Background: an optimization exercise with open tools, aiming at small area, a short achievable clock period and few clock cycles. Do not read the settings as production practice.
Where RTL was checked, it was by simulation tests only, not by an equivalence proof against the original.
Some runs may be left out. An edit can pass the tests and still lose a function that they never use.
The RTL of runs 6 to 10 was laid out without a check of its function.

**flow/config.mk**
```make
export PLATFORM = sky130hd
export DESIGN_NAME = exponent
export DESIGN_NICKNAME = exponent
export VERILOG_FILES = /design/flow/design.v
export SDC_FILE = /design/flow/constraint.sdc
export NUM_CORES = 4
export LEC_CHECK = 0
export CAP_MARGIN = 20
export CORE_MARGIN = 2
export CORE_UTILIZATION = 40
export PLACE_DENSITY = 0.6
export SETUP_SLACK_MARGIN = 3.5
export SLEW_MARGIN = 20
```
**flow/constraint.sdc**
```tcl
create_clock -name core_clock -period 10.0 [get_ports {clock}]
set_input_delay 2.0000 -clock core_clock [delete_from_list [all_inputs] [get_ports {clock}]]
set_output_delay 2.0000 -clock core_clock [all_outputs]
set_load 0.01 [all_outputs]
```
**flow/design.v**
```verilog
`timescale 1ps/1ps
module exponent (clock, reset_n, enable, x, a, p, ready);
    input logic clock, reset_n, enable;
    input logic [31:0] x, a;
    output logic [31:0] p;
    output logic ready;
    logic [31:0] b;       
    logic [30:0] e;       
    logic busy;
    wire [31:0] s = busy ? b : x;
    wire [31:0] sq;       
    wire [31:0] pr;       
    wire sq_1;
    wire sq_2;
    wire sq_3;
    wire sq_4;
    wire sq_5;
    wire sq_6;
    wire sq_7;
    wire sq_8;
    wire sq_9;
    wire sq_10;
    wire sq_11;
    wire sq_12;
    wire sq_13;
    wire sq_14;
    wire sq_15;
    wire sq_16;
    wire sq_17;
    wire sq_18;
    wire sq_19;
    wire sq_20;
    wire sq_21;
    wire sq_22;
    wire sq_23;
    wire sq_24;
    wire sq_25;
    wire sq_26;
    wire sq_27;
    wire sq_28;
    wire sq_29;
    wire sq_30;
    wire sq_31;
    wire sq_32;
    wire sq_33;
    wire sq_34;
    wire sq_35;
    wire sq_36;
    wire sq_37;
    wire sq_38;
    wire sq_39;
    wire sq_40;
    wire sq_41;
    wire sq_42;
    wire sq_43;
    wire sq_44;
    wire sq_45;
    wire sq_46;
    wire sq_47;
    wire sq_48;
    wire sq_49;
    wire sq_50;
    wire sq_51;
    wire sq_52;
    wire sq_53;
    wire sq_54;
    wire sq_55;
    wire sq_56;
    wire sq_57;
    wire sq_58;
    wire sq_59;
    wire sq_60;
    wire sq_61;
    wire sq_62;
    wire sq_63;
    wire sq_64;
    wire sq_65;
    wire sq_66;
    wire sq_67;
    wire sq_68;
    wire sq_69;
    wire sq_70;
    wire sq_71;
    wire sq_72;
    wire sq_73;
    wire sq_74;
    wire sq_75;
    wire sq_76;
    wire sq_77;
    wire sq_78;
    wire sq_79;
    wire sq_80;
    wire sq_81;
    wire sq_82;
    wire sq_83;
    wire sq_84;
    wire sq_85;
    wire sq_86;
    wire sq_87;
    wire sq_88;
    wire sq_89;
    wire sq_90;
    wire sq_91;
    wire sq_92;
    wire sq_93;
    wire sq_94;
    wire sq_95;
    wire sq_96;
    wire sq_97;
    wire sq_98;
    wire sq_99;
    wire sq_100;
    wire sq_101;
    wire sq_102;
    wire sq_103;
    wire sq_104;
    wire sq_105;
    wire sq_106;
    wire sq_107;
    wire sq_108;
    wire sq_109;
    wire sq_110;
    wire sq_111;
    wire sq_112;
    wire sq_113;
    wire sq_114;
    wire sq_115;
    wire sq_116;
    wire sq_117;
    wire sq_118;
    wire sq_119;
    wire sq_120;
    wire sq_121;
    wire sq_122;
    wire sq_123;
    wire sq_124;
    wire sq_125;
    wire sq_126;
    wire sq_127;
    wire sq_128;
    wire sq_129;
    wire sq_130;
    wire sq_131;
    wire sq_132;
    wire sq_133;
    wire sq_134;
    wire sq_135;
    wire sq_136;
    wire sq_137;
    wire sq_138;
    wire sq_139;
    wire sq_140;
    wire sq_141;
    wire sq_142;
    wire sq_143;
    wire sq_144;
    wire sq_145;
    wire sq_146;
    wire sq_147;
    wire sq_148;
    wire sq_149;
    wire sq_150;
    wire sq_151;
    wire sq_152;
    wire sq_153;
    wire sq_154;
    wire sq_155;
    wire sq_156;
    wire sq_157;
    wire sq_158;
    wire sq_159;
    wire sq_160;
    wire sq_161;
    wire sq_162;
    wire sq_163;
    wire sq_164;
    wire sq_165;
    wire sq_166;
    wire sq_167;
    wire sq_168;
    wire sq_169;
    wire sq_170;
    wire sq_171;
    wire sq_172;
    wire sq_173;
    wire sq_174;
    wire sq_175;
    wire sq_176;
    wire sq_177;
    wire sq_178;
    wire sq_179;
    wire sq_180;
    wire sq_181;
    wire sq_182;
    wire sq_183;
    wire sq_184;
    wire sq_185;
    wire sq_186;
    wire sq_187;
    wire sq_188;
    wire sq_189;
    wire sq_190;
    wire sq_191;
    wire sq_192;
    wire sq_193;
    wire sq_194;
    wire sq_195;
    wire sq_196;
    wire sq_197;
    wire sq_198;
    wire sq_199;
    wire sq_200;
    wire sq_201;
    wire sq_202;
    wire sq_203;
    wire sq_204;
    wire sq_205;
    wire sq_206;
    wire sq_207;
    wire sq_208;
    wire sq_209;
    wire sq_210;
    wire sq_211;
    wire sq_212;
    wire sq_213;
    wire sq_214;
    wire sq_215;
    wire sq_216;
    wire sq_217;
    wire sq_218;
    wire sq_219;
    wire sq_220;
    wire sq_221;
    wire sq_222;
    wire sq_223;
    wire sq_224;
    wire sq_225;
    wire sq_226;
    wire sq_227;
    wire sq_228;
    wire sq_229;
    wire sq_230;
    wire sq_231;
    wire sq_232;
    wire sq_233;
    wire sq_234;
    wire sq_235;
    wire sq_236;
    wire sq_237;
    wire sq_238;
    wire sq_239;
    wire sq_240;
    wire sq_241;
    wire sq_242;
    wire sq_243;
    wire sq_244;
    wire sq_245;
    wire sq_246;
    wire sq_247;
    wire sq_248;
    wire sq_249;
    wire sq_250;
    wire sq_251;
    wire sq_252;
    wire sq_253;
    wire sq_254;
    wire sq_255;
    wire sq_256;
    wire sq_257;
    wire sq_258;
    wire sq_259;
    wire sq_260;
    wire sq_261;
    wire sq_262;
    wire sq_263;
    wire sq_264;
    wire sq_265;
    wire sq_266;
    wire sq_267;
    wire sq_268;
    wire sq_269;
    wire sq_270;
    wire sq_271;
    wire sq_272;
    wire sq_273;
    wire sq_274;
    wire sq_275;
    wire sq_276;
    wire sq_277;
    wire sq_278;
    wire sq_279;
    wire sq_280;
    wire sq_281;
    wire sq_282;
    wire sq_283;
    wire sq_284;
    wire sq_285;
    wire sq_286;
    wire sq_287;
    wire sq_288;
    wire sq_289;
    wire sq_290;
    wire sq_291;
    wire sq_292;
    wire sq_293;
    wire sq_294;
    wire sq_295;
    wire sq_296;
    wire sq_297;
    wire sq_298;
    wire sq_299;
    wire sq_300;
    wire sq_301;
    wire sq_302;
    wire sq_303;
    wire sq_304;
    wire sq_305;
    wire sq_306;
    wire sq_307;
    wire sq_308;
    wire sq_309;
    wire sq_310;
    wire sq_311;
    wire sq_312;
    wire sq_313;
    wire sq_314;
    wire sq_315;
    wire sq_316;
    wire sq_317;
    wire sq_318;
    wire sq_319;
    wire sq_320;
    wire sq_321;
    wire sq_322;
    wire sq_323;
    wire sq_324;
    wire sq_325;
    wire sq_326;
    wire sq_327;
    wire sq_328;
    wire sq_329;
    wire sq_330;
    wire sq_331;
    wire sq_332;
    wire sq_333;
    wire sq_334;
    wire sq_335;
    wire sq_336;
    wire sq_337;
    wire sq_338;
    wire sq_339;
    wire sq_340;
    wire sq_341;
    wire sq_342;
    wire sq_343;
    wire sq_344;
    wire sq_345;
    wire sq_346;
    wire sq_347;
    wire sq_348;
    wire sq_349;
    wire sq_350;
    wire sq_351;
    wire sq_352;
    wire sq_353;
    wire sq_354;
    wire sq_355;
    wire sq_356;
    wire sq_357;
    wire sq_358;
    wire sq_359;
    wire sq_360;
    wire sq_361;
    wire sq_362;
    wire sq_363;
    wire sq_364;
    wire sq_365;
    wire sq_366;
    wire sq_367;
    wire sq_368;
    wire sq_369;
    wire sq_370;
    wire sq_371;
    wire sq_372;
    wire sq_373;
    wire sq_374;
    wire sq_375;
    wire sq_376;
    wire sq_377;
    wire sq_378;
    wire sq_379;
    wire sq_380;
    wire sq_381;
    wire sq_382;
    wire sq_383;
    wire sq_384;
    wire sq_385;
    wire sq_386;
    wire sq_387;
    wire sq_388;
    wire sq_389;
    wire sq_390;
    wire sq_391;
    wire sq_392;
    wire sq_393;
    wire sq_394;
    wire sq_395;
    wire sq_396;
    wire sq_397;
    wire sq_398;
    wire sq_399;
    wire sq_400;
    wire sq_401;
    wire sq_402;
    wire sq_403;
    wire sq_404;
    wire sq_405;
    wire sq_406;
    assign sq_1 = s[13] ^ (s[0] & s[25]);
    assign sq_2 = s[13] & (s[0] & s[25]);
    assign sq_3 = (s[0] & s[26]) ^ (s[1] & s[25]);
    assign sq_4 = (s[0] & s[26]) & (s[1] & s[25]);
    assign sq_5 = s[14] ^ (s[0] & s[27]) ^ (s[1] & s[26]);
    assign sq_6 = (s[14] & (s[0] & s[27])) | (s[14] & (s[1] & s[26])) | ((s[0] & s[27]) & (s[1] & s[26]));
    assign sq_7 = (s[2] & s[25]) ^ (s[3] & s[24]);
    assign sq_8 = (s[2] & s[25]) & (s[3] & s[24]);
    assign sq_9 = (s[0] & s[28]) ^ (s[1] & s[27]) ^ (s[2] & s[26]);
    assign sq_10 = ((s[0] & s[28]) & (s[1] & s[27])) | ((s[0] & s[28]) & (s[2] & s[26])) | ((s[1] & s[27]) & (s[2] & s[26]));
    assign sq_11 = (s[3] & s[25]) ^ (s[4] & s[24]);
    assign sq_12 = (s[3] & s[25]) & (s[4] & s[24]);
    assign sq_13 = s[15] ^ (s[0] & s[29]) ^ (s[1] & s[28]);
    assign sq_14 = (s[15] & (s[0] & s[29])) | (s[15] & (s[1] & s[28])) | ((s[0] & s[29]) & (s[1] & s[28]));
    assign sq_15 = (s[2] & s[27]) ^ (s[3] & s[26]) ^ (s[4] & s[25]);
    assign sq_16 = ((s[2] & s[27]) & (s[3] & s[26])) | ((s[2] & s[27]) & (s[4] & s[25])) | ((s[3] & s[26]) & (s[4] & s[25]));
    assign sq_17 = (s[5] & s[24]) ^ (s[6] & s[23]);
    assign sq_18 = (s[5] & s[24]) & (s[6] & s[23]);
    assign sq_19 = (s[0] & s[30]) ^ (s[1] & s[29]) ^ (s[2] & s[28]);
    assign sq_20 = (s[3] & s[27]) ^ (s[4] & s[26]) ^ (s[5] & s[25]);
    assign sq_21 = (s[6] & s[24]) ^ (s[7] & s[23]);
    assign sq_22 = s[9] ^ (s[0] & s[17]);
    assign sq_23 = s[9] & (s[0] & s[17]);
    assign sq_24 = (s[0] & s[18]) ^ (s[1] & s[17]);
    assign sq_25 = (s[0] & s[18]) & (s[1] & s[17]);
    assign sq_26 = s[10] ^ (s[0] & s[19]) ^ (s[1] & s[18]);
    assign sq_27 = (s[10] & (s[0] & s[19])) | (s[10] & (s[1] & s[18])) | ((s[0] & s[19]) & (s[1] & s[18]));
    assign sq_28 = (s[2] & s[17]) ^ (s[3] & s[16]);
    assign sq_29 = (s[2] & s[17]) & (s[3] & s[16]);
    assign sq_30 = (s[0] & s[20]) ^ (s[1] & s[19]) ^ (s[2] & s[18]);
    assign sq_31 = ((s[0] & s[20]) & (s[1] & s[19])) | ((s[0] & s[20]) & (s[2] & s[18])) | ((s[1] & s[19]) & (s[2] & s[18]));
    assign sq_32 = (s[3] & s[17]) ^ (s[4] & s[16]);
    assign sq_33 = (s[3] & s[17]) & (s[4] & s[16]);
    assign sq_34 = s[11] ^ (s[0] & s[21]) ^ (s[1] & s[20]);
    assign sq_35 = (s[11] & (s[0] & s[21])) | (s[11] & (s[1] & s[20])) | ((s[0] & s[21]) & (s[1] & s[20]));
    assign sq_36 = (s[2] & s[19]) ^ (s[3] & s[18]) ^ (s[4] & s[17]);
    assign sq_37 = ((s[2] & s[19]) & (s[3] & s[18])) | ((s[2] & s[19]) & (s[4] & s[17])) | ((s[3] & s[18]) & (s[4] & s[17]));
    assign sq_38 = (s[5] & s[16]) ^ (s[6] & s[15]);
    assign sq_39 = (s[5] & s[16]) & (s[6] & s[15]);
    assign sq_40 = (s[0] & s[22]) ^ (s[1] & s[21]) ^ (s[2] & s[20]);
    assign sq_41 = ((s[0] & s[22]) & (s[1] & s[21])) | ((s[0] & s[22]) & (s[2] & s[20])) | ((s[1] & s[21]) & (s[2] & s[20]));
    assign sq_42 = (s[3] & s[19]) ^ (s[4] & s[18]) ^ (s[5] & s[17]);
    assign sq_43 = ((s[3] & s[19]) & (s[4] & s[18])) | ((s[3] & s[19]) & (s[5] & s[17])) | ((s[4] & s[18]) & (s[5] & s[17]));
    assign sq_44 = (s[6] & s[16]) ^ (s[7] & s[15]);
    assign sq_45 = (s[6] & s[16]) & (s[7] & s[15]);
    assign sq_46 = s[12] ^ (s[0] & s[23]) ^ (s[1] & s[22]);
    assign sq_47 = (s[12] & (s[0] & s[23])) | (s[12] & (s[1] & s[22])) | ((s[0] & s[23]) & (s[1] & s[22]));
    assign sq_48 = (s[2] & s[21]) ^ (s[3] & s[20]) ^ (s[4] & s[19]);
    assign sq_49 = ((s[2] & s[21]) & (s[3] & s[20])) | ((s[2] & s[21]) & (s[4] & s[19])) | ((s[3] & s[20]) & (s[4] & s[19]));
    assign sq_50 = (s[5] & s[18]) ^ (s[6] & s[17]) ^ (s[7] & s[16]);
    assign sq_51 = ((s[5] & s[18]) & (s[6] & s[17])) | ((s[5] & s[18]) & (s[7] & s[16])) | ((s[6] & s[17]) & (s[7] & s[16]));
    assign sq_52 = (s[8] & s[15]) ^ (s[9] & s[14]);
    assign sq_53 = (s[8] & s[15]) & (s[9] & s[14]);
    assign sq_54 = (s[0] & s[24]) ^ (s[1] & s[23]) ^ (s[2] & s[22]);
    assign sq_55 = ((s[0] & s[24]) & (s[1] & s[23])) | ((s[0] & s[24]) & (s[2] & s[22])) | ((s[1] & s[23]) & (s[2] & s[22]));
    assign sq_56 = (s[3] & s[21]) ^ (s[4] & s[20]) ^ (s[5] & s[19]);
    assign sq_57 = ((s[3] & s[21]) & (s[4] & s[20])) | ((s[3] & s[21]) & (s[5] & s[19])) | ((s[4] & s[20]) & (s[5] & s[19]));
    assign sq_58 = (s[6] & s[18]) ^ (s[7] & s[17]) ^ (s[8] & s[16]);
    assign sq_59 = ((s[6] & s[18]) & (s[7] & s[17])) | ((s[6] & s[18]) & (s[8] & s[16])) | ((s[7] & s[17]) & (s[8] & s[16]));
    assign sq_60 = (s[9] & s[15]) ^ (s[10] & s[14]);
    assign sq_61 = (s[9] & s[15]) & (s[10] & s[14]);
    assign sq_62 = (s[1] & s[24]) ^ (s[2] & s[23]) ^ (s[3] & s[22]);
    assign sq_63 = ((s[1] & s[24]) & (s[2] & s[23])) | ((s[1] & s[24]) & (s[3] & s[22])) | ((s[2] & s[23]) & (s[3] & s[22]));
    assign sq_64 = (s[4] & s[21]) ^ (s[5] & s[20]) ^ (s[6] & s[19]);
    assign sq_65 = ((s[4] & s[21]) & (s[5] & s[20])) | ((s[4] & s[21]) & (s[6] & s[19])) | ((s[5] & s[20]) & (s[6] & s[19]));
    assign sq_66 = (s[7] & s[18]) ^ (s[8] & s[17]) ^ (s[9] & s[16]);
    assign sq_67 = ((s[7] & s[18]) & (s[8] & s[17])) | ((s[7] & s[18]) & (s[9] & s[16])) | ((s[8] & s[17]) & (s[9] & s[16]));
    assign sq_68 = (s[10] & s[15]) ^ (s[11] & s[14]) ^ (s[12] & s[13]);
    assign sq_69 = ((s[10] & s[15]) & (s[11] & s[14])) | ((s[10] & s[15]) & (s[12] & s[13])) | ((s[11] & s[14]) & (s[12] & s[13]));
    assign sq_70 = (s[2] & s[24]) ^ (s[3] & s[23]) ^ (s[4] & s[22]);
    assign sq_71 = ((s[2] & s[24]) & (s[3] & s[23])) | ((s[2] & s[24]) & (s[4] & s[22])) | ((s[3] & s[23]) & (s[4] & s[22]));
    assign sq_72 = (s[5] & s[21]) ^ (s[6] & s[20]) ^ (s[7] & s[19]);
    assign sq_73 = ((s[5] & s[21]) & (s[6] & s[20])) | ((s[5] & s[21]) & (s[7] & s[19])) | ((s[6] & s[20]) & (s[7] & s[19]));
    assign sq_74 = (s[8] & s[18]) ^ (s[9] & s[17]) ^ (s[10] & s[16]);
    assign sq_75 = ((s[8] & s[18]) & (s[9] & s[17])) | ((s[8] & s[18]) & (s[10] & s[16])) | ((s[9] & s[17]) & (s[10] & s[16]));
    assign sq_76 = (s[11] & s[15]) ^ (s[12] & s[14]) ^ sq_2;
    assign sq_77 = ((s[11] & s[15]) & (s[12] & s[14])) | ((s[11] & s[15]) & sq_2) | ((s[12] & s[14]) & sq_2);
    assign sq_78 = (s[4] & s[23]) ^ (s[5] & s[22]) ^ (s[6] & s[21]);
    assign sq_79 = ((s[4] & s[23]) & (s[5] & s[22])) | ((s[4] & s[23]) & (s[6] & s[21])) | ((s[5] & s[22]) & (s[6] & s[21]));
    assign sq_80 = (s[7] & s[20]) ^ (s[8] & s[19]) ^ (s[9] & s[18]);
    assign sq_81 = ((s[7] & s[20]) & (s[8] & s[19])) | ((s[7] & s[20]) & (s[9] & s[18])) | ((s[8] & s[19]) & (s[9] & s[18]));
    assign sq_82 = (s[10] & s[17]) ^ (s[11] & s[16]) ^ (s[12] & s[15]);
    assign sq_83 = ((s[10] & s[17]) & (s[11] & s[16])) | ((s[10] & s[17]) & (s[12] & s[15])) | ((s[11] & s[16]) & (s[12] & s[15]));
    assign sq_84 = (s[13] & s[14]) ^ sq_4 ^ sq_5;
    assign sq_85 = ((s[13] & s[14]) & sq_4) | ((s[13] & s[14]) & sq_5) | (sq_4 & sq_5);
    assign sq_86 = (s[5] & s[23]) ^ (s[6] & s[22]) ^ (s[7] & s[21]);
    assign sq_87 = ((s[5] & s[23]) & (s[6] & s[22])) | ((s[5] & s[23]) & (s[7] & s[21])) | ((s[6] & s[22]) & (s[7] & s[21]));
    assign sq_88 = (s[8] & s[20]) ^ (s[9] & s[19]) ^ (s[10] & s[18]);
    assign sq_89 = ((s[8] & s[20]) & (s[9] & s[19])) | ((s[8] & s[20]) & (s[10] & s[18])) | ((s[9] & s[19]) & (s[10] & s[18]));
    assign sq_90 = (s[11] & s[17]) ^ (s[12] & s[16]) ^ (s[13] & s[15]);
    assign sq_91 = ((s[11] & s[17]) & (s[12] & s[16])) | ((s[11] & s[17]) & (s[13] & s[15])) | ((s[12] & s[16]) & (s[13] & s[15]));
    assign sq_92 = sq_6 ^ sq_8 ^ sq_9;
    assign sq_93 = (sq_6 & sq_8) | (sq_6 & sq_9) | (sq_8 & sq_9);
    assign sq_94 = (s[7] & s[22]) ^ (s[8] & s[21]) ^ (s[9] & s[20]);
    assign sq_95 = ((s[7] & s[22]) & (s[8] & s[21])) | ((s[7] & s[22]) & (s[9] & s[20])) | ((s[8] & s[21]) & (s[9] & s[20]));
    assign sq_96 = (s[10] & s[19]) ^ (s[11] & s[18]) ^ (s[12] & s[17]);
    assign sq_97 = ((s[10] & s[19]) & (s[11] & s[18])) | ((s[10] & s[19]) & (s[12] & s[17])) | ((s[11] & s[18]) & (s[12] & s[17]));
    assign sq_98 = (s[13] & s[16]) ^ (s[14] & s[15]) ^ sq_10;
    assign sq_99 = ((s[13] & s[16]) & (s[14] & s[15])) | ((s[13] & s[16]) & sq_10) | ((s[14] & s[15]) & sq_10);
    assign sq_100 = sq_12 ^ sq_13 ^ sq_15;
    assign sq_101 = (sq_12 & sq_13) | (sq_12 & sq_15) | (sq_13 & sq_15);
    assign sq_102 = (s[8] & s[22]) ^ (s[9] & s[21]) ^ (s[10] & s[20]);
    assign sq_103 = (s[11] & s[19]) ^ (s[12] & s[18]) ^ (s[13] & s[17]);
    assign sq_104 = (s[14] & s[16]) ^ sq_14 ^ sq_16;
    assign sq_105 = sq_18 ^ sq_19 ^ sq_20;
    assign sq_106 = s[6] ^ (s[0] & s[11]);
    assign sq_107 = s[6] & (s[0] & s[11]);
    assign sq_108 = (s[0] & s[12]) ^ (s[1] & s[11]);
    assign sq_109 = (s[0] & s[12]) & (s[1] & s[11]);
    assign sq_110 = s[7] ^ (s[0] & s[13]) ^ (s[1] & s[12]);
    assign sq_111 = (s[7] & (s[0] & s[13])) | (s[7] & (s[1] & s[12])) | ((s[0] & s[13]) & (s[1] & s[12]));
    assign sq_112 = (s[2] & s[11]) ^ (s[3] & s[10]);
    assign sq_113 = (s[2] & s[11]) & (s[3] & s[10]);
    assign sq_114 = (s[0] & s[14]) ^ (s[1] & s[13]) ^ (s[2] & s[12]);
    assign sq_115 = ((s[0] & s[14]) & (s[1] & s[13])) | ((s[0] & s[14]) & (s[2] & s[12])) | ((s[1] & s[13]) & (s[2] & s[12]));
    assign sq_116 = (s[3] & s[11]) ^ (s[4] & s[10]);
    assign sq_117 = (s[3] & s[11]) & (s[4] & s[10]);
    assign sq_118 = s[8] ^ (s[0] & s[15]) ^ (s[1] & s[14]);
    assign sq_119 = (s[8] & (s[0] & s[15])) | (s[8] & (s[1] & s[14])) | ((s[0] & s[15]) & (s[1] & s[14]));
    assign sq_120 = (s[2] & s[13]) ^ (s[3] & s[12]) ^ (s[4] & s[11]);
    assign sq_121 = ((s[2] & s[13]) & (s[3] & s[12])) | ((s[2] & s[13]) & (s[4] & s[11])) | ((s[3] & s[12]) & (s[4] & s[11]));
    assign sq_122 = (s[5] & s[10]) ^ (s[6] & s[9]);
    assign sq_123 = (s[5] & s[10]) & (s[6] & s[9]);
    assign sq_124 = (s[0] & s[16]) ^ (s[1] & s[15]) ^ (s[2] & s[14]);
    assign sq_125 = ((s[0] & s[16]) & (s[1] & s[15])) | ((s[0] & s[16]) & (s[2] & s[14])) | ((s[1] & s[15]) & (s[2] & s[14]));
    assign sq_126 = (s[3] & s[13]) ^ (s[4] & s[12]) ^ (s[5] & s[11]);
    assign sq_127 = ((s[3] & s[13]) & (s[4] & s[12])) | ((s[3] & s[13]) & (s[5] & s[11])) | ((s[4] & s[12]) & (s[5] & s[11]));
    assign sq_128 = (s[6] & s[10]) ^ (s[7] & s[9]);
    assign sq_129 = (s[6] & s[10]) & (s[7] & s[9]);
    assign sq_130 = (s[1] & s[16]) ^ (s[2] & s[15]) ^ (s[3] & s[14]);
    assign sq_131 = ((s[1] & s[16]) & (s[2] & s[15])) | ((s[1] & s[16]) & (s[3] & s[14])) | ((s[2] & s[15]) & (s[3] & s[14]));
    assign sq_132 = (s[4] & s[13]) ^ (s[5] & s[12]) ^ (s[6] & s[11]);
    assign sq_133 = ((s[4] & s[13]) & (s[5] & s[12])) | ((s[4] & s[13]) & (s[6] & s[11])) | ((s[5] & s[12]) & (s[6] & s[11]));
    assign sq_134 = (s[7] & s[10]) ^ (s[8] & s[9]) ^ sq_22;
    assign sq_135 = ((s[7] & s[10]) & (s[8] & s[9])) | ((s[7] & s[10]) & sq_22) | ((s[8] & s[9]) & sq_22);
    assign sq_136 = (s[2] & s[16]) ^ (s[3] & s[15]) ^ (s[4] & s[14]);
    assign sq_137 = ((s[2] & s[16]) & (s[3] & s[15])) | ((s[2] & s[16]) & (s[4] & s[14])) | ((s[3] & s[15]) & (s[4] & s[14]));
    assign sq_138 = (s[5] & s[13]) ^ (s[6] & s[12]) ^ (s[7] & s[11]);
    assign sq_139 = ((s[5] & s[13]) & (s[6] & s[12])) | ((s[5] & s[13]) & (s[7] & s[11])) | ((s[6] & s[12]) & (s[7] & s[11]));
    assign sq_140 = (s[8] & s[10]) ^ sq_23 ^ sq_24;
    assign sq_141 = ((s[8] & s[10]) & sq_23) | ((s[8] & s[10]) & sq_24) | (sq_23 & sq_24);
    assign sq_142 = (s[4] & s[15]) ^ (s[5] & s[14]) ^ (s[6] & s[13]);
    assign sq_143 = ((s[4] & s[15]) & (s[5] & s[14])) | ((s[4] & s[15]) & (s[6] & s[13])) | ((s[5] & s[14]) & (s[6] & s[13]));
    assign sq_144 = (s[7] & s[12]) ^ (s[8] & s[11]) ^ (s[9] & s[10]);
    assign sq_145 = ((s[7] & s[12]) & (s[8] & s[11])) | ((s[7] & s[12]) & (s[9] & s[10])) | ((s[8] & s[11]) & (s[9] & s[10]));
    assign sq_146 = sq_25 ^ sq_26 ^ sq_28;
    assign sq_147 = (sq_25 & sq_26) | (sq_25 & sq_28) | (sq_26 & sq_28);
    assign sq_148 = (s[5] & s[15]) ^ (s[6] & s[14]) ^ (s[7] & s[13]);
    assign sq_149 = ((s[5] & s[15]) & (s[6] & s[14])) | ((s[5] & s[15]) & (s[7] & s[13])) | ((s[6] & s[14]) & (s[7] & s[13]));
    assign sq_150 = (s[8] & s[12]) ^ (s[9] & s[11]) ^ sq_27;
    assign sq_151 = ((s[8] & s[12]) & (s[9] & s[11])) | ((s[8] & s[12]) & sq_27) | ((s[9] & s[11]) & sq_27);
    assign sq_152 = sq_29 ^ sq_30 ^ sq_32;
    assign sq_153 = (sq_29 & sq_30) | (sq_29 & sq_32) | (sq_30 & sq_32);
    assign sq_154 = (s[7] & s[14]) ^ (s[8] & s[13]) ^ (s[9] & s[12]);
    assign sq_155 = ((s[7] & s[14]) & (s[8] & s[13])) | ((s[7] & s[14]) & (s[9] & s[12])) | ((s[8] & s[13]) & (s[9] & s[12]));
    assign sq_156 = (s[10] & s[11]) ^ sq_31 ^ sq_33;
    assign sq_157 = ((s[10] & s[11]) & sq_31) | ((s[10] & s[11]) & sq_33) | (sq_31 & sq_33);
    assign sq_158 = sq_34 ^ sq_36 ^ sq_38;
    assign sq_159 = (sq_34 & sq_36) | (sq_34 & sq_38) | (sq_36 & sq_38);
    assign sq_160 = (s[8] & s[14]) ^ (s[9] & s[13]) ^ (s[10] & s[12]);
    assign sq_161 = ((s[8] & s[14]) & (s[9] & s[13])) | ((s[8] & s[14]) & (s[10] & s[12])) | ((s[9] & s[13]) & (s[10] & s[12]));
    assign sq_162 = sq_35 ^ sq_37 ^ sq_39;
    assign sq_163 = (sq_35 & sq_37) | (sq_35 & sq_39) | (sq_37 & sq_39);
    assign sq_164 = sq_40 ^ sq_42 ^ sq_44;
    assign sq_165 = (sq_40 & sq_42) | (sq_40 & sq_44) | (sq_42 & sq_44);
    assign sq_166 = (s[10] & s[13]) ^ (s[11] & s[12]) ^ sq_41;
    assign sq_167 = ((s[10] & s[13]) & (s[11] & s[12])) | ((s[10] & s[13]) & sq_41) | ((s[11] & s[12]) & sq_41);
    assign sq_168 = sq_43 ^ sq_45 ^ sq_46;
    assign sq_169 = (sq_43 & sq_45) | (sq_43 & sq_46) | (sq_45 & sq_46);
    assign sq_170 = sq_48 ^ sq_50 ^ sq_52;
    assign sq_171 = (sq_48 & sq_50) | (sq_48 & sq_52) | (sq_50 & sq_52);
    assign sq_172 = (s[11] & s[13]) ^ sq_47 ^ sq_49;
    assign sq_173 = ((s[11] & s[13]) & sq_47) | ((s[11] & s[13]) & sq_49) | (sq_47 & sq_49);
    assign sq_174 = sq_51 ^ sq_53 ^ sq_54;
    assign sq_175 = (sq_51 & sq_53) | (sq_51 & sq_54) | (sq_53 & sq_54);
    assign sq_176 = sq_56 ^ sq_58 ^ sq_60;
    assign sq_177 = (sq_56 & sq_58) | (sq_56 & sq_60) | (sq_58 & sq_60);
    assign sq_178 = sq_1 ^ sq_55 ^ sq_57;
    assign sq_179 = (sq_1 & sq_55) | (sq_1 & sq_57) | (sq_55 & sq_57);
    assign sq_180 = sq_59 ^ sq_61 ^ sq_62;
    assign sq_181 = (sq_59 & sq_61) | (sq_59 & sq_62) | (sq_61 & sq_62);
    assign sq_182 = sq_64 ^ sq_66 ^ sq_68;
    assign sq_183 = (sq_64 & sq_66) | (sq_64 & sq_68) | (sq_66 & sq_68);
    assign sq_184 = sq_3 ^ sq_63 ^ sq_65;
    assign sq_185 = (sq_3 & sq_63) | (sq_3 & sq_65) | (sq_63 & sq_65);
    assign sq_186 = sq_67 ^ sq_69 ^ sq_70;
    assign sq_187 = (sq_67 & sq_69) | (sq_67 & sq_70) | (sq_69 & sq_70);
    assign sq_188 = sq_72 ^ sq_74 ^ sq_76;
    assign sq_189 = (sq_72 & sq_74) | (sq_72 & sq_76) | (sq_74 & sq_76);
    assign sq_190 = sq_7 ^ sq_71 ^ sq_73;
    assign sq_191 = (sq_7 & sq_71) | (sq_7 & sq_73) | (sq_71 & sq_73);
    assign sq_192 = sq_75 ^ sq_77 ^ sq_78;
    assign sq_193 = (sq_75 & sq_77) | (sq_75 & sq_78) | (sq_77 & sq_78);
    assign sq_194 = sq_80 ^ sq_82 ^ sq_84;
    assign sq_195 = (sq_80 & sq_82) | (sq_80 & sq_84) | (sq_82 & sq_84);
    assign sq_196 = sq_11 ^ sq_79 ^ sq_81;
    assign sq_197 = (sq_11 & sq_79) | (sq_11 & sq_81) | (sq_79 & sq_81);
    assign sq_198 = sq_83 ^ sq_85 ^ sq_86;
    assign sq_199 = (sq_83 & sq_85) | (sq_83 & sq_86) | (sq_85 & sq_86);
    assign sq_200 = sq_88 ^ sq_90 ^ sq_92;
    assign sq_201 = (sq_88 & sq_90) | (sq_88 & sq_92) | (sq_90 & sq_92);
    assign sq_202 = sq_17 ^ sq_87 ^ sq_89;
    assign sq_203 = (sq_17 & sq_87) | (sq_17 & sq_89) | (sq_87 & sq_89);
    assign sq_204 = sq_91 ^ sq_93 ^ sq_94;
    assign sq_205 = (sq_91 & sq_93) | (sq_91 & sq_94) | (sq_93 & sq_94);
    assign sq_206 = sq_96 ^ sq_98 ^ sq_100;
    assign sq_207 = (sq_96 & sq_98) | (sq_96 & sq_100) | (sq_98 & sq_100);
    assign sq_208 = sq_21 ^ sq_95 ^ sq_97;
    assign sq_209 = sq_99 ^ sq_101 ^ sq_102;
    assign sq_210 = sq_103 ^ sq_104 ^ sq_105;
    assign sq_211 = s[4] ^ (s[0] & s[7]);
    assign sq_212 = s[4] & (s[0] & s[7]);
    assign sq_213 = (s[0] & s[8]) ^ (s[1] & s[7]);
    assign sq_214 = (s[0] & s[8]) & (s[1] & s[7]);
    assign sq_215 = s[5] ^ (s[0] & s[9]) ^ (s[1] & s[8]);
    assign sq_216 = (s[5] & (s[0] & s[9])) | (s[5] & (s[1] & s[8])) | ((s[0] & s[9]) & (s[1] & s[8]));
    assign sq_217 = (s[2] & s[7]) ^ (s[3] & s[6]);
    assign sq_218 = (s[2] & s[7]) & (s[3] & s[6]);
    assign sq_219 = (s[0] & s[10]) ^ (s[1] & s[9]) ^ (s[2] & s[8]);
    assign sq_220 = ((s[0] & s[10]) & (s[1] & s[9])) | ((s[0] & s[10]) & (s[2] & s[8])) | ((s[1] & s[9]) & (s[2] & s[8]));
    assign sq_221 = (s[3] & s[7]) ^ (s[4] & s[6]);
    assign sq_222 = (s[3] & s[7]) & (s[4] & s[6]);
    assign sq_223 = (s[1] & s[10]) ^ (s[2] & s[9]) ^ (s[3] & s[8]);
    assign sq_224 = ((s[1] & s[10]) & (s[2] & s[9])) | ((s[1] & s[10]) & (s[3] & s[8])) | ((s[2] & s[9]) & (s[3] & s[8]));
    assign sq_225 = (s[4] & s[7]) ^ (s[5] & s[6]) ^ sq_106;
    assign sq_226 = ((s[4] & s[7]) & (s[5] & s[6])) | ((s[4] & s[7]) & sq_106) | ((s[5] & s[6]) & sq_106);
    assign sq_227 = (s[2] & s[10]) ^ (s[3] & s[9]) ^ (s[4] & s[8]);
    assign sq_228 = ((s[2] & s[10]) & (s[3] & s[9])) | ((s[2] & s[10]) & (s[4] & s[8])) | ((s[3] & s[9]) & (s[4] & s[8]));
    assign sq_229 = (s[5] & s[7]) ^ sq_107 ^ sq_108;
    assign sq_230 = ((s[5] & s[7]) & sq_107) | ((s[5] & s[7]) & sq_108) | (sq_107 & sq_108);
    assign sq_231 = (s[4] & s[9]) ^ (s[5] & s[8]) ^ (s[6] & s[7]);
    assign sq_232 = ((s[4] & s[9]) & (s[5] & s[8])) | ((s[4] & s[9]) & (s[6] & s[7])) | ((s[5] & s[8]) & (s[6] & s[7]));
    assign sq_233 = sq_109 ^ sq_110 ^ sq_112;
    assign sq_234 = (sq_109 & sq_110) | (sq_109 & sq_112) | (sq_110 & sq_112);
    assign sq_235 = (s[5] & s[9]) ^ (s[6] & s[8]) ^ sq_111;
    assign sq_236 = ((s[5] & s[9]) & (s[6] & s[8])) | ((s[5] & s[9]) & sq_111) | ((s[6] & s[8]) & sq_111);
    assign sq_237 = sq_113 ^ sq_114 ^ sq_116;
    assign sq_238 = (sq_113 & sq_114) | (sq_113 & sq_116) | (sq_114 & sq_116);
    assign sq_239 = (s[7] & s[8]) ^ sq_115 ^ sq_117;
    assign sq_240 = ((s[7] & s[8]) & sq_115) | ((s[7] & s[8]) & sq_117) | (sq_115 & sq_117);
    assign sq_241 = sq_118 ^ sq_120 ^ sq_122;
    assign sq_242 = (sq_118 & sq_120) | (sq_118 & sq_122) | (sq_120 & sq_122);
    assign sq_243 = sq_119 ^ sq_121 ^ sq_123;
    assign sq_244 = (sq_119 & sq_121) | (sq_119 & sq_123) | (sq_121 & sq_123);
    assign sq_245 = sq_124 ^ sq_126 ^ sq_128;
    assign sq_246 = (sq_124 & sq_126) | (sq_124 & sq_128) | (sq_126 & sq_128);
    assign sq_247 = sq_125 ^ sq_127 ^ sq_129;
    assign sq_248 = (sq_125 & sq_127) | (sq_125 & sq_129) | (sq_127 & sq_129);
    assign sq_249 = sq_130 ^ sq_132 ^ sq_134;
    assign sq_250 = (sq_130 & sq_132) | (sq_130 & sq_134) | (sq_132 & sq_134);
    assign sq_251 = sq_131 ^ sq_133 ^ sq_135;
    assign sq_252 = (sq_131 & sq_133) | (sq_131 & sq_135) | (sq_133 & sq_135);
    assign sq_253 = sq_136 ^ sq_138 ^ sq_140;
    assign sq_254 = (sq_136 & sq_138) | (sq_136 & sq_140) | (sq_138 & sq_140);
    assign sq_255 = sq_137 ^ sq_139 ^ sq_141;
    assign sq_256 = (sq_137 & sq_139) | (sq_137 & sq_141) | (sq_139 & sq_141);
    assign sq_257 = sq_142 ^ sq_144 ^ sq_146;
    assign sq_258 = (sq_142 & sq_144) | (sq_142 & sq_146) | (sq_144 & sq_146);
    assign sq_259 = sq_143 ^ sq_145 ^ sq_147;
    assign sq_260 = (sq_143 & sq_145) | (sq_143 & sq_147) | (sq_145 & sq_147);
    assign sq_261 = sq_148 ^ sq_150 ^ sq_152;
    assign sq_262 = (sq_148 & sq_150) | (sq_148 & sq_152) | (sq_150 & sq_152);
    assign sq_263 = sq_149 ^ sq_151 ^ sq_153;
    assign sq_264 = (sq_149 & sq_151) | (sq_149 & sq_153) | (sq_151 & sq_153);
    assign sq_265 = sq_154 ^ sq_156 ^ sq_158;
    assign sq_266 = (sq_154 & sq_156) | (sq_154 & sq_158) | (sq_156 & sq_158);
    assign sq_267 = sq_155 ^ sq_157 ^ sq_159;
    assign sq_268 = (sq_155 & sq_157) | (sq_155 & sq_159) | (sq_157 & sq_159);
    assign sq_269 = sq_160 ^ sq_162 ^ sq_164;
    assign sq_270 = (sq_160 & sq_162) | (sq_160 & sq_164) | (sq_162 & sq_164);
    assign sq_271 = sq_161 ^ sq_163 ^ sq_165;
    assign sq_272 = (sq_161 & sq_163) | (sq_161 & sq_165) | (sq_163 & sq_165);
    assign sq_273 = sq_166 ^ sq_168 ^ sq_170;
    assign sq_274 = (sq_166 & sq_168) | (sq_166 & sq_170) | (sq_168 & sq_170);
    assign sq_275 = sq_167 ^ sq_169 ^ sq_171;
    assign sq_276 = (sq_167 & sq_169) | (sq_167 & sq_171) | (sq_169 & sq_171);
    assign sq_277 = sq_172 ^ sq_174 ^ sq_176;
    assign sq_278 = (sq_172 & sq_174) | (sq_172 & sq_176) | (sq_174 & sq_176);
    assign sq_279 = sq_173 ^ sq_175 ^ sq_177;
    assign sq_280 = (sq_173 & sq_175) | (sq_173 & sq_177) | (sq_175 & sq_177);
    assign sq_281 = sq_178 ^ sq_180 ^ sq_182;
    assign sq_282 = (sq_178 & sq_180) | (sq_178 & sq_182) | (sq_180 & sq_182);
    assign sq_283 = sq_179 ^ sq_181 ^ sq_183;
    assign sq_284 = (sq_179 & sq_181) | (sq_179 & sq_183) | (sq_181 & sq_183);
    assign sq_285 = sq_184 ^ sq_186 ^ sq_188;
    assign sq_286 = (sq_184 & sq_186) | (sq_184 & sq_188) | (sq_186 & sq_188);
    assign sq_287 = sq_185 ^ sq_187 ^ sq_189;
    assign sq_288 = (sq_185 & sq_187) | (sq_185 & sq_189) | (sq_187 & sq_189);
    assign sq_289 = sq_190 ^ sq_192 ^ sq_194;
    assign sq_290 = (sq_190 & sq_192) | (sq_190 & sq_194) | (sq_192 & sq_194);
    assign sq_291 = sq_191 ^ sq_193 ^ sq_195;
    assign sq_292 = (sq_191 & sq_193) | (sq_191 & sq_195) | (sq_193 & sq_195);
    assign sq_293 = sq_196 ^ sq_198 ^ sq_200;
    assign sq_294 = (sq_196 & sq_198) | (sq_196 & sq_200) | (sq_198 & sq_200);
    assign sq_295 = sq_197 ^ sq_199 ^ sq_201;
    assign sq_296 = (sq_197 & sq_199) | (sq_197 & sq_201) | (sq_199 & sq_201);
    assign sq_297 = sq_202 ^ sq_204 ^ sq_206;
    assign sq_298 = (sq_202 & sq_204) | (sq_202 & sq_206) | (sq_204 & sq_206);
    assign sq_299 = sq_203 ^ sq_205 ^ sq_207;
    assign sq_300 = sq_208 ^ sq_209 ^ sq_210;
    assign sq_301 = s[3] ^ (s[0] & s[5]);
    assign sq_302 = s[3] & (s[0] & s[5]);
    assign sq_303 = (s[0] & s[6]) ^ (s[1] & s[5]);
    assign sq_304 = (s[0] & s[6]) & (s[1] & s[5]);
    assign sq_305 = (s[1] & s[6]) ^ (s[2] & s[5]) ^ (s[3] & s[4]);
    assign sq_306 = ((s[1] & s[6]) & (s[2] & s[5])) | ((s[1] & s[6]) & (s[3] & s[4])) | ((s[2] & s[5]) & (s[3] & s[4]));
    assign sq_307 = (s[2] & s[6]) ^ (s[3] & s[5]) ^ sq_212;
    assign sq_308 = ((s[2] & s[6]) & (s[3] & s[5])) | ((s[2] & s[6]) & sq_212) | ((s[3] & s[5]) & sq_212);
    assign sq_309 = (s[4] & s[5]) ^ sq_214 ^ sq_215;
    assign sq_310 = ((s[4] & s[5]) & sq_214) | ((s[4] & s[5]) & sq_215) | (sq_214 & sq_215);
    assign sq_311 = sq_216 ^ sq_218 ^ sq_219;
    assign sq_312 = (sq_216 & sq_218) | (sq_216 & sq_219) | (sq_218 & sq_219);
    assign sq_313 = sq_220 ^ sq_222 ^ sq_223;
    assign sq_314 = (sq_220 & sq_222) | (sq_220 & sq_223) | (sq_222 & sq_223);
    assign sq_315 = sq_224 ^ sq_226 ^ sq_227;
    assign sq_316 = (sq_224 & sq_226) | (sq_224 & sq_227) | (sq_226 & sq_227);
    assign sq_317 = sq_228 ^ sq_230 ^ sq_231;
    assign sq_318 = (sq_228 & sq_230) | (sq_228 & sq_231) | (sq_230 & sq_231);
    assign sq_319 = sq_232 ^ sq_234 ^ sq_235;
    assign sq_320 = (sq_232 & sq_234) | (sq_232 & sq_235) | (sq_234 & sq_235);
    assign sq_321 = sq_236 ^ sq_238 ^ sq_239;
    assign sq_322 = (sq_236 & sq_238) | (sq_236 & sq_239) | (sq_238 & sq_239);
    assign sq_323 = sq_240 ^ sq_242 ^ sq_243;
    assign sq_324 = (sq_240 & sq_242) | (sq_240 & sq_243) | (sq_242 & sq_243);
    assign sq_325 = sq_244 ^ sq_246 ^ sq_247;
    assign sq_326 = (sq_244 & sq_246) | (sq_244 & sq_247) | (sq_246 & sq_247);
    assign sq_327 = sq_248 ^ sq_250 ^ sq_251;
    assign sq_328 = (sq_248 & sq_250) | (sq_248 & sq_251) | (sq_250 & sq_251);
    assign sq_329 = sq_252 ^ sq_254 ^ sq_255;
    assign sq_330 = (sq_252 & sq_254) | (sq_252 & sq_255) | (sq_254 & sq_255);
    assign sq_331 = sq_256 ^ sq_258 ^ sq_259;
    assign sq_332 = (sq_256 & sq_258) | (sq_256 & sq_259) | (sq_258 & sq_259);
    assign sq_333 = sq_260 ^ sq_262 ^ sq_263;
    assign sq_334 = (sq_260 & sq_262) | (sq_260 & sq_263) | (sq_262 & sq_263);
    assign sq_335 = sq_264 ^ sq_266 ^ sq_267;
    assign sq_336 = (sq_264 & sq_266) | (sq_264 & sq_267) | (sq_266 & sq_267);
    assign sq_337 = sq_268 ^ sq_270 ^ sq_271;
    assign sq_338 = (sq_268 & sq_270) | (sq_268 & sq_271) | (sq_270 & sq_271);
    assign sq_339 = sq_272 ^ sq_274 ^ sq_275;
    assign sq_340 = (sq_272 & sq_274) | (sq_272 & sq_275) | (sq_274 & sq_275);
    assign sq_341 = sq_276 ^ sq_278 ^ sq_279;
    assign sq_342 = (sq_276 & sq_278) | (sq_276 & sq_279) | (sq_278 & sq_279);
    assign sq_343 = sq_280 ^ sq_282 ^ sq_283;
    assign sq_344 = (sq_280 & sq_282) | (sq_280 & sq_283) | (sq_282 & sq_283);
    assign sq_345 = sq_284 ^ sq_286 ^ sq_287;
    assign sq_346 = (sq_284 & sq_286) | (sq_284 & sq_287) | (sq_286 & sq_287);
    assign sq_347 = sq_288 ^ sq_290 ^ sq_291;
    assign sq_348 = (sq_288 & sq_290) | (sq_288 & sq_291) | (sq_290 & sq_291);
    assign sq_349 = sq_292 ^ sq_294 ^ sq_295;
    assign sq_350 = (sq_292 & sq_294) | (sq_292 & sq_295) | (sq_294 & sq_295);
    assign sq_351 = sq_296 ^ sq_298 ^ sq_299;
    assign sq_352 = s[2] ^ (s[0] & s[3]);
    assign sq_353 = s[2] & (s[0] & s[3]);
    assign sq_354 = (s[0] & s[4]) ^ (s[1] & s[3]);
    assign sq_355 = (s[0] & s[4]) & (s[1] & s[3]);
    assign sq_356 = (s[1] & s[4]) ^ (s[2] & s[3]) ^ sq_301;
    assign sq_357 = ((s[1] & s[4]) & (s[2] & s[3])) | ((s[1] & s[4]) & sq_301) | ((s[2] & s[3]) & sq_301);
    assign sq_358 = (s[2] & s[4]) ^ sq_302 ^ sq_303;
    assign sq_359 = ((s[2] & s[4]) & sq_302) | ((s[2] & s[4]) & sq_303) | (sq_302 & sq_303);
    assign sq_360 = sq_211 ^ sq_304 ^ sq_305;
    assign sq_361 = (sq_211 & sq_304) | (sq_211 & sq_305) | (sq_304 & sq_305);
    assign sq_362 = sq_213 ^ sq_306 ^ sq_307;
    assign sq_363 = (sq_213 & sq_306) | (sq_213 & sq_307) | (sq_306 & sq_307);
    assign sq_364 = sq_217 ^ sq_308 ^ sq_309;
    assign sq_365 = (sq_217 & sq_308) | (sq_217 & sq_309) | (sq_308 & sq_309);
    assign sq_366 = sq_221 ^ sq_310 ^ sq_311;
    assign sq_367 = (sq_221 & sq_310) | (sq_221 & sq_311) | (sq_310 & sq_311);
    assign sq_368 = sq_225 ^ sq_312 ^ sq_313;
    assign sq_369 = (sq_225 & sq_312) | (sq_225 & sq_313) | (sq_312 & sq_313);
    assign sq_370 = sq_229 ^ sq_314 ^ sq_315;
    assign sq_371 = (sq_229 & sq_314) | (sq_229 & sq_315) | (sq_314 & sq_315);
    assign sq_372 = sq_233 ^ sq_316 ^ sq_317;
    assign sq_373 = (sq_233 & sq_316) | (sq_233 & sq_317) | (sq_316 & sq_317);
    assign sq_374 = sq_237 ^ sq_318 ^ sq_319;
    assign sq_375 = (sq_237 & sq_318) | (sq_237 & sq_319) | (sq_318 & sq_319);
    assign sq_376 = sq_241 ^ sq_320 ^ sq_321;
    assign sq_377 = (sq_241 & sq_320) | (sq_241 & sq_321) | (sq_320 & sq_321);
    assign sq_378 = sq_245 ^ sq_322 ^ sq_323;
    assign sq_379 = (sq_245 & sq_322) | (sq_245 & sq_323) | (sq_322 & sq_323);
    assign sq_380 = sq_249 ^ sq_324 ^ sq_325;
    assign sq_381 = (sq_249 & sq_324) | (sq_249 & sq_325) | (sq_324 & sq_325);
    assign sq_382 = sq_253 ^ sq_326 ^ sq_327;
    assign sq_383 = (sq_253 & sq_326) | (sq_253 & sq_327) | (sq_326 & sq_327);
    assign sq_384 = sq_257 ^ sq_328 ^ sq_329;
    assign sq_385 = (sq_257 & sq_328) | (sq_257 & sq_329) | (sq_328 & sq_329);
    assign sq_386 = sq_261 ^ sq_330 ^ sq_331;
    assign sq_387 = (sq_261 & sq_330) | (sq_261 & sq_331) | (sq_330 & sq_331);
    assign sq_388 = sq_265 ^ sq_332 ^ sq_333;
    assign sq_389 = (sq_265 & sq_332) | (sq_265 & sq_333) | (sq_332 & sq_333);
    assign sq_390 = sq_269 ^ sq_334 ^ sq_335;
    assign sq_391 = (sq_269 & sq_334) | (sq_269 & sq_335) | (sq_334 & sq_335);
    assign sq_392 = sq_273 ^ sq_336 ^ sq_337;
    assign sq_393 = (sq_273 & sq_336) | (sq_273 & sq_337) | (sq_336 & sq_337);
    assign sq_394 = sq_277 ^ sq_338 ^ sq_339;
    assign sq_395 = (sq_277 & sq_338) | (sq_277 & sq_339) | (sq_338 & sq_339);
    assign sq_396 = sq_281 ^ sq_340 ^ sq_341;
    assign sq_397 = (sq_281 & sq_340) | (sq_281 & sq_341) | (sq_340 & sq_341);
    assign sq_398 = sq_285 ^ sq_342 ^ sq_343;
    assign sq_399 = (sq_285 & sq_342) | (sq_285 & sq_343) | (sq_342 & sq_343);
    assign sq_400 = sq_289 ^ sq_344 ^ sq_345;
    assign sq_401 = (sq_289 & sq_344) | (sq_289 & sq_345) | (sq_344 & sq_345);
    assign sq_402 = sq_293 ^ sq_346 ^ sq_347;
    assign sq_403 = (sq_293 & sq_346) | (sq_293 & sq_347) | (sq_346 & sq_347);
    assign sq_404 = sq_297 ^ sq_348 ^ sq_349;
    assign sq_405 = (sq_297 & sq_348) | (sq_297 & sq_349) | (sq_348 & sq_349);
    assign sq_406 = sq_300 ^ sq_350 ^ sq_351;
    wire sq_g0_0 = s[0] & 1'b0;
    wire sq_p0_0 = s[0] ^ 1'b0;
    wire sq_g0_1 = 1'b0 & 1'b0;
    wire sq_p0_1 = 1'b0 ^ 1'b0;
    wire sq_g0_2 = s[1] & (s[0] & s[1]);
    wire sq_p0_2 = s[1] ^ (s[0] & s[1]);
    wire sq_g0_3 = (s[0] & s[2]) & 1'b0;
    wire sq_p0_3 = (s[0] & s[2]) ^ 1'b0;
    wire sq_g0_4 = (s[1] & s[2]) & sq_352;
    wire sq_p0_4 = (s[1] & s[2]) ^ sq_352;
    wire sq_g0_5 = sq_353 & sq_354;
    wire sq_p0_5 = sq_353 ^ sq_354;
    wire sq_g0_6 = sq_355 & sq_356;
    wire sq_p0_6 = sq_355 ^ sq_356;
    wire sq_g0_7 = sq_357 & sq_358;
    wire sq_p0_7 = sq_357 ^ sq_358;
    wire sq_g0_8 = sq_359 & sq_360;
    wire sq_p0_8 = sq_359 ^ sq_360;
    wire sq_g0_9 = sq_361 & sq_362;
    wire sq_p0_9 = sq_361 ^ sq_362;
    wire sq_g0_10 = sq_363 & sq_364;
    wire sq_p0_10 = sq_363 ^ sq_364;
    wire sq_g0_11 = sq_365 & sq_366;
    wire sq_p0_11 = sq_365 ^ sq_366;
    wire sq_g0_12 = sq_367 & sq_368;
    wire sq_p0_12 = sq_367 ^ sq_368;
    wire sq_g0_13 = sq_369 & sq_370;
    wire sq_p0_13 = sq_369 ^ sq_370;
    wire sq_g0_14 = sq_371 & sq_372;
    wire sq_p0_14 = sq_371 ^ sq_372;
    wire sq_g0_15 = sq_373 & sq_374;
    wire sq_p0_15 = sq_373 ^ sq_374;
    wire sq_g0_16 = sq_375 & sq_376;
    wire sq_p0_16 = sq_375 ^ sq_376;
    wire sq_g0_17 = sq_377 & sq_378;
    wire sq_p0_17 = sq_377 ^ sq_378;
    wire sq_g0_18 = sq_379 & sq_380;
    wire sq_p0_18 = sq_379 ^ sq_380;
    wire sq_g0_19 = sq_381 & sq_382;
    wire sq_p0_19 = sq_381 ^ sq_382;
    wire sq_g0_20 = sq_383 & sq_384;
    wire sq_p0_20 = sq_383 ^ sq_384;
    wire sq_g0_21 = sq_385 & sq_386;
    wire sq_p0_21 = sq_385 ^ sq_386;
    wire sq_g0_22 = sq_387 & sq_388;
    wire sq_p0_22 = sq_387 ^ sq_388;
    wire sq_g0_23 = sq_389 & sq_390;
    wire sq_p0_23 = sq_389 ^ sq_390;
    wire sq_g0_24 = sq_391 & sq_392;
    wire sq_p0_24 = sq_391 ^ sq_392;
    wire sq_g0_25 = sq_393 & sq_394;
    wire sq_p0_25 = sq_393 ^ sq_394;
    wire sq_g0_26 = sq_395 & sq_396;
    wire sq_p0_26 = sq_395 ^ sq_396;
    wire sq_g0_27 = sq_397 & sq_398;
    wire sq_p0_27 = sq_397 ^ sq_398;
    wire sq_g0_28 = sq_399 & sq_400;
    wire sq_p0_28 = sq_399 ^ sq_400;
    wire sq_g0_29 = sq_401 & sq_402;
    wire sq_p0_29 = sq_401 ^ sq_402;
    wire sq_g0_30 = sq_403 & sq_404;
    wire sq_p0_30 = sq_403 ^ sq_404;
    wire sq_g0_31 = sq_405 & sq_406;
    wire sq_p0_31 = sq_405 ^ sq_406;
    wire sq_g1_1 = sq_g0_1 | (sq_p0_1 & sq_g0_0);
    wire sq_pp1_1 = sq_p0_1 & sq_p0_0;
    wire sq_g1_3 = sq_g0_3 | (sq_p0_3 & sq_g0_2);
    wire sq_pp1_3 = sq_p0_3 & sq_p0_2;
    wire sq_g1_5 = sq_g0_5 | (sq_p0_5 & sq_g0_4);
    wire sq_pp1_5 = sq_p0_5 & sq_p0_4;
    wire sq_g1_7 = sq_g0_7 | (sq_p0_7 & sq_g0_6);
    wire sq_pp1_7 = sq_p0_7 & sq_p0_6;
    wire sq_g1_9 = sq_g0_9 | (sq_p0_9 & sq_g0_8);
    wire sq_pp1_9 = sq_p0_9 & sq_p0_8;
    wire sq_g1_11 = sq_g0_11 | (sq_p0_11 & sq_g0_10);
    wire sq_pp1_11 = sq_p0_11 & sq_p0_10;
    wire sq_g1_13 = sq_g0_13 | (sq_p0_13 & sq_g0_12);
    wire sq_pp1_13 = sq_p0_13 & sq_p0_12;
    wire sq_g1_15 = sq_g0_15 | (sq_p0_15 & sq_g0_14);
    wire sq_pp1_15 = sq_p0_15 & sq_p0_14;
    wire sq_g1_17 = sq_g0_17 | (sq_p0_17 & sq_g0_16);
    wire sq_pp1_17 = sq_p0_17 & sq_p0_16;
    wire sq_g1_19 = sq_g0_19 | (sq_p0_19 & sq_g0_18);
    wire sq_pp1_19 = sq_p0_19 & sq_p0_18;
    wire sq_g1_21 = sq_g0_21 | (sq_p0_21 & sq_g0_20);
    wire sq_pp1_21 = sq_p0_21 & sq_p0_20;
    wire sq_g1_23 = sq_g0_23 | (sq_p0_23 & sq_g0_22);
    wire sq_pp1_23 = sq_p0_23 & sq_p0_22;
    wire sq_g1_25 = sq_g0_25 | (sq_p0_25 & sq_g0_24);
    wire sq_pp1_25 = sq_p0_25 & sq_p0_24;
    wire sq_g1_27 = sq_g0_27 | (sq_p0_27 & sq_g0_26);
    wire sq_pp1_27 = sq_p0_27 & sq_p0_26;
    wire sq_g1_29 = sq_g0_29 | (sq_p0_29 & sq_g0_28);
    wire sq_pp1_29 = sq_p0_29 & sq_p0_28;
    wire sq_g1_31 = sq_g0_31 | (sq_p0_31 & sq_g0_30);
    wire sq_pp1_31 = sq_p0_31 & sq_p0_30;
    wire sq_g2_2 = sq_g0_2 | (sq_p0_2 & sq_g1_1);
    wire sq_pp2_2 = sq_p0_2 & sq_pp1_1;
    wire sq_g2_3 = sq_g1_3 | (sq_pp1_3 & sq_g1_1);
    wire sq_pp2_3 = sq_pp1_3 & sq_pp1_1;
    wire sq_g2_6 = sq_g0_6 | (sq_p0_6 & sq_g1_5);
    wire sq_pp2_6 = sq_p0_6 & sq_pp1_5;
    wire sq_g2_7 = sq_g1_7 | (sq_pp1_7 & sq_g1_5);
    wire sq_pp2_7 = sq_pp1_7 & sq_pp1_5;
    wire sq_g2_10 = sq_g0_10 | (sq_p0_10 & sq_g1_9);
    wire sq_pp2_10 = sq_p0_10 & sq_pp1_9;
    wire sq_g2_11 = sq_g1_11 | (sq_pp1_11 & sq_g1_9);
    wire sq_pp2_11 = sq_pp1_11 & sq_pp1_9;
    wire sq_g2_14 = sq_g0_14 | (sq_p0_14 & sq_g1_13);
    wire sq_pp2_14 = sq_p0_14 & sq_pp1_13;
    wire sq_g2_15 = sq_g1_15 | (sq_pp1_15 & sq_g1_13);
    wire sq_pp2_15 = sq_pp1_15 & sq_pp1_13;
    wire sq_g2_18 = sq_g0_18 | (sq_p0_18 & sq_g1_17);
    wire sq_pp2_18 = sq_p0_18 & sq_pp1_17;
    wire sq_g2_19 = sq_g1_19 | (sq_pp1_19 & sq_g1_17);
    wire sq_pp2_19 = sq_pp1_19 & sq_pp1_17;
    wire sq_g2_22 = sq_g0_22 | (sq_p0_22 & sq_g1_21);
    wire sq_pp2_22 = sq_p0_22 & sq_pp1_21;
    wire sq_g2_23 = sq_g1_23 | (sq_pp1_23 & sq_g1_21);
    wire sq_pp2_23 = sq_pp1_23 & sq_pp1_21;
    wire sq_g2_26 = sq_g0_26 | (sq_p0_26 & sq_g1_25);
    wire sq_pp2_26 = sq_p0_26 & sq_pp1_25;
    wire sq_g2_27 = sq_g1_27 | (sq_pp1_27 & sq_g1_25);
    wire sq_pp2_27 = sq_pp1_27 & sq_pp1_25;
    wire sq_g2_30 = sq_g0_30 | (sq_p0_30 & sq_g1_29);
    wire sq_pp2_30 = sq_p0_30 & sq_pp1_29;
    wire sq_g2_31 = sq_g1_31 | (sq_pp1_31 & sq_g1_29);
    wire sq_pp2_31 = sq_pp1_31 & sq_pp1_29;
    wire sq_g3_4 = sq_g0_4 | (sq_p0_4 & sq_g2_3);
    wire sq_pp3_4 = sq_p0_4 & sq_pp2_3;
    wire sq_g3_5 = sq_g1_5 | (sq_pp1_5 & sq_g2_3);
    wire sq_pp3_5 = sq_pp1_5 & sq_pp2_3;
    wire sq_g3_6 = sq_g2_6 | (sq_pp2_6 & sq_g2_3);
    wire sq_pp3_6 = sq_pp2_6 & sq_pp2_3;
    wire sq_g3_7 = sq_g2_7 | (sq_pp2_7 & sq_g2_3);
    wire sq_pp3_7 = sq_pp2_7 & sq_pp2_3;
    wire sq_g3_12 = sq_g0_12 | (sq_p0_12 & sq_g2_11);
    wire sq_pp3_12 = sq_p0_12 & sq_pp2_11;
    wire sq_g3_13 = sq_g1_13 | (sq_pp1_13 & sq_g2_11);
    wire sq_pp3_13 = sq_pp1_13 & sq_pp2_11;
    wire sq_g3_14 = sq_g2_14 | (sq_pp2_14 & sq_g2_11);
    wire sq_pp3_14 = sq_pp2_14 & sq_pp2_11;
    wire sq_g3_15 = sq_g2_15 | (sq_pp2_15 & sq_g2_11);
    wire sq_pp3_15 = sq_pp2_15 & sq_pp2_11;
    wire sq_g3_20 = sq_g0_20 | (sq_p0_20 & sq_g2_19);
    wire sq_pp3_20 = sq_p0_20 & sq_pp2_19;
    wire sq_g3_21 = sq_g1_21 | (sq_pp1_21 & sq_g2_19);
    wire sq_pp3_21 = sq_pp1_21 & sq_pp2_19;
    wire sq_g3_22 = sq_g2_22 | (sq_pp2_22 & sq_g2_19);
    wire sq_pp3_22 = sq_pp2_22 & sq_pp2_19;
    wire sq_g3_23 = sq_g2_23 | (sq_pp2_23 & sq_g2_19);
    wire sq_pp3_23 = sq_pp2_23 & sq_pp2_19;
    wire sq_g3_28 = sq_g0_28 | (sq_p0_28 & sq_g2_27);
    wire sq_pp3_28 = sq_p0_28 & sq_pp2_27;
    wire sq_g3_29 = sq_g1_29 | (sq_pp1_29 & sq_g2_27);
    wire sq_pp3_29 = sq_pp1_29 & sq_pp2_27;
    wire sq_g3_30 = sq_g2_30 | (sq_pp2_30 & sq_g2_27);
    wire sq_pp3_30 = sq_pp2_30 & sq_pp2_27;
    wire sq_g3_31 = sq_g2_31 | (sq_pp2_31 & sq_g2_27);
    wire sq_pp3_31 = sq_pp2_31 & sq_pp2_27;
    wire sq_g4_8 = sq_g0_8 | (sq_p0_8 & sq_g3_7);
    wire sq_pp4_8 = sq_p0_8 & sq_pp3_7;
    wire sq_g4_9 = sq_g1_9 | (sq_pp1_9 & sq_g3_7);
    wire sq_pp4_9 = sq_pp1_9 & sq_pp3_7;
    wire sq_g4_10 = sq_g2_10 | (sq_pp2_10 & sq_g3_7);
    wire sq_pp4_10 = sq_pp2_10 & sq_pp3_7;
    wire sq_g4_11 = sq_g2_11 | (sq_pp2_11 & sq_g3_7);
    wire sq_pp4_11 = sq_pp2_11 & sq_pp3_7;
    wire sq_g4_12 = sq_g3_12 | (sq_pp3_12 & sq_g3_7);
    wire sq_pp4_12 = sq_pp3_12 & sq_pp3_7;
    wire sq_g4_13 = sq_g3_13 | (sq_pp3_13 & sq_g3_7);
    wire sq_pp4_13 = sq_pp3_13 & sq_pp3_7;
    wire sq_g4_14 = sq_g3_14 | (sq_pp3_14 & sq_g3_7);
    wire sq_pp4_14 = sq_pp3_14 & sq_pp3_7;
    wire sq_g4_15 = sq_g3_15 | (sq_pp3_15 & sq_g3_7);
    wire sq_pp4_15 = sq_pp3_15 & sq_pp3_7;
    wire sq_g4_24 = sq_g0_24 | (sq_p0_24 & sq_g3_23);
    wire sq_pp4_24 = sq_p0_24 & sq_pp3_23;
    wire sq_g4_25 = sq_g1_25 | (sq_pp1_25 & sq_g3_23);
    wire sq_pp4_25 = sq_pp1_25 & sq_pp3_23;
    wire sq_g4_26 = sq_g2_26 | (sq_pp2_26 & sq_g3_23);
    wire sq_pp4_26 = sq_pp2_26 & sq_pp3_23;
    wire sq_g4_27 = sq_g2_27 | (sq_pp2_27 & sq_g3_23);
    wire sq_pp4_27 = sq_pp2_27 & sq_pp3_23;
    wire sq_g4_28 = sq_g3_28 | (sq_pp3_28 & sq_g3_23);
    wire sq_pp4_28 = sq_pp3_28 & sq_pp3_23;
    wire sq_g4_29 = sq_g3_29 | (sq_pp3_29 & sq_g3_23);
    wire sq_pp4_29 = sq_pp3_29 & sq_pp3_23;
    wire sq_g4_30 = sq_g3_30 | (sq_pp3_30 & sq_g3_23);
    wire sq_pp4_30 = sq_pp3_30 & sq_pp3_23;
    wire sq_g4_31 = sq_g3_31 | (sq_pp3_31 & sq_g3_23);
    wire sq_pp4_31 = sq_pp3_31 & sq_pp3_23;
    wire sq_g5_16 = sq_g0_16 | (sq_p0_16 & sq_g4_15);
    wire sq_pp5_16 = sq_p0_16 & sq_pp4_15;
    wire sq_g5_17 = sq_g1_17 | (sq_pp1_17 & sq_g4_15);
    wire sq_pp5_17 = sq_pp1_17 & sq_pp4_15;
    wire sq_g5_18 = sq_g2_18 | (sq_pp2_18 & sq_g4_15);
    wire sq_pp5_18 = sq_pp2_18 & sq_pp4_15;
    wire sq_g5_19 = sq_g2_19 | (sq_pp2_19 & sq_g4_15);
    wire sq_pp5_19 = sq_pp2_19 & sq_pp4_15;
    wire sq_g5_20 = sq_g3_20 | (sq_pp3_20 & sq_g4_15);
    wire sq_pp5_20 = sq_pp3_20 & sq_pp4_15;
    wire sq_g5_21 = sq_g3_21 | (sq_pp3_21 & sq_g4_15);
    wire sq_pp5_21 = sq_pp3_21 & sq_pp4_15;
    wire sq_g5_22 = sq_g3_22 | (sq_pp3_22 & sq_g4_15);
    wire sq_pp5_22 = sq_pp3_22 & sq_pp4_15;
    wire sq_g5_23 = sq_g3_23 | (sq_pp3_23 & sq_g4_15);
    wire sq_pp5_23 = sq_pp3_23 & sq_pp4_15;
    wire sq_g5_24 = sq_g4_24 | (sq_pp4_24 & sq_g4_15);
    wire sq_pp5_24 = sq_pp4_24 & sq_pp4_15;
    wire sq_g5_25 = sq_g4_25 | (sq_pp4_25 & sq_g4_15);
    wire sq_pp5_25 = sq_pp4_25 & sq_pp4_15;
    wire sq_g5_26 = sq_g4_26 | (sq_pp4_26 & sq_g4_15);
    wire sq_pp5_26 = sq_pp4_26 & sq_pp4_15;
    wire sq_g5_27 = sq_g4_27 | (sq_pp4_27 & sq_g4_15);
    wire sq_pp5_27 = sq_pp4_27 & sq_pp4_15;
    wire sq_g5_28 = sq_g4_28 | (sq_pp4_28 & sq_g4_15);
    wire sq_pp5_28 = sq_pp4_28 & sq_pp4_15;
    wire sq_g5_29 = sq_g4_29 | (sq_pp4_29 & sq_g4_15);
    wire sq_pp5_29 = sq_pp4_29 & sq_pp4_15;
    wire sq_g5_30 = sq_g4_30 | (sq_pp4_30 & sq_g4_15);
    wire sq_pp5_30 = sq_pp4_30 & sq_pp4_15;
    wire sq_g5_31 = sq_g4_31 | (sq_pp4_31 & sq_g4_15);
    wire sq_pp5_31 = sq_pp4_31 & sq_pp4_15;
    assign sq[0] = sq_p0_0;
    assign sq[1] = sq_p0_1 ^ sq_g0_0;
    assign sq[2] = sq_p0_2 ^ sq_g1_1;
    assign sq[3] = sq_p0_3 ^ sq_g2_2;
    assign sq[4] = sq_p0_4 ^ sq_g2_3;
    assign sq[5] = sq_p0_5 ^ sq_g3_4;
    assign sq[6] = sq_p0_6 ^ sq_g3_5;
    assign sq[7] = sq_p0_7 ^ sq_g3_6;
    assign sq[8] = sq_p0_8 ^ sq_g3_7;
    assign sq[9] = sq_p0_9 ^ sq_g4_8;
    assign sq[10] = sq_p0_10 ^ sq_g4_9;
    assign sq[11] = sq_p0_11 ^ sq_g4_10;
    assign sq[12] = sq_p0_12 ^ sq_g4_11;
    assign sq[13] = sq_p0_13 ^ sq_g4_12;
    assign sq[14] = sq_p0_14 ^ sq_g4_13;
    assign sq[15] = sq_p0_15 ^ sq_g4_14;
    assign sq[16] = sq_p0_16 ^ sq_g4_15;
    assign sq[17] = sq_p0_17 ^ sq_g5_16;
    assign sq[18] = sq_p0_18 ^ sq_g5_17;
    assign sq[19] = sq_p0_19 ^ sq_g5_18;
    assign sq[20] = sq_p0_20 ^ sq_g5_19;
    assign sq[21] = sq_p0_21 ^ sq_g5_20;
    assign sq[22] = sq_p0_22 ^ sq_g5_21;
    assign sq[23] = sq_p0_23 ^ sq_g5_22;
    assign sq[24] = sq_p0_24 ^ sq_g5_23;
    assign sq[25] = sq_p0_25 ^ sq_g5_24;
    assign sq[26] = sq_p0_26 ^ sq_g5_25;
    assign sq[27] = sq_p0_27 ^ sq_g5_26;
    assign sq[28] = sq_p0_28 ^ sq_g5_27;
    assign sq[29] = sq_p0_29 ^ sq_g5_28;
    assign sq[30] = sq_p0_30 ^ sq_g5_29;
    assign sq[31] = sq_p0_31 ^ sq_g5_30;
    wire pm_1;
    wire pm_2;
    wire pm_3;
    wire pm_4;
    wire pm_5;
    wire pm_6;
    wire pm_7;
    wire pm_8;
    wire pm_9;
    wire pm_10;
    wire pm_11;
    wire pm_12;
    wire pm_13;
    wire pm_14;
    wire pm_15;
    wire pm_16;
    wire pm_17;
    wire pm_18;
    wire pm_19;
    wire pm_20;
    wire pm_21;
    wire pm_22;
    wire pm_23;
    wire pm_24;
    wire pm_25;
    wire pm_26;
    wire pm_27;
    wire pm_28;
    wire pm_29;
    wire pm_30;
    wire pm_31;
    wire pm_32;
    wire pm_33;
    wire pm_34;
    wire pm_35;
    wire pm_36;
    wire pm_37;
    wire pm_38;
    wire pm_39;
    wire pm_40;
    wire pm_41;
    wire pm_42;
    wire pm_43;
    wire pm_44;
    wire pm_45;
    wire pm_46;
    wire pm_47;
    wire pm_48;
    wire pm_49;
    wire pm_50;
    wire pm_51;
    wire pm_52;
    wire pm_53;
    wire pm_54;
    wire pm_55;
    wire pm_56;
    wire pm_57;
    wire pm_58;
    wire pm_59;
    wire pm_60;
    wire pm_61;
    wire pm_62;
    wire pm_63;
    wire pm_64;
    wire pm_65;
    wire pm_66;
    wire pm_67;
    wire pm_68;
    wire pm_69;
    wire pm_70;
    wire pm_71;
    wire pm_72;
    wire pm_73;
    wire pm_74;
    wire pm_75;
    wire pm_76;
    wire pm_77;
    wire pm_78;
    wire pm_79;
    wire pm_80;
    wire pm_81;
    wire pm_82;
    wire pm_83;
    wire pm_84;
    wire pm_85;
    wire pm_86;
    wire pm_87;
    wire pm_88;
    wire pm_89;
    wire pm_90;
    wire pm_91;
    wire pm_92;
    wire pm_93;
    wire pm_94;
    wire pm_95;
    wire pm_96;
    wire pm_97;
    wire pm_98;
    wire pm_99;
    wire pm_100;
    wire pm_101;
    wire pm_102;
    wire pm_103;
    wire pm_104;
    wire pm_105;
    wire pm_106;
    wire pm_107;
    wire pm_108;
    wire pm_109;
    wire pm_110;
    wire pm_111;
    wire pm_112;
    wire pm_113;
    wire pm_114;
    wire pm_115;
    wire pm_116;
    wire pm_117;
    wire pm_118;
    wire pm_119;
    wire pm_120;
    wire pm_121;
    wire pm_122;
    wire pm_123;
    wire pm_124;
    wire pm_125;
    wire pm_126;
    wire pm_127;
    wire pm_128;
    wire pm_129;
    wire pm_130;
    wire pm_131;
    wire pm_132;
    wire pm_133;
    wire pm_134;
    wire pm_135;
    wire pm_136;
    wire pm_137;
    wire pm_138;
    wire pm_139;
    wire pm_140;
    wire pm_141;
    wire pm_142;
    wire pm_143;
    wire pm_144;
    wire pm_145;
    wire pm_146;
    wire pm_147;
    wire pm_148;
    wire pm_149;
    wire pm_150;
    wire pm_151;
    wire pm_152;
    wire pm_153;
    wire pm_154;
    wire pm_155;
    wire pm_156;
    wire pm_157;
    wire pm_158;
    wire pm_159;
    wire pm_160;
    wire pm_161;
    wire pm_162;
    wire pm_163;
    wire pm_164;
    wire pm_165;
    wire pm_166;
    wire pm_167;
    wire pm_168;
    wire pm_169;
    wire pm_170;
    wire pm_171;
    wire pm_172;
    wire pm_173;
    wire pm_174;
    wire pm_175;
    wire pm_176;
    wire pm_177;
    wire pm_178;
    wire pm_179;
    wire pm_180;
    wire pm_181;
    wire pm_182;
    wire pm_183;
    wire pm_184;
    wire pm_185;
    wire pm_186;
    wire pm_187;
    wire pm_188;
    wire pm_189;
    wire pm_190;
    wire pm_191;
    wire pm_192;
    wire pm_193;
    wire pm_194;
    wire pm_195;
    wire pm_196;
    wire pm_197;
    wire pm_198;
    wire pm_199;
    wire pm_200;
    wire pm_201;
    wire pm_202;
    wire pm_203;
    wire pm_204;
    wire pm_205;
    wire pm_206;
    wire pm_207;
    wire pm_208;
    wire pm_209;
    wire pm_210;
    wire pm_211;
    wire pm_212;
    wire pm_213;
    wire pm_214;
    wire pm_215;
    wire pm_216;
    wire pm_217;
    wire pm_218;
    wire pm_219;
    wire pm_220;
    wire pm_221;
    wire pm_222;
    wire pm_223;
    wire pm_224;
    wire pm_225;
    wire pm_226;
    wire pm_227;
    wire pm_228;
    wire pm_229;
    wire pm_230;
    wire pm_231;
    wire pm_232;
    wire pm_233;
    wire pm_234;
    wire pm_235;
    wire pm_236;
    wire pm_237;
    wire pm_238;
    wire pm_239;
    wire pm_240;
    wire pm_241;
    wire pm_242;
    wire pm_243;
    wire pm_244;
    wire pm_245;
    wire pm_246;
    wire pm_247;
    wire pm_248;
    wire pm_249;
    wire pm_250;
    wire pm_251;
    wire pm_252;
    wire pm_253;
    wire pm_254;
    wire pm_255;
    wire pm_256;
    wire pm_257;
    wire pm_258;
    wire pm_259;
    wire pm_260;
    wire pm_261;
    wire pm_262;
    wire pm_263;
    wire pm_264;
    wire pm_265;
    wire pm_266;
    wire pm_267;
    wire pm_268;
    wire pm_269;
    wire pm_270;
    wire pm_271;
    wire pm_272;
    wire pm_273;
    wire pm_274;
    wire pm_275;
    wire pm_276;
    wire pm_277;
    wire pm_278;
    wire pm_279;
    wire pm_280;
    wire pm_281;
    wire pm_282;
    wire pm_283;
    wire pm_284;
    wire pm_285;
    wire pm_286;
    wire pm_287;
    wire pm_288;
    wire pm_289;
    wire pm_290;
    wire pm_291;
    wire pm_292;
    wire pm_293;
    wire pm_294;
    wire pm_295;
    wire pm_296;
    wire pm_297;
    wire pm_298;
    wire pm_299;
    wire pm_300;
    wire pm_301;
    wire pm_302;
    wire pm_303;
    wire pm_304;
    wire pm_305;
    wire pm_306;
    wire pm_307;
    wire pm_308;
    wire pm_309;
    wire pm_310;
    wire pm_311;
    wire pm_312;
    wire pm_313;
    wire pm_314;
    wire pm_315;
    wire pm_316;
    wire pm_317;
    wire pm_318;
    wire pm_319;
    wire pm_320;
    wire pm_321;
    wire pm_322;
    wire pm_323;
    wire pm_324;
    wire pm_325;
    wire pm_326;
    wire pm_327;
    wire pm_328;
    wire pm_329;
    wire pm_330;
    wire pm_331;
    wire pm_332;
    wire pm_333;
    wire pm_334;
    wire pm_335;
    wire pm_336;
    wire pm_337;
    wire pm_338;
    wire pm_339;
    wire pm_340;
    wire pm_341;
    wire pm_342;
    wire pm_343;
    wire pm_344;
    wire pm_345;
    wire pm_346;
    wire pm_347;
    wire pm_348;
    wire pm_349;
    wire pm_350;
    wire pm_351;
    wire pm_352;
    wire pm_353;
    wire pm_354;
    wire pm_355;
    wire pm_356;
    wire pm_357;
    wire pm_358;
    wire pm_359;
    wire pm_360;
    wire pm_361;
    wire pm_362;
    wire pm_363;
    wire pm_364;
    wire pm_365;
    wire pm_366;
    wire pm_367;
    wire pm_368;
    wire pm_369;
    wire pm_370;
    wire pm_371;
    wire pm_372;
    wire pm_373;
    wire pm_374;
    wire pm_375;
    wire pm_376;
    wire pm_377;
    wire pm_378;
    wire pm_379;
    wire pm_380;
    wire pm_381;
    wire pm_382;
    wire pm_383;
    wire pm_384;
    wire pm_385;
    wire pm_386;
    wire pm_387;
    wire pm_388;
    wire pm_389;
    wire pm_390;
    wire pm_391;
    wire pm_392;
    wire pm_393;
    wire pm_394;
    wire pm_395;
    wire pm_396;
    wire pm_397;
    wire pm_398;
    wire pm_399;
    wire pm_400;
    wire pm_401;
    wire pm_402;
    wire pm_403;
    wire pm_404;
    wire pm_405;
    wire pm_406;
    wire pm_407;
    wire pm_408;
    wire pm_409;
    wire pm_410;
    wire pm_411;
    wire pm_412;
    wire pm_413;
    wire pm_414;
    wire pm_415;
    wire pm_416;
    wire pm_417;
    wire pm_418;
    wire pm_419;
    wire pm_420;
    wire pm_421;
    wire pm_422;
    wire pm_423;
    wire pm_424;
    wire pm_425;
    wire pm_426;
    wire pm_427;
    wire pm_428;
    wire pm_429;
    wire pm_430;
    wire pm_431;
    wire pm_432;
    wire pm_433;
    wire pm_434;
    wire pm_435;
    wire pm_436;
    wire pm_437;
    wire pm_438;
    wire pm_439;
    wire pm_440;
    wire pm_441;
    wire pm_442;
    wire pm_443;
    wire pm_444;
    wire pm_445;
    wire pm_446;
    wire pm_447;
    wire pm_448;
    wire pm_449;
    wire pm_450;
    wire pm_451;
    wire pm_452;
    wire pm_453;
    wire pm_454;
    wire pm_455;
    wire pm_456;
    wire pm_457;
    wire pm_458;
    wire pm_459;
    wire pm_460;
    wire pm_461;
    wire pm_462;
    wire pm_463;
    wire pm_464;
    wire pm_465;
    wire pm_466;
    wire pm_467;
    wire pm_468;
    wire pm_469;
    wire pm_470;
    wire pm_471;
    wire pm_472;
    wire pm_473;
    wire pm_474;
    wire pm_475;
    wire pm_476;
    wire pm_477;
    wire pm_478;
    wire pm_479;
    wire pm_480;
    wire pm_481;
    wire pm_482;
    wire pm_483;
    wire pm_484;
    wire pm_485;
    wire pm_486;
    wire pm_487;
    wire pm_488;
    wire pm_489;
    wire pm_490;
    wire pm_491;
    wire pm_492;
    wire pm_493;
    wire pm_494;
    wire pm_495;
    wire pm_496;
    wire pm_497;
    wire pm_498;
    wire pm_499;
    wire pm_500;
    wire pm_501;
    wire pm_502;
    wire pm_503;
    wire pm_504;
    wire pm_505;
    wire pm_506;
    wire pm_507;
    wire pm_508;
    wire pm_509;
    wire pm_510;
    wire pm_511;
    wire pm_512;
    wire pm_513;
    wire pm_514;
    wire pm_515;
    wire pm_516;
    wire pm_517;
    wire pm_518;
    wire pm_519;
    wire pm_520;
    wire pm_521;
    wire pm_522;
    wire pm_523;
    wire pm_524;
    wire pm_525;
    wire pm_526;
    wire pm_527;
    wire pm_528;
    wire pm_529;
    wire pm_530;
    wire pm_531;
    wire pm_532;
    wire pm_533;
    wire pm_534;
    wire pm_535;
    wire pm_536;
    wire pm_537;
    wire pm_538;
    wire pm_539;
    wire pm_540;
    wire pm_541;
    wire pm_542;
    wire pm_543;
    wire pm_544;
    wire pm_545;
    wire pm_546;
    wire pm_547;
    wire pm_548;
    wire pm_549;
    wire pm_550;
    wire pm_551;
    wire pm_552;
    wire pm_553;
    wire pm_554;
    wire pm_555;
    wire pm_556;
    wire pm_557;
    wire pm_558;
    wire pm_559;
    wire pm_560;
    wire pm_561;
    wire pm_562;
    wire pm_563;
    wire pm_564;
    wire pm_565;
    wire pm_566;
    wire pm_567;
    wire pm_568;
    wire pm_569;
    wire pm_570;
    wire pm_571;
    wire pm_572;
    wire pm_573;
    wire pm_574;
    wire pm_575;
    wire pm_576;
    wire pm_577;
    wire pm_578;
    wire pm_579;
    wire pm_580;
    wire pm_581;
    wire pm_582;
    wire pm_583;
    wire pm_584;
    wire pm_585;
    wire pm_586;
    wire pm_587;
    wire pm_588;
    wire pm_589;
    wire pm_590;
    wire pm_591;
    wire pm_592;
    wire pm_593;
    wire pm_594;
    wire pm_595;
    wire pm_596;
    wire pm_597;
    wire pm_598;
    wire pm_599;
    wire pm_600;
    wire pm_601;
    wire pm_602;
    wire pm_603;
    wire pm_604;
    wire pm_605;
    wire pm_606;
    wire pm_607;
    wire pm_608;
    wire pm_609;
    wire pm_610;
    wire pm_611;
    wire pm_612;
    wire pm_613;
    wire pm_614;
    wire pm_615;
    wire pm_616;
    wire pm_617;
    wire pm_618;
    wire pm_619;
    wire pm_620;
    wire pm_621;
    wire pm_622;
    wire pm_623;
    wire pm_624;
    wire pm_625;
    wire pm_626;
    wire pm_627;
    wire pm_628;
    wire pm_629;
    wire pm_630;
    wire pm_631;
    wire pm_632;
    wire pm_633;
    wire pm_634;
    wire pm_635;
    wire pm_636;
    wire pm_637;
    wire pm_638;
    wire pm_639;
    wire pm_640;
    wire pm_641;
    wire pm_642;
    wire pm_643;
    wire pm_644;
    wire pm_645;
    wire pm_646;
    wire pm_647;
    wire pm_648;
    wire pm_649;
    wire pm_650;
    wire pm_651;
    wire pm_652;
    wire pm_653;
    wire pm_654;
    wire pm_655;
    wire pm_656;
    wire pm_657;
    wire pm_658;
    wire pm_659;
    wire pm_660;
    wire pm_661;
    wire pm_662;
    wire pm_663;
    wire pm_664;
    wire pm_665;
    wire pm_666;
    wire pm_667;
    wire pm_668;
    wire pm_669;
    wire pm_670;
    wire pm_671;
    wire pm_672;
    wire pm_673;
    wire pm_674;
    wire pm_675;
    wire pm_676;
    wire pm_677;
    wire pm_678;
    wire pm_679;
    wire pm_680;
    wire pm_681;
    wire pm_682;
    wire pm_683;
    wire pm_684;
    wire pm_685;
    wire pm_686;
    wire pm_687;
    wire pm_688;
    wire pm_689;
    wire pm_690;
    wire pm_691;
    wire pm_692;
    wire pm_693;
    wire pm_694;
    wire pm_695;
    wire pm_696;
    wire pm_697;
    wire pm_698;
    wire pm_699;
    wire pm_700;
    wire pm_701;
    wire pm_702;
    wire pm_703;
    wire pm_704;
    wire pm_705;
    wire pm_706;
    wire pm_707;
    wire pm_708;
    wire pm_709;
    wire pm_710;
    wire pm_711;
    wire pm_712;
    wire pm_713;
    wire pm_714;
    wire pm_715;
    wire pm_716;
    wire pm_717;
    wire pm_718;
    wire pm_719;
    wire pm_720;
    wire pm_721;
    wire pm_722;
    wire pm_723;
    wire pm_724;
    wire pm_725;
    wire pm_726;
    wire pm_727;
    wire pm_728;
    wire pm_729;
    wire pm_730;
    wire pm_731;
    wire pm_732;
    wire pm_733;
    wire pm_734;
    wire pm_735;
    wire pm_736;
    wire pm_737;
    wire pm_738;
    wire pm_739;
    wire pm_740;
    wire pm_741;
    wire pm_742;
    wire pm_743;
    wire pm_744;
    wire pm_745;
    wire pm_746;
    wire pm_747;
    wire pm_748;
    wire pm_749;
    wire pm_750;
    wire pm_751;
    wire pm_752;
    wire pm_753;
    wire pm_754;
    wire pm_755;
    wire pm_756;
    wire pm_757;
    wire pm_758;
    wire pm_759;
    wire pm_760;
    wire pm_761;
    wire pm_762;
    wire pm_763;
    wire pm_764;
    wire pm_765;
    wire pm_766;
    wire pm_767;
    wire pm_768;
    wire pm_769;
    wire pm_770;
    wire pm_771;
    wire pm_772;
    wire pm_773;
    wire pm_774;
    wire pm_775;
    wire pm_776;
    wire pm_777;
    wire pm_778;
    wire pm_779;
    wire pm_780;
    wire pm_781;
    wire pm_782;
    wire pm_783;
    wire pm_784;
    assign pm_1 = (p[27] & b[3]) ^ (p[26] & b[4]);
    assign pm_2 = (p[27] & b[3]) & (p[26] & b[4]);
    assign pm_3 = (p[28] & b[3]) ^ (p[27] & b[4]) ^ (p[26] & b[5]);
    assign pm_4 = (p[25] & b[6]) ^ (p[24] & b[7]);
    assign pm_5 = (p[18] & b[3]) ^ (p[17] & b[4]);
    assign pm_6 = (p[18] & b[3]) & (p[17] & b[4]);
    assign pm_7 = (p[19] & b[3]) ^ (p[18] & b[4]) ^ (p[17] & b[5]);
    assign pm_8 = ((p[19] & b[3]) & (p[18] & b[4])) | ((p[19] & b[3]) & (p[17] & b[5])) | ((p[18] & b[4]) & (p[17] & b[5]));
    assign pm_9 = (p[16] & b[6]) ^ (p[15] & b[7]);
    assign pm_10 = (p[16] & b[6]) & (p[15] & b[7]);
    assign pm_11 = (p[20] & b[3]) ^ (p[19] & b[4]) ^ (p[18] & b[5]);
    assign pm_12 = ((p[20] & b[3]) & (p[19] & b[4])) | ((p[20] & b[3]) & (p[18] & b[5])) | ((p[19] & b[4]) & (p[18] & b[5]));
    assign pm_13 = (p[17] & b[6]) ^ (p[16] & b[7]) ^ (p[15] & b[8]);
    assign pm_14 = ((p[17] & b[6]) & (p[16] & b[7])) | ((p[17] & b[6]) & (p[15] & b[8])) | ((p[16] & b[7]) & (p[15] & b[8]));
    assign pm_15 = (p[14] & b[9]) ^ (p[13] & b[10]);
    assign pm_16 = (p[14] & b[9]) & (p[13] & b[10]);
    assign pm_17 = (p[21] & b[3]) ^ (p[20] & b[4]) ^ (p[19] & b[5]);
    assign pm_18 = ((p[21] & b[3]) & (p[20] & b[4])) | ((p[21] & b[3]) & (p[19] & b[5])) | ((p[20] & b[4]) & (p[19] & b[5]));
    assign pm_19 = (p[18] & b[6]) ^ (p[17] & b[7]) ^ (p[16] & b[8]);
    assign pm_20 = ((p[18] & b[6]) & (p[17] & b[7])) | ((p[18] & b[6]) & (p[16] & b[8])) | ((p[17] & b[7]) & (p[16] & b[8]));
    assign pm_21 = (p[15] & b[9]) ^ (p[14] & b[10]) ^ (p[13] & b[11]);
    assign pm_22 = ((p[15] & b[9]) & (p[14] & b[10])) | ((p[15] & b[9]) & (p[13] & b[11])) | ((p[14] & b[10]) & (p[13] & b[11]));
    assign pm_23 = (p[12] & b[12]) ^ (p[11] & b[13]);
    assign pm_24 = (p[12] & b[12]) & (p[11] & b[13]);
    assign pm_25 = (p[22] & b[3]) ^ (p[21] & b[4]) ^ (p[20] & b[5]);
    assign pm_26 = ((p[22] & b[3]) & (p[21] & b[4])) | ((p[22] & b[3]) & (p[20] & b[5])) | ((p[21] & b[4]) & (p[20] & b[5]));
    assign pm_27 = (p[19] & b[6]) ^ (p[18] & b[7]) ^ (p[17] & b[8]);
    assign pm_28 = ((p[19] & b[6]) & (p[18] & b[7])) | ((p[19] & b[6]) & (p[17] & b[8])) | ((p[18] & b[7]) & (p[17] & b[8]));
    assign pm_29 = (p[16] & b[9]) ^ (p[15] & b[10]) ^ (p[14] & b[11]);
    assign pm_30 = ((p[16] & b[9]) & (p[15] & b[10])) | ((p[16] & b[9]) & (p[14] & b[11])) | ((p[15] & b[10]) & (p[14] & b[11]));
    assign pm_31 = (p[13] & b[12]) ^ (p[12] & b[13]) ^ (p[11] & b[14]);
    assign pm_32 = ((p[13] & b[12]) & (p[12] & b[13])) | ((p[13] & b[12]) & (p[11] & b[14])) | ((p[12] & b[13]) & (p[11] & b[14]));
    assign pm_33 = (p[10] & b[15]) ^ (p[9] & b[16]);
    assign pm_34 = (p[10] & b[15]) & (p[9] & b[16]);
    assign pm_35 = (p[23] & b[3]) ^ (p[22] & b[4]) ^ (p[21] & b[5]);
    assign pm_36 = ((p[23] & b[3]) & (p[22] & b[4])) | ((p[23] & b[3]) & (p[21] & b[5])) | ((p[22] & b[4]) & (p[21] & b[5]));
    assign pm_37 = (p[20] & b[6]) ^ (p[19] & b[7]) ^ (p[18] & b[8]);
    assign pm_38 = ((p[20] & b[6]) & (p[19] & b[7])) | ((p[20] & b[6]) & (p[18] & b[8])) | ((p[19] & b[7]) & (p[18] & b[8]));
    assign pm_39 = (p[17] & b[9]) ^ (p[16] & b[10]) ^ (p[15] & b[11]);
    assign pm_40 = ((p[17] & b[9]) & (p[16] & b[10])) | ((p[17] & b[9]) & (p[15] & b[11])) | ((p[16] & b[10]) & (p[15] & b[11]));
    assign pm_41 = (p[14] & b[12]) ^ (p[13] & b[13]) ^ (p[12] & b[14]);
    assign pm_42 = ((p[14] & b[12]) & (p[13] & b[13])) | ((p[14] & b[12]) & (p[12] & b[14])) | ((p[13] & b[13]) & (p[12] & b[14]));
    assign pm_43 = (p[11] & b[15]) ^ (p[10] & b[16]) ^ (p[9] & b[17]);
    assign pm_44 = ((p[11] & b[15]) & (p[10] & b[16])) | ((p[11] & b[15]) & (p[9] & b[17])) | ((p[10] & b[16]) & (p[9] & b[17]));
    assign pm_45 = (p[8] & b[18]) ^ (p[7] & b[19]);
    assign pm_46 = (p[8] & b[18]) & (p[7] & b[19]);
    assign pm_47 = (p[24] & b[3]) ^ (p[23] & b[4]) ^ (p[22] & b[5]);
    assign pm_48 = ((p[24] & b[3]) & (p[23] & b[4])) | ((p[24] & b[3]) & (p[22] & b[5])) | ((p[23] & b[4]) & (p[22] & b[5]));
    assign pm_49 = (p[21] & b[6]) ^ (p[20] & b[7]) ^ (p[19] & b[8]);
    assign pm_50 = ((p[21] & b[6]) & (p[20] & b[7])) | ((p[21] & b[6]) & (p[19] & b[8])) | ((p[20] & b[7]) & (p[19] & b[8]));
    assign pm_51 = (p[18] & b[9]) ^ (p[17] & b[10]) ^ (p[16] & b[11]);
    assign pm_52 = ((p[18] & b[9]) & (p[17] & b[10])) | ((p[18] & b[9]) & (p[16] & b[11])) | ((p[17] & b[10]) & (p[16] & b[11]));
    assign pm_53 = (p[15] & b[12]) ^ (p[14] & b[13]) ^ (p[13] & b[14]);
    assign pm_54 = ((p[15] & b[12]) & (p[14] & b[13])) | ((p[15] & b[12]) & (p[13] & b[14])) | ((p[14] & b[13]) & (p[13] & b[14]));
    assign pm_55 = (p[12] & b[15]) ^ (p[11] & b[16]) ^ (p[10] & b[17]);
    assign pm_56 = ((p[12] & b[15]) & (p[11] & b[16])) | ((p[12] & b[15]) & (p[10] & b[17])) | ((p[11] & b[16]) & (p[10] & b[17]));
    assign pm_57 = (p[9] & b[18]) ^ (p[8] & b[19]) ^ (p[7] & b[20]);
    assign pm_58 = ((p[9] & b[18]) & (p[8] & b[19])) | ((p[9] & b[18]) & (p[7] & b[20])) | ((p[8] & b[19]) & (p[7] & b[20]));
    assign pm_59 = (p[6] & b[21]) ^ (p[5] & b[22]);
    assign pm_60 = (p[6] & b[21]) & (p[5] & b[22]);
    assign pm_61 = (p[25] & b[3]) ^ (p[24] & b[4]) ^ (p[23] & b[5]);
    assign pm_62 = ((p[25] & b[3]) & (p[24] & b[4])) | ((p[25] & b[3]) & (p[23] & b[5])) | ((p[24] & b[4]) & (p[23] & b[5]));
    assign pm_63 = (p[22] & b[6]) ^ (p[21] & b[7]) ^ (p[20] & b[8]);
    assign pm_64 = ((p[22] & b[6]) & (p[21] & b[7])) | ((p[22] & b[6]) & (p[20] & b[8])) | ((p[21] & b[7]) & (p[20] & b[8]));
    assign pm_65 = (p[19] & b[9]) ^ (p[18] & b[10]) ^ (p[17] & b[11]);
    assign pm_66 = ((p[19] & b[9]) & (p[18] & b[10])) | ((p[19] & b[9]) & (p[17] & b[11])) | ((p[18] & b[10]) & (p[17] & b[11]));
    assign pm_67 = (p[16] & b[12]) ^ (p[15] & b[13]) ^ (p[14] & b[14]);
    assign pm_68 = ((p[16] & b[12]) & (p[15] & b[13])) | ((p[16] & b[12]) & (p[14] & b[14])) | ((p[15] & b[13]) & (p[14] & b[14]));
    assign pm_69 = (p[13] & b[15]) ^ (p[12] & b[16]) ^ (p[11] & b[17]);
    assign pm_70 = ((p[13] & b[15]) & (p[12] & b[16])) | ((p[13] & b[15]) & (p[11] & b[17])) | ((p[12] & b[16]) & (p[11] & b[17]));
    assign pm_71 = (p[10] & b[18]) ^ (p[9] & b[19]) ^ (p[8] & b[20]);
    assign pm_72 = ((p[10] & b[18]) & (p[9] & b[19])) | ((p[10] & b[18]) & (p[8] & b[20])) | ((p[9] & b[19]) & (p[8] & b[20]));
    assign pm_73 = (p[7] & b[21]) ^ (p[6] & b[22]) ^ (p[5] & b[23]);
    assign pm_74 = ((p[7] & b[21]) & (p[6] & b[22])) | ((p[7] & b[21]) & (p[5] & b[23])) | ((p[6] & b[22]) & (p[5] & b[23]));
    assign pm_75 = (p[4] & b[24]) ^ (p[3] & b[25]);
    assign pm_76 = (p[4] & b[24]) & (p[3] & b[25]);
    assign pm_77 = (p[26] & b[3]) ^ (p[25] & b[4]) ^ (p[24] & b[5]);
    assign pm_78 = ((p[26] & b[3]) & (p[25] & b[4])) | ((p[26] & b[3]) & (p[24] & b[5])) | ((p[25] & b[4]) & (p[24] & b[5]));
    assign pm_79 = (p[23] & b[6]) ^ (p[22] & b[7]) ^ (p[21] & b[8]);
    assign pm_80 = ((p[23] & b[6]) & (p[22] & b[7])) | ((p[23] & b[6]) & (p[21] & b[8])) | ((p[22] & b[7]) & (p[21] & b[8]));
    assign pm_81 = (p[20] & b[9]) ^ (p[19] & b[10]) ^ (p[18] & b[11]);
    assign pm_82 = ((p[20] & b[9]) & (p[19] & b[10])) | ((p[20] & b[9]) & (p[18] & b[11])) | ((p[19] & b[10]) & (p[18] & b[11]));
    assign pm_83 = (p[17] & b[12]) ^ (p[16] & b[13]) ^ (p[15] & b[14]);
    assign pm_84 = ((p[17] & b[12]) & (p[16] & b[13])) | ((p[17] & b[12]) & (p[15] & b[14])) | ((p[16] & b[13]) & (p[15] & b[14]));
    assign pm_85 = (p[14] & b[15]) ^ (p[13] & b[16]) ^ (p[12] & b[17]);
    assign pm_86 = ((p[14] & b[15]) & (p[13] & b[16])) | ((p[14] & b[15]) & (p[12] & b[17])) | ((p[13] & b[16]) & (p[12] & b[17]));
    assign pm_87 = (p[11] & b[18]) ^ (p[10] & b[19]) ^ (p[9] & b[20]);
    assign pm_88 = ((p[11] & b[18]) & (p[10] & b[19])) | ((p[11] & b[18]) & (p[9] & b[20])) | ((p[10] & b[19]) & (p[9] & b[20]));
    assign pm_89 = (p[8] & b[21]) ^ (p[7] & b[22]) ^ (p[6] & b[23]);
    assign pm_90 = ((p[8] & b[21]) & (p[7] & b[22])) | ((p[8] & b[21]) & (p[6] & b[23])) | ((p[7] & b[22]) & (p[6] & b[23]));
    assign pm_91 = (p[5] & b[24]) ^ (p[4] & b[25]) ^ (p[3] & b[26]);
    assign pm_92 = ((p[5] & b[24]) & (p[4] & b[25])) | ((p[5] & b[24]) & (p[3] & b[26])) | ((p[4] & b[25]) & (p[3] & b[26]));
    assign pm_93 = (p[2] & b[27]) ^ (p[1] & b[28]);
    assign pm_94 = (p[2] & b[27]) & (p[1] & b[28]);
    assign pm_95 = (p[25] & b[5]) ^ (p[24] & b[6]) ^ (p[23] & b[7]);
    assign pm_96 = ((p[25] & b[5]) & (p[24] & b[6])) | ((p[25] & b[5]) & (p[23] & b[7])) | ((p[24] & b[6]) & (p[23] & b[7]));
    assign pm_97 = (p[22] & b[8]) ^ (p[21] & b[9]) ^ (p[20] & b[10]);
    assign pm_98 = ((p[22] & b[8]) & (p[21] & b[9])) | ((p[22] & b[8]) & (p[20] & b[10])) | ((p[21] & b[9]) & (p[20] & b[10]));
    assign pm_99 = (p[19] & b[11]) ^ (p[18] & b[12]) ^ (p[17] & b[13]);
    assign pm_100 = ((p[19] & b[11]) & (p[18] & b[12])) | ((p[19] & b[11]) & (p[17] & b[13])) | ((p[18] & b[12]) & (p[17] & b[13]));
    assign pm_101 = (p[16] & b[14]) ^ (p[15] & b[15]) ^ (p[14] & b[16]);
    assign pm_102 = ((p[16] & b[14]) & (p[15] & b[15])) | ((p[16] & b[14]) & (p[14] & b[16])) | ((p[15] & b[15]) & (p[14] & b[16]));
    assign pm_103 = (p[13] & b[17]) ^ (p[12] & b[18]) ^ (p[11] & b[19]);
    assign pm_104 = ((p[13] & b[17]) & (p[12] & b[18])) | ((p[13] & b[17]) & (p[11] & b[19])) | ((p[12] & b[18]) & (p[11] & b[19]));
    assign pm_105 = (p[10] & b[20]) ^ (p[9] & b[21]) ^ (p[8] & b[22]);
    assign pm_106 = ((p[10] & b[20]) & (p[9] & b[21])) | ((p[10] & b[20]) & (p[8] & b[22])) | ((p[9] & b[21]) & (p[8] & b[22]));
    assign pm_107 = (p[7] & b[23]) ^ (p[6] & b[24]) ^ (p[5] & b[25]);
    assign pm_108 = ((p[7] & b[23]) & (p[6] & b[24])) | ((p[7] & b[23]) & (p[5] & b[25])) | ((p[6] & b[24]) & (p[5] & b[25]));
    assign pm_109 = (p[4] & b[26]) ^ (p[3] & b[27]) ^ (p[2] & b[28]);
    assign pm_110 = ((p[4] & b[26]) & (p[3] & b[27])) | ((p[4] & b[26]) & (p[2] & b[28])) | ((p[3] & b[27]) & (p[2] & b[28]));
    assign pm_111 = (p[1] & b[29]) ^ (p[0] & b[30]) ^ ((p[30] & b[0]) | (p[28] & b[2]));
    assign pm_112 = ((p[1] & b[29]) & (p[0] & b[30])) | ((p[1] & b[29]) & ((p[30] & b[0]) | (p[28] & b[2]))) | ((p[0] & b[30]) & ((p[30] & b[0]) | (p[28] & b[2])));
    assign pm_113 = (p[23] & b[8]) ^ (p[22] & b[9]) ^ (p[21] & b[10]);
    assign pm_114 = (p[20] & b[11]) ^ (p[19] & b[12]) ^ (p[18] & b[13]);
    assign pm_115 = (p[17] & b[14]) ^ (p[16] & b[15]) ^ (p[15] & b[16]);
    assign pm_116 = (p[14] & b[17]) ^ (p[13] & b[18]) ^ (p[12] & b[19]);
    assign pm_117 = (p[11] & b[20]) ^ (p[10] & b[21]) ^ (p[9] & b[22]);
    assign pm_118 = (p[8] & b[23]) ^ (p[7] & b[24]) ^ (p[6] & b[25]);
    assign pm_119 = (p[5] & b[26]) ^ (p[4] & b[27]) ^ (p[3] & b[28]);
    assign pm_120 = (p[2] & b[29]) ^ (p[1] & b[30]) ^ (p[0] & b[31]);
    assign pm_121 = ((p[31] & b[0]) | (p[29] & b[2])) ^ pm_2 ^ pm_3;
    assign pm_122 = (p[12] & b[3]) ^ (p[11] & b[4]);
    assign pm_123 = (p[12] & b[3]) & (p[11] & b[4]);
    assign pm_124 = (p[13] & b[3]) ^ (p[12] & b[4]) ^ (p[11] & b[5]);
    assign pm_125 = ((p[13] & b[3]) & (p[12] & b[4])) | ((p[13] & b[3]) & (p[11] & b[5])) | ((p[12] & b[4]) & (p[11] & b[5]));
    assign pm_126 = (p[10] & b[6]) ^ (p[9] & b[7]);
    assign pm_127 = (p[10] & b[6]) & (p[9] & b[7]);
    assign pm_128 = (p[14] & b[3]) ^ (p[13] & b[4]) ^ (p[12] & b[5]);
    assign pm_129 = ((p[14] & b[3]) & (p[13] & b[4])) | ((p[14] & b[3]) & (p[12] & b[5])) | ((p[13] & b[4]) & (p[12] & b[5]));
    assign pm_130 = (p[11] & b[6]) ^ (p[10] & b[7]) ^ (p[9] & b[8]);
    assign pm_131 = ((p[11] & b[6]) & (p[10] & b[7])) | ((p[11] & b[6]) & (p[9] & b[8])) | ((p[10] & b[7]) & (p[9] & b[8]));
    assign pm_132 = (p[8] & b[9]) ^ (p[7] & b[10]);
    assign pm_133 = (p[8] & b[9]) & (p[7] & b[10]);
    assign pm_134 = (p[15] & b[3]) ^ (p[14] & b[4]) ^ (p[13] & b[5]);
    assign pm_135 = ((p[15] & b[3]) & (p[14] & b[4])) | ((p[15] & b[3]) & (p[13] & b[5])) | ((p[14] & b[4]) & (p[13] & b[5]));
    assign pm_136 = (p[12] & b[6]) ^ (p[11] & b[7]) ^ (p[10] & b[8]);
    assign pm_137 = ((p[12] & b[6]) & (p[11] & b[7])) | ((p[12] & b[6]) & (p[10] & b[8])) | ((p[11] & b[7]) & (p[10] & b[8]));
    assign pm_138 = (p[9] & b[9]) ^ (p[8] & b[10]) ^ (p[7] & b[11]);
    assign pm_139 = ((p[9] & b[9]) & (p[8] & b[10])) | ((p[9] & b[9]) & (p[7] & b[11])) | ((p[8] & b[10]) & (p[7] & b[11]));
    assign pm_140 = (p[6] & b[12]) ^ (p[5] & b[13]);
    assign pm_141 = (p[6] & b[12]) & (p[5] & b[13]);
    assign pm_142 = (p[16] & b[3]) ^ (p[15] & b[4]) ^ (p[14] & b[5]);
    assign pm_143 = ((p[16] & b[3]) & (p[15] & b[4])) | ((p[16] & b[3]) & (p[14] & b[5])) | ((p[15] & b[4]) & (p[14] & b[5]));
    assign pm_144 = (p[13] & b[6]) ^ (p[12] & b[7]) ^ (p[11] & b[8]);
    assign pm_145 = ((p[13] & b[6]) & (p[12] & b[7])) | ((p[13] & b[6]) & (p[11] & b[8])) | ((p[12] & b[7]) & (p[11] & b[8]));
    assign pm_146 = (p[10] & b[9]) ^ (p[9] & b[10]) ^ (p[8] & b[11]);
    assign pm_147 = ((p[10] & b[9]) & (p[9] & b[10])) | ((p[10] & b[9]) & (p[8] & b[11])) | ((p[9] & b[10]) & (p[8] & b[11]));
    assign pm_148 = (p[7] & b[12]) ^ (p[6] & b[13]) ^ (p[5] & b[14]);
    assign pm_149 = ((p[7] & b[12]) & (p[6] & b[13])) | ((p[7] & b[12]) & (p[5] & b[14])) | ((p[6] & b[13]) & (p[5] & b[14]));
    assign pm_150 = (p[4] & b[15]) ^ (p[3] & b[16]);
    assign pm_151 = (p[4] & b[15]) & (p[3] & b[16]);
    assign pm_152 = (p[17] & b[3]) ^ (p[16] & b[4]) ^ (p[15] & b[5]);
    assign pm_153 = ((p[17] & b[3]) & (p[16] & b[4])) | ((p[17] & b[3]) & (p[15] & b[5])) | ((p[16] & b[4]) & (p[15] & b[5]));
    assign pm_154 = (p[14] & b[6]) ^ (p[13] & b[7]) ^ (p[12] & b[8]);
    assign pm_155 = ((p[14] & b[6]) & (p[13] & b[7])) | ((p[14] & b[6]) & (p[12] & b[8])) | ((p[13] & b[7]) & (p[12] & b[8]));
    assign pm_156 = (p[11] & b[9]) ^ (p[10] & b[10]) ^ (p[9] & b[11]);
    assign pm_157 = ((p[11] & b[9]) & (p[10] & b[10])) | ((p[11] & b[9]) & (p[9] & b[11])) | ((p[10] & b[10]) & (p[9] & b[11]));
    assign pm_158 = (p[8] & b[12]) ^ (p[7] & b[13]) ^ (p[6] & b[14]);
    assign pm_159 = ((p[8] & b[12]) & (p[7] & b[13])) | ((p[8] & b[12]) & (p[6] & b[14])) | ((p[7] & b[13]) & (p[6] & b[14]));
    assign pm_160 = (p[5] & b[15]) ^ (p[4] & b[16]) ^ (p[3] & b[17]);
    assign pm_161 = ((p[5] & b[15]) & (p[4] & b[16])) | ((p[5] & b[15]) & (p[3] & b[17])) | ((p[4] & b[16]) & (p[3] & b[17]));
    assign pm_162 = (p[2] & b[18]) ^ (p[1] & b[19]);
    assign pm_163 = (p[2] & b[18]) & (p[1] & b[19]);
    assign pm_164 = (p[16] & b[5]) ^ (p[15] & b[6]) ^ (p[14] & b[7]);
    assign pm_165 = ((p[16] & b[5]) & (p[15] & b[6])) | ((p[16] & b[5]) & (p[14] & b[7])) | ((p[15] & b[6]) & (p[14] & b[7]));
    assign pm_166 = (p[13] & b[8]) ^ (p[12] & b[9]) ^ (p[11] & b[10]);
    assign pm_167 = ((p[13] & b[8]) & (p[12] & b[9])) | ((p[13] & b[8]) & (p[11] & b[10])) | ((p[12] & b[9]) & (p[11] & b[10]));
    assign pm_168 = (p[10] & b[11]) ^ (p[9] & b[12]) ^ (p[8] & b[13]);
    assign pm_169 = ((p[10] & b[11]) & (p[9] & b[12])) | ((p[10] & b[11]) & (p[8] & b[13])) | ((p[9] & b[12]) & (p[8] & b[13]));
    assign pm_170 = (p[7] & b[14]) ^ (p[6] & b[15]) ^ (p[5] & b[16]);
    assign pm_171 = ((p[7] & b[14]) & (p[6] & b[15])) | ((p[7] & b[14]) & (p[5] & b[16])) | ((p[6] & b[15]) & (p[5] & b[16]));
    assign pm_172 = (p[4] & b[17]) ^ (p[3] & b[18]) ^ (p[2] & b[19]);
    assign pm_173 = ((p[4] & b[17]) & (p[3] & b[18])) | ((p[4] & b[17]) & (p[2] & b[19])) | ((p[3] & b[18]) & (p[2] & b[19]));
    assign pm_174 = (p[1] & b[20]) ^ (p[0] & b[21]) ^ ((p[21] & b[0]) | (p[19] & b[2]));
    assign pm_175 = ((p[1] & b[20]) & (p[0] & b[21])) | ((p[1] & b[20]) & ((p[21] & b[0]) | (p[19] & b[2]))) | ((p[0] & b[21]) & ((p[21] & b[0]) | (p[19] & b[2])));
    assign pm_176 = (p[14] & b[8]) ^ (p[13] & b[9]) ^ (p[12] & b[10]);
    assign pm_177 = ((p[14] & b[8]) & (p[13] & b[9])) | ((p[14] & b[8]) & (p[12] & b[10])) | ((p[13] & b[9]) & (p[12] & b[10]));
    assign pm_178 = (p[11] & b[11]) ^ (p[10] & b[12]) ^ (p[9] & b[13]);
    assign pm_179 = ((p[11] & b[11]) & (p[10] & b[12])) | ((p[11] & b[11]) & (p[9] & b[13])) | ((p[10] & b[12]) & (p[9] & b[13]));
    assign pm_180 = (p[8] & b[14]) ^ (p[7] & b[15]) ^ (p[6] & b[16]);
    assign pm_181 = ((p[8] & b[14]) & (p[7] & b[15])) | ((p[8] & b[14]) & (p[6] & b[16])) | ((p[7] & b[15]) & (p[6] & b[16]));
    assign pm_182 = (p[5] & b[17]) ^ (p[4] & b[18]) ^ (p[3] & b[19]);
    assign pm_183 = ((p[5] & b[17]) & (p[4] & b[18])) | ((p[5] & b[17]) & (p[3] & b[19])) | ((p[4] & b[18]) & (p[3] & b[19]));
    assign pm_184 = (p[2] & b[20]) ^ (p[1] & b[21]) ^ (p[0] & b[22]);
    assign pm_185 = ((p[2] & b[20]) & (p[1] & b[21])) | ((p[2] & b[20]) & (p[0] & b[22])) | ((p[1] & b[21]) & (p[0] & b[22]));
    assign pm_186 = ((p[22] & b[0]) | (p[20] & b[2])) ^ pm_6 ^ pm_7;
    assign pm_187 = (((p[22] & b[0]) | (p[20] & b[2])) & pm_6) | (((p[22] & b[0]) | (p[20] & b[2])) & pm_7) | (pm_6 & pm_7);
    assign pm_188 = (p[12] & b[11]) ^ (p[11] & b[12]) ^ (p[10] & b[13]);
    assign pm_189 = ((p[12] & b[11]) & (p[11] & b[12])) | ((p[12] & b[11]) & (p[10] & b[13])) | ((p[11] & b[12]) & (p[10] & b[13]));
    assign pm_190 = (p[9] & b[14]) ^ (p[8] & b[15]) ^ (p[7] & b[16]);
    assign pm_191 = ((p[9] & b[14]) & (p[8] & b[15])) | ((p[9] & b[14]) & (p[7] & b[16])) | ((p[8] & b[15]) & (p[7] & b[16]));
    assign pm_192 = (p[6] & b[17]) ^ (p[5] & b[18]) ^ (p[4] & b[19]);
    assign pm_193 = ((p[6] & b[17]) & (p[5] & b[18])) | ((p[6] & b[17]) & (p[4] & b[19])) | ((p[5] & b[18]) & (p[4] & b[19]));
    assign pm_194 = (p[3] & b[20]) ^ (p[2] & b[21]) ^ (p[1] & b[22]);
    assign pm_195 = ((p[3] & b[20]) & (p[2] & b[21])) | ((p[3] & b[20]) & (p[1] & b[22])) | ((p[2] & b[21]) & (p[1] & b[22]));
    assign pm_196 = (p[0] & b[23]) ^ ((p[23] & b[0]) | (p[21] & b[2])) ^ pm_8;
    assign pm_197 = ((p[0] & b[23]) & ((p[23] & b[0]) | (p[21] & b[2]))) | ((p[0] & b[23]) & pm_8) | (((p[23] & b[0]) | (p[21] & b[2])) & pm_8);
    assign pm_198 = pm_10 ^ pm_11 ^ pm_13;
    assign pm_199 = (pm_10 & pm_11) | (pm_10 & pm_13) | (pm_11 & pm_13);
    assign pm_200 = (p[10] & b[14]) ^ (p[9] & b[15]) ^ (p[8] & b[16]);
    assign pm_201 = ((p[10] & b[14]) & (p[9] & b[15])) | ((p[10] & b[14]) & (p[8] & b[16])) | ((p[9] & b[15]) & (p[8] & b[16]));
    assign pm_202 = (p[7] & b[17]) ^ (p[6] & b[18]) ^ (p[5] & b[19]);
    assign pm_203 = ((p[7] & b[17]) & (p[6] & b[18])) | ((p[7] & b[17]) & (p[5] & b[19])) | ((p[6] & b[18]) & (p[5] & b[19]));
    assign pm_204 = (p[4] & b[20]) ^ (p[3] & b[21]) ^ (p[2] & b[22]);
    assign pm_205 = ((p[4] & b[20]) & (p[3] & b[21])) | ((p[4] & b[20]) & (p[2] & b[22])) | ((p[3] & b[21]) & (p[2] & b[22]));
    assign pm_206 = (p[1] & b[23]) ^ (p[0] & b[24]) ^ ((p[24] & b[0]) | (p[22] & b[2]));
    assign pm_207 = ((p[1] & b[23]) & (p[0] & b[24])) | ((p[1] & b[23]) & ((p[24] & b[0]) | (p[22] & b[2]))) | ((p[0] & b[24]) & ((p[24] & b[0]) | (p[22] & b[2])));
    assign pm_208 = pm_12 ^ pm_14 ^ pm_16;
    assign pm_209 = (pm_12 & pm_14) | (pm_12 & pm_16) | (pm_14 & pm_16);
    assign pm_210 = pm_17 ^ pm_19 ^ pm_21;
    assign pm_211 = (pm_17 & pm_19) | (pm_17 & pm_21) | (pm_19 & pm_21);
    assign pm_212 = (p[8] & b[17]) ^ (p[7] & b[18]) ^ (p[6] & b[19]);
    assign pm_213 = ((p[8] & b[17]) & (p[7] & b[18])) | ((p[8] & b[17]) & (p[6] & b[19])) | ((p[7] & b[18]) & (p[6] & b[19]));
    assign pm_214 = (p[5] & b[20]) ^ (p[4] & b[21]) ^ (p[3] & b[22]);
    assign pm_215 = ((p[5] & b[20]) & (p[4] & b[21])) | ((p[5] & b[20]) & (p[3] & b[22])) | ((p[4] & b[21]) & (p[3] & b[22]));
    assign pm_216 = (p[2] & b[23]) ^ (p[1] & b[24]) ^ (p[0] & b[25]);
    assign pm_217 = ((p[2] & b[23]) & (p[1] & b[24])) | ((p[2] & b[23]) & (p[0] & b[25])) | ((p[1] & b[24]) & (p[0] & b[25]));
    assign pm_218 = ((p[25] & b[0]) | (p[23] & b[2])) ^ pm_18 ^ pm_20;
    assign pm_219 = (((p[25] & b[0]) | (p[23] & b[2])) & pm_18) | (((p[25] & b[0]) | (p[23] & b[2])) & pm_20) | (pm_18 & pm_20);
    assign pm_220 = pm_22 ^ pm_24 ^ pm_25;
    assign pm_221 = (pm_22 & pm_24) | (pm_22 & pm_25) | (pm_24 & pm_25);
    assign pm_222 = pm_27 ^ pm_29 ^ pm_31;
    assign pm_223 = (pm_27 & pm_29) | (pm_27 & pm_31) | (pm_29 & pm_31);
    assign pm_224 = (p[6] & b[20]) ^ (p[5] & b[21]) ^ (p[4] & b[22]);
    assign pm_225 = ((p[6] & b[20]) & (p[5] & b[21])) | ((p[6] & b[20]) & (p[4] & b[22])) | ((p[5] & b[21]) & (p[4] & b[22]));
    assign pm_226 = (p[3] & b[23]) ^ (p[2] & b[24]) ^ (p[1] & b[25]);
    assign pm_227 = ((p[3] & b[23]) & (p[2] & b[24])) | ((p[3] & b[23]) & (p[1] & b[25])) | ((p[2] & b[24]) & (p[1] & b[25]));
    assign pm_228 = (p[0] & b[26]) ^ ((p[26] & b[0]) | (p[24] & b[2])) ^ pm_26;
    assign pm_229 = ((p[0] & b[26]) & ((p[26] & b[0]) | (p[24] & b[2]))) | ((p[0] & b[26]) & pm_26) | (((p[26] & b[0]) | (p[24] & b[2])) & pm_26);
    assign pm_230 = pm_28 ^ pm_30 ^ pm_32;
    assign pm_231 = (pm_28 & pm_30) | (pm_28 & pm_32) | (pm_30 & pm_32);
    assign pm_232 = pm_34 ^ pm_35 ^ pm_37;
    assign pm_233 = (pm_34 & pm_35) | (pm_34 & pm_37) | (pm_35 & pm_37);
    assign pm_234 = pm_39 ^ pm_41 ^ pm_43;
    assign pm_235 = (pm_39 & pm_41) | (pm_39 & pm_43) | (pm_41 & pm_43);
    assign pm_236 = (p[4] & b[23]) ^ (p[3] & b[24]) ^ (p[2] & b[25]);
    assign pm_237 = ((p[4] & b[23]) & (p[3] & b[24])) | ((p[4] & b[23]) & (p[2] & b[25])) | ((p[3] & b[24]) & (p[2] & b[25]));
    assign pm_238 = (p[1] & b[26]) ^ (p[0] & b[27]) ^ ((p[27] & b[0]) | (p[25] & b[2]));
    assign pm_239 = ((p[1] & b[26]) & (p[0] & b[27])) | ((p[1] & b[26]) & ((p[27] & b[0]) | (p[25] & b[2]))) | ((p[0] & b[27]) & ((p[27] & b[0]) | (p[25] & b[2])));
    assign pm_240 = pm_36 ^ pm_38 ^ pm_40;
    assign pm_241 = (pm_36 & pm_38) | (pm_36 & pm_40) | (pm_38 & pm_40);
    assign pm_242 = pm_42 ^ pm_44 ^ pm_46;
    assign pm_243 = (pm_42 & pm_44) | (pm_42 & pm_46) | (pm_44 & pm_46);
    assign pm_244 = pm_47 ^ pm_49 ^ pm_51;
    assign pm_245 = (pm_47 & pm_49) | (pm_47 & pm_51) | (pm_49 & pm_51);
    assign pm_246 = pm_53 ^ pm_55 ^ pm_57;
    assign pm_247 = (pm_53 & pm_55) | (pm_53 & pm_57) | (pm_55 & pm_57);
    assign pm_248 = (p[2] & b[26]) ^ (p[1] & b[27]) ^ (p[0] & b[28]);
    assign pm_249 = ((p[2] & b[26]) & (p[1] & b[27])) | ((p[2] & b[26]) & (p[0] & b[28])) | ((p[1] & b[27]) & (p[0] & b[28]));
    assign pm_250 = ((p[28] & b[0]) | (p[26] & b[2])) ^ pm_48 ^ pm_50;
    assign pm_251 = (((p[28] & b[0]) | (p[26] & b[2])) & pm_48) | (((p[28] & b[0]) | (p[26] & b[2])) & pm_50) | (pm_48 & pm_50);
    assign pm_252 = pm_52 ^ pm_54 ^ pm_56;
    assign pm_253 = (pm_52 & pm_54) | (pm_52 & pm_56) | (pm_54 & pm_56);
    assign pm_254 = pm_58 ^ pm_60 ^ pm_61;
    assign pm_255 = (pm_58 & pm_60) | (pm_58 & pm_61) | (pm_60 & pm_61);
    assign pm_256 = pm_63 ^ pm_65 ^ pm_67;
    assign pm_257 = (pm_63 & pm_65) | (pm_63 & pm_67) | (pm_65 & pm_67);
    assign pm_258 = pm_69 ^ pm_71 ^ pm_73;
    assign pm_259 = (pm_69 & pm_71) | (pm_69 & pm_73) | (pm_71 & pm_73);
    assign pm_260 = (p[0] & b[29]) ^ ((p[29] & b[0]) | (p[27] & b[2])) ^ pm_62;
    assign pm_261 = ((p[0] & b[29]) & ((p[29] & b[0]) | (p[27] & b[2]))) | ((p[0] & b[29]) & pm_62) | (((p[29] & b[0]) | (p[27] & b[2])) & pm_62);
    assign pm_262 = pm_64 ^ pm_66 ^ pm_68;
    assign pm_263 = (pm_64 & pm_66) | (pm_64 & pm_68) | (pm_66 & pm_68);
    assign pm_264 = pm_70 ^ pm_72 ^ pm_74;
    assign pm_265 = (pm_70 & pm_72) | (pm_70 & pm_74) | (pm_72 & pm_74);
    assign pm_266 = pm_76 ^ pm_77 ^ pm_79;
    assign pm_267 = (pm_76 & pm_77) | (pm_76 & pm_79) | (pm_77 & pm_79);
    assign pm_268 = pm_81 ^ pm_83 ^ pm_85;
    assign pm_269 = (pm_81 & pm_83) | (pm_81 & pm_85) | (pm_83 & pm_85);
    assign pm_270 = pm_87 ^ pm_89 ^ pm_91;
    assign pm_271 = (pm_87 & pm_89) | (pm_87 & pm_91) | (pm_89 & pm_91);
    assign pm_272 = pm_1 ^ pm_78 ^ pm_80;
    assign pm_273 = (pm_1 & pm_78) | (pm_1 & pm_80) | (pm_78 & pm_80);
    assign pm_274 = pm_82 ^ pm_84 ^ pm_86;
    assign pm_275 = (pm_82 & pm_84) | (pm_82 & pm_86) | (pm_84 & pm_86);
    assign pm_276 = pm_88 ^ pm_90 ^ pm_92;
    assign pm_277 = (pm_88 & pm_90) | (pm_88 & pm_92) | (pm_90 & pm_92);
    assign pm_278 = pm_94 ^ pm_95 ^ pm_97;
    assign pm_279 = (pm_94 & pm_95) | (pm_94 & pm_97) | (pm_95 & pm_97);
    assign pm_280 = pm_99 ^ pm_101 ^ pm_103;
    assign pm_281 = (pm_99 & pm_101) | (pm_99 & pm_103) | (pm_101 & pm_103);
    assign pm_282 = pm_105 ^ pm_107 ^ pm_109;
    assign pm_283 = (pm_105 & pm_107) | (pm_105 & pm_109) | (pm_107 & pm_109);
    assign pm_284 = pm_4 ^ pm_96 ^ pm_98;
    assign pm_285 = pm_100 ^ pm_102 ^ pm_104;
    assign pm_286 = pm_106 ^ pm_108 ^ pm_110;
    assign pm_287 = pm_112 ^ pm_113 ^ pm_114;
    assign pm_288 = pm_115 ^ pm_116 ^ pm_117;
    assign pm_289 = pm_118 ^ pm_119 ^ pm_120;
    assign pm_290 = (p[8] & b[3]) ^ (p[7] & b[4]);
    assign pm_291 = (p[8] & b[3]) & (p[7] & b[4]);
    assign pm_292 = (p[9] & b[3]) ^ (p[8] & b[4]) ^ (p[7] & b[5]);
    assign pm_293 = ((p[9] & b[3]) & (p[8] & b[4])) | ((p[9] & b[3]) & (p[7] & b[5])) | ((p[8] & b[4]) & (p[7] & b[5]));
    assign pm_294 = (p[6] & b[6]) ^ (p[5] & b[7]);
    assign pm_295 = (p[6] & b[6]) & (p[5] & b[7]);
    assign pm_296 = (p[10] & b[3]) ^ (p[9] & b[4]) ^ (p[8] & b[5]);
    assign pm_297 = ((p[10] & b[3]) & (p[9] & b[4])) | ((p[10] & b[3]) & (p[8] & b[5])) | ((p[9] & b[4]) & (p[8] & b[5]));
    assign pm_298 = (p[7] & b[6]) ^ (p[6] & b[7]) ^ (p[5] & b[8]);
    assign pm_299 = ((p[7] & b[6]) & (p[6] & b[7])) | ((p[7] & b[6]) & (p[5] & b[8])) | ((p[6] & b[7]) & (p[5] & b[8]));
    assign pm_300 = (p[4] & b[9]) ^ (p[3] & b[10]);
    assign pm_301 = (p[4] & b[9]) & (p[3] & b[10]);
    assign pm_302 = (p[11] & b[3]) ^ (p[10] & b[4]) ^ (p[9] & b[5]);
    assign pm_303 = ((p[11] & b[3]) & (p[10] & b[4])) | ((p[11] & b[3]) & (p[9] & b[5])) | ((p[10] & b[4]) & (p[9] & b[5]));
    assign pm_304 = (p[8] & b[6]) ^ (p[7] & b[7]) ^ (p[6] & b[8]);
    assign pm_305 = ((p[8] & b[6]) & (p[7] & b[7])) | ((p[8] & b[6]) & (p[6] & b[8])) | ((p[7] & b[7]) & (p[6] & b[8]));
    assign pm_306 = (p[5] & b[9]) ^ (p[4] & b[10]) ^ (p[3] & b[11]);
    assign pm_307 = ((p[5] & b[9]) & (p[4] & b[10])) | ((p[5] & b[9]) & (p[3] & b[11])) | ((p[4] & b[10]) & (p[3] & b[11]));
    assign pm_308 = (p[2] & b[12]) ^ (p[1] & b[13]);
    assign pm_309 = (p[2] & b[12]) & (p[1] & b[13]);
    assign pm_310 = (p[10] & b[5]) ^ (p[9] & b[6]) ^ (p[8] & b[7]);
    assign pm_311 = ((p[10] & b[5]) & (p[9] & b[6])) | ((p[10] & b[5]) & (p[8] & b[7])) | ((p[9] & b[6]) & (p[8] & b[7]));
    assign pm_312 = (p[7] & b[8]) ^ (p[6] & b[9]) ^ (p[5] & b[10]);
    assign pm_313 = ((p[7] & b[8]) & (p[6] & b[9])) | ((p[7] & b[8]) & (p[5] & b[10])) | ((p[6] & b[9]) & (p[5] & b[10]));
    assign pm_314 = (p[4] & b[11]) ^ (p[3] & b[12]) ^ (p[2] & b[13]);
    assign pm_315 = ((p[4] & b[11]) & (p[3] & b[12])) | ((p[4] & b[11]) & (p[2] & b[13])) | ((p[3] & b[12]) & (p[2] & b[13]));
    assign pm_316 = (p[1] & b[14]) ^ (p[0] & b[15]) ^ ((p[15] & b[0]) | (p[13] & b[2]));
    assign pm_317 = ((p[1] & b[14]) & (p[0] & b[15])) | ((p[1] & b[14]) & ((p[15] & b[0]) | (p[13] & b[2]))) | ((p[0] & b[15]) & ((p[15] & b[0]) | (p[13] & b[2])));
    assign pm_318 = (p[8] & b[8]) ^ (p[7] & b[9]) ^ (p[6] & b[10]);
    assign pm_319 = ((p[8] & b[8]) & (p[7] & b[9])) | ((p[8] & b[8]) & (p[6] & b[10])) | ((p[7] & b[9]) & (p[6] & b[10]));
    assign pm_320 = (p[5] & b[11]) ^ (p[4] & b[12]) ^ (p[3] & b[13]);
    assign pm_321 = ((p[5] & b[11]) & (p[4] & b[12])) | ((p[5] & b[11]) & (p[3] & b[13])) | ((p[4] & b[12]) & (p[3] & b[13]));
    assign pm_322 = (p[2] & b[14]) ^ (p[1] & b[15]) ^ (p[0] & b[16]);
    assign pm_323 = ((p[2] & b[14]) & (p[1] & b[15])) | ((p[2] & b[14]) & (p[0] & b[16])) | ((p[1] & b[15]) & (p[0] & b[16]));
    assign pm_324 = ((p[16] & b[0]) | (p[14] & b[2])) ^ pm_123 ^ pm_124;
    assign pm_325 = (((p[16] & b[0]) | (p[14] & b[2])) & pm_123) | (((p[16] & b[0]) | (p[14] & b[2])) & pm_124) | (pm_123 & pm_124);
    assign pm_326 = (p[6] & b[11]) ^ (p[5] & b[12]) ^ (p[4] & b[13]);
    assign pm_327 = ((p[6] & b[11]) & (p[5] & b[12])) | ((p[6] & b[11]) & (p[4] & b[13])) | ((p[5] & b[12]) & (p[4] & b[13]));
    assign pm_328 = (p[3] & b[14]) ^ (p[2] & b[15]) ^ (p[1] & b[16]);
    assign pm_329 = ((p[3] & b[14]) & (p[2] & b[15])) | ((p[3] & b[14]) & (p[1] & b[16])) | ((p[2] & b[15]) & (p[1] & b[16]));
    assign pm_330 = (p[0] & b[17]) ^ ((p[17] & b[0]) | (p[15] & b[2])) ^ pm_125;
    assign pm_331 = ((p[0] & b[17]) & ((p[17] & b[0]) | (p[15] & b[2]))) | ((p[0] & b[17]) & pm_125) | (((p[17] & b[0]) | (p[15] & b[2])) & pm_125);
    assign pm_332 = pm_127 ^ pm_128 ^ pm_130;
    assign pm_333 = (pm_127 & pm_128) | (pm_127 & pm_130) | (pm_128 & pm_130);
    assign pm_334 = (p[4] & b[14]) ^ (p[3] & b[15]) ^ (p[2] & b[16]);
    assign pm_335 = ((p[4] & b[14]) & (p[3] & b[15])) | ((p[4] & b[14]) & (p[2] & b[16])) | ((p[3] & b[15]) & (p[2] & b[16]));
    assign pm_336 = (p[1] & b[17]) ^ (p[0] & b[18]) ^ ((p[18] & b[0]) | (p[16] & b[2]));
    assign pm_337 = ((p[1] & b[17]) & (p[0] & b[18])) | ((p[1] & b[17]) & ((p[18] & b[0]) | (p[16] & b[2]))) | ((p[0] & b[18]) & ((p[18] & b[0]) | (p[16] & b[2])));
    assign pm_338 = pm_129 ^ pm_131 ^ pm_133;
    assign pm_339 = (pm_129 & pm_131) | (pm_129 & pm_133) | (pm_131 & pm_133);
    assign pm_340 = pm_134 ^ pm_136 ^ pm_138;
    assign pm_341 = (pm_134 & pm_136) | (pm_134 & pm_138) | (pm_136 & pm_138);
    assign pm_342 = (p[2] & b[17]) ^ (p[1] & b[18]) ^ (p[0] & b[19]);
    assign pm_343 = ((p[2] & b[17]) & (p[1] & b[18])) | ((p[2] & b[17]) & (p[0] & b[19])) | ((p[1] & b[18]) & (p[0] & b[19]));
    assign pm_344 = ((p[19] & b[0]) | (p[17] & b[2])) ^ pm_135 ^ pm_137;
    assign pm_345 = (((p[19] & b[0]) | (p[17] & b[2])) & pm_135) | (((p[19] & b[0]) | (p[17] & b[2])) & pm_137) | (pm_135 & pm_137);
    assign pm_346 = pm_139 ^ pm_141 ^ pm_142;
    assign pm_347 = (pm_139 & pm_141) | (pm_139 & pm_142) | (pm_141 & pm_142);
    assign pm_348 = pm_144 ^ pm_146 ^ pm_148;
    assign pm_349 = (pm_144 & pm_146) | (pm_144 & pm_148) | (pm_146 & pm_148);
    assign pm_350 = (p[0] & b[20]) ^ ((p[20] & b[0]) | (p[18] & b[2])) ^ pm_143;
    assign pm_351 = ((p[0] & b[20]) & ((p[20] & b[0]) | (p[18] & b[2]))) | ((p[0] & b[20]) & pm_143) | (((p[20] & b[0]) | (p[18] & b[2])) & pm_143);
    assign pm_352 = pm_145 ^ pm_147 ^ pm_149;
    assign pm_353 = (pm_145 & pm_147) | (pm_145 & pm_149) | (pm_147 & pm_149);
    assign pm_354 = pm_151 ^ pm_152 ^ pm_154;
    assign pm_355 = (pm_151 & pm_152) | (pm_151 & pm_154) | (pm_152 & pm_154);
    assign pm_356 = pm_156 ^ pm_158 ^ pm_160;
    assign pm_357 = (pm_156 & pm_158) | (pm_156 & pm_160) | (pm_158 & pm_160);
    assign pm_358 = pm_5 ^ pm_153 ^ pm_155;
    assign pm_359 = (pm_5 & pm_153) | (pm_5 & pm_155) | (pm_153 & pm_155);
    assign pm_360 = pm_157 ^ pm_159 ^ pm_161;
    assign pm_361 = (pm_157 & pm_159) | (pm_157 & pm_161) | (pm_159 & pm_161);
    assign pm_362 = pm_163 ^ pm_164 ^ pm_166;
    assign pm_363 = (pm_163 & pm_164) | (pm_163 & pm_166) | (pm_164 & pm_166);
    assign pm_364 = pm_168 ^ pm_170 ^ pm_172;
    assign pm_365 = (pm_168 & pm_170) | (pm_168 & pm_172) | (pm_170 & pm_172);
    assign pm_366 = pm_9 ^ pm_165 ^ pm_167;
    assign pm_367 = (pm_9 & pm_165) | (pm_9 & pm_167) | (pm_165 & pm_167);
    assign pm_368 = pm_169 ^ pm_171 ^ pm_173;
    assign pm_369 = (pm_169 & pm_171) | (pm_169 & pm_173) | (pm_171 & pm_173);
    assign pm_370 = pm_175 ^ pm_176 ^ pm_178;
    assign pm_371 = (pm_175 & pm_176) | (pm_175 & pm_178) | (pm_176 & pm_178);
    assign pm_372 = pm_180 ^ pm_182 ^ pm_184;
    assign pm_373 = (pm_180 & pm_182) | (pm_180 & pm_184) | (pm_182 & pm_184);
    assign pm_374 = pm_15 ^ pm_177 ^ pm_179;
    assign pm_375 = (pm_15 & pm_177) | (pm_15 & pm_179) | (pm_177 & pm_179);
    assign pm_376 = pm_181 ^ pm_183 ^ pm_185;
    assign pm_377 = (pm_181 & pm_183) | (pm_181 & pm_185) | (pm_183 & pm_185);
    assign pm_378 = pm_187 ^ pm_188 ^ pm_190;
    assign pm_379 = (pm_187 & pm_188) | (pm_187 & pm_190) | (pm_188 & pm_190);
    assign pm_380 = pm_192 ^ pm_194 ^ pm_196;
    assign pm_381 = (pm_192 & pm_194) | (pm_192 & pm_196) | (pm_194 & pm_196);
    assign pm_382 = pm_23 ^ pm_189 ^ pm_191;
    assign pm_383 = (pm_23 & pm_189) | (pm_23 & pm_191) | (pm_189 & pm_191);
    assign pm_384 = pm_193 ^ pm_195 ^ pm_197;
    assign pm_385 = (pm_193 & pm_195) | (pm_193 & pm_197) | (pm_195 & pm_197);
    assign pm_386 = pm_199 ^ pm_200 ^ pm_202;
    assign pm_387 = (pm_199 & pm_200) | (pm_199 & pm_202) | (pm_200 & pm_202);
    assign pm_388 = pm_204 ^ pm_206 ^ pm_208;
    assign pm_389 = (pm_204 & pm_206) | (pm_204 & pm_208) | (pm_206 & pm_208);
    assign pm_390 = pm_33 ^ pm_201 ^ pm_203;
    assign pm_391 = (pm_33 & pm_201) | (pm_33 & pm_203) | (pm_201 & pm_203);
    assign pm_392 = pm_205 ^ pm_207 ^ pm_209;
    assign pm_393 = (pm_205 & pm_207) | (pm_205 & pm_209) | (pm_207 & pm_209);
    assign pm_394 = pm_211 ^ pm_212 ^ pm_214;
    assign pm_395 = (pm_211 & pm_212) | (pm_211 & pm_214) | (pm_212 & pm_214);
    assign pm_396 = pm_216 ^ pm_218 ^ pm_220;
    assign pm_397 = (pm_216 & pm_218) | (pm_216 & pm_220) | (pm_218 & pm_220);
    assign pm_398 = pm_45 ^ pm_213 ^ pm_215;
    assign pm_399 = (pm_45 & pm_213) | (pm_45 & pm_215) | (pm_213 & pm_215);
    assign pm_400 = pm_217 ^ pm_219 ^ pm_221;
    assign pm_401 = (pm_217 & pm_219) | (pm_217 & pm_221) | (pm_219 & pm_221);
    assign pm_402 = pm_223 ^ pm_224 ^ pm_226;
    assign pm_403 = (pm_223 & pm_224) | (pm_223 & pm_226) | (pm_224 & pm_226);
    assign pm_404 = pm_228 ^ pm_230 ^ pm_232;
    assign pm_405 = (pm_228 & pm_230) | (pm_228 & pm_232) | (pm_230 & pm_232);
    assign pm_406 = pm_59 ^ pm_225 ^ pm_227;
    assign pm_407 = (pm_59 & pm_225) | (pm_59 & pm_227) | (pm_225 & pm_227);
    assign pm_408 = pm_229 ^ pm_231 ^ pm_233;
    assign pm_409 = (pm_229 & pm_231) | (pm_229 & pm_233) | (pm_231 & pm_233);
    assign pm_410 = pm_235 ^ pm_236 ^ pm_238;
    assign pm_411 = (pm_235 & pm_236) | (pm_235 & pm_238) | (pm_236 & pm_238);
    assign pm_412 = pm_240 ^ pm_242 ^ pm_244;
    assign pm_413 = (pm_240 & pm_242) | (pm_240 & pm_244) | (pm_242 & pm_244);
    assign pm_414 = pm_75 ^ pm_237 ^ pm_239;
    assign pm_415 = (pm_75 & pm_237) | (pm_75 & pm_239) | (pm_237 & pm_239);
    assign pm_416 = pm_241 ^ pm_243 ^ pm_245;
    assign pm_417 = (pm_241 & pm_243) | (pm_241 & pm_245) | (pm_243 & pm_245);
    assign pm_418 = pm_247 ^ pm_248 ^ pm_250;
    assign pm_419 = (pm_247 & pm_248) | (pm_247 & pm_250) | (pm_248 & pm_250);
    assign pm_420 = pm_252 ^ pm_254 ^ pm_256;
    assign pm_421 = (pm_252 & pm_254) | (pm_252 & pm_256) | (pm_254 & pm_256);
    assign pm_422 = pm_93 ^ pm_249 ^ pm_251;
    assign pm_423 = (pm_93 & pm_249) | (pm_93 & pm_251) | (pm_249 & pm_251);
    assign pm_424 = pm_253 ^ pm_255 ^ pm_257;
    assign pm_425 = (pm_253 & pm_255) | (pm_253 & pm_257) | (pm_255 & pm_257);
    assign pm_426 = pm_259 ^ pm_260 ^ pm_262;
    assign pm_427 = (pm_259 & pm_260) | (pm_259 & pm_262) | (pm_260 & pm_262);
    assign pm_428 = pm_264 ^ pm_266 ^ pm_268;
    assign pm_429 = (pm_264 & pm_266) | (pm_264 & pm_268) | (pm_266 & pm_268);
    assign pm_430 = pm_111 ^ pm_261 ^ pm_263;
    assign pm_431 = (pm_111 & pm_261) | (pm_111 & pm_263) | (pm_261 & pm_263);
    assign pm_432 = pm_265 ^ pm_267 ^ pm_269;
    assign pm_433 = (pm_265 & pm_267) | (pm_265 & pm_269) | (pm_267 & pm_269);
    assign pm_434 = pm_271 ^ pm_272 ^ pm_274;
    assign pm_435 = (pm_271 & pm_272) | (pm_271 & pm_274) | (pm_272 & pm_274);
    assign pm_436 = pm_276 ^ pm_278 ^ pm_280;
    assign pm_437 = (pm_276 & pm_278) | (pm_276 & pm_280) | (pm_278 & pm_280);
    assign pm_438 = pm_121 ^ pm_273 ^ pm_275;
    assign pm_439 = pm_277 ^ pm_279 ^ pm_281;
    assign pm_440 = pm_283 ^ pm_284 ^ pm_285;
    assign pm_441 = pm_286 ^ pm_287 ^ pm_288;
    assign pm_442 = (p[5] & b[3]) ^ (p[4] & b[4]);
    assign pm_443 = (p[5] & b[3]) & (p[4] & b[4]);
    assign pm_444 = (p[6] & b[3]) ^ (p[5] & b[4]) ^ (p[4] & b[5]);
    assign pm_445 = ((p[6] & b[3]) & (p[5] & b[4])) | ((p[6] & b[3]) & (p[4] & b[5])) | ((p[5] & b[4]) & (p[4] & b[5]));
    assign pm_446 = (p[3] & b[6]) ^ (p[2] & b[7]);
    assign pm_447 = (p[3] & b[6]) & (p[2] & b[7]);
    assign pm_448 = (p[7] & b[3]) ^ (p[6] & b[4]) ^ (p[5] & b[5]);
    assign pm_449 = ((p[7] & b[3]) & (p[6] & b[4])) | ((p[7] & b[3]) & (p[5] & b[5])) | ((p[6] & b[4]) & (p[5] & b[5]));
    assign pm_450 = (p[4] & b[6]) ^ (p[3] & b[7]) ^ (p[2] & b[8]);
    assign pm_451 = ((p[4] & b[6]) & (p[3] & b[7])) | ((p[4] & b[6]) & (p[2] & b[8])) | ((p[3] & b[7]) & (p[2] & b[8]));
    assign pm_452 = (p[1] & b[9]) ^ (p[0] & b[10]);
    assign pm_453 = (p[1] & b[9]) & (p[0] & b[10]);
    assign pm_454 = (p[6] & b[5]) ^ (p[5] & b[6]) ^ (p[4] & b[7]);
    assign pm_455 = ((p[6] & b[5]) & (p[5] & b[6])) | ((p[6] & b[5]) & (p[4] & b[7])) | ((p[5] & b[6]) & (p[4] & b[7]));
    assign pm_456 = (p[3] & b[8]) ^ (p[2] & b[9]) ^ (p[1] & b[10]);
    assign pm_457 = ((p[3] & b[8]) & (p[2] & b[9])) | ((p[3] & b[8]) & (p[1] & b[10])) | ((p[2] & b[9]) & (p[1] & b[10]));
    assign pm_458 = (p[0] & b[11]) ^ ((p[11] & b[0]) | (p[9] & b[2])) ^ pm_290;
    assign pm_459 = ((p[0] & b[11]) & ((p[11] & b[0]) | (p[9] & b[2]))) | ((p[0] & b[11]) & pm_290) | (((p[11] & b[0]) | (p[9] & b[2])) & pm_290);
    assign pm_460 = (p[4] & b[8]) ^ (p[3] & b[9]) ^ (p[2] & b[10]);
    assign pm_461 = ((p[4] & b[8]) & (p[3] & b[9])) | ((p[4] & b[8]) & (p[2] & b[10])) | ((p[3] & b[9]) & (p[2] & b[10]));
    assign pm_462 = (p[1] & b[11]) ^ (p[0] & b[12]) ^ ((p[12] & b[0]) | (p[10] & b[2]));
    assign pm_463 = ((p[1] & b[11]) & (p[0] & b[12])) | ((p[1] & b[11]) & ((p[12] & b[0]) | (p[10] & b[2]))) | ((p[0] & b[12]) & ((p[12] & b[0]) | (p[10] & b[2])));
    assign pm_464 = pm_291 ^ pm_292 ^ pm_294;
    assign pm_465 = (pm_291 & pm_292) | (pm_291 & pm_294) | (pm_292 & pm_294);
    assign pm_466 = (p[2] & b[11]) ^ (p[1] & b[12]) ^ (p[0] & b[13]);
    assign pm_467 = ((p[2] & b[11]) & (p[1] & b[12])) | ((p[2] & b[11]) & (p[0] & b[13])) | ((p[1] & b[12]) & (p[0] & b[13]));
    assign pm_468 = ((p[13] & b[0]) | (p[11] & b[2])) ^ pm_293 ^ pm_295;
    assign pm_469 = (((p[13] & b[0]) | (p[11] & b[2])) & pm_293) | (((p[13] & b[0]) | (p[11] & b[2])) & pm_295) | (pm_293 & pm_295);
    assign pm_470 = pm_296 ^ pm_298 ^ pm_300;
    assign pm_471 = (pm_296 & pm_298) | (pm_296 & pm_300) | (pm_298 & pm_300);
    assign pm_472 = (p[0] & b[14]) ^ ((p[14] & b[0]) | (p[12] & b[2])) ^ pm_297;
    assign pm_473 = ((p[0] & b[14]) & ((p[14] & b[0]) | (p[12] & b[2]))) | ((p[0] & b[14]) & pm_297) | (((p[14] & b[0]) | (p[12] & b[2])) & pm_297);
    assign pm_474 = pm_299 ^ pm_301 ^ pm_302;
    assign pm_475 = (pm_299 & pm_301) | (pm_299 & pm_302) | (pm_301 & pm_302);
    assign pm_476 = pm_304 ^ pm_306 ^ pm_308;
    assign pm_477 = (pm_304 & pm_306) | (pm_304 & pm_308) | (pm_306 & pm_308);
    assign pm_478 = pm_122 ^ pm_303 ^ pm_305;
    assign pm_479 = (pm_122 & pm_303) | (pm_122 & pm_305) | (pm_303 & pm_305);
    assign pm_480 = pm_307 ^ pm_309 ^ pm_310;
    assign pm_481 = (pm_307 & pm_309) | (pm_307 & pm_310) | (pm_309 & pm_310);
    assign pm_482 = pm_312 ^ pm_314 ^ pm_316;
    assign pm_483 = (pm_312 & pm_314) | (pm_312 & pm_316) | (pm_314 & pm_316);
    assign pm_484 = pm_126 ^ pm_311 ^ pm_313;
    assign pm_485 = (pm_126 & pm_311) | (pm_126 & pm_313) | (pm_311 & pm_313);
    assign pm_486 = pm_315 ^ pm_317 ^ pm_318;
    assign pm_487 = (pm_315 & pm_317) | (pm_315 & pm_318) | (pm_317 & pm_318);
    assign pm_488 = pm_320 ^ pm_322 ^ pm_324;
    assign pm_489 = (pm_320 & pm_322) | (pm_320 & pm_324) | (pm_322 & pm_324);
    assign pm_490 = pm_132 ^ pm_319 ^ pm_321;
    assign pm_491 = (pm_132 & pm_319) | (pm_132 & pm_321) | (pm_319 & pm_321);
    assign pm_492 = pm_323 ^ pm_325 ^ pm_326;
    assign pm_493 = (pm_323 & pm_325) | (pm_323 & pm_326) | (pm_325 & pm_326);
    assign pm_494 = pm_328 ^ pm_330 ^ pm_332;
    assign pm_495 = (pm_328 & pm_330) | (pm_328 & pm_332) | (pm_330 & pm_332);
    assign pm_496 = pm_140 ^ pm_327 ^ pm_329;
    assign pm_497 = (pm_140 & pm_327) | (pm_140 & pm_329) | (pm_327 & pm_329);
    assign pm_498 = pm_331 ^ pm_333 ^ pm_334;
    assign pm_499 = (pm_331 & pm_333) | (pm_331 & pm_334) | (pm_333 & pm_334);
    assign pm_500 = pm_336 ^ pm_338 ^ pm_340;
    assign pm_501 = (pm_336 & pm_338) | (pm_336 & pm_340) | (pm_338 & pm_340);
    assign pm_502 = pm_150 ^ pm_335 ^ pm_337;
    assign pm_503 = (pm_150 & pm_335) | (pm_150 & pm_337) | (pm_335 & pm_337);
    assign pm_504 = pm_339 ^ pm_341 ^ pm_342;
    assign pm_505 = (pm_339 & pm_341) | (pm_339 & pm_342) | (pm_341 & pm_342);
    assign pm_506 = pm_344 ^ pm_346 ^ pm_348;
    assign pm_507 = (pm_344 & pm_346) | (pm_344 & pm_348) | (pm_346 & pm_348);
    assign pm_508 = pm_162 ^ pm_343 ^ pm_345;
    assign pm_509 = (pm_162 & pm_343) | (pm_162 & pm_345) | (pm_343 & pm_345);
    assign pm_510 = pm_347 ^ pm_349 ^ pm_350;
    assign pm_511 = (pm_347 & pm_349) | (pm_347 & pm_350) | (pm_349 & pm_350);
    assign pm_512 = pm_352 ^ pm_354 ^ pm_356;
    assign pm_513 = (pm_352 & pm_354) | (pm_352 & pm_356) | (pm_354 & pm_356);
    assign pm_514 = pm_174 ^ pm_351 ^ pm_353;
    assign pm_515 = (pm_174 & pm_351) | (pm_174 & pm_353) | (pm_351 & pm_353);
    assign pm_516 = pm_355 ^ pm_357 ^ pm_358;
    assign pm_517 = (pm_355 & pm_357) | (pm_355 & pm_358) | (pm_357 & pm_358);
    assign pm_518 = pm_360 ^ pm_362 ^ pm_364;
    assign pm_519 = (pm_360 & pm_362) | (pm_360 & pm_364) | (pm_362 & pm_364);
    assign pm_520 = pm_186 ^ pm_359 ^ pm_361;
    assign pm_521 = (pm_186 & pm_359) | (pm_186 & pm_361) | (pm_359 & pm_361);
    assign pm_522 = pm_363 ^ pm_365 ^ pm_366;
    assign pm_523 = (pm_363 & pm_365) | (pm_363 & pm_366) | (pm_365 & pm_366);
    assign pm_524 = pm_368 ^ pm_370 ^ pm_372;
    assign pm_525 = (pm_368 & pm_370) | (pm_368 & pm_372) | (pm_370 & pm_372);
    assign pm_526 = pm_198 ^ pm_367 ^ pm_369;
    assign pm_527 = (pm_198 & pm_367) | (pm_198 & pm_369) | (pm_367 & pm_369);
    assign pm_528 = pm_371 ^ pm_373 ^ pm_374;
    assign pm_529 = (pm_371 & pm_373) | (pm_371 & pm_374) | (pm_373 & pm_374);
    assign pm_530 = pm_376 ^ pm_378 ^ pm_380;
    assign pm_531 = (pm_376 & pm_378) | (pm_376 & pm_380) | (pm_378 & pm_380);
    assign pm_532 = pm_210 ^ pm_375 ^ pm_377;
    assign pm_533 = (pm_210 & pm_375) | (pm_210 & pm_377) | (pm_375 & pm_377);
    assign pm_534 = pm_379 ^ pm_381 ^ pm_382;
    assign pm_535 = (pm_379 & pm_381) | (pm_379 & pm_382) | (pm_381 & pm_382);
    assign pm_536 = pm_384 ^ pm_386 ^ pm_388;
    assign pm_537 = (pm_384 & pm_386) | (pm_384 & pm_388) | (pm_386 & pm_388);
    assign pm_538 = pm_222 ^ pm_383 ^ pm_385;
    assign pm_539 = (pm_222 & pm_383) | (pm_222 & pm_385) | (pm_383 & pm_385);
    assign pm_540 = pm_387 ^ pm_389 ^ pm_390;
    assign pm_541 = (pm_387 & pm_389) | (pm_387 & pm_390) | (pm_389 & pm_390);
    assign pm_542 = pm_392 ^ pm_394 ^ pm_396;
    assign pm_543 = (pm_392 & pm_394) | (pm_392 & pm_396) | (pm_394 & pm_396);
    assign pm_544 = pm_234 ^ pm_391 ^ pm_393;
    assign pm_545 = (pm_234 & pm_391) | (pm_234 & pm_393) | (pm_391 & pm_393);
    assign pm_546 = pm_395 ^ pm_397 ^ pm_398;
    assign pm_547 = (pm_395 & pm_397) | (pm_395 & pm_398) | (pm_397 & pm_398);
    assign pm_548 = pm_400 ^ pm_402 ^ pm_404;
    assign pm_549 = (pm_400 & pm_402) | (pm_400 & pm_404) | (pm_402 & pm_404);
    assign pm_550 = pm_246 ^ pm_399 ^ pm_401;
    assign pm_551 = (pm_246 & pm_399) | (pm_246 & pm_401) | (pm_399 & pm_401);
    assign pm_552 = pm_403 ^ pm_405 ^ pm_406;
    assign pm_553 = (pm_403 & pm_405) | (pm_403 & pm_406) | (pm_405 & pm_406);
    assign pm_554 = pm_408 ^ pm_410 ^ pm_412;
    assign pm_555 = (pm_408 & pm_410) | (pm_408 & pm_412) | (pm_410 & pm_412);
    assign pm_556 = pm_258 ^ pm_407 ^ pm_409;
    assign pm_557 = (pm_258 & pm_407) | (pm_258 & pm_409) | (pm_407 & pm_409);
    assign pm_558 = pm_411 ^ pm_413 ^ pm_414;
    assign pm_559 = (pm_411 & pm_413) | (pm_411 & pm_414) | (pm_413 & pm_414);
    assign pm_560 = pm_416 ^ pm_418 ^ pm_420;
    assign pm_561 = (pm_416 & pm_418) | (pm_416 & pm_420) | (pm_418 & pm_420);
    assign pm_562 = pm_270 ^ pm_415 ^ pm_417;
    assign pm_563 = (pm_270 & pm_415) | (pm_270 & pm_417) | (pm_415 & pm_417);
    assign pm_564 = pm_419 ^ pm_421 ^ pm_422;
    assign pm_565 = (pm_419 & pm_421) | (pm_419 & pm_422) | (pm_421 & pm_422);
    assign pm_566 = pm_424 ^ pm_426 ^ pm_428;
    assign pm_567 = (pm_424 & pm_426) | (pm_424 & pm_428) | (pm_426 & pm_428);
    assign pm_568 = pm_282 ^ pm_423 ^ pm_425;
    assign pm_569 = (pm_282 & pm_423) | (pm_282 & pm_425) | (pm_423 & pm_425);
    assign pm_570 = pm_427 ^ pm_429 ^ pm_430;
    assign pm_571 = (pm_427 & pm_429) | (pm_427 & pm_430) | (pm_429 & pm_430);
    assign pm_572 = pm_432 ^ pm_434 ^ pm_436;
    assign pm_573 = (pm_432 & pm_434) | (pm_432 & pm_436) | (pm_434 & pm_436);
    assign pm_574 = pm_289 ^ pm_431 ^ pm_433;
    assign pm_575 = pm_435 ^ pm_437 ^ pm_438;
    assign pm_576 = pm_439 ^ pm_440 ^ pm_441;
    assign pm_577 = (p[3] & b[3]) ^ (p[2] & b[4]);
    assign pm_578 = (p[3] & b[3]) & (p[2] & b[4]);
    assign pm_579 = (p[4] & b[3]) ^ (p[3] & b[4]) ^ (p[2] & b[5]);
    assign pm_580 = ((p[4] & b[3]) & (p[3] & b[4])) | ((p[4] & b[3]) & (p[2] & b[5])) | ((p[3] & b[4]) & (p[2] & b[5]));
    assign pm_581 = (p[1] & b[6]) ^ (p[0] & b[7]);
    assign pm_582 = (p[1] & b[6]) & (p[0] & b[7]);
    assign pm_583 = (p[3] & b[5]) ^ (p[2] & b[6]) ^ (p[1] & b[7]);
    assign pm_584 = ((p[3] & b[5]) & (p[2] & b[6])) | ((p[3] & b[5]) & (p[1] & b[7])) | ((p[2] & b[6]) & (p[1] & b[7]));
    assign pm_585 = (p[0] & b[8]) ^ ((p[8] & b[0]) | (p[6] & b[2])) ^ pm_442;
    assign pm_586 = ((p[0] & b[8]) & ((p[8] & b[0]) | (p[6] & b[2]))) | ((p[0] & b[8]) & pm_442) | (((p[8] & b[0]) | (p[6] & b[2])) & pm_442);
    assign pm_587 = (p[1] & b[8]) ^ (p[0] & b[9]) ^ ((p[9] & b[0]) | (p[7] & b[2]));
    assign pm_588 = ((p[1] & b[8]) & (p[0] & b[9])) | ((p[1] & b[8]) & ((p[9] & b[0]) | (p[7] & b[2]))) | ((p[0] & b[9]) & ((p[9] & b[0]) | (p[7] & b[2])));
    assign pm_589 = pm_443 ^ pm_444 ^ pm_446;
    assign pm_590 = (pm_443 & pm_444) | (pm_443 & pm_446) | (pm_444 & pm_446);
    assign pm_591 = ((p[10] & b[0]) | (p[8] & b[2])) ^ pm_445 ^ pm_447;
    assign pm_592 = (((p[10] & b[0]) | (p[8] & b[2])) & pm_445) | (((p[10] & b[0]) | (p[8] & b[2])) & pm_447) | (pm_445 & pm_447);
    assign pm_593 = pm_448 ^ pm_450 ^ pm_452;
    assign pm_594 = (pm_448 & pm_450) | (pm_448 & pm_452) | (pm_450 & pm_452);
    assign pm_595 = pm_449 ^ pm_451 ^ pm_453;
    assign pm_596 = (pm_449 & pm_451) | (pm_449 & pm_453) | (pm_451 & pm_453);
    assign pm_597 = pm_454 ^ pm_456 ^ pm_458;
    assign pm_598 = (pm_454 & pm_456) | (pm_454 & pm_458) | (pm_456 & pm_458);
    assign pm_599 = pm_455 ^ pm_457 ^ pm_459;
    assign pm_600 = (pm_455 & pm_457) | (pm_455 & pm_459) | (pm_457 & pm_459);
    assign pm_601 = pm_460 ^ pm_462 ^ pm_464;
    assign pm_602 = (pm_460 & pm_462) | (pm_460 & pm_464) | (pm_462 & pm_464);
    assign pm_603 = pm_461 ^ pm_463 ^ pm_465;
    assign pm_604 = (pm_461 & pm_463) | (pm_461 & pm_465) | (pm_463 & pm_465);
    assign pm_605 = pm_466 ^ pm_468 ^ pm_470;
    assign pm_606 = (pm_466 & pm_468) | (pm_466 & pm_470) | (pm_468 & pm_470);
    assign pm_607 = pm_467 ^ pm_469 ^ pm_471;
    assign pm_608 = (pm_467 & pm_469) | (pm_467 & pm_471) | (pm_469 & pm_471);
    assign pm_609 = pm_472 ^ pm_474 ^ pm_476;
    assign pm_610 = (pm_472 & pm_474) | (pm_472 & pm_476) | (pm_474 & pm_476);
    assign pm_611 = pm_473 ^ pm_475 ^ pm_477;
    assign pm_612 = (pm_473 & pm_475) | (pm_473 & pm_477) | (pm_475 & pm_477);
    assign pm_613 = pm_478 ^ pm_480 ^ pm_482;
    assign pm_614 = (pm_478 & pm_480) | (pm_478 & pm_482) | (pm_480 & pm_482);
    assign pm_615 = pm_479 ^ pm_481 ^ pm_483;
    assign pm_616 = (pm_479 & pm_481) | (pm_479 & pm_483) | (pm_481 & pm_483);
    assign pm_617 = pm_484 ^ pm_486 ^ pm_488;
    assign pm_618 = (pm_484 & pm_486) | (pm_484 & pm_488) | (pm_486 & pm_488);
    assign pm_619 = pm_485 ^ pm_487 ^ pm_489;
    assign pm_620 = (pm_485 & pm_487) | (pm_485 & pm_489) | (pm_487 & pm_489);
    assign pm_621 = pm_490 ^ pm_492 ^ pm_494;
    assign pm_622 = (pm_490 & pm_492) | (pm_490 & pm_494) | (pm_492 & pm_494);
    assign pm_623 = pm_491 ^ pm_493 ^ pm_495;
    assign pm_624 = (pm_491 & pm_493) | (pm_491 & pm_495) | (pm_493 & pm_495);
    assign pm_625 = pm_496 ^ pm_498 ^ pm_500;
    assign pm_626 = (pm_496 & pm_498) | (pm_496 & pm_500) | (pm_498 & pm_500);
    assign pm_627 = pm_497 ^ pm_499 ^ pm_501;
    assign pm_628 = (pm_497 & pm_499) | (pm_497 & pm_501) | (pm_499 & pm_501);
    assign pm_629 = pm_502 ^ pm_504 ^ pm_506;
    assign pm_630 = (pm_502 & pm_504) | (pm_502 & pm_506) | (pm_504 & pm_506);
    assign pm_631 = pm_503 ^ pm_505 ^ pm_507;
    assign pm_632 = (pm_503 & pm_505) | (pm_503 & pm_507) | (pm_505 & pm_507);
    assign pm_633 = pm_508 ^ pm_510 ^ pm_512;
    assign pm_634 = (pm_508 & pm_510) | (pm_508 & pm_512) | (pm_510 & pm_512);
    assign pm_635 = pm_509 ^ pm_511 ^ pm_513;
    assign pm_636 = (pm_509 & pm_511) | (pm_509 & pm_513) | (pm_511 & pm_513);
    assign pm_637 = pm_514 ^ pm_516 ^ pm_518;
    assign pm_638 = (pm_514 & pm_516) | (pm_514 & pm_518) | (pm_516 & pm_518);
    assign pm_639 = pm_515 ^ pm_517 ^ pm_519;
    assign pm_640 = (pm_515 & pm_517) | (pm_515 & pm_519) | (pm_517 & pm_519);
    assign pm_641 = pm_520 ^ pm_522 ^ pm_524;
    assign pm_642 = (pm_520 & pm_522) | (pm_520 & pm_524) | (pm_522 & pm_524);
    assign pm_643 = pm_521 ^ pm_523 ^ pm_525;
    assign pm_644 = (pm_521 & pm_523) | (pm_521 & pm_525) | (pm_523 & pm_525);
    assign pm_645 = pm_526 ^ pm_528 ^ pm_530;
    assign pm_646 = (pm_526 & pm_528) | (pm_526 & pm_530) | (pm_528 & pm_530);
    assign pm_647 = pm_527 ^ pm_529 ^ pm_531;
    assign pm_648 = (pm_527 & pm_529) | (pm_527 & pm_531) | (pm_529 & pm_531);
    assign pm_649 = pm_532 ^ pm_534 ^ pm_536;
    assign pm_650 = (pm_532 & pm_534) | (pm_532 & pm_536) | (pm_534 & pm_536);
    assign pm_651 = pm_533 ^ pm_535 ^ pm_537;
    assign pm_652 = (pm_533 & pm_535) | (pm_533 & pm_537) | (pm_535 & pm_537);
    assign pm_653 = pm_538 ^ pm_540 ^ pm_542;
    assign pm_654 = (pm_538 & pm_540) | (pm_538 & pm_542) | (pm_540 & pm_542);
    assign pm_655 = pm_539 ^ pm_541 ^ pm_543;
    assign pm_656 = (pm_539 & pm_541) | (pm_539 & pm_543) | (pm_541 & pm_543);
    assign pm_657 = pm_544 ^ pm_546 ^ pm_548;
    assign pm_658 = (pm_544 & pm_546) | (pm_544 & pm_548) | (pm_546 & pm_548);
    assign pm_659 = pm_545 ^ pm_547 ^ pm_549;
    assign pm_660 = (pm_545 & pm_547) | (pm_545 & pm_549) | (pm_547 & pm_549);
    assign pm_661 = pm_550 ^ pm_552 ^ pm_554;
    assign pm_662 = (pm_550 & pm_552) | (pm_550 & pm_554) | (pm_552 & pm_554);
    assign pm_663 = pm_551 ^ pm_553 ^ pm_555;
    assign pm_664 = (pm_551 & pm_553) | (pm_551 & pm_555) | (pm_553 & pm_555);
    assign pm_665 = pm_556 ^ pm_558 ^ pm_560;
    assign pm_666 = (pm_556 & pm_558) | (pm_556 & pm_560) | (pm_558 & pm_560);
    assign pm_667 = pm_557 ^ pm_559 ^ pm_561;
    assign pm_668 = (pm_557 & pm_559) | (pm_557 & pm_561) | (pm_559 & pm_561);
    assign pm_669 = pm_562 ^ pm_564 ^ pm_566;
    assign pm_670 = (pm_562 & pm_564) | (pm_562 & pm_566) | (pm_564 & pm_566);
    assign pm_671 = pm_563 ^ pm_565 ^ pm_567;
    assign pm_672 = (pm_563 & pm_565) | (pm_563 & pm_567) | (pm_565 & pm_567);
    assign pm_673 = pm_568 ^ pm_570 ^ pm_572;
    assign pm_674 = (pm_568 & pm_570) | (pm_568 & pm_572) | (pm_570 & pm_572);
    assign pm_675 = pm_569 ^ pm_571 ^ pm_573;
    assign pm_676 = pm_574 ^ pm_575 ^ pm_576;
    assign pm_677 = (p[2] & b[3]) ^ (p[1] & b[4]);
    assign pm_678 = (p[2] & b[3]) & (p[1] & b[4]);
    assign pm_679 = (p[1] & b[5]) ^ (p[0] & b[6]) ^ ((p[6] & b[0]) | (p[4] & b[2]));
    assign pm_680 = ((p[1] & b[5]) & (p[0] & b[6])) | ((p[1] & b[5]) & ((p[6] & b[0]) | (p[4] & b[2]))) | ((p[0] & b[6]) & ((p[6] & b[0]) | (p[4] & b[2])));
    assign pm_681 = ((p[7] & b[0]) | (p[5] & b[2])) ^ pm_578 ^ pm_579;
    assign pm_682 = (((p[7] & b[0]) | (p[5] & b[2])) & pm_578) | (((p[7] & b[0]) | (p[5] & b[2])) & pm_579) | (pm_578 & pm_579);
    assign pm_683 = pm_580 ^ pm_582 ^ pm_583;
    assign pm_684 = (pm_580 & pm_582) | (pm_580 & pm_583) | (pm_582 & pm_583);
    assign pm_685 = pm_584 ^ pm_586 ^ pm_587;
    assign pm_686 = (pm_584 & pm_586) | (pm_584 & pm_587) | (pm_586 & pm_587);
    assign pm_687 = pm_588 ^ pm_590 ^ pm_591;
    assign pm_688 = (pm_588 & pm_590) | (pm_588 & pm_591) | (pm_590 & pm_591);
    assign pm_689 = pm_592 ^ pm_594 ^ pm_595;
    assign pm_690 = (pm_592 & pm_594) | (pm_592 & pm_595) | (pm_594 & pm_595);
    assign pm_691 = pm_596 ^ pm_598 ^ pm_599;
    assign pm_692 = (pm_596 & pm_598) | (pm_596 & pm_599) | (pm_598 & pm_599);
    assign pm_693 = pm_600 ^ pm_602 ^ pm_603;
    assign pm_694 = (pm_600 & pm_602) | (pm_600 & pm_603) | (pm_602 & pm_603);
    assign pm_695 = pm_604 ^ pm_606 ^ pm_607;
    assign pm_696 = (pm_604 & pm_606) | (pm_604 & pm_607) | (pm_606 & pm_607);
    assign pm_697 = pm_608 ^ pm_610 ^ pm_611;
    assign pm_698 = (pm_608 & pm_610) | (pm_608 & pm_611) | (pm_610 & pm_611);
    assign pm_699 = pm_612 ^ pm_614 ^ pm_615;
    assign pm_700 = (pm_612 & pm_614) | (pm_612 & pm_615) | (pm_614 & pm_615);
    assign pm_701 = pm_616 ^ pm_618 ^ pm_619;
    assign pm_702 = (pm_616 & pm_618) | (pm_616 & pm_619) | (pm_618 & pm_619);
    assign pm_703 = pm_620 ^ pm_622 ^ pm_623;
    assign pm_704 = (pm_620 & pm_622) | (pm_620 & pm_623) | (pm_622 & pm_623);
    assign pm_705 = pm_624 ^ pm_626 ^ pm_627;
    assign pm_706 = (pm_624 & pm_626) | (pm_624 & pm_627) | (pm_626 & pm_627);
    assign pm_707 = pm_628 ^ pm_630 ^ pm_631;
    assign pm_708 = (pm_628 & pm_630) | (pm_628 & pm_631) | (pm_630 & pm_631);
    assign pm_709 = pm_632 ^ pm_634 ^ pm_635;
    assign pm_710 = (pm_632 & pm_634) | (pm_632 & pm_635) | (pm_634 & pm_635);
    assign pm_711 = pm_636 ^ pm_638 ^ pm_639;
    assign pm_712 = (pm_636 & pm_638) | (pm_636 & pm_639) | (pm_638 & pm_639);
    assign pm_713 = pm_640 ^ pm_642 ^ pm_643;
    assign pm_714 = (pm_640 & pm_642) | (pm_640 & pm_643) | (pm_642 & pm_643);
    assign pm_715 = pm_644 ^ pm_646 ^ pm_647;
    assign pm_716 = (pm_644 & pm_646) | (pm_644 & pm_647) | (pm_646 & pm_647);
    assign pm_717 = pm_648 ^ pm_650 ^ pm_651;
    assign pm_718 = (pm_648 & pm_650) | (pm_648 & pm_651) | (pm_650 & pm_651);
    assign pm_719 = pm_652 ^ pm_654 ^ pm_655;
    assign pm_720 = (pm_652 & pm_654) | (pm_652 & pm_655) | (pm_654 & pm_655);
    assign pm_721 = pm_656 ^ pm_658 ^ pm_659;
    assign pm_722 = (pm_656 & pm_658) | (pm_656 & pm_659) | (pm_658 & pm_659);
    assign pm_723 = pm_660 ^ pm_662 ^ pm_663;
    assign pm_724 = (pm_660 & pm_662) | (pm_660 & pm_663) | (pm_662 & pm_663);
    assign pm_725 = pm_664 ^ pm_666 ^ pm_667;
    assign pm_726 = (pm_664 & pm_666) | (pm_664 & pm_667) | (pm_666 & pm_667);
    assign pm_727 = pm_668 ^ pm_670 ^ pm_671;
    assign pm_728 = (pm_668 & pm_670) | (pm_668 & pm_671) | (pm_670 & pm_671);
    assign pm_729 = pm_672 ^ pm_674 ^ pm_675;
    assign pm_730 = (p[1] & b[3]) ^ (p[0] & b[4]);
    assign pm_731 = (p[1] & b[3]) & (p[0] & b[4]);
    assign pm_732 = (p[0] & b[5]) ^ ((p[5] & b[0]) | (p[3] & b[2])) ^ pm_677;
    assign pm_733 = ((p[0] & b[5]) & ((p[5] & b[0]) | (p[3] & b[2]))) | ((p[0] & b[5]) & pm_677) | (((p[5] & b[0]) | (p[3] & b[2])) & pm_677);
    assign pm_734 = pm_577 ^ pm_678 ^ pm_679;
    assign pm_735 = (pm_577 & pm_678) | (pm_577 & pm_679) | (pm_678 & pm_679);
    assign pm_736 = pm_581 ^ pm_680 ^ pm_681;
    assign pm_737 = (pm_581 & pm_680) | (pm_581 & pm_681) | (pm_680 & pm_681);
    assign pm_738 = pm_585 ^ pm_682 ^ pm_683;
    assign pm_739 = (pm_585 & pm_682) | (pm_585 & pm_683) | (pm_682 & pm_683);
    assign pm_740 = pm_589 ^ pm_684 ^ pm_685;
    assign pm_741 = (pm_589 & pm_684) | (pm_589 & pm_685) | (pm_684 & pm_685);
    assign pm_742 = pm_593 ^ pm_686 ^ pm_687;
    assign pm_743 = (pm_593 & pm_686) | (pm_593 & pm_687) | (pm_686 & pm_687);
    assign pm_744 = pm_597 ^ pm_688 ^ pm_689;
    assign pm_745 = (pm_597 & pm_688) | (pm_597 & pm_689) | (pm_688 & pm_689);
    assign pm_746 = pm_601 ^ pm_690 ^ pm_691;
    assign pm_747 = (pm_601 & pm_690) | (pm_601 & pm_691) | (pm_690 & pm_691);
    assign pm_748 = pm_605 ^ pm_692 ^ pm_693;
    assign pm_749 = (pm_605 & pm_692) | (pm_605 & pm_693) | (pm_692 & pm_693);
    assign pm_750 = pm_609 ^ pm_694 ^ pm_695;
    assign pm_751 = (pm_609 & pm_694) | (pm_609 & pm_695) | (pm_694 & pm_695);
    assign pm_752 = pm_613 ^ pm_696 ^ pm_697;
    assign pm_753 = (pm_613 & pm_696) | (pm_613 & pm_697) | (pm_696 & pm_697);
    assign pm_754 = pm_617 ^ pm_698 ^ pm_699;
    assign pm_755 = (pm_617 & pm_698) | (pm_617 & pm_699) | (pm_698 & pm_699);
    assign pm_756 = pm_621 ^ pm_700 ^ pm_701;
    assign pm_757 = (pm_621 & pm_700) | (pm_621 & pm_701) | (pm_700 & pm_701);
    assign pm_758 = pm_625 ^ pm_702 ^ pm_703;
    assign pm_759 = (pm_625 & pm_702) | (pm_625 & pm_703) | (pm_702 & pm_703);
    assign pm_760 = pm_629 ^ pm_704 ^ pm_705;
    assign pm_761 = (pm_629 & pm_704) | (pm_629 & pm_705) | (pm_704 & pm_705);
    assign pm_762 = pm_633 ^ pm_706 ^ pm_707;
    assign pm_763 = (pm_633 & pm_706) | (pm_633 & pm_707) | (pm_706 & pm_707);
    assign pm_764 = pm_637 ^ pm_708 ^ pm_709;
    assign pm_765 = (pm_637 & pm_708) | (pm_637 & pm_709) | (pm_708 & pm_709);
    assign pm_766 = pm_641 ^ pm_710 ^ pm_711;
    assign pm_767 = (pm_641 & pm_710) | (pm_641 & pm_711) | (pm_710 & pm_711);
    assign pm_768 = pm_645 ^ pm_712 ^ pm_713;
    assign pm_769 = (pm_645 & pm_712) | (pm_645 & pm_713) | (pm_712 & pm_713);
    assign pm_770 = pm_649 ^ pm_714 ^ pm_715;
    assign pm_771 = (pm_649 & pm_714) | (pm_649 & pm_715) | (pm_714 & pm_715);
    assign pm_772 = pm_653 ^ pm_716 ^ pm_717;
    assign pm_773 = (pm_653 & pm_716) | (pm_653 & pm_717) | (pm_716 & pm_717);
    assign pm_774 = pm_657 ^ pm_718 ^ pm_719;
    assign pm_775 = (pm_657 & pm_718) | (pm_657 & pm_719) | (pm_718 & pm_719);
    assign pm_776 = pm_661 ^ pm_720 ^ pm_721;
    assign pm_777 = (pm_661 & pm_720) | (pm_661 & pm_721) | (pm_720 & pm_721);
    assign pm_778 = pm_665 ^ pm_722 ^ pm_723;
    assign pm_779 = (pm_665 & pm_722) | (pm_665 & pm_723) | (pm_722 & pm_723);
    assign pm_780 = pm_669 ^ pm_724 ^ pm_725;
    assign pm_781 = (pm_669 & pm_724) | (pm_669 & pm_725) | (pm_724 & pm_725);
    assign pm_782 = pm_673 ^ pm_726 ^ pm_727;
    assign pm_783 = (pm_673 & pm_726) | (pm_673 & pm_727) | (pm_726 & pm_727);
    assign pm_784 = pm_676 ^ pm_728 ^ pm_729;
    wire pm_g0_0 = (p[0] & b[0]) & 1'b0;
    wire pm_p0_0 = (p[0] & b[0]) ^ 1'b0;
    wire pm_g0_1 = (p[1] & b[0]) & 1'b0;
    wire pm_p0_1 = (p[1] & b[0]) ^ 1'b0;
    wire pm_g0_2 = ((p[2] & b[0]) | (p[0] & b[2])) & 1'b0;
    wire pm_p0_2 = ((p[2] & b[0]) | (p[0] & b[2])) ^ 1'b0;
    wire pm_g0_3 = (p[0] & b[3]) & ((p[3] & b[0]) | (p[1] & b[2]));
    wire pm_p0_3 = (p[0] & b[3]) ^ ((p[3] & b[0]) | (p[1] & b[2]));
    wire pm_g0_4 = ((p[4] & b[0]) | (p[2] & b[2])) & pm_730;
    wire pm_p0_4 = ((p[4] & b[0]) | (p[2] & b[2])) ^ pm_730;
    wire pm_g0_5 = pm_731 & pm_732;
    wire pm_p0_5 = pm_731 ^ pm_732;
    wire pm_g0_6 = pm_733 & pm_734;
    wire pm_p0_6 = pm_733 ^ pm_734;
    wire pm_g0_7 = pm_735 & pm_736;
    wire pm_p0_7 = pm_735 ^ pm_736;
    wire pm_g0_8 = pm_737 & pm_738;
    wire pm_p0_8 = pm_737 ^ pm_738;
    wire pm_g0_9 = pm_739 & pm_740;
    wire pm_p0_9 = pm_739 ^ pm_740;
    wire pm_g0_10 = pm_741 & pm_742;
    wire pm_p0_10 = pm_741 ^ pm_742;
    wire pm_g0_11 = pm_743 & pm_744;
    wire pm_p0_11 = pm_743 ^ pm_744;
    wire pm_g0_12 = pm_745 & pm_746;
    wire pm_p0_12 = pm_745 ^ pm_746;
    wire pm_g0_13 = pm_747 & pm_748;
    wire pm_p0_13 = pm_747 ^ pm_748;
    wire pm_g0_14 = pm_749 & pm_750;
    wire pm_p0_14 = pm_749 ^ pm_750;
    wire pm_g0_15 = pm_751 & pm_752;
    wire pm_p0_15 = pm_751 ^ pm_752;
    wire pm_g0_16 = pm_753 & pm_754;
    wire pm_p0_16 = pm_753 ^ pm_754;
    wire pm_g0_17 = pm_755 & pm_756;
    wire pm_p0_17 = pm_755 ^ pm_756;
    wire pm_g0_18 = pm_757 & pm_758;
    wire pm_p0_18 = pm_757 ^ pm_758;
    wire pm_g0_19 = pm_759 & pm_760;
    wire pm_p0_19 = pm_759 ^ pm_760;
    wire pm_g0_20 = pm_761 & pm_762;
    wire pm_p0_20 = pm_761 ^ pm_762;
    wire pm_g0_21 = pm_763 & pm_764;
    wire pm_p0_21 = pm_763 ^ pm_764;
    wire pm_g0_22 = pm_765 & pm_766;
    wire pm_p0_22 = pm_765 ^ pm_766;
    wire pm_g0_23 = pm_767 & pm_768;
    wire pm_p0_23 = pm_767 ^ pm_768;
    wire pm_g0_24 = pm_769 & pm_770;
    wire pm_p0_24 = pm_769 ^ pm_770;
    wire pm_g0_25 = pm_771 & pm_772;
    wire pm_p0_25 = pm_771 ^ pm_772;
    wire pm_g0_26 = pm_773 & pm_774;
    wire pm_p0_26 = pm_773 ^ pm_774;
    wire pm_g0_27 = pm_775 & pm_776;
    wire pm_p0_27 = pm_775 ^ pm_776;
    wire pm_g0_28 = pm_777 & pm_778;
    wire pm_p0_28 = pm_777 ^ pm_778;
    wire pm_g0_29 = pm_779 & pm_780;
    wire pm_p0_29 = pm_779 ^ pm_780;
    wire pm_g0_30 = pm_781 & pm_782;
    wire pm_p0_30 = pm_781 ^ pm_782;
    wire pm_g0_31 = pm_783 & pm_784;
    wire pm_p0_31 = pm_783 ^ pm_784;
    wire pm_g1_1 = pm_g0_1 | (pm_p0_1 & pm_g0_0);
    wire pm_pp1_1 = pm_p0_1 & pm_p0_0;
    wire pm_g1_3 = pm_g0_3 | (pm_p0_3 & pm_g0_2);
    wire pm_pp1_3 = pm_p0_3 & pm_p0_2;
    wire pm_g1_5 = pm_g0_5 | (pm_p0_5 & pm_g0_4);
    wire pm_pp1_5 = pm_p0_5 & pm_p0_4;
    wire pm_g1_7 = pm_g0_7 | (pm_p0_7 & pm_g0_6);
    wire pm_pp1_7 = pm_p0_7 & pm_p0_6;
    wire pm_g1_9 = pm_g0_9 | (pm_p0_9 & pm_g0_8);
    wire pm_pp1_9 = pm_p0_9 & pm_p0_8;
    wire pm_g1_11 = pm_g0_11 | (pm_p0_11 & pm_g0_10);
    wire pm_pp1_11 = pm_p0_11 & pm_p0_10;
    wire pm_g1_13 = pm_g0_13 | (pm_p0_13 & pm_g0_12);
    wire pm_pp1_13 = pm_p0_13 & pm_p0_12;
    wire pm_g1_15 = pm_g0_15 | (pm_p0_15 & pm_g0_14);
    wire pm_pp1_15 = pm_p0_15 & pm_p0_14;
    wire pm_g1_17 = pm_g0_17 | (pm_p0_17 & pm_g0_16);
    wire pm_pp1_17 = pm_p0_17 & pm_p0_16;
    wire pm_g1_19 = pm_g0_19 | (pm_p0_19 & pm_g0_18);
    wire pm_pp1_19 = pm_p0_19 & pm_p0_18;
    wire pm_g1_21 = pm_g0_21 | (pm_p0_21 & pm_g0_20);
    wire pm_pp1_21 = pm_p0_21 & pm_p0_20;
    wire pm_g1_23 = pm_g0_23 | (pm_p0_23 & pm_g0_22);
    wire pm_pp1_23 = pm_p0_23 & pm_p0_22;
    wire pm_g1_25 = pm_g0_25 | (pm_p0_25 & pm_g0_24);
    wire pm_pp1_25 = pm_p0_25 & pm_p0_24;
    wire pm_g1_27 = pm_g0_27 | (pm_p0_27 & pm_g0_26);
    wire pm_pp1_27 = pm_p0_27 & pm_p0_26;
    wire pm_g1_29 = pm_g0_29 | (pm_p0_29 & pm_g0_28);
    wire pm_pp1_29 = pm_p0_29 & pm_p0_28;
    wire pm_g1_31 = pm_g0_31 | (pm_p0_31 & pm_g0_30);
    wire pm_pp1_31 = pm_p0_31 & pm_p0_30;
    wire pm_g2_2 = pm_g0_2 | (pm_p0_2 & pm_g1_1);
    wire pm_pp2_2 = pm_p0_2 & pm_pp1_1;
    wire pm_g2_3 = pm_g1_3 | (pm_pp1_3 & pm_g1_1);
    wire pm_pp2_3 = pm_pp1_3 & pm_pp1_1;
    wire pm_g2_6 = pm_g0_6 | (pm_p0_6 & pm_g1_5);
    wire pm_pp2_6 = pm_p0_6 & pm_pp1_5;
    wire pm_g2_7 = pm_g1_7 | (pm_pp1_7 & pm_g1_5);
    wire pm_pp2_7 = pm_pp1_7 & pm_pp1_5;
    wire pm_g2_10 = pm_g0_10 | (pm_p0_10 & pm_g1_9);
    wire pm_pp2_10 = pm_p0_10 & pm_pp1_9;
    wire pm_g2_11 = pm_g1_11 | (pm_pp1_11 & pm_g1_9);
    wire pm_pp2_11 = pm_pp1_11 & pm_pp1_9;
    wire pm_g2_14 = pm_g0_14 | (pm_p0_14 & pm_g1_13);
    wire pm_pp2_14 = pm_p0_14 & pm_pp1_13;
    wire pm_g2_15 = pm_g1_15 | (pm_pp1_15 & pm_g1_13);
    wire pm_pp2_15 = pm_pp1_15 & pm_pp1_13;
    wire pm_g2_18 = pm_g0_18 | (pm_p0_18 & pm_g1_17);
    wire pm_pp2_18 = pm_p0_18 & pm_pp1_17;
    wire pm_g2_19 = pm_g1_19 | (pm_pp1_19 & pm_g1_17);
    wire pm_pp2_19 = pm_pp1_19 & pm_pp1_17;
    wire pm_g2_22 = pm_g0_22 | (pm_p0_22 & pm_g1_21);
    wire pm_pp2_22 = pm_p0_22 & pm_pp1_21;
    wire pm_g2_23 = pm_g1_23 | (pm_pp1_23 & pm_g1_21);
    wire pm_pp2_23 = pm_pp1_23 & pm_pp1_21;
    wire pm_g2_26 = pm_g0_26 | (pm_p0_26 & pm_g1_25);
    wire pm_pp2_26 = pm_p0_26 & pm_pp1_25;
    wire pm_g2_27 = pm_g1_27 | (pm_pp1_27 & pm_g1_25);
    wire pm_pp2_27 = pm_pp1_27 & pm_pp1_25;
    wire pm_g2_30 = pm_g0_30 | (pm_p0_30 & pm_g1_29);
    wire pm_pp2_30 = pm_p0_30 & pm_pp1_29;
    wire pm_g2_31 = pm_g1_31 | (pm_pp1_31 & pm_g1_29);
    wire pm_pp2_31 = pm_pp1_31 & pm_pp1_29;
    wire pm_g3_4 = pm_g0_4 | (pm_p0_4 & pm_g2_3);
    wire pm_pp3_4 = pm_p0_4 & pm_pp2_3;
    wire pm_g3_5 = pm_g1_5 | (pm_pp1_5 & pm_g2_3);
    wire pm_pp3_5 = pm_pp1_5 & pm_pp2_3;
    wire pm_g3_6 = pm_g2_6 | (pm_pp2_6 & pm_g2_3);
    wire pm_pp3_6 = pm_pp2_6 & pm_pp2_3;
    wire pm_g3_7 = pm_g2_7 | (pm_pp2_7 & pm_g2_3);
    wire pm_pp3_7 = pm_pp2_7 & pm_pp2_3;
    wire pm_g3_12 = pm_g0_12 | (pm_p0_12 & pm_g2_11);
    wire pm_pp3_12 = pm_p0_12 & pm_pp2_11;
    wire pm_g3_13 = pm_g1_13 | (pm_pp1_13 & pm_g2_11);
    wire pm_pp3_13 = pm_pp1_13 & pm_pp2_11;
    wire pm_g3_14 = pm_g2_14 | (pm_pp2_14 & pm_g2_11);
    wire pm_pp3_14 = pm_pp2_14 & pm_pp2_11;
    wire pm_g3_15 = pm_g2_15 | (pm_pp2_15 & pm_g2_11);
    wire pm_pp3_15 = pm_pp2_15 & pm_pp2_11;
    wire pm_g3_20 = pm_g0_20 | (pm_p0_20 & pm_g2_19);
    wire pm_pp3_20 = pm_p0_20 & pm_pp2_19;
    wire pm_g3_21 = pm_g1_21 | (pm_pp1_21 & pm_g2_19);
    wire pm_pp3_21 = pm_pp1_21 & pm_pp2_19;
    wire pm_g3_22 = pm_g2_22 | (pm_pp2_22 & pm_g2_19);
    wire pm_pp3_22 = pm_pp2_22 & pm_pp2_19;
    wire pm_g3_23 = pm_g2_23 | (pm_pp2_23 & pm_g2_19);
    wire pm_pp3_23 = pm_pp2_23 & pm_pp2_19;
    wire pm_g3_28 = pm_g0_28 | (pm_p0_28 & pm_g2_27);
    wire pm_pp3_28 = pm_p0_28 & pm_pp2_27;
    wire pm_g3_29 = pm_g1_29 | (pm_pp1_29 & pm_g2_27);
    wire pm_pp3_29 = pm_pp1_29 & pm_pp2_27;
    wire pm_g3_30 = pm_g2_30 | (pm_pp2_30 & pm_g2_27);
    wire pm_pp3_30 = pm_pp2_30 & pm_pp2_27;
    wire pm_g3_31 = pm_g2_31 | (pm_pp2_31 & pm_g2_27);
    wire pm_pp3_31 = pm_pp2_31 & pm_pp2_27;
    wire pm_g4_8 = pm_g0_8 | (pm_p0_8 & pm_g3_7);
    wire pm_pp4_8 = pm_p0_8 & pm_pp3_7;
    wire pm_g4_9 = pm_g1_9 | (pm_pp1_9 & pm_g3_7);
    wire pm_pp4_9 = pm_pp1_9 & pm_pp3_7;
    wire pm_g4_10 = pm_g2_10 | (pm_pp2_10 & pm_g3_7);
    wire pm_pp4_10 = pm_pp2_10 & pm_pp3_7;
    wire pm_g4_11 = pm_g2_11 | (pm_pp2_11 & pm_g3_7);
    wire pm_pp4_11 = pm_pp2_11 & pm_pp3_7;
    wire pm_g4_12 = pm_g3_12 | (pm_pp3_12 & pm_g3_7);
    wire pm_pp4_12 = pm_pp3_12 & pm_pp3_7;
    wire pm_g4_13 = pm_g3_13 | (pm_pp3_13 & pm_g3_7);
    wire pm_pp4_13 = pm_pp3_13 & pm_pp3_7;
    wire pm_g4_14 = pm_g3_14 | (pm_pp3_14 & pm_g3_7);
    wire pm_pp4_14 = pm_pp3_14 & pm_pp3_7;
    wire pm_g4_15 = pm_g3_15 | (pm_pp3_15 & pm_g3_7);
    wire pm_pp4_15 = pm_pp3_15 & pm_pp3_7;
    wire pm_g4_24 = pm_g0_24 | (pm_p0_24 & pm_g3_23);
    wire pm_pp4_24 = pm_p0_24 & pm_pp3_23;
    wire pm_g4_25 = pm_g1_25 | (pm_pp1_25 & pm_g3_23);
    wire pm_pp4_25 = pm_pp1_25 & pm_pp3_23;
    wire pm_g4_26 = pm_g2_26 | (pm_pp2_26 & pm_g3_23);
    wire pm_pp4_26 = pm_pp2_26 & pm_pp3_23;
    wire pm_g4_27 = pm_g2_27 | (pm_pp2_27 & pm_g3_23);
    wire pm_pp4_27 = pm_pp2_27 & pm_pp3_23;
    wire pm_g4_28 = pm_g3_28 | (pm_pp3_28 & pm_g3_23);
    wire pm_pp4_28 = pm_pp3_28 & pm_pp3_23;
    wire pm_g4_29 = pm_g3_29 | (pm_pp3_29 & pm_g3_23);
    wire pm_pp4_29 = pm_pp3_29 & pm_pp3_23;
    wire pm_g4_30 = pm_g3_30 | (pm_pp3_30 & pm_g3_23);
    wire pm_pp4_30 = pm_pp3_30 & pm_pp3_23;
    wire pm_g4_31 = pm_g3_31 | (pm_pp3_31 & pm_g3_23);
    wire pm_pp4_31 = pm_pp3_31 & pm_pp3_23;
    wire pm_g5_16 = pm_g0_16 | (pm_p0_16 & pm_g4_15);
    wire pm_pp5_16 = pm_p0_16 & pm_pp4_15;
    wire pm_g5_17 = pm_g1_17 | (pm_pp1_17 & pm_g4_15);
    wire pm_pp5_17 = pm_pp1_17 & pm_pp4_15;
    wire pm_g5_18 = pm_g2_18 | (pm_pp2_18 & pm_g4_15);
    wire pm_pp5_18 = pm_pp2_18 & pm_pp4_15;
    wire pm_g5_19 = pm_g2_19 | (pm_pp2_19 & pm_g4_15);
    wire pm_pp5_19 = pm_pp2_19 & pm_pp4_15;
    wire pm_g5_20 = pm_g3_20 | (pm_pp3_20 & pm_g4_15);
    wire pm_pp5_20 = pm_pp3_20 & pm_pp4_15;
    wire pm_g5_21 = pm_g3_21 | (pm_pp3_21 & pm_g4_15);
    wire pm_pp5_21 = pm_pp3_21 & pm_pp4_15;
    wire pm_g5_22 = pm_g3_22 | (pm_pp3_22 & pm_g4_15);
    wire pm_pp5_22 = pm_pp3_22 & pm_pp4_15;
    wire pm_g5_23 = pm_g3_23 | (pm_pp3_23 & pm_g4_15);
    wire pm_pp5_23 = pm_pp3_23 & pm_pp4_15;
    wire pm_g5_24 = pm_g4_24 | (pm_pp4_24 & pm_g4_15);
    wire pm_pp5_24 = pm_pp4_24 & pm_pp4_15;
    wire pm_g5_25 = pm_g4_25 | (pm_pp4_25 & pm_g4_15);
    wire pm_pp5_25 = pm_pp4_25 & pm_pp4_15;
    wire pm_g5_26 = pm_g4_26 | (pm_pp4_26 & pm_g4_15);
    wire pm_pp5_26 = pm_pp4_26 & pm_pp4_15;
    wire pm_g5_27 = pm_g4_27 | (pm_pp4_27 & pm_g4_15);
    wire pm_pp5_27 = pm_pp4_27 & pm_pp4_15;
    wire pm_g5_28 = pm_g4_28 | (pm_pp4_28 & pm_g4_15);
    wire pm_pp5_28 = pm_pp4_28 & pm_pp4_15;
    wire pm_g5_29 = pm_g4_29 | (pm_pp4_29 & pm_g4_15);
    wire pm_pp5_29 = pm_pp4_29 & pm_pp4_15;
    wire pm_g5_30 = pm_g4_30 | (pm_pp4_30 & pm_g4_15);
    wire pm_pp5_30 = pm_pp4_30 & pm_pp4_15;
    wire pm_g5_31 = pm_g4_31 | (pm_pp4_31 & pm_g4_15);
    wire pm_pp5_31 = pm_pp4_31 & pm_pp4_15;
    assign pr[0] = pm_p0_0;
    assign pr[1] = pm_p0_1 ^ pm_g0_0;
    assign pr[2] = pm_p0_2 ^ pm_g1_1;
    assign pr[3] = pm_p0_3 ^ pm_g2_2;
    assign pr[4] = pm_p0_4 ^ pm_g2_3;
    assign pr[5] = pm_p0_5 ^ pm_g3_4;
    assign pr[6] = pm_p0_6 ^ pm_g3_5;
    assign pr[7] = pm_p0_7 ^ pm_g3_6;
    assign pr[8] = pm_p0_8 ^ pm_g3_7;
    assign pr[9] = pm_p0_9 ^ pm_g4_8;
    assign pr[10] = pm_p0_10 ^ pm_g4_9;
    assign pr[11] = pm_p0_11 ^ pm_g4_10;
    assign pr[12] = pm_p0_12 ^ pm_g4_11;
    assign pr[13] = pm_p0_13 ^ pm_g4_12;
    assign pr[14] = pm_p0_14 ^ pm_g4_13;
    assign pr[15] = pm_p0_15 ^ pm_g4_14;
    assign pr[16] = pm_p0_16 ^ pm_g4_15;
    assign pr[17] = pm_p0_17 ^ pm_g5_16;
    assign pr[18] = pm_p0_18 ^ pm_g5_17;
    assign pr[19] = pm_p0_19 ^ pm_g5_18;
    assign pr[20] = pm_p0_20 ^ pm_g5_19;
    assign pr[21] = pm_p0_21 ^ pm_g5_20;
    assign pr[22] = pm_p0_22 ^ pm_g5_21;
    assign pr[23] = pm_p0_23 ^ pm_g5_22;
    assign pr[24] = pm_p0_24 ^ pm_g5_23;
    assign pr[25] = pm_p0_25 ^ pm_g5_24;
    assign pr[26] = pm_p0_26 ^ pm_g5_25;
    assign pr[27] = pm_p0_27 ^ pm_g5_26;
    assign pr[28] = pm_p0_28 ^ pm_g5_27;
    assign pr[29] = pm_p0_29 ^ pm_g5_28;
    assign pr[30] = pm_p0_30 ^ pm_g5_29;
    assign pr[31] = pm_p0_31 ^ pm_g5_30;
    always @(posedge clock) begin
        b <= sq;
        e <= busy ? (e >> 1) : a[31:1];
    end
    always @(posedge clock) begin
        if (!reset_n) begin
            busy <= 1'b0;
            ready <= 1'b0;
        end else if (busy) begin
            if (e[0]) p <= pr;
            if (e[30:1] == 31'd0) begin
                busy <= 1'b0;
                ready <= 1'b1;
            end
        end else if (!ready) begin
            ready <= 1'b1;
        end else if (enable) begin
            ready <= 1'b0;
            busy <= 1'b1;
            p <= a[0] ? x : 32'd1;
        end
    end
endmodule
```
**flow/run.sh**
```bash
#!/bin/bash
# synth_recipe.tcl (not shown) runs the flow's synth.tcl, then flattens the netlist and writes it again
# the make line also repeats each setting of config.mk as NAME=value (left out here)
make -C /OpenROAD-flow-scripts/flow DESIGN_CONFIG=/design/flow/config.mk WORK_HOME=/design/flow/orfs CLKGATE_MAP_FILE= SYNTH_SCRIPT=/design/flow/synth_recipe.tcl finish
```
==> run_1/m4.png <==
(3 px per um) Supply wires on this layer in grey.
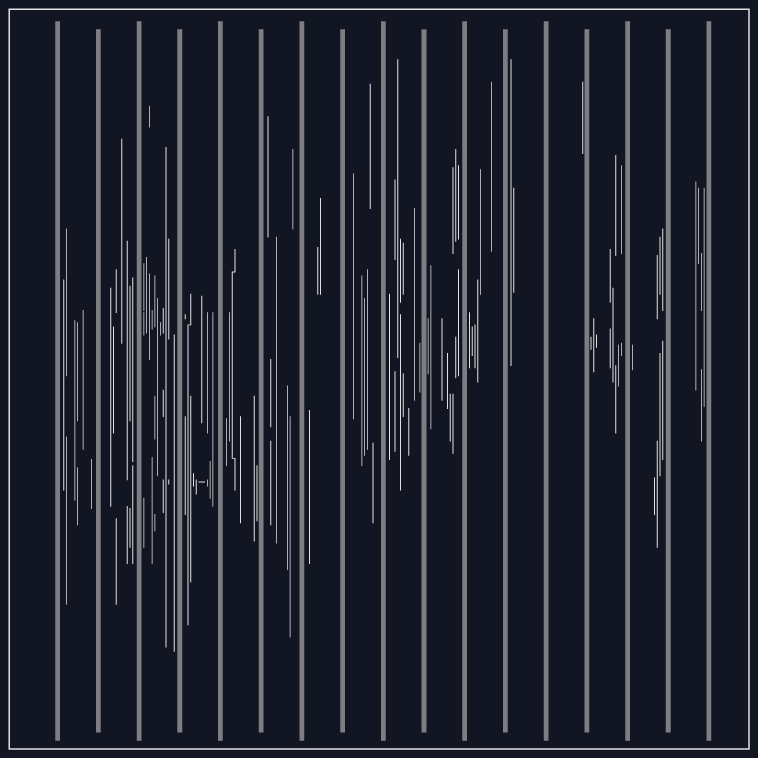
main direction: vertical
longest straight run: 167 um

==> run_1/layers.png <==
(2 px per um) Only two layers are drawn.
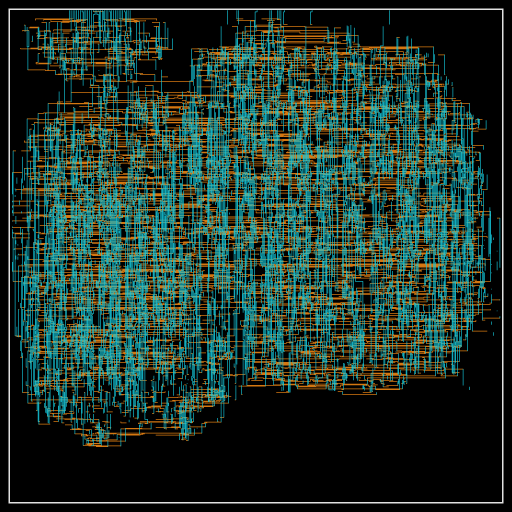
| colour | layer | wire length |
|---|---|---|
| cyan | M2 | 38.2 mm |
| orange | M1 | 32.1 mm |

==> run_1/util_map.png <==
(1.5 px per um) 25 x 25 tiles, from dark purple (low) to yellow (high), 0 to 100% covered.
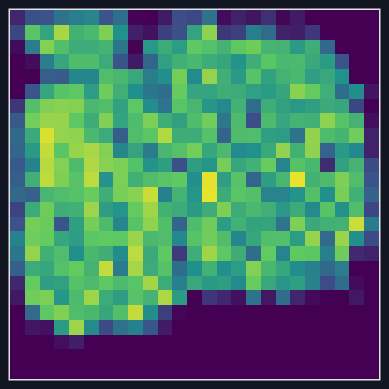
tiles over 75% full: 15%
mean over tiles: 44%
emptiest ninth of the die: lower right
nearly empty tiles: 22%
fullest tile: 97%

==> reports/qor.yml, run 1 <==
die_height_um: 246
synth_ff_type: "dfxtp_1"
tightest_slew_ns: 1.09
holdCritStartpoint: "e[4]"
min_period_over_period_pct: 65.2
gr-usage-met3_pct: 7.35
max_freq_ghz: 0.153
grt_pass1_wl_um: 126000
syn_to_final_growth_pct: 18.0
diodes: 0
finalHoldViolations: 0
syn_avg_cell_area_um2: 9.39
drtAntennaViolNets: 0
cts_root_buffer: "clkbuf_16"
final.fill_count: 5389
clk_pin_slew_ns: 0.08
slew_headroom_pct: 27.1
multi_input_area_um2: 19300
synth-simple-area-share_pct: 16.6
crit_cells: 20
hold_path_depth: 1
critPathMaxFanout: 5
drc: 0
worst_ep_arrival_time_ns: 6.81
grt_pass1_vias: 20600
grt_antenna_before_repair: 4
area.sequential_um2: 2260
initial_core_util_pct: 40.5
vias: 18700
max_cap_violations: 0
ys_top_cells_by_area: "fa_1, and2_1, inv_1"
cts_buffers: 9
synth_cells: 2497
r2r_end: "b[31]"
grt_max_degree: 59
grt_overflow: 0
drive_gt1_share_pct: 14.4
ys_types: 64
rr_startpoint: "busy"
synth-xor-area-share_pct: 4.82
ys_warn_count: 1
critPathKind: "in -> reg"
post-dp-hpwl_um: 58100
hold_path_class: "reg -> reg"
dieArea_um2: 60500
regToRegSetupSlack_ns: 3.60
core_um2: 57800
critical-path-top-delay-family: "adder cells"
cp_slowest_stage_delay_ns: 0.50
path_cells: "dlygate4sd2_1 -> mux2i_4 -> buf_8 -> clkinvlp_4 -> nand2_1 -> fa_1 -> fa_2 -> fa_1 -> fa_1 -> fa_1 -> inv_1 -> ha_4 -> a21o_1 -> a21o_1 -> a21oi_2 -> o21ai_1 -> o21ba_4 -> nor2_4 -> a2111oi_4 -> xnor2_1"
drv_slew: 0
finalWorstPathRequiredPeriod_ns: 6.52
cts_max_level: 3
crit_end: "b[31]"
final_core_util_pct: 47.8
drt_wl_total_um: 84000
cts_resized: 175
rows: 88
gp_congestion: 0.985
cts_setup_buffers: 96
reg2reg_depth: 20
synth_compound_area_share_pct: 4.42
hold_end: "e[3]"
portBuffers: 99
grt_use_met2_pct: 44.7
wl_per_cell_um: 24.4
status: "finished clean"
fp.dieW_um: 246
tritoncts: "done"
critPathLaunchType: "input port"
fin_ws_ns: 3.48
insertion_delay_ns: 0.38
io_pins: 100
busiest_layer: "met2"
setup_tns_ns: 0
globalRouteMet1Util_pct: 36.8
synth.area.mux_share_pct: 3.26
yosysTopAreaCellShare_pct: 44.9
setup_viol_count_final: 0
place_ws_ns: 1.86
worstSetupStartpoint: "x[6]"
syn-cell-area_um2: 23400
cpMostUsedCell: "fa_1"
async_reset_ff_share_pct: 0
dr.pass1.iters: 6
layout.nets: 3377
synth_common_cells: "fa_1, inv_1, and2_1, nand2_1, nor2_1"
track_usage_pct: 28.5
crit_slowest_cell: "fa_1"
Testbench counts for the RTL of run 1, summed over its fixed seeds: cycles 3,115.
run 1: layout by cell type, fill, tap and decap left out, types with 32 or more instances in the layout:
cell type / n
and2_1: 325
buf_4: 128
clkdlybuf4s50_1: 71
dfxtp_1: 56
edfxtp_1: 32
fa_1: 494
fa_2: 32
ha_1: 100
inv_1: 511
mux2_2: 33
nand2_1: 209
nor2_1: 179
xnor2_1: 102
run 1: flip-flops by register name, indices dropped and copies added (netlist names):
register and flops:
ready 1, e 31, b 31, p 32, busy 1
run 1: area by class of cell:
class | instances | share of cell area, %
tap | 765 | 3.46
clock buffer | 9 | 0.814
sequential | 96 | 8.19
multi-input combinational | 1755 | 69.7
timing repair buffer | 284 | 10.2
inverter | 528 | 7.28
clock inverter | 7 | 0.330
run 1: stage by stage:
step                      cells  instance area (um2)
after floorplan            2497                23600
after global placement     3297                25400
after detailed placement   3297                25400
after CTS                  3415                27200
after global routing       3444                27700
final                      3444                27700
run 1: metal layers:
layer  vias to the layer above  share of wire [%]
met5                         -              0.020
met4                         2                5.3
met3                       288                 11
met2                      1131                 45
met1                      9566                 38
li1                       7722                  -
==> run_1/top_view.png <==
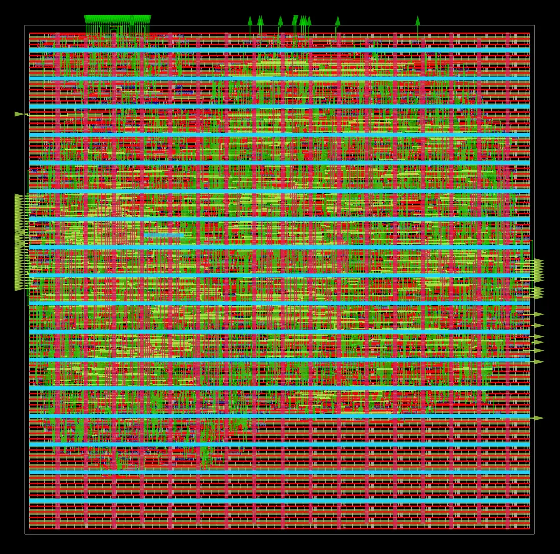

==> run 2, diff against run 1 <==
--- a/flow/config.mk
+++ b/flow/config.mk
@@ -9,5 +9,4 @@
 export CORE_MARGIN = 2
 export CORE_UTILIZATION = 40
 export PLACE_DENSITY = 0.6
-export SETUP_SLACK_MARGIN = 3.5
 export SLEW_MARGIN = 20
==> run_2/top_view.png <==
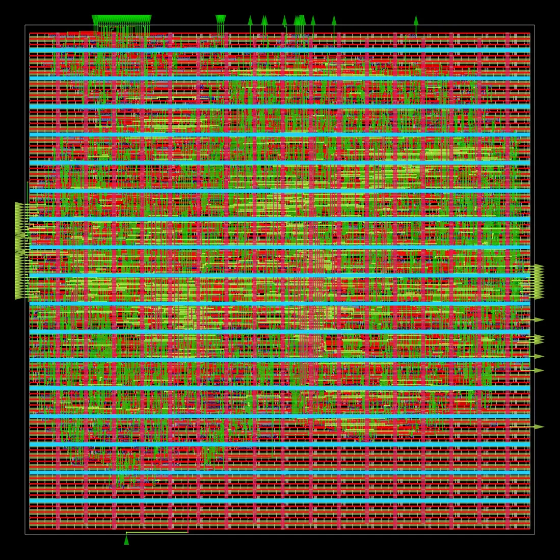
FP Rows: 88
fin util: 44.5%
num ports: 100
die area: 60500 um2
post-route design area: 25700 um2

==> run_2/placed.png <==
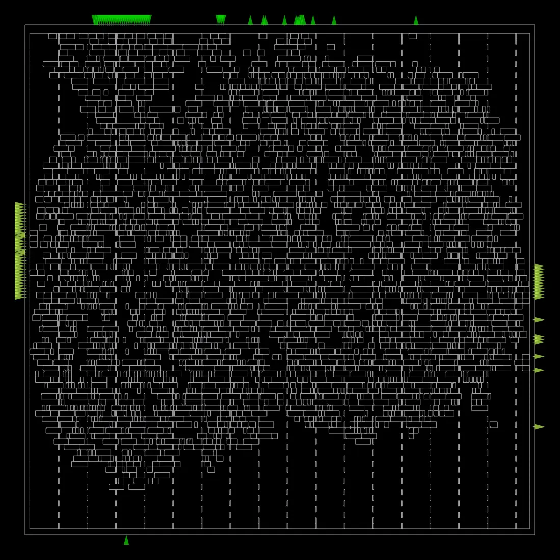
Seq/total area: 8.74%
Tap Cells: 765

==> reports/qor.yml, run 2 <==
syn_to_final_growth_pct: 9.70
critical-path-top-delay-family: "adder cells"
cts_max_level: 3  # unchanged
setup_viol_count_final: 0  # unchanged
post-dp-hpwl_um: 60400  # +3.9%
clock_sinks: 96
max_cap_violations: 0  # unchanged
synth_ff_type: "dfxtp_1"
cts_buffers: 9  # unchanged
regMostFlops: "p"
insertion_delay_ns: 0.38  # about the same
synth_cells: 2497  # unchanged
yosys.area.top_type: "fa_1"
cp_num_buf_inv: 4
finalHoldViolations: 0  # unchanged
vias: 17900  # -4.3%
drtAntennaViolNets: 0  # unchanged
drv_slew: 0  # unchanged
drtIter0Drc: 1542
status: "finished clean"
path_cells: "clkdlybuf4s50_1 -> mux2i_4 -> buf_4 -> nor2_1 -> fa_1 -> fa_1 -> inv_1 -> fa_1 -> fa_1 -> fa_1 -> inv_1 -> ha_1 -> a21o_1 -> a21oi_1 -> and2b_1 -> a311oi_2 -> o21ai_1 -> o21ba_4 -> nor2_2 -> a2111oi_4 -> xnor2_1"
drive_gt1_share_pct: 5.75  # -8.7 points
viasPerCell: 5.39
grt_antenna_before_repair: 4  # unchanged
synth_common_cells: "fa_1, inv_1, and2_1, nand2_1, nor2_1"
slew_headroom_pct: 26.5  # -0.58 points
postCtsHoldBufs: 0
tritoncts: "done"
syn-cell-area_um2: 23400  # unchanged
drc: 0  # unchanged
ys_top_cells_by_area: "fa_1, and2_1, inv_1"
finalWorstPathRequiredPeriod_ns: 7.47  # +0.954 ns
cpMostUsedCell: "fa_1"
endpoint_kind: "flip-flop"
critPathLaunchType: "input port"
worst_ep_arrival_time_ns: 7.75  # +0.94 ns
largest_reg_flops: 32  # unchanged
synth_edf_count: 32
core_um2: 57800  # unchanged
syn_avg_cell_area_um2: 9.39  # unchanged
cp.required_ns: 10.27
setup_tns_ns: 0  # unchanged
fin_ws_ns: 2.53  # -0.954 ns
final_cells: 3321  # -3.6%
max_freq_ghz: 0.134  # -13%
placed_cell_area_um2: 25400  # -0.15%
ys_ff_latch: 96
clk_pin_slew_ns: 0.09  # about the same
rsz0062_at_grt: "no"
drt_wl_total_um: 80100  # -4.7%
grt_pass1_vias: 19800  # -4.1%
critPathMaxFanout: 28  # +23
track_usage_pct: 27.7  # -0.79 points
hold_path_class: "reg -> reg"
portBuffers: 99  # unchanged
cts_root_buffer: "clkbuf_16"
wl_per_cell_um: 24.1  # -1.2%
min_period_over_period_pct: 74.7  # +9.5 points
synth_nets: 3200
grt_pass1_wl_um: 123000  # -2.7%
reg.largest.list: "p x32, b x31, e x31"
cp_slowest_stage_delay_ns: 0.53  # +0.03 ns
gp_congestion: 0.990  # +0.48%
clock_skew_ns: 0.0113
yosysSeqAreaShare_pct: 9.57
grt_overflow: 0  # unchanged
async_reset_ff_share_pct: 0  # unchanged
place_ws_ns: 2.12  # +0.257 ns
critPathKind: "in -> reg"
clockBufferDepth: 2
hold_ws_ns: 0.486
dr.pass1.iters: 6  # unchanged
ys_types: 64  # unchanged
crit_slowest_cell: "fa_1"
fp.dieW_um: 246  # unchanged
tightest_slew_ns: 1.10  # +0.00952 ns
ys_warn_count: 1  # unchanged
initial_core_util_pct: 40.5  # unchanged
grt_max_degree: 52  # -12%
die_height_um: 246  # unchanged
placed_cells: 3304  # +0.21%
cts_resized: 0  # -100%
cts_setup_buffers: 0  # -100%
final_cell_mix: "inv_1, fa_1, and2_1"
regToRegSetupSlack_ns: 2.75  # -0.85 ns
layout.nets: 3253  # -3.7%
yosysTopAreaCellShare_pct: 44.9  # unchanged
[run 2: cell counts after synthesis]
Identical to the previous run, type by type.
[run 2: cell families after synthesis]
| group | share of synthesized area, % |
|---|---|
| simple gates | 16.6 |
| buf+inv | 10.6 |
| mux | 3.26 |
| compound gates | 4.42 |
| flops | 9.57 |
| fa+ha+maj | 50.8 |
| xor+xnor | 4.82 |
[run 2: path summary, 6_finish.rpt]
path	startpoint	to	cells after the start
min reg2reg	e[7]	e[6]	1
max reg2reg	b[4]	p[29]	20
min	e[7]	e[6]	1
max	x[0]	b[31]	21
[run 2: cell type report]
cell class                 instances  area [um2]
timing repair buffer             162        1460
multi-input combinational       1753       18700
sequential                        96        2250
inverter                         528        1980
antenna                            1        2.50
tap                              765         957
clock inverter                     7        88.8
fill                            5658       32100
clock buffer                       9         225
[run 2: per-layer routing]
layer	GRT usage, %	wire length [um]
met1	37.8	32100
met2	43.6	36400
met3	5.00	7960
met4	11.0	3610
met5	0	0
==> run_2/util_map.png <==
(1.5 px per um) 25 x 25 tiles, from dark purple (low) to yellow (high), 0 to 100% covered.
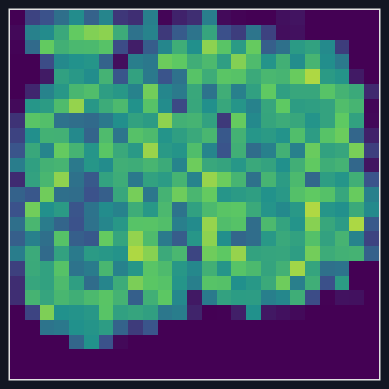

==> run 3, diff against run 2 <==
--- a/flow/config.mk
+++ b/flow/config.mk
@@ -9,4 +9,5 @@
 export CORE_MARGIN = 2
 export CORE_UTILIZATION = 40
 export PLACE_DENSITY = 0.6
+export SETUP_SLACK_MARGIN = 5
 export SLEW_MARGIN = 20
==> run_3/util_map.png <==
(1.5 px per um) 25 x 25 tiles, from dark purple (low) to yellow (high), 0 to 100% covered.
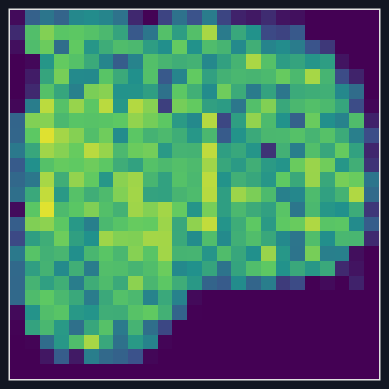
emptiest ninth of the die: lower right
fullest tile: 95%
mean over tiles: 46%
nearly empty tiles: 21%
tiles over 75% full: 15%

==> reports/qor.yml, run 3 <==
top_layer: "met5"
hold_path_class: "reg -> reg"
cts_root_buffer: "clkbuf_16"
buf_share_pct: 11.5  # +5.8 points
core_um2: 57800  # unchanged
endpoint_kind: "flip-flop"
drv_slew: 0  # unchanged
num-clock-buffers: 9  # unchanged
dieArea_um2: 60500  # unchanged
yosys.area.top_type: "fa_1"
cts_max_level: 3  # unchanged
met2WireLength_um: 39600  # +8.6%
gp_congestion: 0.999  # +1.0%
setup_tns_ns: 0  # unchanged
ys_top_cells_by_area: "fa_1, and2_1, inv_1"
ys_types: 64  # unchanged
rsz0062_at_grt: "yes"
track_usage_pct: 29.0  # +1.4 points
rows: 88  # unchanged
critPathKind: "in -> reg"
synth_ff_type: "dfxtp_1"
yosysSeqAreaShare_pct: 9.57  # unchanged
drtAntennaViolNets: 0  # unchanged
layout.nets: 3424  # +5.3%
die_height_um: 246  # unchanged
io_pins: 100  # unchanged
tritoncts: "done"
clock_sinks: 96  # unchanged
largest_cell_class: "multi-input combinational cells"
grt_pass1_wl_um: 129000  # +4.5%
tightest_slew_ns: 0.863  # -0.238 ns
wl_met1_um: 33500  # +4.3%
regMostFlops: "p"
synth_cells: 2497  # unchanged
cts_buffers: 9  # unchanged
yosysTopAreaCellShare_pct: 44.9  # unchanged
clockBufferDepth: 2  # unchanged
syn-cell-area_um2: 23400  # unchanged
critPathLaunchType: "input port"
nFlopsAndLatches: 96  # unchanged
largest_reg_flops: 32  # unchanged
crit_slowest_cell: "fa_1"
cp.required_ns: 10.26  # about the same
place_ws_ns: 2.02  # -0.101 ns
slew_headroom_pct: 42.4  # +16 points
drive_gt1_share_pct: 19.8  # +14 points
postCtsHoldBufs: 0  # unchanged
multi_input_area_share_pct: 69.2  # -3.7 points
reg2reg_depth: 19  # -5.0%
cp_slowest_stage_delay_ns: 0.56  # +0.03 ns
syn_avg_cell_area_um2: 9.39  # unchanged
hold_path_depth: 1  # unchanged
grt_max_degree: 32  # -38%
synth_edf_count: 32  # unchanged
drt_wl_total_um: 86100  # +7.5%
synth_nets: 3200  # unchanged
diodes: 1  # unchanged
grt_antenna_before_repair: 2  # -2
multi_input_area_um2: 19800  # +5.8%
drtIter0Drc: 1591  # +3.2%
ys_ff_latch: 96  # unchanged
n_all_inverters: 528  # unchanged
reg.largest.list: "p x32, b x31, e x31"
post-dp-hpwl_um: 60200  # -0.35%
fp.dieW_um: 246  # unchanged
min_period_over_period_pct: 65.7  # -9.1 points
synth_common_cells: "fa_1, inv_1, and2_1, nand2_1, nor2_1"
insertion_delay_ns: 0.37  # about the same
clkCellAreaFrac_pct: 1.10  # -0.13 points
setup_viol_count_final: 0  # unchanged
grt_pass1_vias: 20700  # +5.0%
finalWorstPathRequiredPeriod_ns: 6.57  # -0.908 ns
status: "finished clean"
fin_ws_ns: 3.43  # +0.908 ns
worst_ep_arrival_time_ns: 6.83  # -0.92 ns
path_cells: "buf_4 -> mux2i_4 -> buf_8 -> nor2_2 -> fa_1 -> fa_2 -> inv_2 -> fa_2 -> fa_1 -> fa_1 -> inv_2 -> ha_4 -> buf_4 -> nand3_2 -> or4_1 -> o22a_1 -> o21ba_4 -> o21bai_4 -> a21oi_2 -> xnor2_1"
critical-path-top-delay-family: "adder cells"
final_core_util_pct: 49.6  # +5.1 points
area.sequential_um2: 2250  # +0.39%
buffers: 332  # +100%
dr.pass1.iters: 5  # -1
max_cap_violations: 0  # unchanged
drc: 0  # unchanged
final_cell_mix: "inv_1, fa_1, and2_1"
clock_skew_ns: 0.0111  # -0.000290 ns
max_freq_ghz: 0.152  # +14%
dr_wl_met3_um: 8670  # +9.0%
syn_to_final_growth_pct: 22.3
clk_pin_slew_ns: 0.08  # about the same
portBuffers: 99  # unchanged
viasPerCell: 5.38  # -0.24%
grt_overflow: 0  # unchanged
regToRegSetupSlack_ns: 3.60  # +0.85 ns
ys_warn_count: 1  # unchanged
critPathMaxFanout: 5  # -82%
==> run_3/placed.png <==
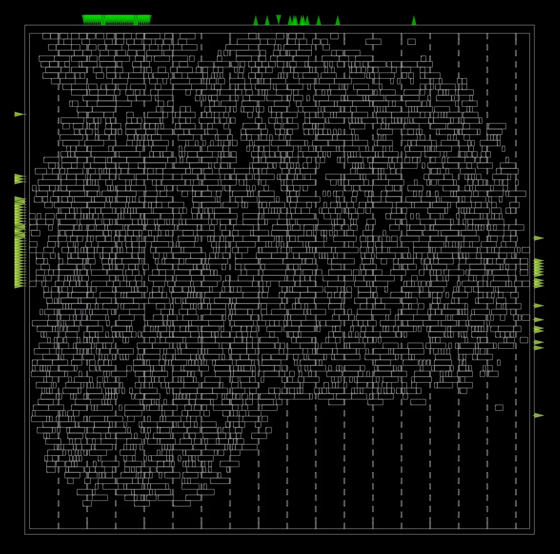
Fillers: 5360
Seq/total area: 7.87%
final cell count without fillers: 3492

[run 3: what timing repair did]
action                     CTS  global route
setup endpoints to repair   44            40
cloned                       2             0
gates resized for setup    208           120
buffers inserted           142            35
pin swaps                   41            67
[run 3: through the flow]
step	instances	instance area, um2	hold WS (ns)
floorplan	2497	24300	0.457
global placement	3296	25800	0.464
detailed placement	3296	25800	0.476
CTS	3456	28000	0.496
global route	3491	28600	0.508
finish	3492	28700	0.492
[run 3: final timing paths]
path	start	to
max reg2reg	b[0]	p[29]
min	e[4]	e[3]
max	x[0]	b[30]
min reg2reg	e[4]	e[3]
[run 3: metal layers]
layer  GRT usage [%]  up-vias
li1                -     7817
met1            37.8     9683
met2            46.3     1027
met3            6.51      252
met4            12.8        2
met5               0        -
[run 3: cell families after synthesis]
group                      share of synthesized area, %
and+or+nand+nor                                    16.6
buffers and inverters                              10.6
adders and majority gates                          50.8
AOI/OAI and AO/OA                                  4.42
xor gates and xnor gates                           4.82
DFF                                                9.57
muxes                                              3.26
==> run_3/m4.png <==
(3 px per um) Supply wires on this layer in grey.
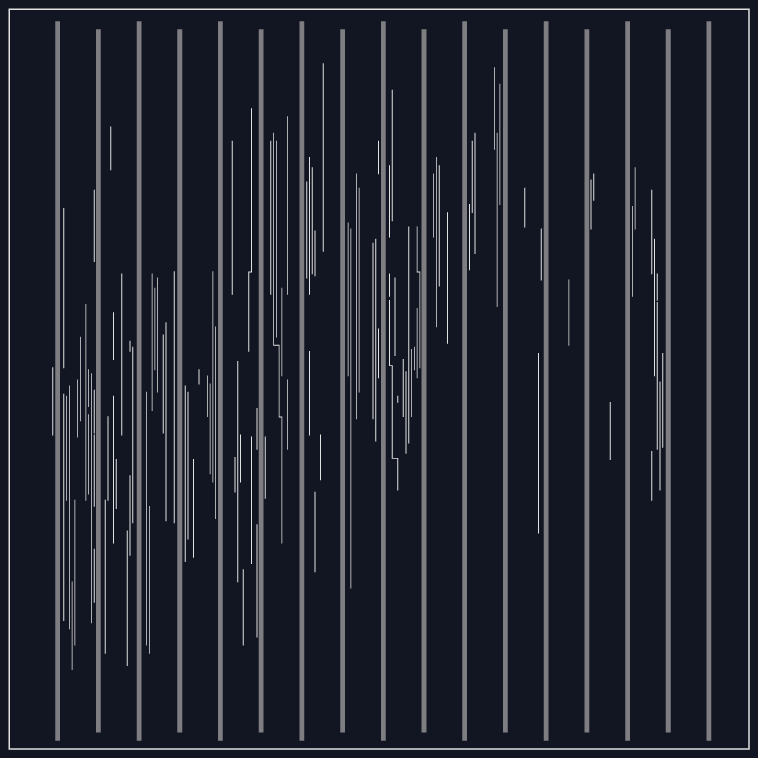

==> run 4, diff against run 3 <==
--- a/flow/config.mk
+++ b/flow/config.mk
@@ -9,5 +9,5 @@
 export CORE_MARGIN = 2
 export CORE_UTILIZATION = 40
 export PLACE_DENSITY = 0.6
-export SETUP_SLACK_MARGIN = 5
+export SETUP_SLACK_MARGIN = 4.5
 export SLEW_MARGIN = 20
==> run_4/m4.png <==
(3 px per um) Supply wires on this layer in grey.
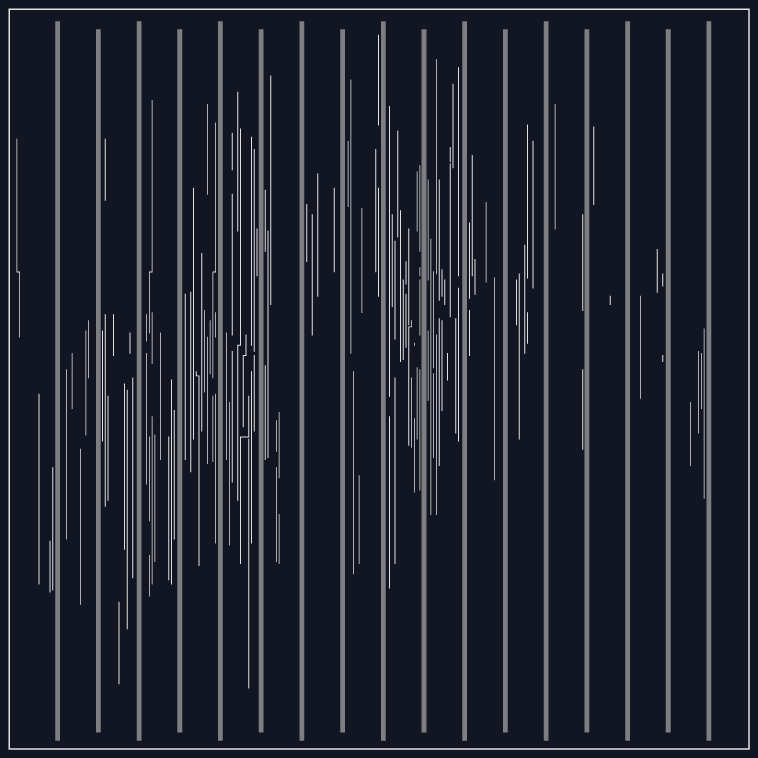
nets with wire on the layer: 108
longest straight run: 96.6 um

==> run_4/placed.png <==
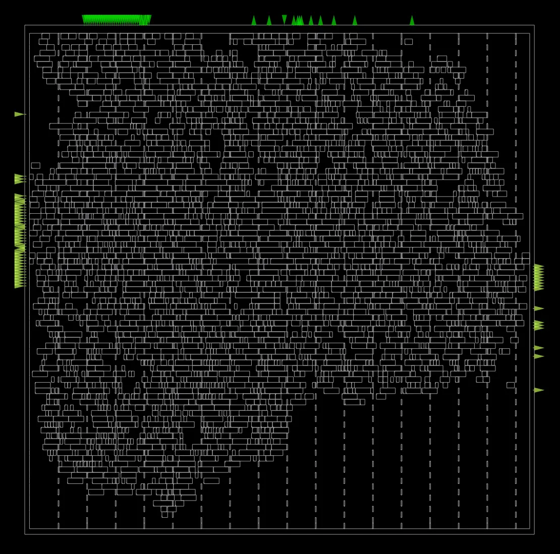
fin util: 52.1%
Core Area: 57800 um2
Seq/total area: 7.53%

==> reports/qor.yml, run 4 <==
status: "finished clean"
placed_cells: 3297  # +0.030%
grt_pass1_wl_um: 134000  # +4.3%
ys_ff_latch: 96  # unchanged
track_usage_pct: 30.4  # +1.3 points
finalWorstPathRequiredPeriod_ns: 6.54  # -0.0295 ns
cp_slowest_stage_delay_ns: 0.58  # +0.02 ns
max_freq_ghz: 0.153  # +0.45%
min_period_over_period_pct: 65.4  # -0.29 points
hold_path_depth: 1  # unchanged
drive_gt1_share_pct: 24.3  # +4.5 points
reg.largest.list: "p x32, b x31, e x31"
grt_antenna_before_repair: 7  # +5
hold_end: "e[17]"
grt_max_degree: 34  # +6.3%
endpoint_kind: "flip-flop"
synth.area.mux_share_pct: 3.26  # unchanged
clockBufferDepth: 2  # unchanged
drtIter0Drc: 1853  # +16%
dr.pass1.iters: 6  # +1
grt_overflow: 0  # unchanged
syn_avg_cell_area_um2: 9.39  # unchanged
rows: 88  # unchanged
rr_startpoint: "busy"
synth_compound_area_share_pct: 4.42  # unchanged
drc: 0  # unchanged
synth_nets: 3200  # unchanged
synth_cells: 2497  # unchanged
yosys.area.top_type: "fa_1"
tritoncts: "done"
final_cell_mix: "inv_1, fa_1, and2_1"
slew_headroom_pct: 29.9  # -13 points
post-dp-hpwl_um: 57600  # -4.2%
max_cap_violations: 0  # unchanged
synth_common_cells: "fa_1, inv_1, and2_1, nand2_1, nor2_1"
tightest_slew_ns: 1.05  # +0.188 ns
cp.required_ns: 10.28  # +0.02 ns
layout.nets: 3497  # +2.1%
path_cells: "buf_8 -> mux2i_4 -> buf_12 -> buf_6 -> buf_6 -> or2_4 -> fa_1 -> fa_2 -> fa_1 -> fa_1 -> fa_1 -> inv_2 -> ha_4 -> nand3_2 -> or4_1 -> o22a_1 -> o21ba_4 -> o21bai_4 -> a21oi_2 -> xnor2_1"
hold_ws_ns: 0.494  # +0.00239 ns
setup_tns_ns: 0  # unchanged
die_height_um: 246  # unchanged
io_pins: 100  # unchanged
yosysTopAreaCellShare_pct: 44.9  # unchanged
insertion_delay_ns: 0.38  # about the same
drt_wl_total_um: 89700  # +4.1%
drv_slew: 0  # unchanged
synth-simple-area-share_pct: 16.6  # unchanged
crit_slowest_cell: "fa_1"
clock_skew_ns: 0.0101  # -0.000979 ns
gp_congestion: 0.957  # -4.2%
design_area_um2: 30100  # +5.1%
reg2reg_depth: 20  # +1
==> run 4: through the flow <==
step / setup slack [ns] / utilization, %
after global placement: 2.33 / 44.5
after detailed placement: 2.22 / 44.5
final: 3.46 / 52.1
after CTS: 3.31 / 50.9
after floorplan: 3.40 / -
after global routing: 3.33 / 52.1
==> run 4: area by class of cell <==
cell class	count	area, um2	share of cell area [%]
inverters	528	2010	6.69
clock inverters	7	91.3	0.303
multi-input cells	1754	20100	66.8
well taps	765	957	3.18
flip-flops and latches	96	2270	7.53
clock buffers	9	225	0.748
diodes	3	7.51	0.0249
repair buffers	405	4430	14.7
==> run 4: timing repair <==
action / in CTS / in global routing
setup buffers: 200 / 38
hold buffers: 0 / 0
endpoints found under the setup margin: 36 / 36
gates cloned: 13 / 0
resized for setup: 377 / 122
pin swaps: 141 / 117
==> run 4: metal layers <==
metal	GRT usage, %	vias to the layer above	part of all wire [%]
met5	0	-	0.067
met3	8.41	327	12
met4	15.3	10	6.1
li1	-	7970	-
met2	46.9	1164	44
met1	39.1	9962	38
==> run_4/route_heat.png <==
(1.5 px per um) 25 x 25 tiles, from dark purple (low) to yellow (high), scaled to the fullest tile. Values are wire area over tile area, all layers added.
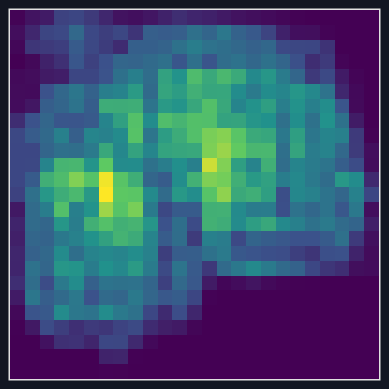

==> run 5, diff against run 4 <==
--- a/flow/config.mk
+++ b/flow/config.mk
@@ -5,9 +5,10 @@
 export SDC_FILE = /design/flow/constraint.sdc
 export NUM_CORES = 4
 export LEC_CHECK = 0
+export ABC_CLOCK_PERIOD_IN_PS = 5000
 export CAP_MARGIN = 20
 export CORE_MARGIN = 2
 export CORE_UTILIZATION = 40
 export PLACE_DENSITY = 0.6
-export SETUP_SLACK_MARGIN = 4.5
+export SETUP_SLACK_MARGIN = 3.5
 export SLEW_MARGIN = 20
==> run_5/route_heat.png <==
(1.5 px per um) 25 x 25 tiles, from dark purple (low) to yellow (high), scaled to the fullest tile. Values are wire area over tile area, all layers added.
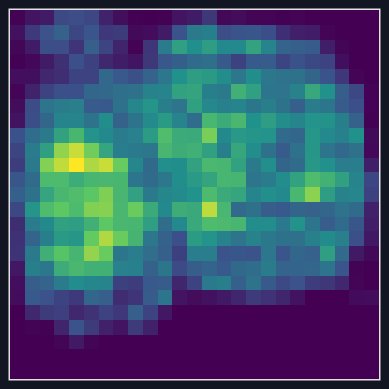
emptiest ninth of the die: lower right
densest ninth of the die: middle left
tiles over half the peak: 20%
nearly empty tiles: 23%
fullest tile: 0.81
mean over tiles: 0.24

==> reports/qor.yml, run 5 <==
largest_cell_class: "multi-input combinational cells"
portBuffers: 99
critPathKind: "in -> reg"
track_usage_pct: 28.5  # -1.9 points
wl_per_cell_um: 24.4
path_cells: "dlygate4sd2_1 -> mux2i_4 -> buf_8 -> clkinvlp_4 -> nand2_1 -> fa_1 -> fa_2 -> fa_1 -> fa_1 -> fa_1 -> inv_1 -> ha_4 -> a21o_1 -> a21o_1 -> a21oi_2 -> o21ai_1 -> o21ba_4 -> nor2_4 -> a2111oi_4 -> xnor2_1"
rows: 88  # unchanged
grt_pass1_wl_um: 126000  # -5.7%
max_cap_violations: 0  # unchanged
tap_cells: 765  # unchanged
crit_slowest_cell: "fa_1"
gp_congestion: 0.985  # +2.9%
grt_max_degree: 59  # +74%
reg.largest.list: "p x32, b x31, e x31"
cts_root_buffer: "clkbuf_16"
rsz0062_at_grt: "yes"
placed_cells: 3297  # unchanged
drc: 0  # unchanged
tritoncts: "done"
ys_ff_latch: 96  # unchanged
finalWorstPathRequiredPeriod_ns: 6.52  # -0.0168 ns
rr_startpoint: "busy"
buf_share_pct: 10.2  # -4.5 points
buffers: 284  # -30%
diodes: 0  # -3
multi_input_gates: 1755  # +0.057%
clkCellAreaFrac_pct: 1.14  # +0.093 points
design_area_um2: 27700  # -8.1%
drtIter0Drc: 1783  # -3.8%
final_common_cell: "inv_1"
clock_skew_ns: 0.0132  # +0.00308 ns
num-clock-buffers: 9  # unchanged
multi_input_area_um2: 19300  # -4.1%
cts_max_level: 3
cp_slowest_stage_delay_ns: 0.50  # -0.08 ns
ys_warn_count: 1
endpoint_kind: "flip-flop"
dr.pass1.iters: 6  # unchanged
min_period_over_period_pct: 65.2  # -0.17 points
synth_common_cells: "fa_1, inv_1, and2_1, nand2_1, nor2_1"
die_height_um: 246  # unchanged
clock_sinks: 96
clockBufferDepth: 2  # unchanged
tightest_slew_ns: 1.09  # +0.0402 ns
holdCritStartpoint: "e[4]"
n_all_inverters: 528  # unchanged
syn_avg_cell_area_um2: 9.39  # unchanged
layout.nets: 3377  # -3.4%
insertion_delay_ns: 0.38  # about the same
syn-cell-area_um2: 23400
core_um2: 57800  # unchanged
place_ws_ns: 1.86  # -0.356 ns
grt_antenna_before_repair: 4  # -3
synth_cells: 2497  # unchanged
hold_ws_ns: 0.487  # -0.00711 ns
drv_slew: 0  # unchanged
dieArea_um2: 60500
final_cell_mix: "inv_1, fa_1, and2_1"
area.sequential_um2: 2260  # about the same
yosys.area.top_type: "fa_1"
status: "finished clean"
cp.required_ns: 10.29  # about the same
io_pins: 100  # unchanged
yosysTopAreaCellShare_pct: 44.9  # unchanged
max_freq_ghz: 0.153  # +0.26%
synth_nets: 3200  # unchanged
grt_overflow: 0  # unchanged
slew_headroom_pct: 27.1  # -2.8 points
drt_wl_total_um: 84000  # -6.3%
setup_tns_ns: 0  # unchanged
post-dp-hpwl_um: 58100  # +0.77%
multi_input_area_share_pct: 69.7  # +2.9 points
fin_ws_ns: 3.48  # +0.0168 ns
drive_gt1_share_pct: 14.4  # -9.9 points
==> run_5/placed.png <==
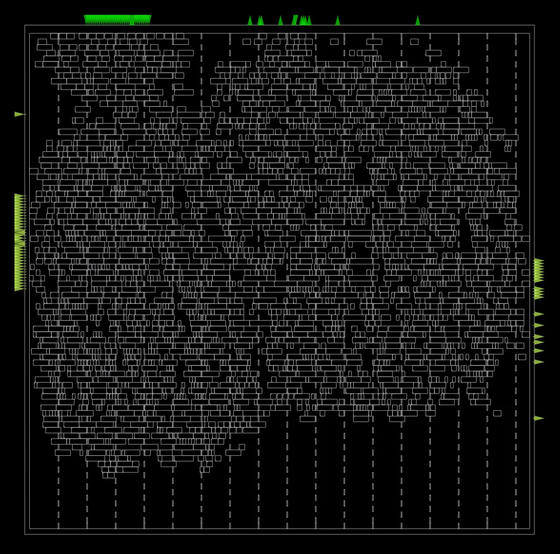
FF+latch count: 96
Seq/total area: 8.19%
fin util: 47.8%
final cell count without fillers: 3444
Fillers: 5389

==> run 5: cell counts after synthesis <==
Identical to the previous run, type by type.
==> run 5: final timing paths <==
kind	endpoint	slack, ns	depth (start not counted)
max	b[31]	3.48	20
min	e[3]	0.49	1
max reg2reg	b[31]	3.60	20
min reg2reg	e[3]	0.49	1
==> run 5: cell families (layout without fill, tap and decap cells) <==
logic type,count (synthesis),count (layout),synth area share (%)
adder cells (fa/ha/maj),636,636,50.8
multiplexers,62,63,3.26
buffers and inverters,648,828,10.6
AND/OR/NAND/NOR,781,782,16.6
XOR/XNOR,129,129,4.82
flip-flops,96,96,9.57
AO/OA/AOI/OAI,145,145,4.42
==> run 5: timing repair <==
action	4_1_cts	5_1_grt
gates cloned	6	1
buffers inserted	96	28
gates resized for setup	175	76
endpoints found under the setup margin	26	15
hold buffers	0	0
pin swaps	25	42
==> run 5: routing by layer <==
metal,vias up,part of all wire (%),GRT usage (%)
li1,7722,-,-
met1,9566,38,36.8
met2,1131,45,44.7
met3,288,11,7.35
met4,2,5.3,13.1
met5,-,0.020,0
==> run 6, diff against run 5 <==
--- a/flow/design.v
+++ b/flow/design.v
@@ -7,7 +7,9 @@
     logic [31:0] b;       
     logic [30:0] e;       
     logic busy;
-    wire [31:0] s = busy ? b : x;
+    wire [31:0] s = b | (x & {32{~busy}});
+    wire last = (e[30:1] == 31'd0);
+    wire keep = reset_n & (busy ? ~last : (ready & enable));
     wire [31:0] sq;       
     wire [31:0] pr;       
     wire sq_1;
@@ -2903,7 +2905,7 @@
     assign pr[30] = pm_p0_30 ^ pm_g5_29;
     assign pr[31] = pm_p0_31 ^ pm_g5_30;
     always @(posedge clock) begin
-        b <= sq;
+        b <= sq & {32{keep}};
         e <= busy ? (e >> 1) : a[31:1];
     end
     always @(posedge clock) begin
@@ -2912,7 +2914,7 @@
             ready <= 1'b0;
         end else if (busy) begin
             if (e[0]) p <= pr;
-            if (e[30:1] == 31'd0) begin
+            if (last) begin
                 busy <= 1'b0;
                 ready <= 1'b1;
             end
==> flow/config.mk (replaced) <==
export PLATFORM = sky130hd
export DESIGN_NAME = exponent
export DESIGN_NICKNAME = exponent
export VERILOG_FILES = /design/flow/design.v
export SDC_FILE = /design/flow/constraint.sdc
export NUM_CORES = 4
export LEC_CHECK = 0
export CAP_MARGIN = 20
export CORE_MARGIN = 2
export CORE_UTILIZATION = 40
export PLACE_DENSITY = 0.6
export SLEW_MARGIN = 20
==> run_6/top_view.png <==
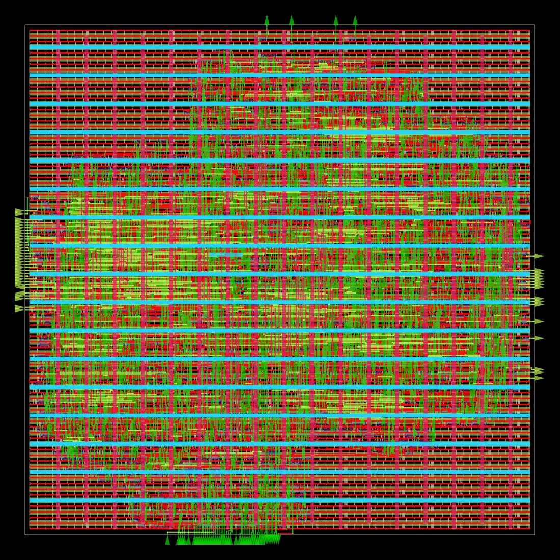
final wirelength: 77400 um
Die Span X: 245 um

==> run_6/layers.png <==
(2 px per um) Only two layers are drawn.
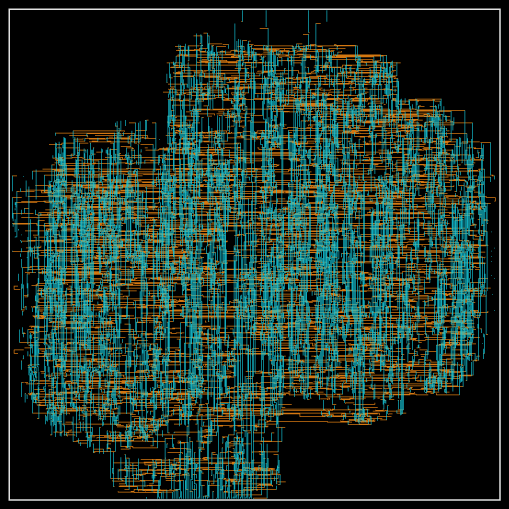
| colour | layer | wire length |
|---|---|---|
| orange | M1 | 30.9 mm |
| cyan | M2 | 35.6 mm |

==> reports/qor.yml, run 6 <==
status: "finished clean"
design_area_um2: 25400  # -8.0%
path_cells: "clkdlybuf4s50_1 -> a21o_1 -> clkinv_1 -> nor2_1 -> fa_1 -> fa_1 -> fa_1 -> fa_1 -> ha_1 -> and3_1 -> nor2b_1 -> a221oi_1 -> nand3_1 -> nand3_1 -> a21oi_1 -> nor3_1 -> a21oi_1 -> nor3_1"
core_um2: 57500  # -0.57%
dieArea_um2: 59800  # -1.2%
layout.nets: 3268  # -3.2%
min_period_over_period_pct: 76.4  # +11 points
ys_ff_latch: 96  # unchanged
holdCritStartpoint: "e[20]"
max_cap_violations: 0  # unchanged
syn_avg_cell_area_um2: 9.20  # -2.0%
clockBufferDepth: 2  # unchanged
cts_resized: 0  # -100%
hold_ws_ns: 0.486  # -0.00125 ns
critPathKind: "in -> reg"
ys_warn_count: 1  # unchanged
drive_gt1_share_pct: 5.06  # -9.3 points
drtIter0Drc: 1729  # -3.0%
grt_max_degree: 44  # -25%
cts_setup_buffers: 0  # -100%
fin_ws_ns: 2.36  # -1.12 ns
rsz0062_at_grt: "no"
regToRegSetupSlack_ns: 2.69  # -0.91 ns
final_cells: 3335  # -3.2%
cts_max_level: 3  # unchanged
grt_antenna_before_repair: 4  # unchanged
cp_slowest_stage_delay_ns: 0.53  # +0.03 ns
crit_end: "b[30]"
cts_root_buffer: "clkbuf_16"
cp.required_ns: 10.27  # -0.02 ns
synth_cells: 2518  # +0.84%
rr_startpoint: "b[8]"
dr.pass1.iters: 6  # unchanged
endpoint_kind: "flip-flop"
insertion_delay_ns: 0.35  # -0.03 ns
grt_pass1_wl_um: 119000  # -6.3%
grt_overflow: 0  # unchanged
clock_skew_ns: 0.00856  # -0.00460 ns
[run 6: cell types whose count changed after synthesis, sizes merged, moves of 10 or more]
cell,delta
and2,-33
nand2b,+12
mux2i,-28
nor3,+10
inv,-29
nand2,+32
a21oi,+29
nor2,+18
[run 6: cell families after synthesis]
group	Yosys count	share of synthesized area (%)
buf+inv	627	10.2
simple gates	829	17.4
xor+xnor	125	4.82
flops	96	9.68
mux	30	1.46
compound gates	175	4.99
fa+ha+maj	636	51.4
[run 6: area by class of cell]
cell class                 instances  area, um2
inverter                         504       1890
clock inverter                     5       60.1
clock buffer                      10        250
fill                            5606      32000
multi-input combinational       1795      18600
antenna                            1       2.50
sequential                        96       2240
tap                              765        957
timing repair buffer             159       1440
[run 6: metal layers]
layer / vias up / global-route usage [%] / share of wire, %
met5: - / 0 / 0.017
met4: 2 / 9.88 / 4.1
met3: 189 / 5.44 / 10
met2: 897 / 42.9 / 46
met1: 9149 / 35.6 / 40
li1: 7535 / - / -
==> run_6/m4.png <==
(3 px per um) Supply wires on this layer in grey.
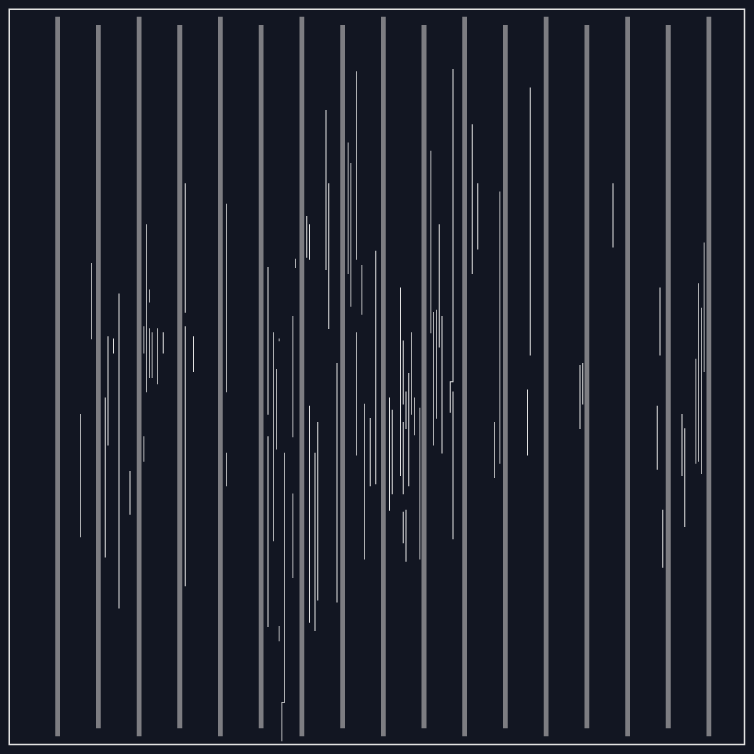

==> run 7, diff against run 6 <==
--- a/flow/config.mk
+++ b/flow/config.mk
@@ -9,4 +9,5 @@
 export CORE_MARGIN = 2
 export CORE_UTILIZATION = 40
 export PLACE_DENSITY = 0.6
+export SETUP_SLACK_MARGIN = 3.5
 export SLEW_MARGIN = 20
==> run_7/m4.png <==
(3 px per um) Supply wires on this layer in grey.
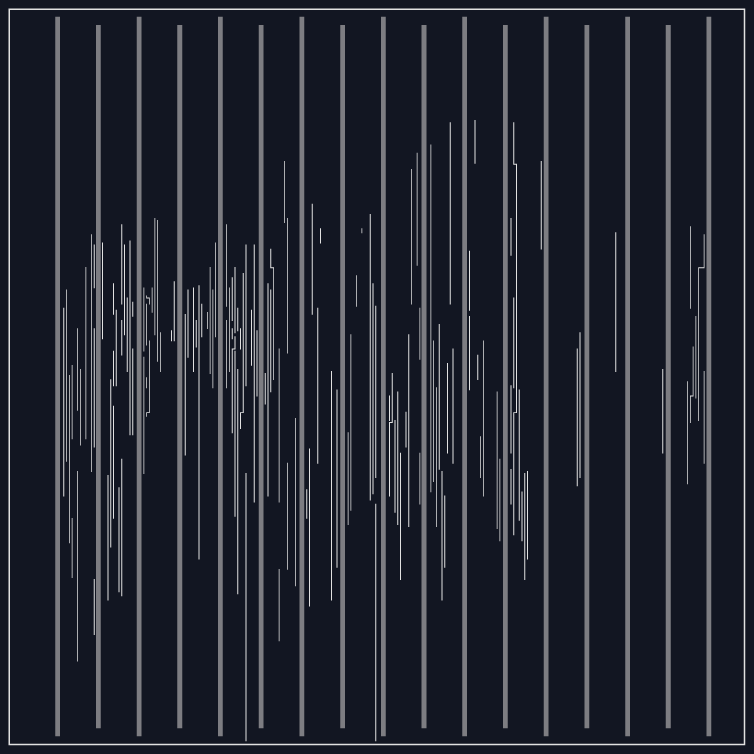
wire length on this layer: 5030 um
main direction: vertical
nets with wire on the layer: 105
share of all routed wire: 5.8%
longest straight run: 116 um

==> run_7/top_view.png <==
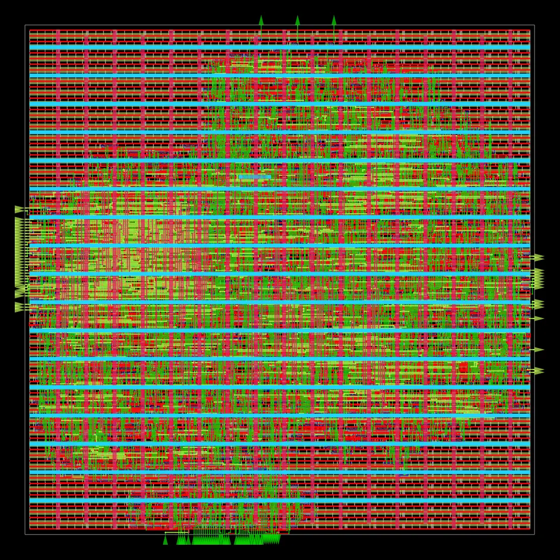
fin util: 48.2%
final wirelength: 86800 um

==> reports/qor.yml, run 7 <==
cts_root_buffer: "clkbuf_16"
postCtsHoldBufs: 0
grt_max_degree: 50  # +14%
drtAntennaViolNets: 0
die_height_um: 245
final.fill_count: 5392  # -3.8%
setup_viol_count_final: 0
final_common_cell: "fa_1"
critical-path-top-delay-family: "adder cells"
track_usage_pct: 29.3
crit_slowest_cell: "fa_1"
ys_ff_latch: 96  # unchanged
regToRegSetupSlack_ns: 3.51  # +0.82 ns
max_cap_violations: 0  # unchanged
place_ws_ns: 2.00
clock_sinks: 96
yosysSeqAreaShare_pct: 9.68
rr_startpoint: "busy"
ys_top_cells_by_area: "fa_1, inv_1, and2_1"
cts_buffers: 9
status: "finished clean"
crit_end: "b[31]"
cpMostUsedCell: "xnor2_1"
clockBufferDepth: 2  # unchanged
ys_warn_count: 1  # unchanged
drtIter0Drc: 1665  # -3.7%
endpoint_kind: "flip-flop"
hold_end: "e[2]"
synth_top_family_by_area: "adder cells"
insertion_delay_ns: 0.36  # about the same
synth_common_cells: "fa_1, inv_1, and2_1, nand2_1, nor2_1"
drive_gt1_share_pct: 15.2  # +10 points
clk_pin_slew_ns: 0.07
holdCritStartpoint: "e[3]"
tritoncts: "done"
gp_congestion: 1.00
tightest_slew_ns: 0.963
layout.nets: 3402  # +4.1%
post-dp-hpwl_um: 59100
worstSetupStartpoint: "x[15]"
reg.largest.list: "p x32, b x31, e x31"
drv_slew: 0
cp.required_ns: 10.21  # -0.06 ns
largest_reg_flops: 32
cp_num_buf_inv: 6
core_um2: 57500  # unchanged
synth_cells: 2518  # unchanged
synth_ff_type: "dfxtp_1"
hold_ws_ns: 0.485  # -0.000672 ns
portBuffers: 99
dr_wl_met3_um: 9820  # +27%
critPathKind: "in -> reg"
yosys.area_share.adder_pct: 51.4  # unchanged
vias: 18900
regMostFlops: "p"
synth-xor-area-share_pct: 4.82  # unchanged
final_cells: 3472  # +4.1%
fp.dieW_um: 245  # unchanged
min_period_over_period_pct: 66.5  # -9.9 points
critPathMaxFanout: 9
dr.pass1.iters: 7  # +1
placed_cells: 3314
grt_antenna_before_repair: 6  # +2
synth_compound_area_share_pct: 4.99  # unchanged
path_cells: "clkdlybuf4s15_1 -> a21o_4 -> clkinv_4 -> fa_1 -> inv_1 -> fa_1 -> inv_1 -> fa_1 -> inv_1 -> fa_1 -> inv_1 -> fa_2 -> xor2_1 -> xnor2_1 -> xnor2_1 -> xnor2_1 -> xnor2_1 -> xnor3_1 -> xnor2_2 -> xnor2_1 -> nor2_1"
fin_ws_ns: 3.35  # +0.989 ns
met2WireLength_um: 39300  # +10%
critPathLaunchType: "input port"
finalHoldViolations: 0
final_cell_mix: "fa_1, inv_1, and2_1"
cts_max_level: 3  # unchanged
synth_edf_count: 32
wl_met1_um: 32700  # +5.9%
clock_skew_ns: 0.00739  # -0.00116 ns
synth.area.mux_share_pct: 1.46  # unchanged
viasPerCell: 5.43
yosys.area.top_type: "fa_1"
io_pins: 100
async_reset_ff_share_pct: 0
rsz0062_at_grt: "yes"
syn_avg_cell_area_um2: 9.20  # unchanged
initial_core_util_pct: 40.3
placed_cell_area_um2: 25100
grt_pass1_wl_um: 129000  # +9.1%
max_freq_ghz: 0.150
design_area_um2: 27700  # +8.9%
synth-simple-area-share_pct: 17.4  # unchanged
hold_path_class: "reg -> reg"
drc: 0
cp_slowest_stage_delay_ns: 0.56  # +0.03 ns
setup_tns_ns: 0
crit_cells: 21
dieArea_um2: 59800  # unchanged
rows: 88
grt_overflow: 0  # unchanged
top_layer: "met5"
run 7: cells by family after synthesis:
logic type	after synthesis
simple gates	829
fa+ha+maj	636
buf+inv	627
compound gates	175
xor+xnor	125
flops	96
mux	30
run 7: layout make-up:
class,count,area (um2),area share (%)
diodes,3,7.51,0.0271
clock buffers,10,229,0.827
clock inverters,6,51.3,0.185
inverters,504,1940,7.01
multi-input cells,1801,19300,69.7
flip-flops and latches,96,2270,8.20
well taps,765,957,3.46
repair buffers,287,2920,10.6
run 7: layer usage:
| metal | vias to the layer above | track usage (%) |
|---|---|---|
| met5 | - | 0 |
| met2 | 1109 | 46.2 |
| met1 | 9617 | 37.7 |
| met4 | 2 | 14.0 |
| met3 | 305 | 7.24 |
| li1 | 7832 | - |
run 7: timing repair:
action                     in CTS  in global routing
setup buffers                  99                 27
setup endpoints to repair      28                 21
cloned                          7                  5
pin swaps                      43                 73
resized for setup             202                143
==> run_7/layers.png <==
(2 px per um) Only two layers are drawn.
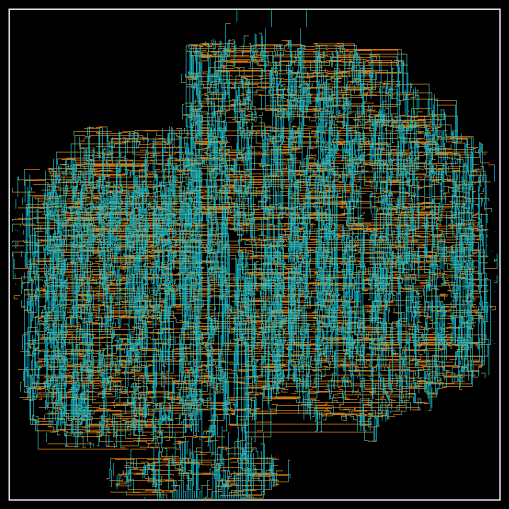

--- run 8 (changed files replaced; the others as in run 7) ---
==> flow/design.v <==
`timescale 1ps/1ps
module exponent (clock, reset_n, enable, x, a, p, ready); 
    input logic clock, reset_n, enable;
    input logic [31:0] x, a;
    output logic [31:0] p;
    output logic ready;
    logic [31:0] base, exp;
    enum {IDLE, COMPUTE, DONE} state;
    always @(posedge clock) begin
        if (!reset_n) begin
            state <= IDLE;
            p <= 1;
            ready <= 0;
        end else case (state)
            IDLE: begin
                ready <= 1;
                base <= 32'd0;
                exp <= 32'd0;
                if (enable) begin
                    ready <= 0;  
                    state <= COMPUTE;
                    p <= 1;
                    base <= x;
                    exp <= a;
                end else begin
                    state <= IDLE;
                end
            end
            COMPUTE: begin
                if (exp != 0) begin
                    p <= p * base;
                    exp <= exp - 32'd1;
                    state <= COMPUTE;
                end else begin
                    state <= DONE;
                end
            end
            DONE: begin
                if (!ready) begin
                    ready <= 1; 
                    state <= DONE;
                end else begin
                    state <= IDLE;
                end 
            end
        endcase
    end
endmodule
==> flow/config.mk <==
export PLATFORM = sky130hd
export DESIGN_NAME = exponent
export DESIGN_NICKNAME = exponent
export VERILOG_FILES = /design/flow/design.v
export SDC_FILE = /design/flow/constraint.sdc
export NUM_CORES = 4
export LEC_CHECK = 0
export CAP_MARGIN = 20
export CORE_MARGIN = 2
export CORE_UTILIZATION = 40
export PLACE_DENSITY = 0.6
export SLEW_MARGIN = 20
==> run_8/layers.png <==
(2 px per um) Only two layers are drawn.
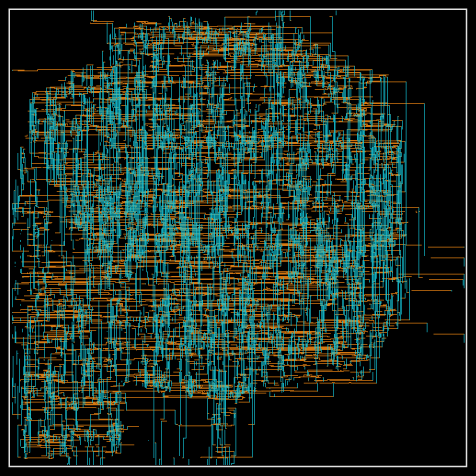
| colour | layer | wire length |
|---|---|---|
| orange | M1 | 23.1 mm |
| cyan | M2 | 27.1 mm |

==> reports/qor.yml, run 8 <==
grt_max_degree: 38  # -24%
cts_root_buffer: "clkbuf_16"
drtAntennaViolNets: 0  # unchanged
yosys.area_share.adder_pct: 48.7  # -2.7 points
dr_wl_met3_um: 3330  # -66%
tap_cells: 672  # -12%
clock_skew_ns: 0.0197  # +0.0123 ns
synth_common_cells: "fa_1, inv_1, and2_1, nand2_1, ha_1"
track_usage_pct: 22.7  # -6.5 points
critPathLaunchType: "flip-flop"
initial_core_util_pct: 40.3  # about the same
gp_congestion: 0.898  # -10%
gr-usage-met3_pct: 3.56  # -3.7 points
busiest_layer: "met2"
syn_avg_cell_area_um2: 9.44  # +2.7%
portBuffers: 99  # unchanged
clk_pin_slew_ns: 0.08  # about the same
rr_startpoint: "base[3]"
yosysSeqAreaShare_pct: 13.1  # +3.4 points
diodes: 1  # -2
drtIter0Drc: 812  # -51%
drc: 0  # unchanged
synth_cells: 2122  # -16%
cp_slowest_stage_delay_ns: 1.03  # +0.47 ns
clock_sinks: 99  # +3.1%
synth-simple-area-share_pct: 19.1  # +1.7 points
ys_top_cells_by_area: "fa_1, and2_1, edfxtp_1"
grt_antenna_before_repair: 1  # -5
cts_setup_buffers: 0  # -100%
status: "finished clean"
multi_input_area_um2: 15500  # -20%
synth_top_family_by_area: "adder cells"
clkCellAreaFrac_pct: 1.43  # +0.42 points
globalRouteMet1Util_pct: 29.0  # -8.7 points
holdCritStartpoint: "p[5]"
io_pins: 100  # unchanged
tightest_slew_ns: 1.13  # +0.167 ns
dr.pass1.iters: 5  # -2
nFlopsAndLatches: 99  # +3.1%
grt_use_met2_pct: 38.5  # -7.6 points
crit_cells: 23  # +9.5%
layout.nets: 2750  # -19%
multi_input_gates: 1523  # -15%
largest_cell_class: "multi-input combinational cells"
yosys.area.top_type: "fa_1"
n_all_inverters: 388  # -23%
cpMostUsedCell: "fa_1"
insertion_delay_ns: 0.40  # +0.04 ns
crit_end: "p[30]"
grt_overflow: 0  # unchanged
viasPerCell: 5.05  # -7.1%
hold_path_class: "reg -> reg"
cts_resized: 0  # -100%
critPathKind: "reg -> reg"
tritoncts: "done"
postCtsHoldBufs: 0  # unchanged
path_cells: "and2_1 -> fa_1 -> inv_1 -> fa_1 -> fa_1 -> fa_1 -> inv_1 -> fa_1 -> inv_1 -> fa_1 -> inv_1 -> fa_1 -> fa_1 -> ha_1 -> and3_1 -> a221o_1 -> a31o_2 -> a221oi_1 -> o21ai_0 -> a21oi_1 -> o21ai_0 -> xor2_1 -> a22o_1"
dieArea_um2: 51900  # -13%
design_area_um2: 22000  # -21%
rows: 82  # -6.8%
ys_warn_count: 1  # unchanged
min_period_over_period_pct: 82.4  # +16 points
synth-xor-area-share_pct: 4.85  # +0.031 points
drive_gt1_share_pct: 2.56  # -13 points
area.sequential_um2: 2620  # +16%
grt_pass1_wl_um: 90700  # -30%
synth_edf_count: 64  # +100%
critPathMaxFanout: 29  # +20
met2WireLength_um: 27100  # -31%
finalHoldViolations: 0  # unchanged
reg.largest.list: "base x32, exp x32, p x32"
seq_area_share_pct: 11.9  # +3.7 points
final.fill_count: 4820  # -11%
multi_input_area_share_pct: 70.7  # +0.96 points
num-clock-buffers: 9  # -1
core_um2: 49800  # -13%
wl_met1_um: 23100  # -29%
ys_ff_latch: 99  # +3.1%
synth_compound_area_share_pct: 4.67  # -0.32 points
buf_share_pct: 5.47  # -5.1 points
placed_cell_area_um2: 21600  # -14%
vias: 14300  # -24%
r2r_end: "p[30]"
hold_end: "p[5]"
final_common_cell: "fa_1"
cp.required_ns: 10.29  # +0.08 ns
drv_slew: 0  # unchanged
setup_viol_count_final: 0  # unchanged
final_cell_mix: "fa_1, inv_1, and2_1"
worstSetupStartpoint: "base[3]"
rsz0062_at_grt: "no"
die_height_um: 228  # -6.9%
max_freq_ghz: 0.121  # -19%
top_layer: "met4"
buffers: 126  # -56%
async_reset_ff_share_pct: 0  # unchanged
clockBufferDepth: 2  # unchanged
synth_ff_type: "edfxtp_1"
cts_buffers: 9  # unchanged
post-dp-hpwl_um: 43900  # -26%
==> run_8/route_heat.png <==
(1.5 px per um) 23 x 23 tiles, from dark purple (low) to yellow (high), scaled to the fullest tile. Values are wire area over tile area, all layers added.
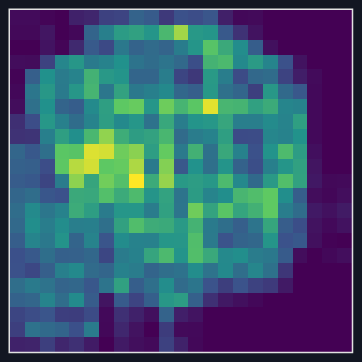
fullest tile: 0.54
nearly empty tiles: 17%
mean over tiles: 0.17
tiles over half the peak: 26%

-- run 8: worst reg2reg max path: stages, from the launching register on --
cell and delay (ns):
edfxtp_1 1.03, and2_1 0.29, fa_1 0.42, inv_1 0.08
fa_1 0.42, fa_1 0.47, fa_1 0.54, inv_1 0.05
fa_1 0.50, inv_1 0.06, fa_1 0.53, inv_1 0.05
fa_1 0.49, fa_1 0.41, ha_1 0.34, and3_1 0.23
a221o_1 0.29, a31o_2 0.25, a221oi_1 0.66, o21ai_0 0.28
a21oi_1 0.27, o21ai_0 0.14, xor2_1 0.15, a22o_1 0.19
-- run 8: stage by stage --
stage / hold slack, ns / instances / setup slack (ns) / utilization [%]
floorplan: 0.508 / 2122 / 2.60 / -
CTS: 0.475 / 2823 / 1.71 / 44.1
finish: 0.469 / 2825 / 1.76 / 44.1
detailed placement: 0.463 / 2807 / 1.71 / 43.5
global route: 0.518 / 2824 / 1.32 / 44.1
global placement: 0.453 / 2807 / 1.82 / 43.5
==> run_8/util_map.png <==
(1.5 px per um) 23 x 23 tiles, from dark purple (low) to yellow (high), 0 to 100% covered.
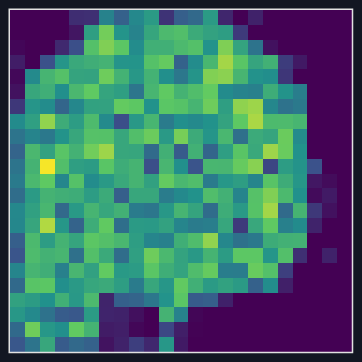

==> run 9, diff against run 8 <==
==> flow/design.v (replaced) <==
`timescale 1ps/1ps
module exponent (clock, reset_n, enable, x, a, p, ready);
    input logic clock, reset_n, enable;
    input logic [31:0] x, a;
    output logic [31:0] p;
    output logic ready;
    logic [31:0] b;       
    logic [30:0] e;       
    logic busy, mulph;
    wire [31:0] m = (mulph ? p : b) * b;
    always @(posedge clock) begin
        if (!reset_n) begin
            busy <= 1'b0;
            ready <= 1'b0;
        end else if (busy) begin
            if (mulph) begin
                p <= m;
                e <= e >> 1;
                mulph <= 1'b0;
                if (e[30:1] == 31'd0) begin
                    busy <= 1'b0;
                    ready <= 1'b1;
                end
            end else if (e == 31'd0) begin
                busy <= 1'b0;
                ready <= 1'b1;
            end else begin
                b <= m;
                if (e[0]) mulph <= 1'b1;
                else e <= e >> 1;
            end
        end else if (!ready) begin
            ready <= 1'b1;
        end else if (enable) begin
            ready <= 1'b0;
            busy <= 1'b1;
            mulph <= 1'b0;
            p <= a[0] ? x : 32'd1;
            b <= x;
            e <= a[31:1];
        end
    end
endmodule
==> run_9/util_map.png <==
(1.5 px per um) 23 x 23 tiles, from dark purple (low) to yellow (high), 0 to 100% covered.
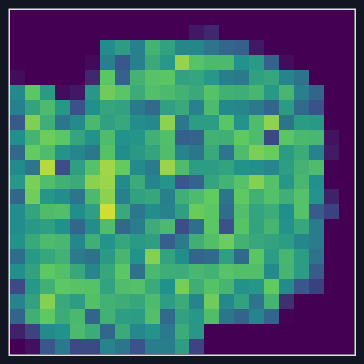
emptiest ninth of the die: upper right
densest ninth of the die: middle left
tiles over 75% full: 5.7%

==> reports/qor.yml, run 9 <==
dieArea_um2: 52700  # +1.5%
r2r_end: "b[23]"
reg.largest.list: "b x32, p x32, e x31"
yosys.area.top_type: "fa_1"
design_area_um2: 22300  # +1.6%
final_common_cell: "fa_1"
post-dp-hpwl_um: 45800  # +4.4%
crit_cells: 23  # unchanged
cts_resized: 0  # unchanged
synth_cells: 2096  # -1.2%
syn_avg_cell_area_um2: 9.71  # +2.8%
ys_warn_count: 1  # unchanged
drv_slew: 0  # unchanged
max_freq_ghz: 0.113  # -7.1%
synth_common_cells: "fa_1, inv_1, and2_1, nand2_1, ha_1"
synth_edf_count: 96  # +50%
met2WireLength_um: 27700  # +2.1%
final_core_util_pct: 44.5  # +0.33 points
crit_end: "b[23]"
gp_congestion: 0.921  # +2.6%
die_height_um: 230  # +0.77%
rsz0062_at_grt: "no"
critPathLaunchType: "flip-flop"
core_um2: 50200  # +0.82%
vias: 14500  # +1.7%
wl_met1_um: 26400  # +14%
final.fill_count: 4855  # +0.73%
globalRouteMet1Util_pct: 33.2  # +4.3 points
yosysSeqAreaShare_pct: 14.4  # +1.3 points
rr_startpoint: "mulph"
clock_sinks: 98  # -1.0%
postCtsHoldBufs: 0  # unchanged
grt_pass1_wl_um: 94600  # +4.4%
drive_gt1_share_pct: 4.32  # +1.8 points
clockBufferDepth: 2  # unchanged
drtAntennaViolNets: 0  # unchanged
final_cells: 2804  # -0.74%
hold_ws_ns: 0.482  # +0.0137 ns
place_ws_ns: 1.37  # -0.340 ns
io_pins: 100  # unchanged
status: "finished clean"
cp_slowest_stage_delay_ns: 0.85  # -0.18 ns
ys_ff_latch: 98  # -1.0%
fin_ws_ns: 1.13  # -0.627 ns
path_cells: "buf_4 -> mux2_2 -> and2_1 -> fa_1 -> fa_1 -> inv_1 -> fa_1 -> fa_1 -> inv_1 -> ha_1 -> ha_1 -> fa_1 -> fa_1 -> ha_1 -> a21o_1 -> a221oi_1 -> nand2_1 -> nor2_1 -> o21ai_0 -> a21boi_0 -> o21ai_0 -> xnor2_1 -> o21ai_0"
placed_cell_area_um2: 22000  # +1.6%
placed_cells: 2786  # -0.75%
top_layer: "met5"
insertion_delay_ns: 0.36  # -0.04 ns
grt_overflow: 0  # unchanged
worstSetupStartpoint: "mulph"
gr-usage-met3_pct: 3.60  # +0.036 points
area.sequential_um2: 2930  # +12%
cts_root_buffer: "clkbuf_16"
tritoncts: "done"
tightest_slew_ns: 0.904  # -0.226 ns
dr_wl_met3_um: 4500  # +35%
drtIter0Drc: 1096  # +35%
viasPerCell: 5.17  # +2.5%
setup_viol_count_final: 0  # unchanged
busiest_layer: "met2"
holdCritStartpoint: "ready"
drc: 0  # unchanged
track_usage_pct: 23.7  # +1.0 points
async_reset_ff_share_pct: 0  # unchanged
dr.pass1.iters: 5  # unchanged
grt_use_met2_pct: 38.6  # +0.047 points
clk_pin_slew_ns: 0.08  # about the same
hold_end: "ready"
multi_input_area_um2: 15500  # about the same
clock_skew_ns: 0.0129  # -0.00678 ns
rows: 82  # unchanged
synth_ff_type: "edfxtp_1"
cts_buffers: 9  # unchanged
==> run_9/layers.png <==
(2 px per um) Only two layers are drawn.
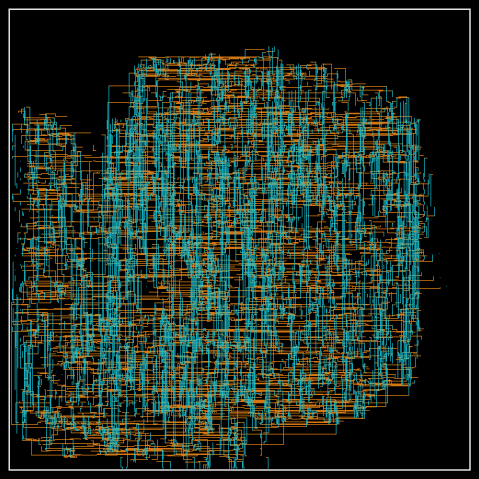
| colour | layer | wire length |
|---|---|---|
| cyan | M2 | 27.7 mm |
| orange | M1 | 26.4 mm |

==> run 9: cell types whose count changed after synthesis, moves of 13 or more <==
cell      previous run  this run
a21boi_0            22         1
mux2i_1              2        30
mux2_2               0        30
nor3_1              16         2
dfxtp_1             35         2
nand3_1             23        10
xnor2_1             85        63
inv_1              388       402
and2_1             346       302
edfxtp_1            64        96
nor2_1              24        46
==> run 9: kinds of logic (layout without fill, tap and decap cells) <==
family | Yosys count | after routing | share of synthesized area (%)
AND/OR/NAND/NOR | 669 | 669 | 16.6
adder cells (fa/ha/maj) | 531 | 531 | 47.7
buffers and inverters | 508 | 542 | 9.51
AO/OA/AOI/OAI | 140 | 140 | 4.51
flip-flops | 98 | 98 | 14.4
XOR/XNOR | 84 | 84 | 3.76
multiplexers | 66 | 66 | 3.58
other | 0 | 2 | 0
==> run 9: final cells by class <==
cell class	instances	share of cell area, %
Clock buffer	9	1.01
Tap cell	672	3.77
Timing Repair Buffer	122	5.33
Sequential cell	98	13.1
Inverter	404	6.80
Antenna cell	2	0.0224
Multi-Input combinational cell	1490	69.5
Clock inverter	7	0.426
==> run_9/top_view.png <==
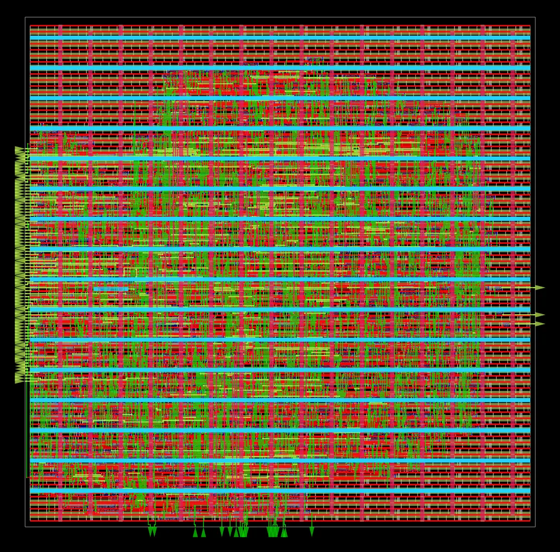

==> run 10, diff against run 9 <==
==> flow/design.v (replaced) <==
`timescale 1ps/1ps
module exponent (clock, reset_n, enable, x, a, p, ready);
    input logic clock, reset_n, enable;
    input logic [31:0] x, a;
    output logic [31:0] p;
    output logic ready;
    logic [31:0] b;       
    logic [30:0] e;       
    logic busy;
    wire [31:0] sq_in = busy ? b : x;
    wire [31:0] sq = sq_in * sq_in;
    wire [31:0] pr = p * b;
    always @(posedge clock) begin
        if (!reset_n) begin
            busy <= 1'b0;
            ready <= 1'b0;
        end else if (busy) begin
            if (e[0]) p <= pr;
            b <= sq;
            e <= e >> 1;
            if (e[30:1] == 31'd0) begin
                busy <= 1'b0;
                ready <= 1'b1;
            end
        end else if (!ready) begin
            ready <= 1'b1;
        end else if (enable) begin
            ready <= 1'b0;
            busy <= 1'b1;
            p <= a[0] ? x : 32'd1;
            b <= sq;
            e <= a[31:1];
        end
    end
endmodule
==> run_10/top_view.png <==
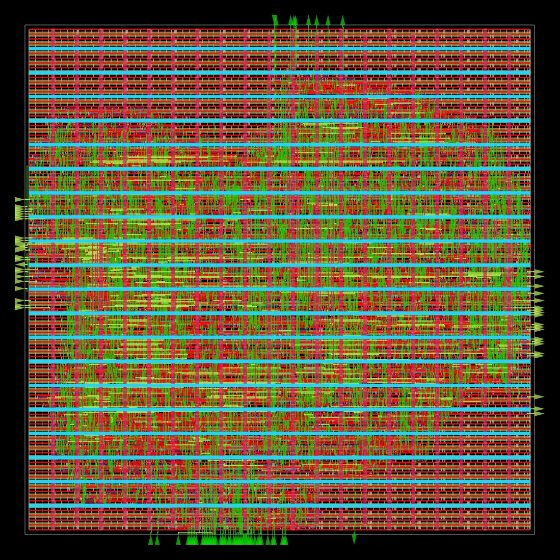
Die H: 288 um
Die Span X: 288 um

==> reports/qor.yml, run 10 <==
synth_common_cells: "inv_1, fa_1, nand2_1, and2_1, ha_1"
drv_slew: 0  # unchanged
clockBufferDepth: 2  # unchanged
status: "finished clean"
cp_slowest_stage_delay_ns: 0.54  # -0.31 ns
synth_cells: 3333  # +59%
final_common_cell: "inv_1"
viasPerCell: 5.02  # -3.0%
crit_cells: 28  # +22%
setup_viol_count_final: 0  # unchanged
post-dp-hpwl_um: 77100  # +68%
max_freq_ghz: 0.104  # -7.6%
gr-usage-met3_pct: 2.70  # -0.90 points
diodes: 0  # -2
yosys.area.top_type: "fa_1"
hold_ws_ns: 0.581  # +0.0983 ns
crit_end: "b[31]"
drc: 0  # unchanged
insertion_delay_ns: 0.37  # about the same
ys_warn_count: 1  # unchanged
globalRouteMet1Util_pct: 33.5  # +0.23 points
core_um2: 80200  # +60%
met2WireLength_um: 42700  # +54%
dieArea_um2: 83000  # +57%
cts_root_buffer: "clkbuf_16"
wl_met1_um: 41100  # +56%
vias: 22600  # +56%
grt_pass1_wl_um: 147000  # +55%
clk_pin_slew_ns: 0.08  # about the same
grt_overflow: 0  # unchanged
hold_end: "e[8]"
yosysSeqAreaShare_pct: 8.87  # -5.5 points
syn_avg_cell_area_um2: 9.68  # -0.30%
drtIter0Drc: 1497  # +37%
placed_cells: 4478  # +61%
tritoncts: "done"
worstSetupStartpoint: "x[6]"
rsz0062_at_grt: "no"
dr_wl_met3_um: 6350  # +41%
==> run_10/m4.png <==
(2 px per um) Supply wires on this layer in grey.
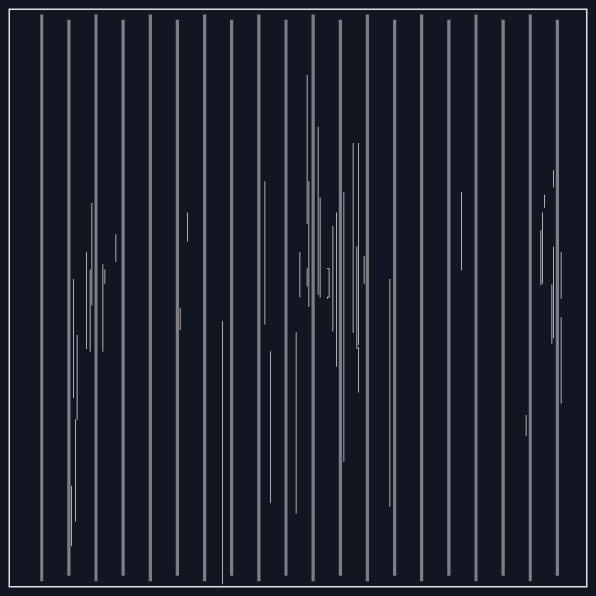
nets with wire on the layer: 36
main direction: vertical
longest straight run: 135 um
share of all routed wire: 2.2%

## run 10: cell families (layout without fill, tap and decap cells)
kind of cell	count (synthesis)	after routing	share of synthesized area, %
other cells	2	2	0.0233
buf+inv	967	1069	11.3
simple gates	866	866	13.2
xor+xnor	136	136	3.69
compound gates	182	182	3.92
fa+ha+maj	1020	1020	56.9
flops	96	96	8.87
mux	64	64	2.14
## run 10: cell type report
| type | instances | area, um2 |
|---|---|---|
| Fill cell | 7926 | 44900 |
| Multi-Input combinational cell | 2270 | 25800 |
| Inverter | 844 | 3170 |
| Sequential cell | 96 | 2870 |
| Timing Repair Buffer | 209 | 1840 |
| Tap cell | 1060 | 1330 |
| Clock buffer | 9 | 225 |
| Clock inverter | 7 | 81.3 |

## Gallery

Wiring by layer.
picture 1
(1.5 px per um) Only two layers are drawn.
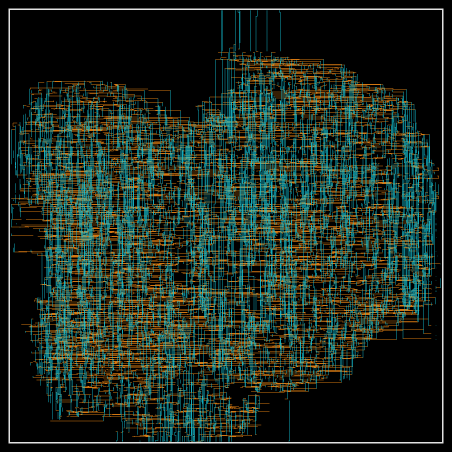
picture 2
(2 px per um) Only two layers are drawn.
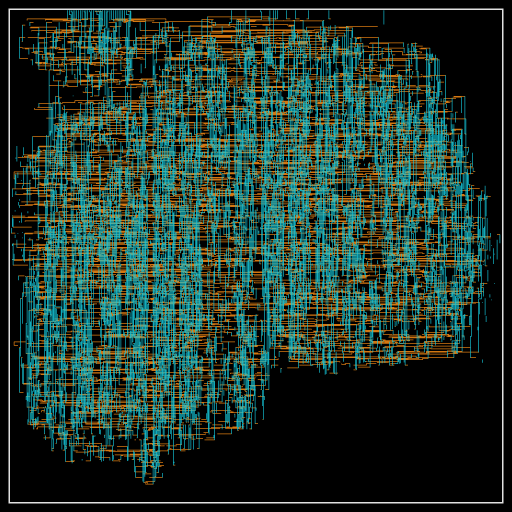
The one with the largest die is picture 1.
run 4: picture 2
run 10: picture 1

Key to picture 1:
| colour | layer | wire length |
|---|---|---|
| orange | M1 | 41.1 mm |
| cyan | M2 | 42.7 mm |


==> screenshots <==
Top view of the die.
shot_01.png
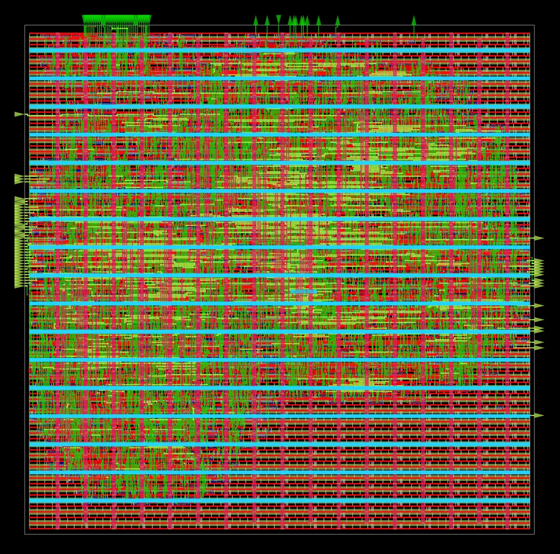
shot_02.png
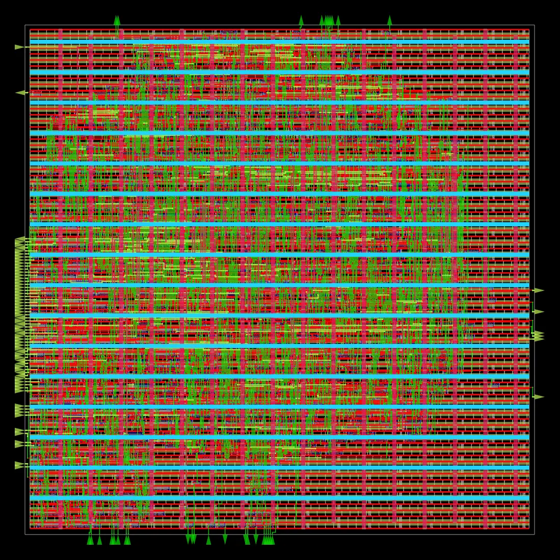
| picture | from |
|---|---|
| shot_01.png | run 3 |
| shot_02.png | run 8 |

[re-timing with driven ports]
The results above use ideal ports. As a check the final layouts listed here were re-extracted and re-timed, cells and wires unchanged.
Step 1: set_driving_cell puts a clkbuf_16 on clock and a buf_2 on each other input, an assumption about the parent block.
Step 2, shift: input delay + t, output delay - t, t = (earliest + latest rising clock arrival at the registers) / 2. This alone moves slack from input paths to output paths.
Slacks: no drivers / after step 1 / after step 2; pairs: no drivers / after step 1.
run | t, ns | setup slack, ns | hold slack, ns | worst slew at a driven data input, ns
run 1 | 0.420 | 3.480 / 3.489 / 3.069 | 0.487 / 0.487 / 0.487 | 0.06
run 2 | 0.425 | 2.525 / 2.549 / 2.124 | 0.486 / 0.486 / 0.486 | 0.06
run 3 | 0.414 | 3.433 / 3.442 / 3.028 | 0.492 / 0.492 / 0.492 | 0.06
run 4 | 0.425 | 3.463 / 3.462 / 3.037 | 0.494 / 0.494 / 0.494 | 0.06
run 5 | 0.420 | 3.480 / 3.489 / 3.069 | 0.487 / 0.487 / 0.487 | 0.06
run 6 | 0.395 | 2.360 / 2.375 / 1.980 | 0.486 / 0.486 / 0.486 | 0.05
run 7 | 0.395 | 3.349 / 3.365 / 2.970 | 0.485 / 0.485 / 0.485 | 0.06
run 8 | 0.450 | 1.760 / 1.760 / 1.760 | 0.469 / 0.469 / 0.469 | 0.06
run 9 | 0.396 | 1.133 / 1.133 / 1.133 | 0.482 / 0.482 / 0.482 | 0.10
run 10 | 0.414 | 0.406 / 0.406 / -0.009 | 0.581 / 0.581 / 0.581 | 0.07
With both steps, setup timing fails in run 10, where it was met with ideal ports. For run 4, which loses most, drivers alone change the setup slack by -0.001 ns; drivers and shift together by -0.426 ns.
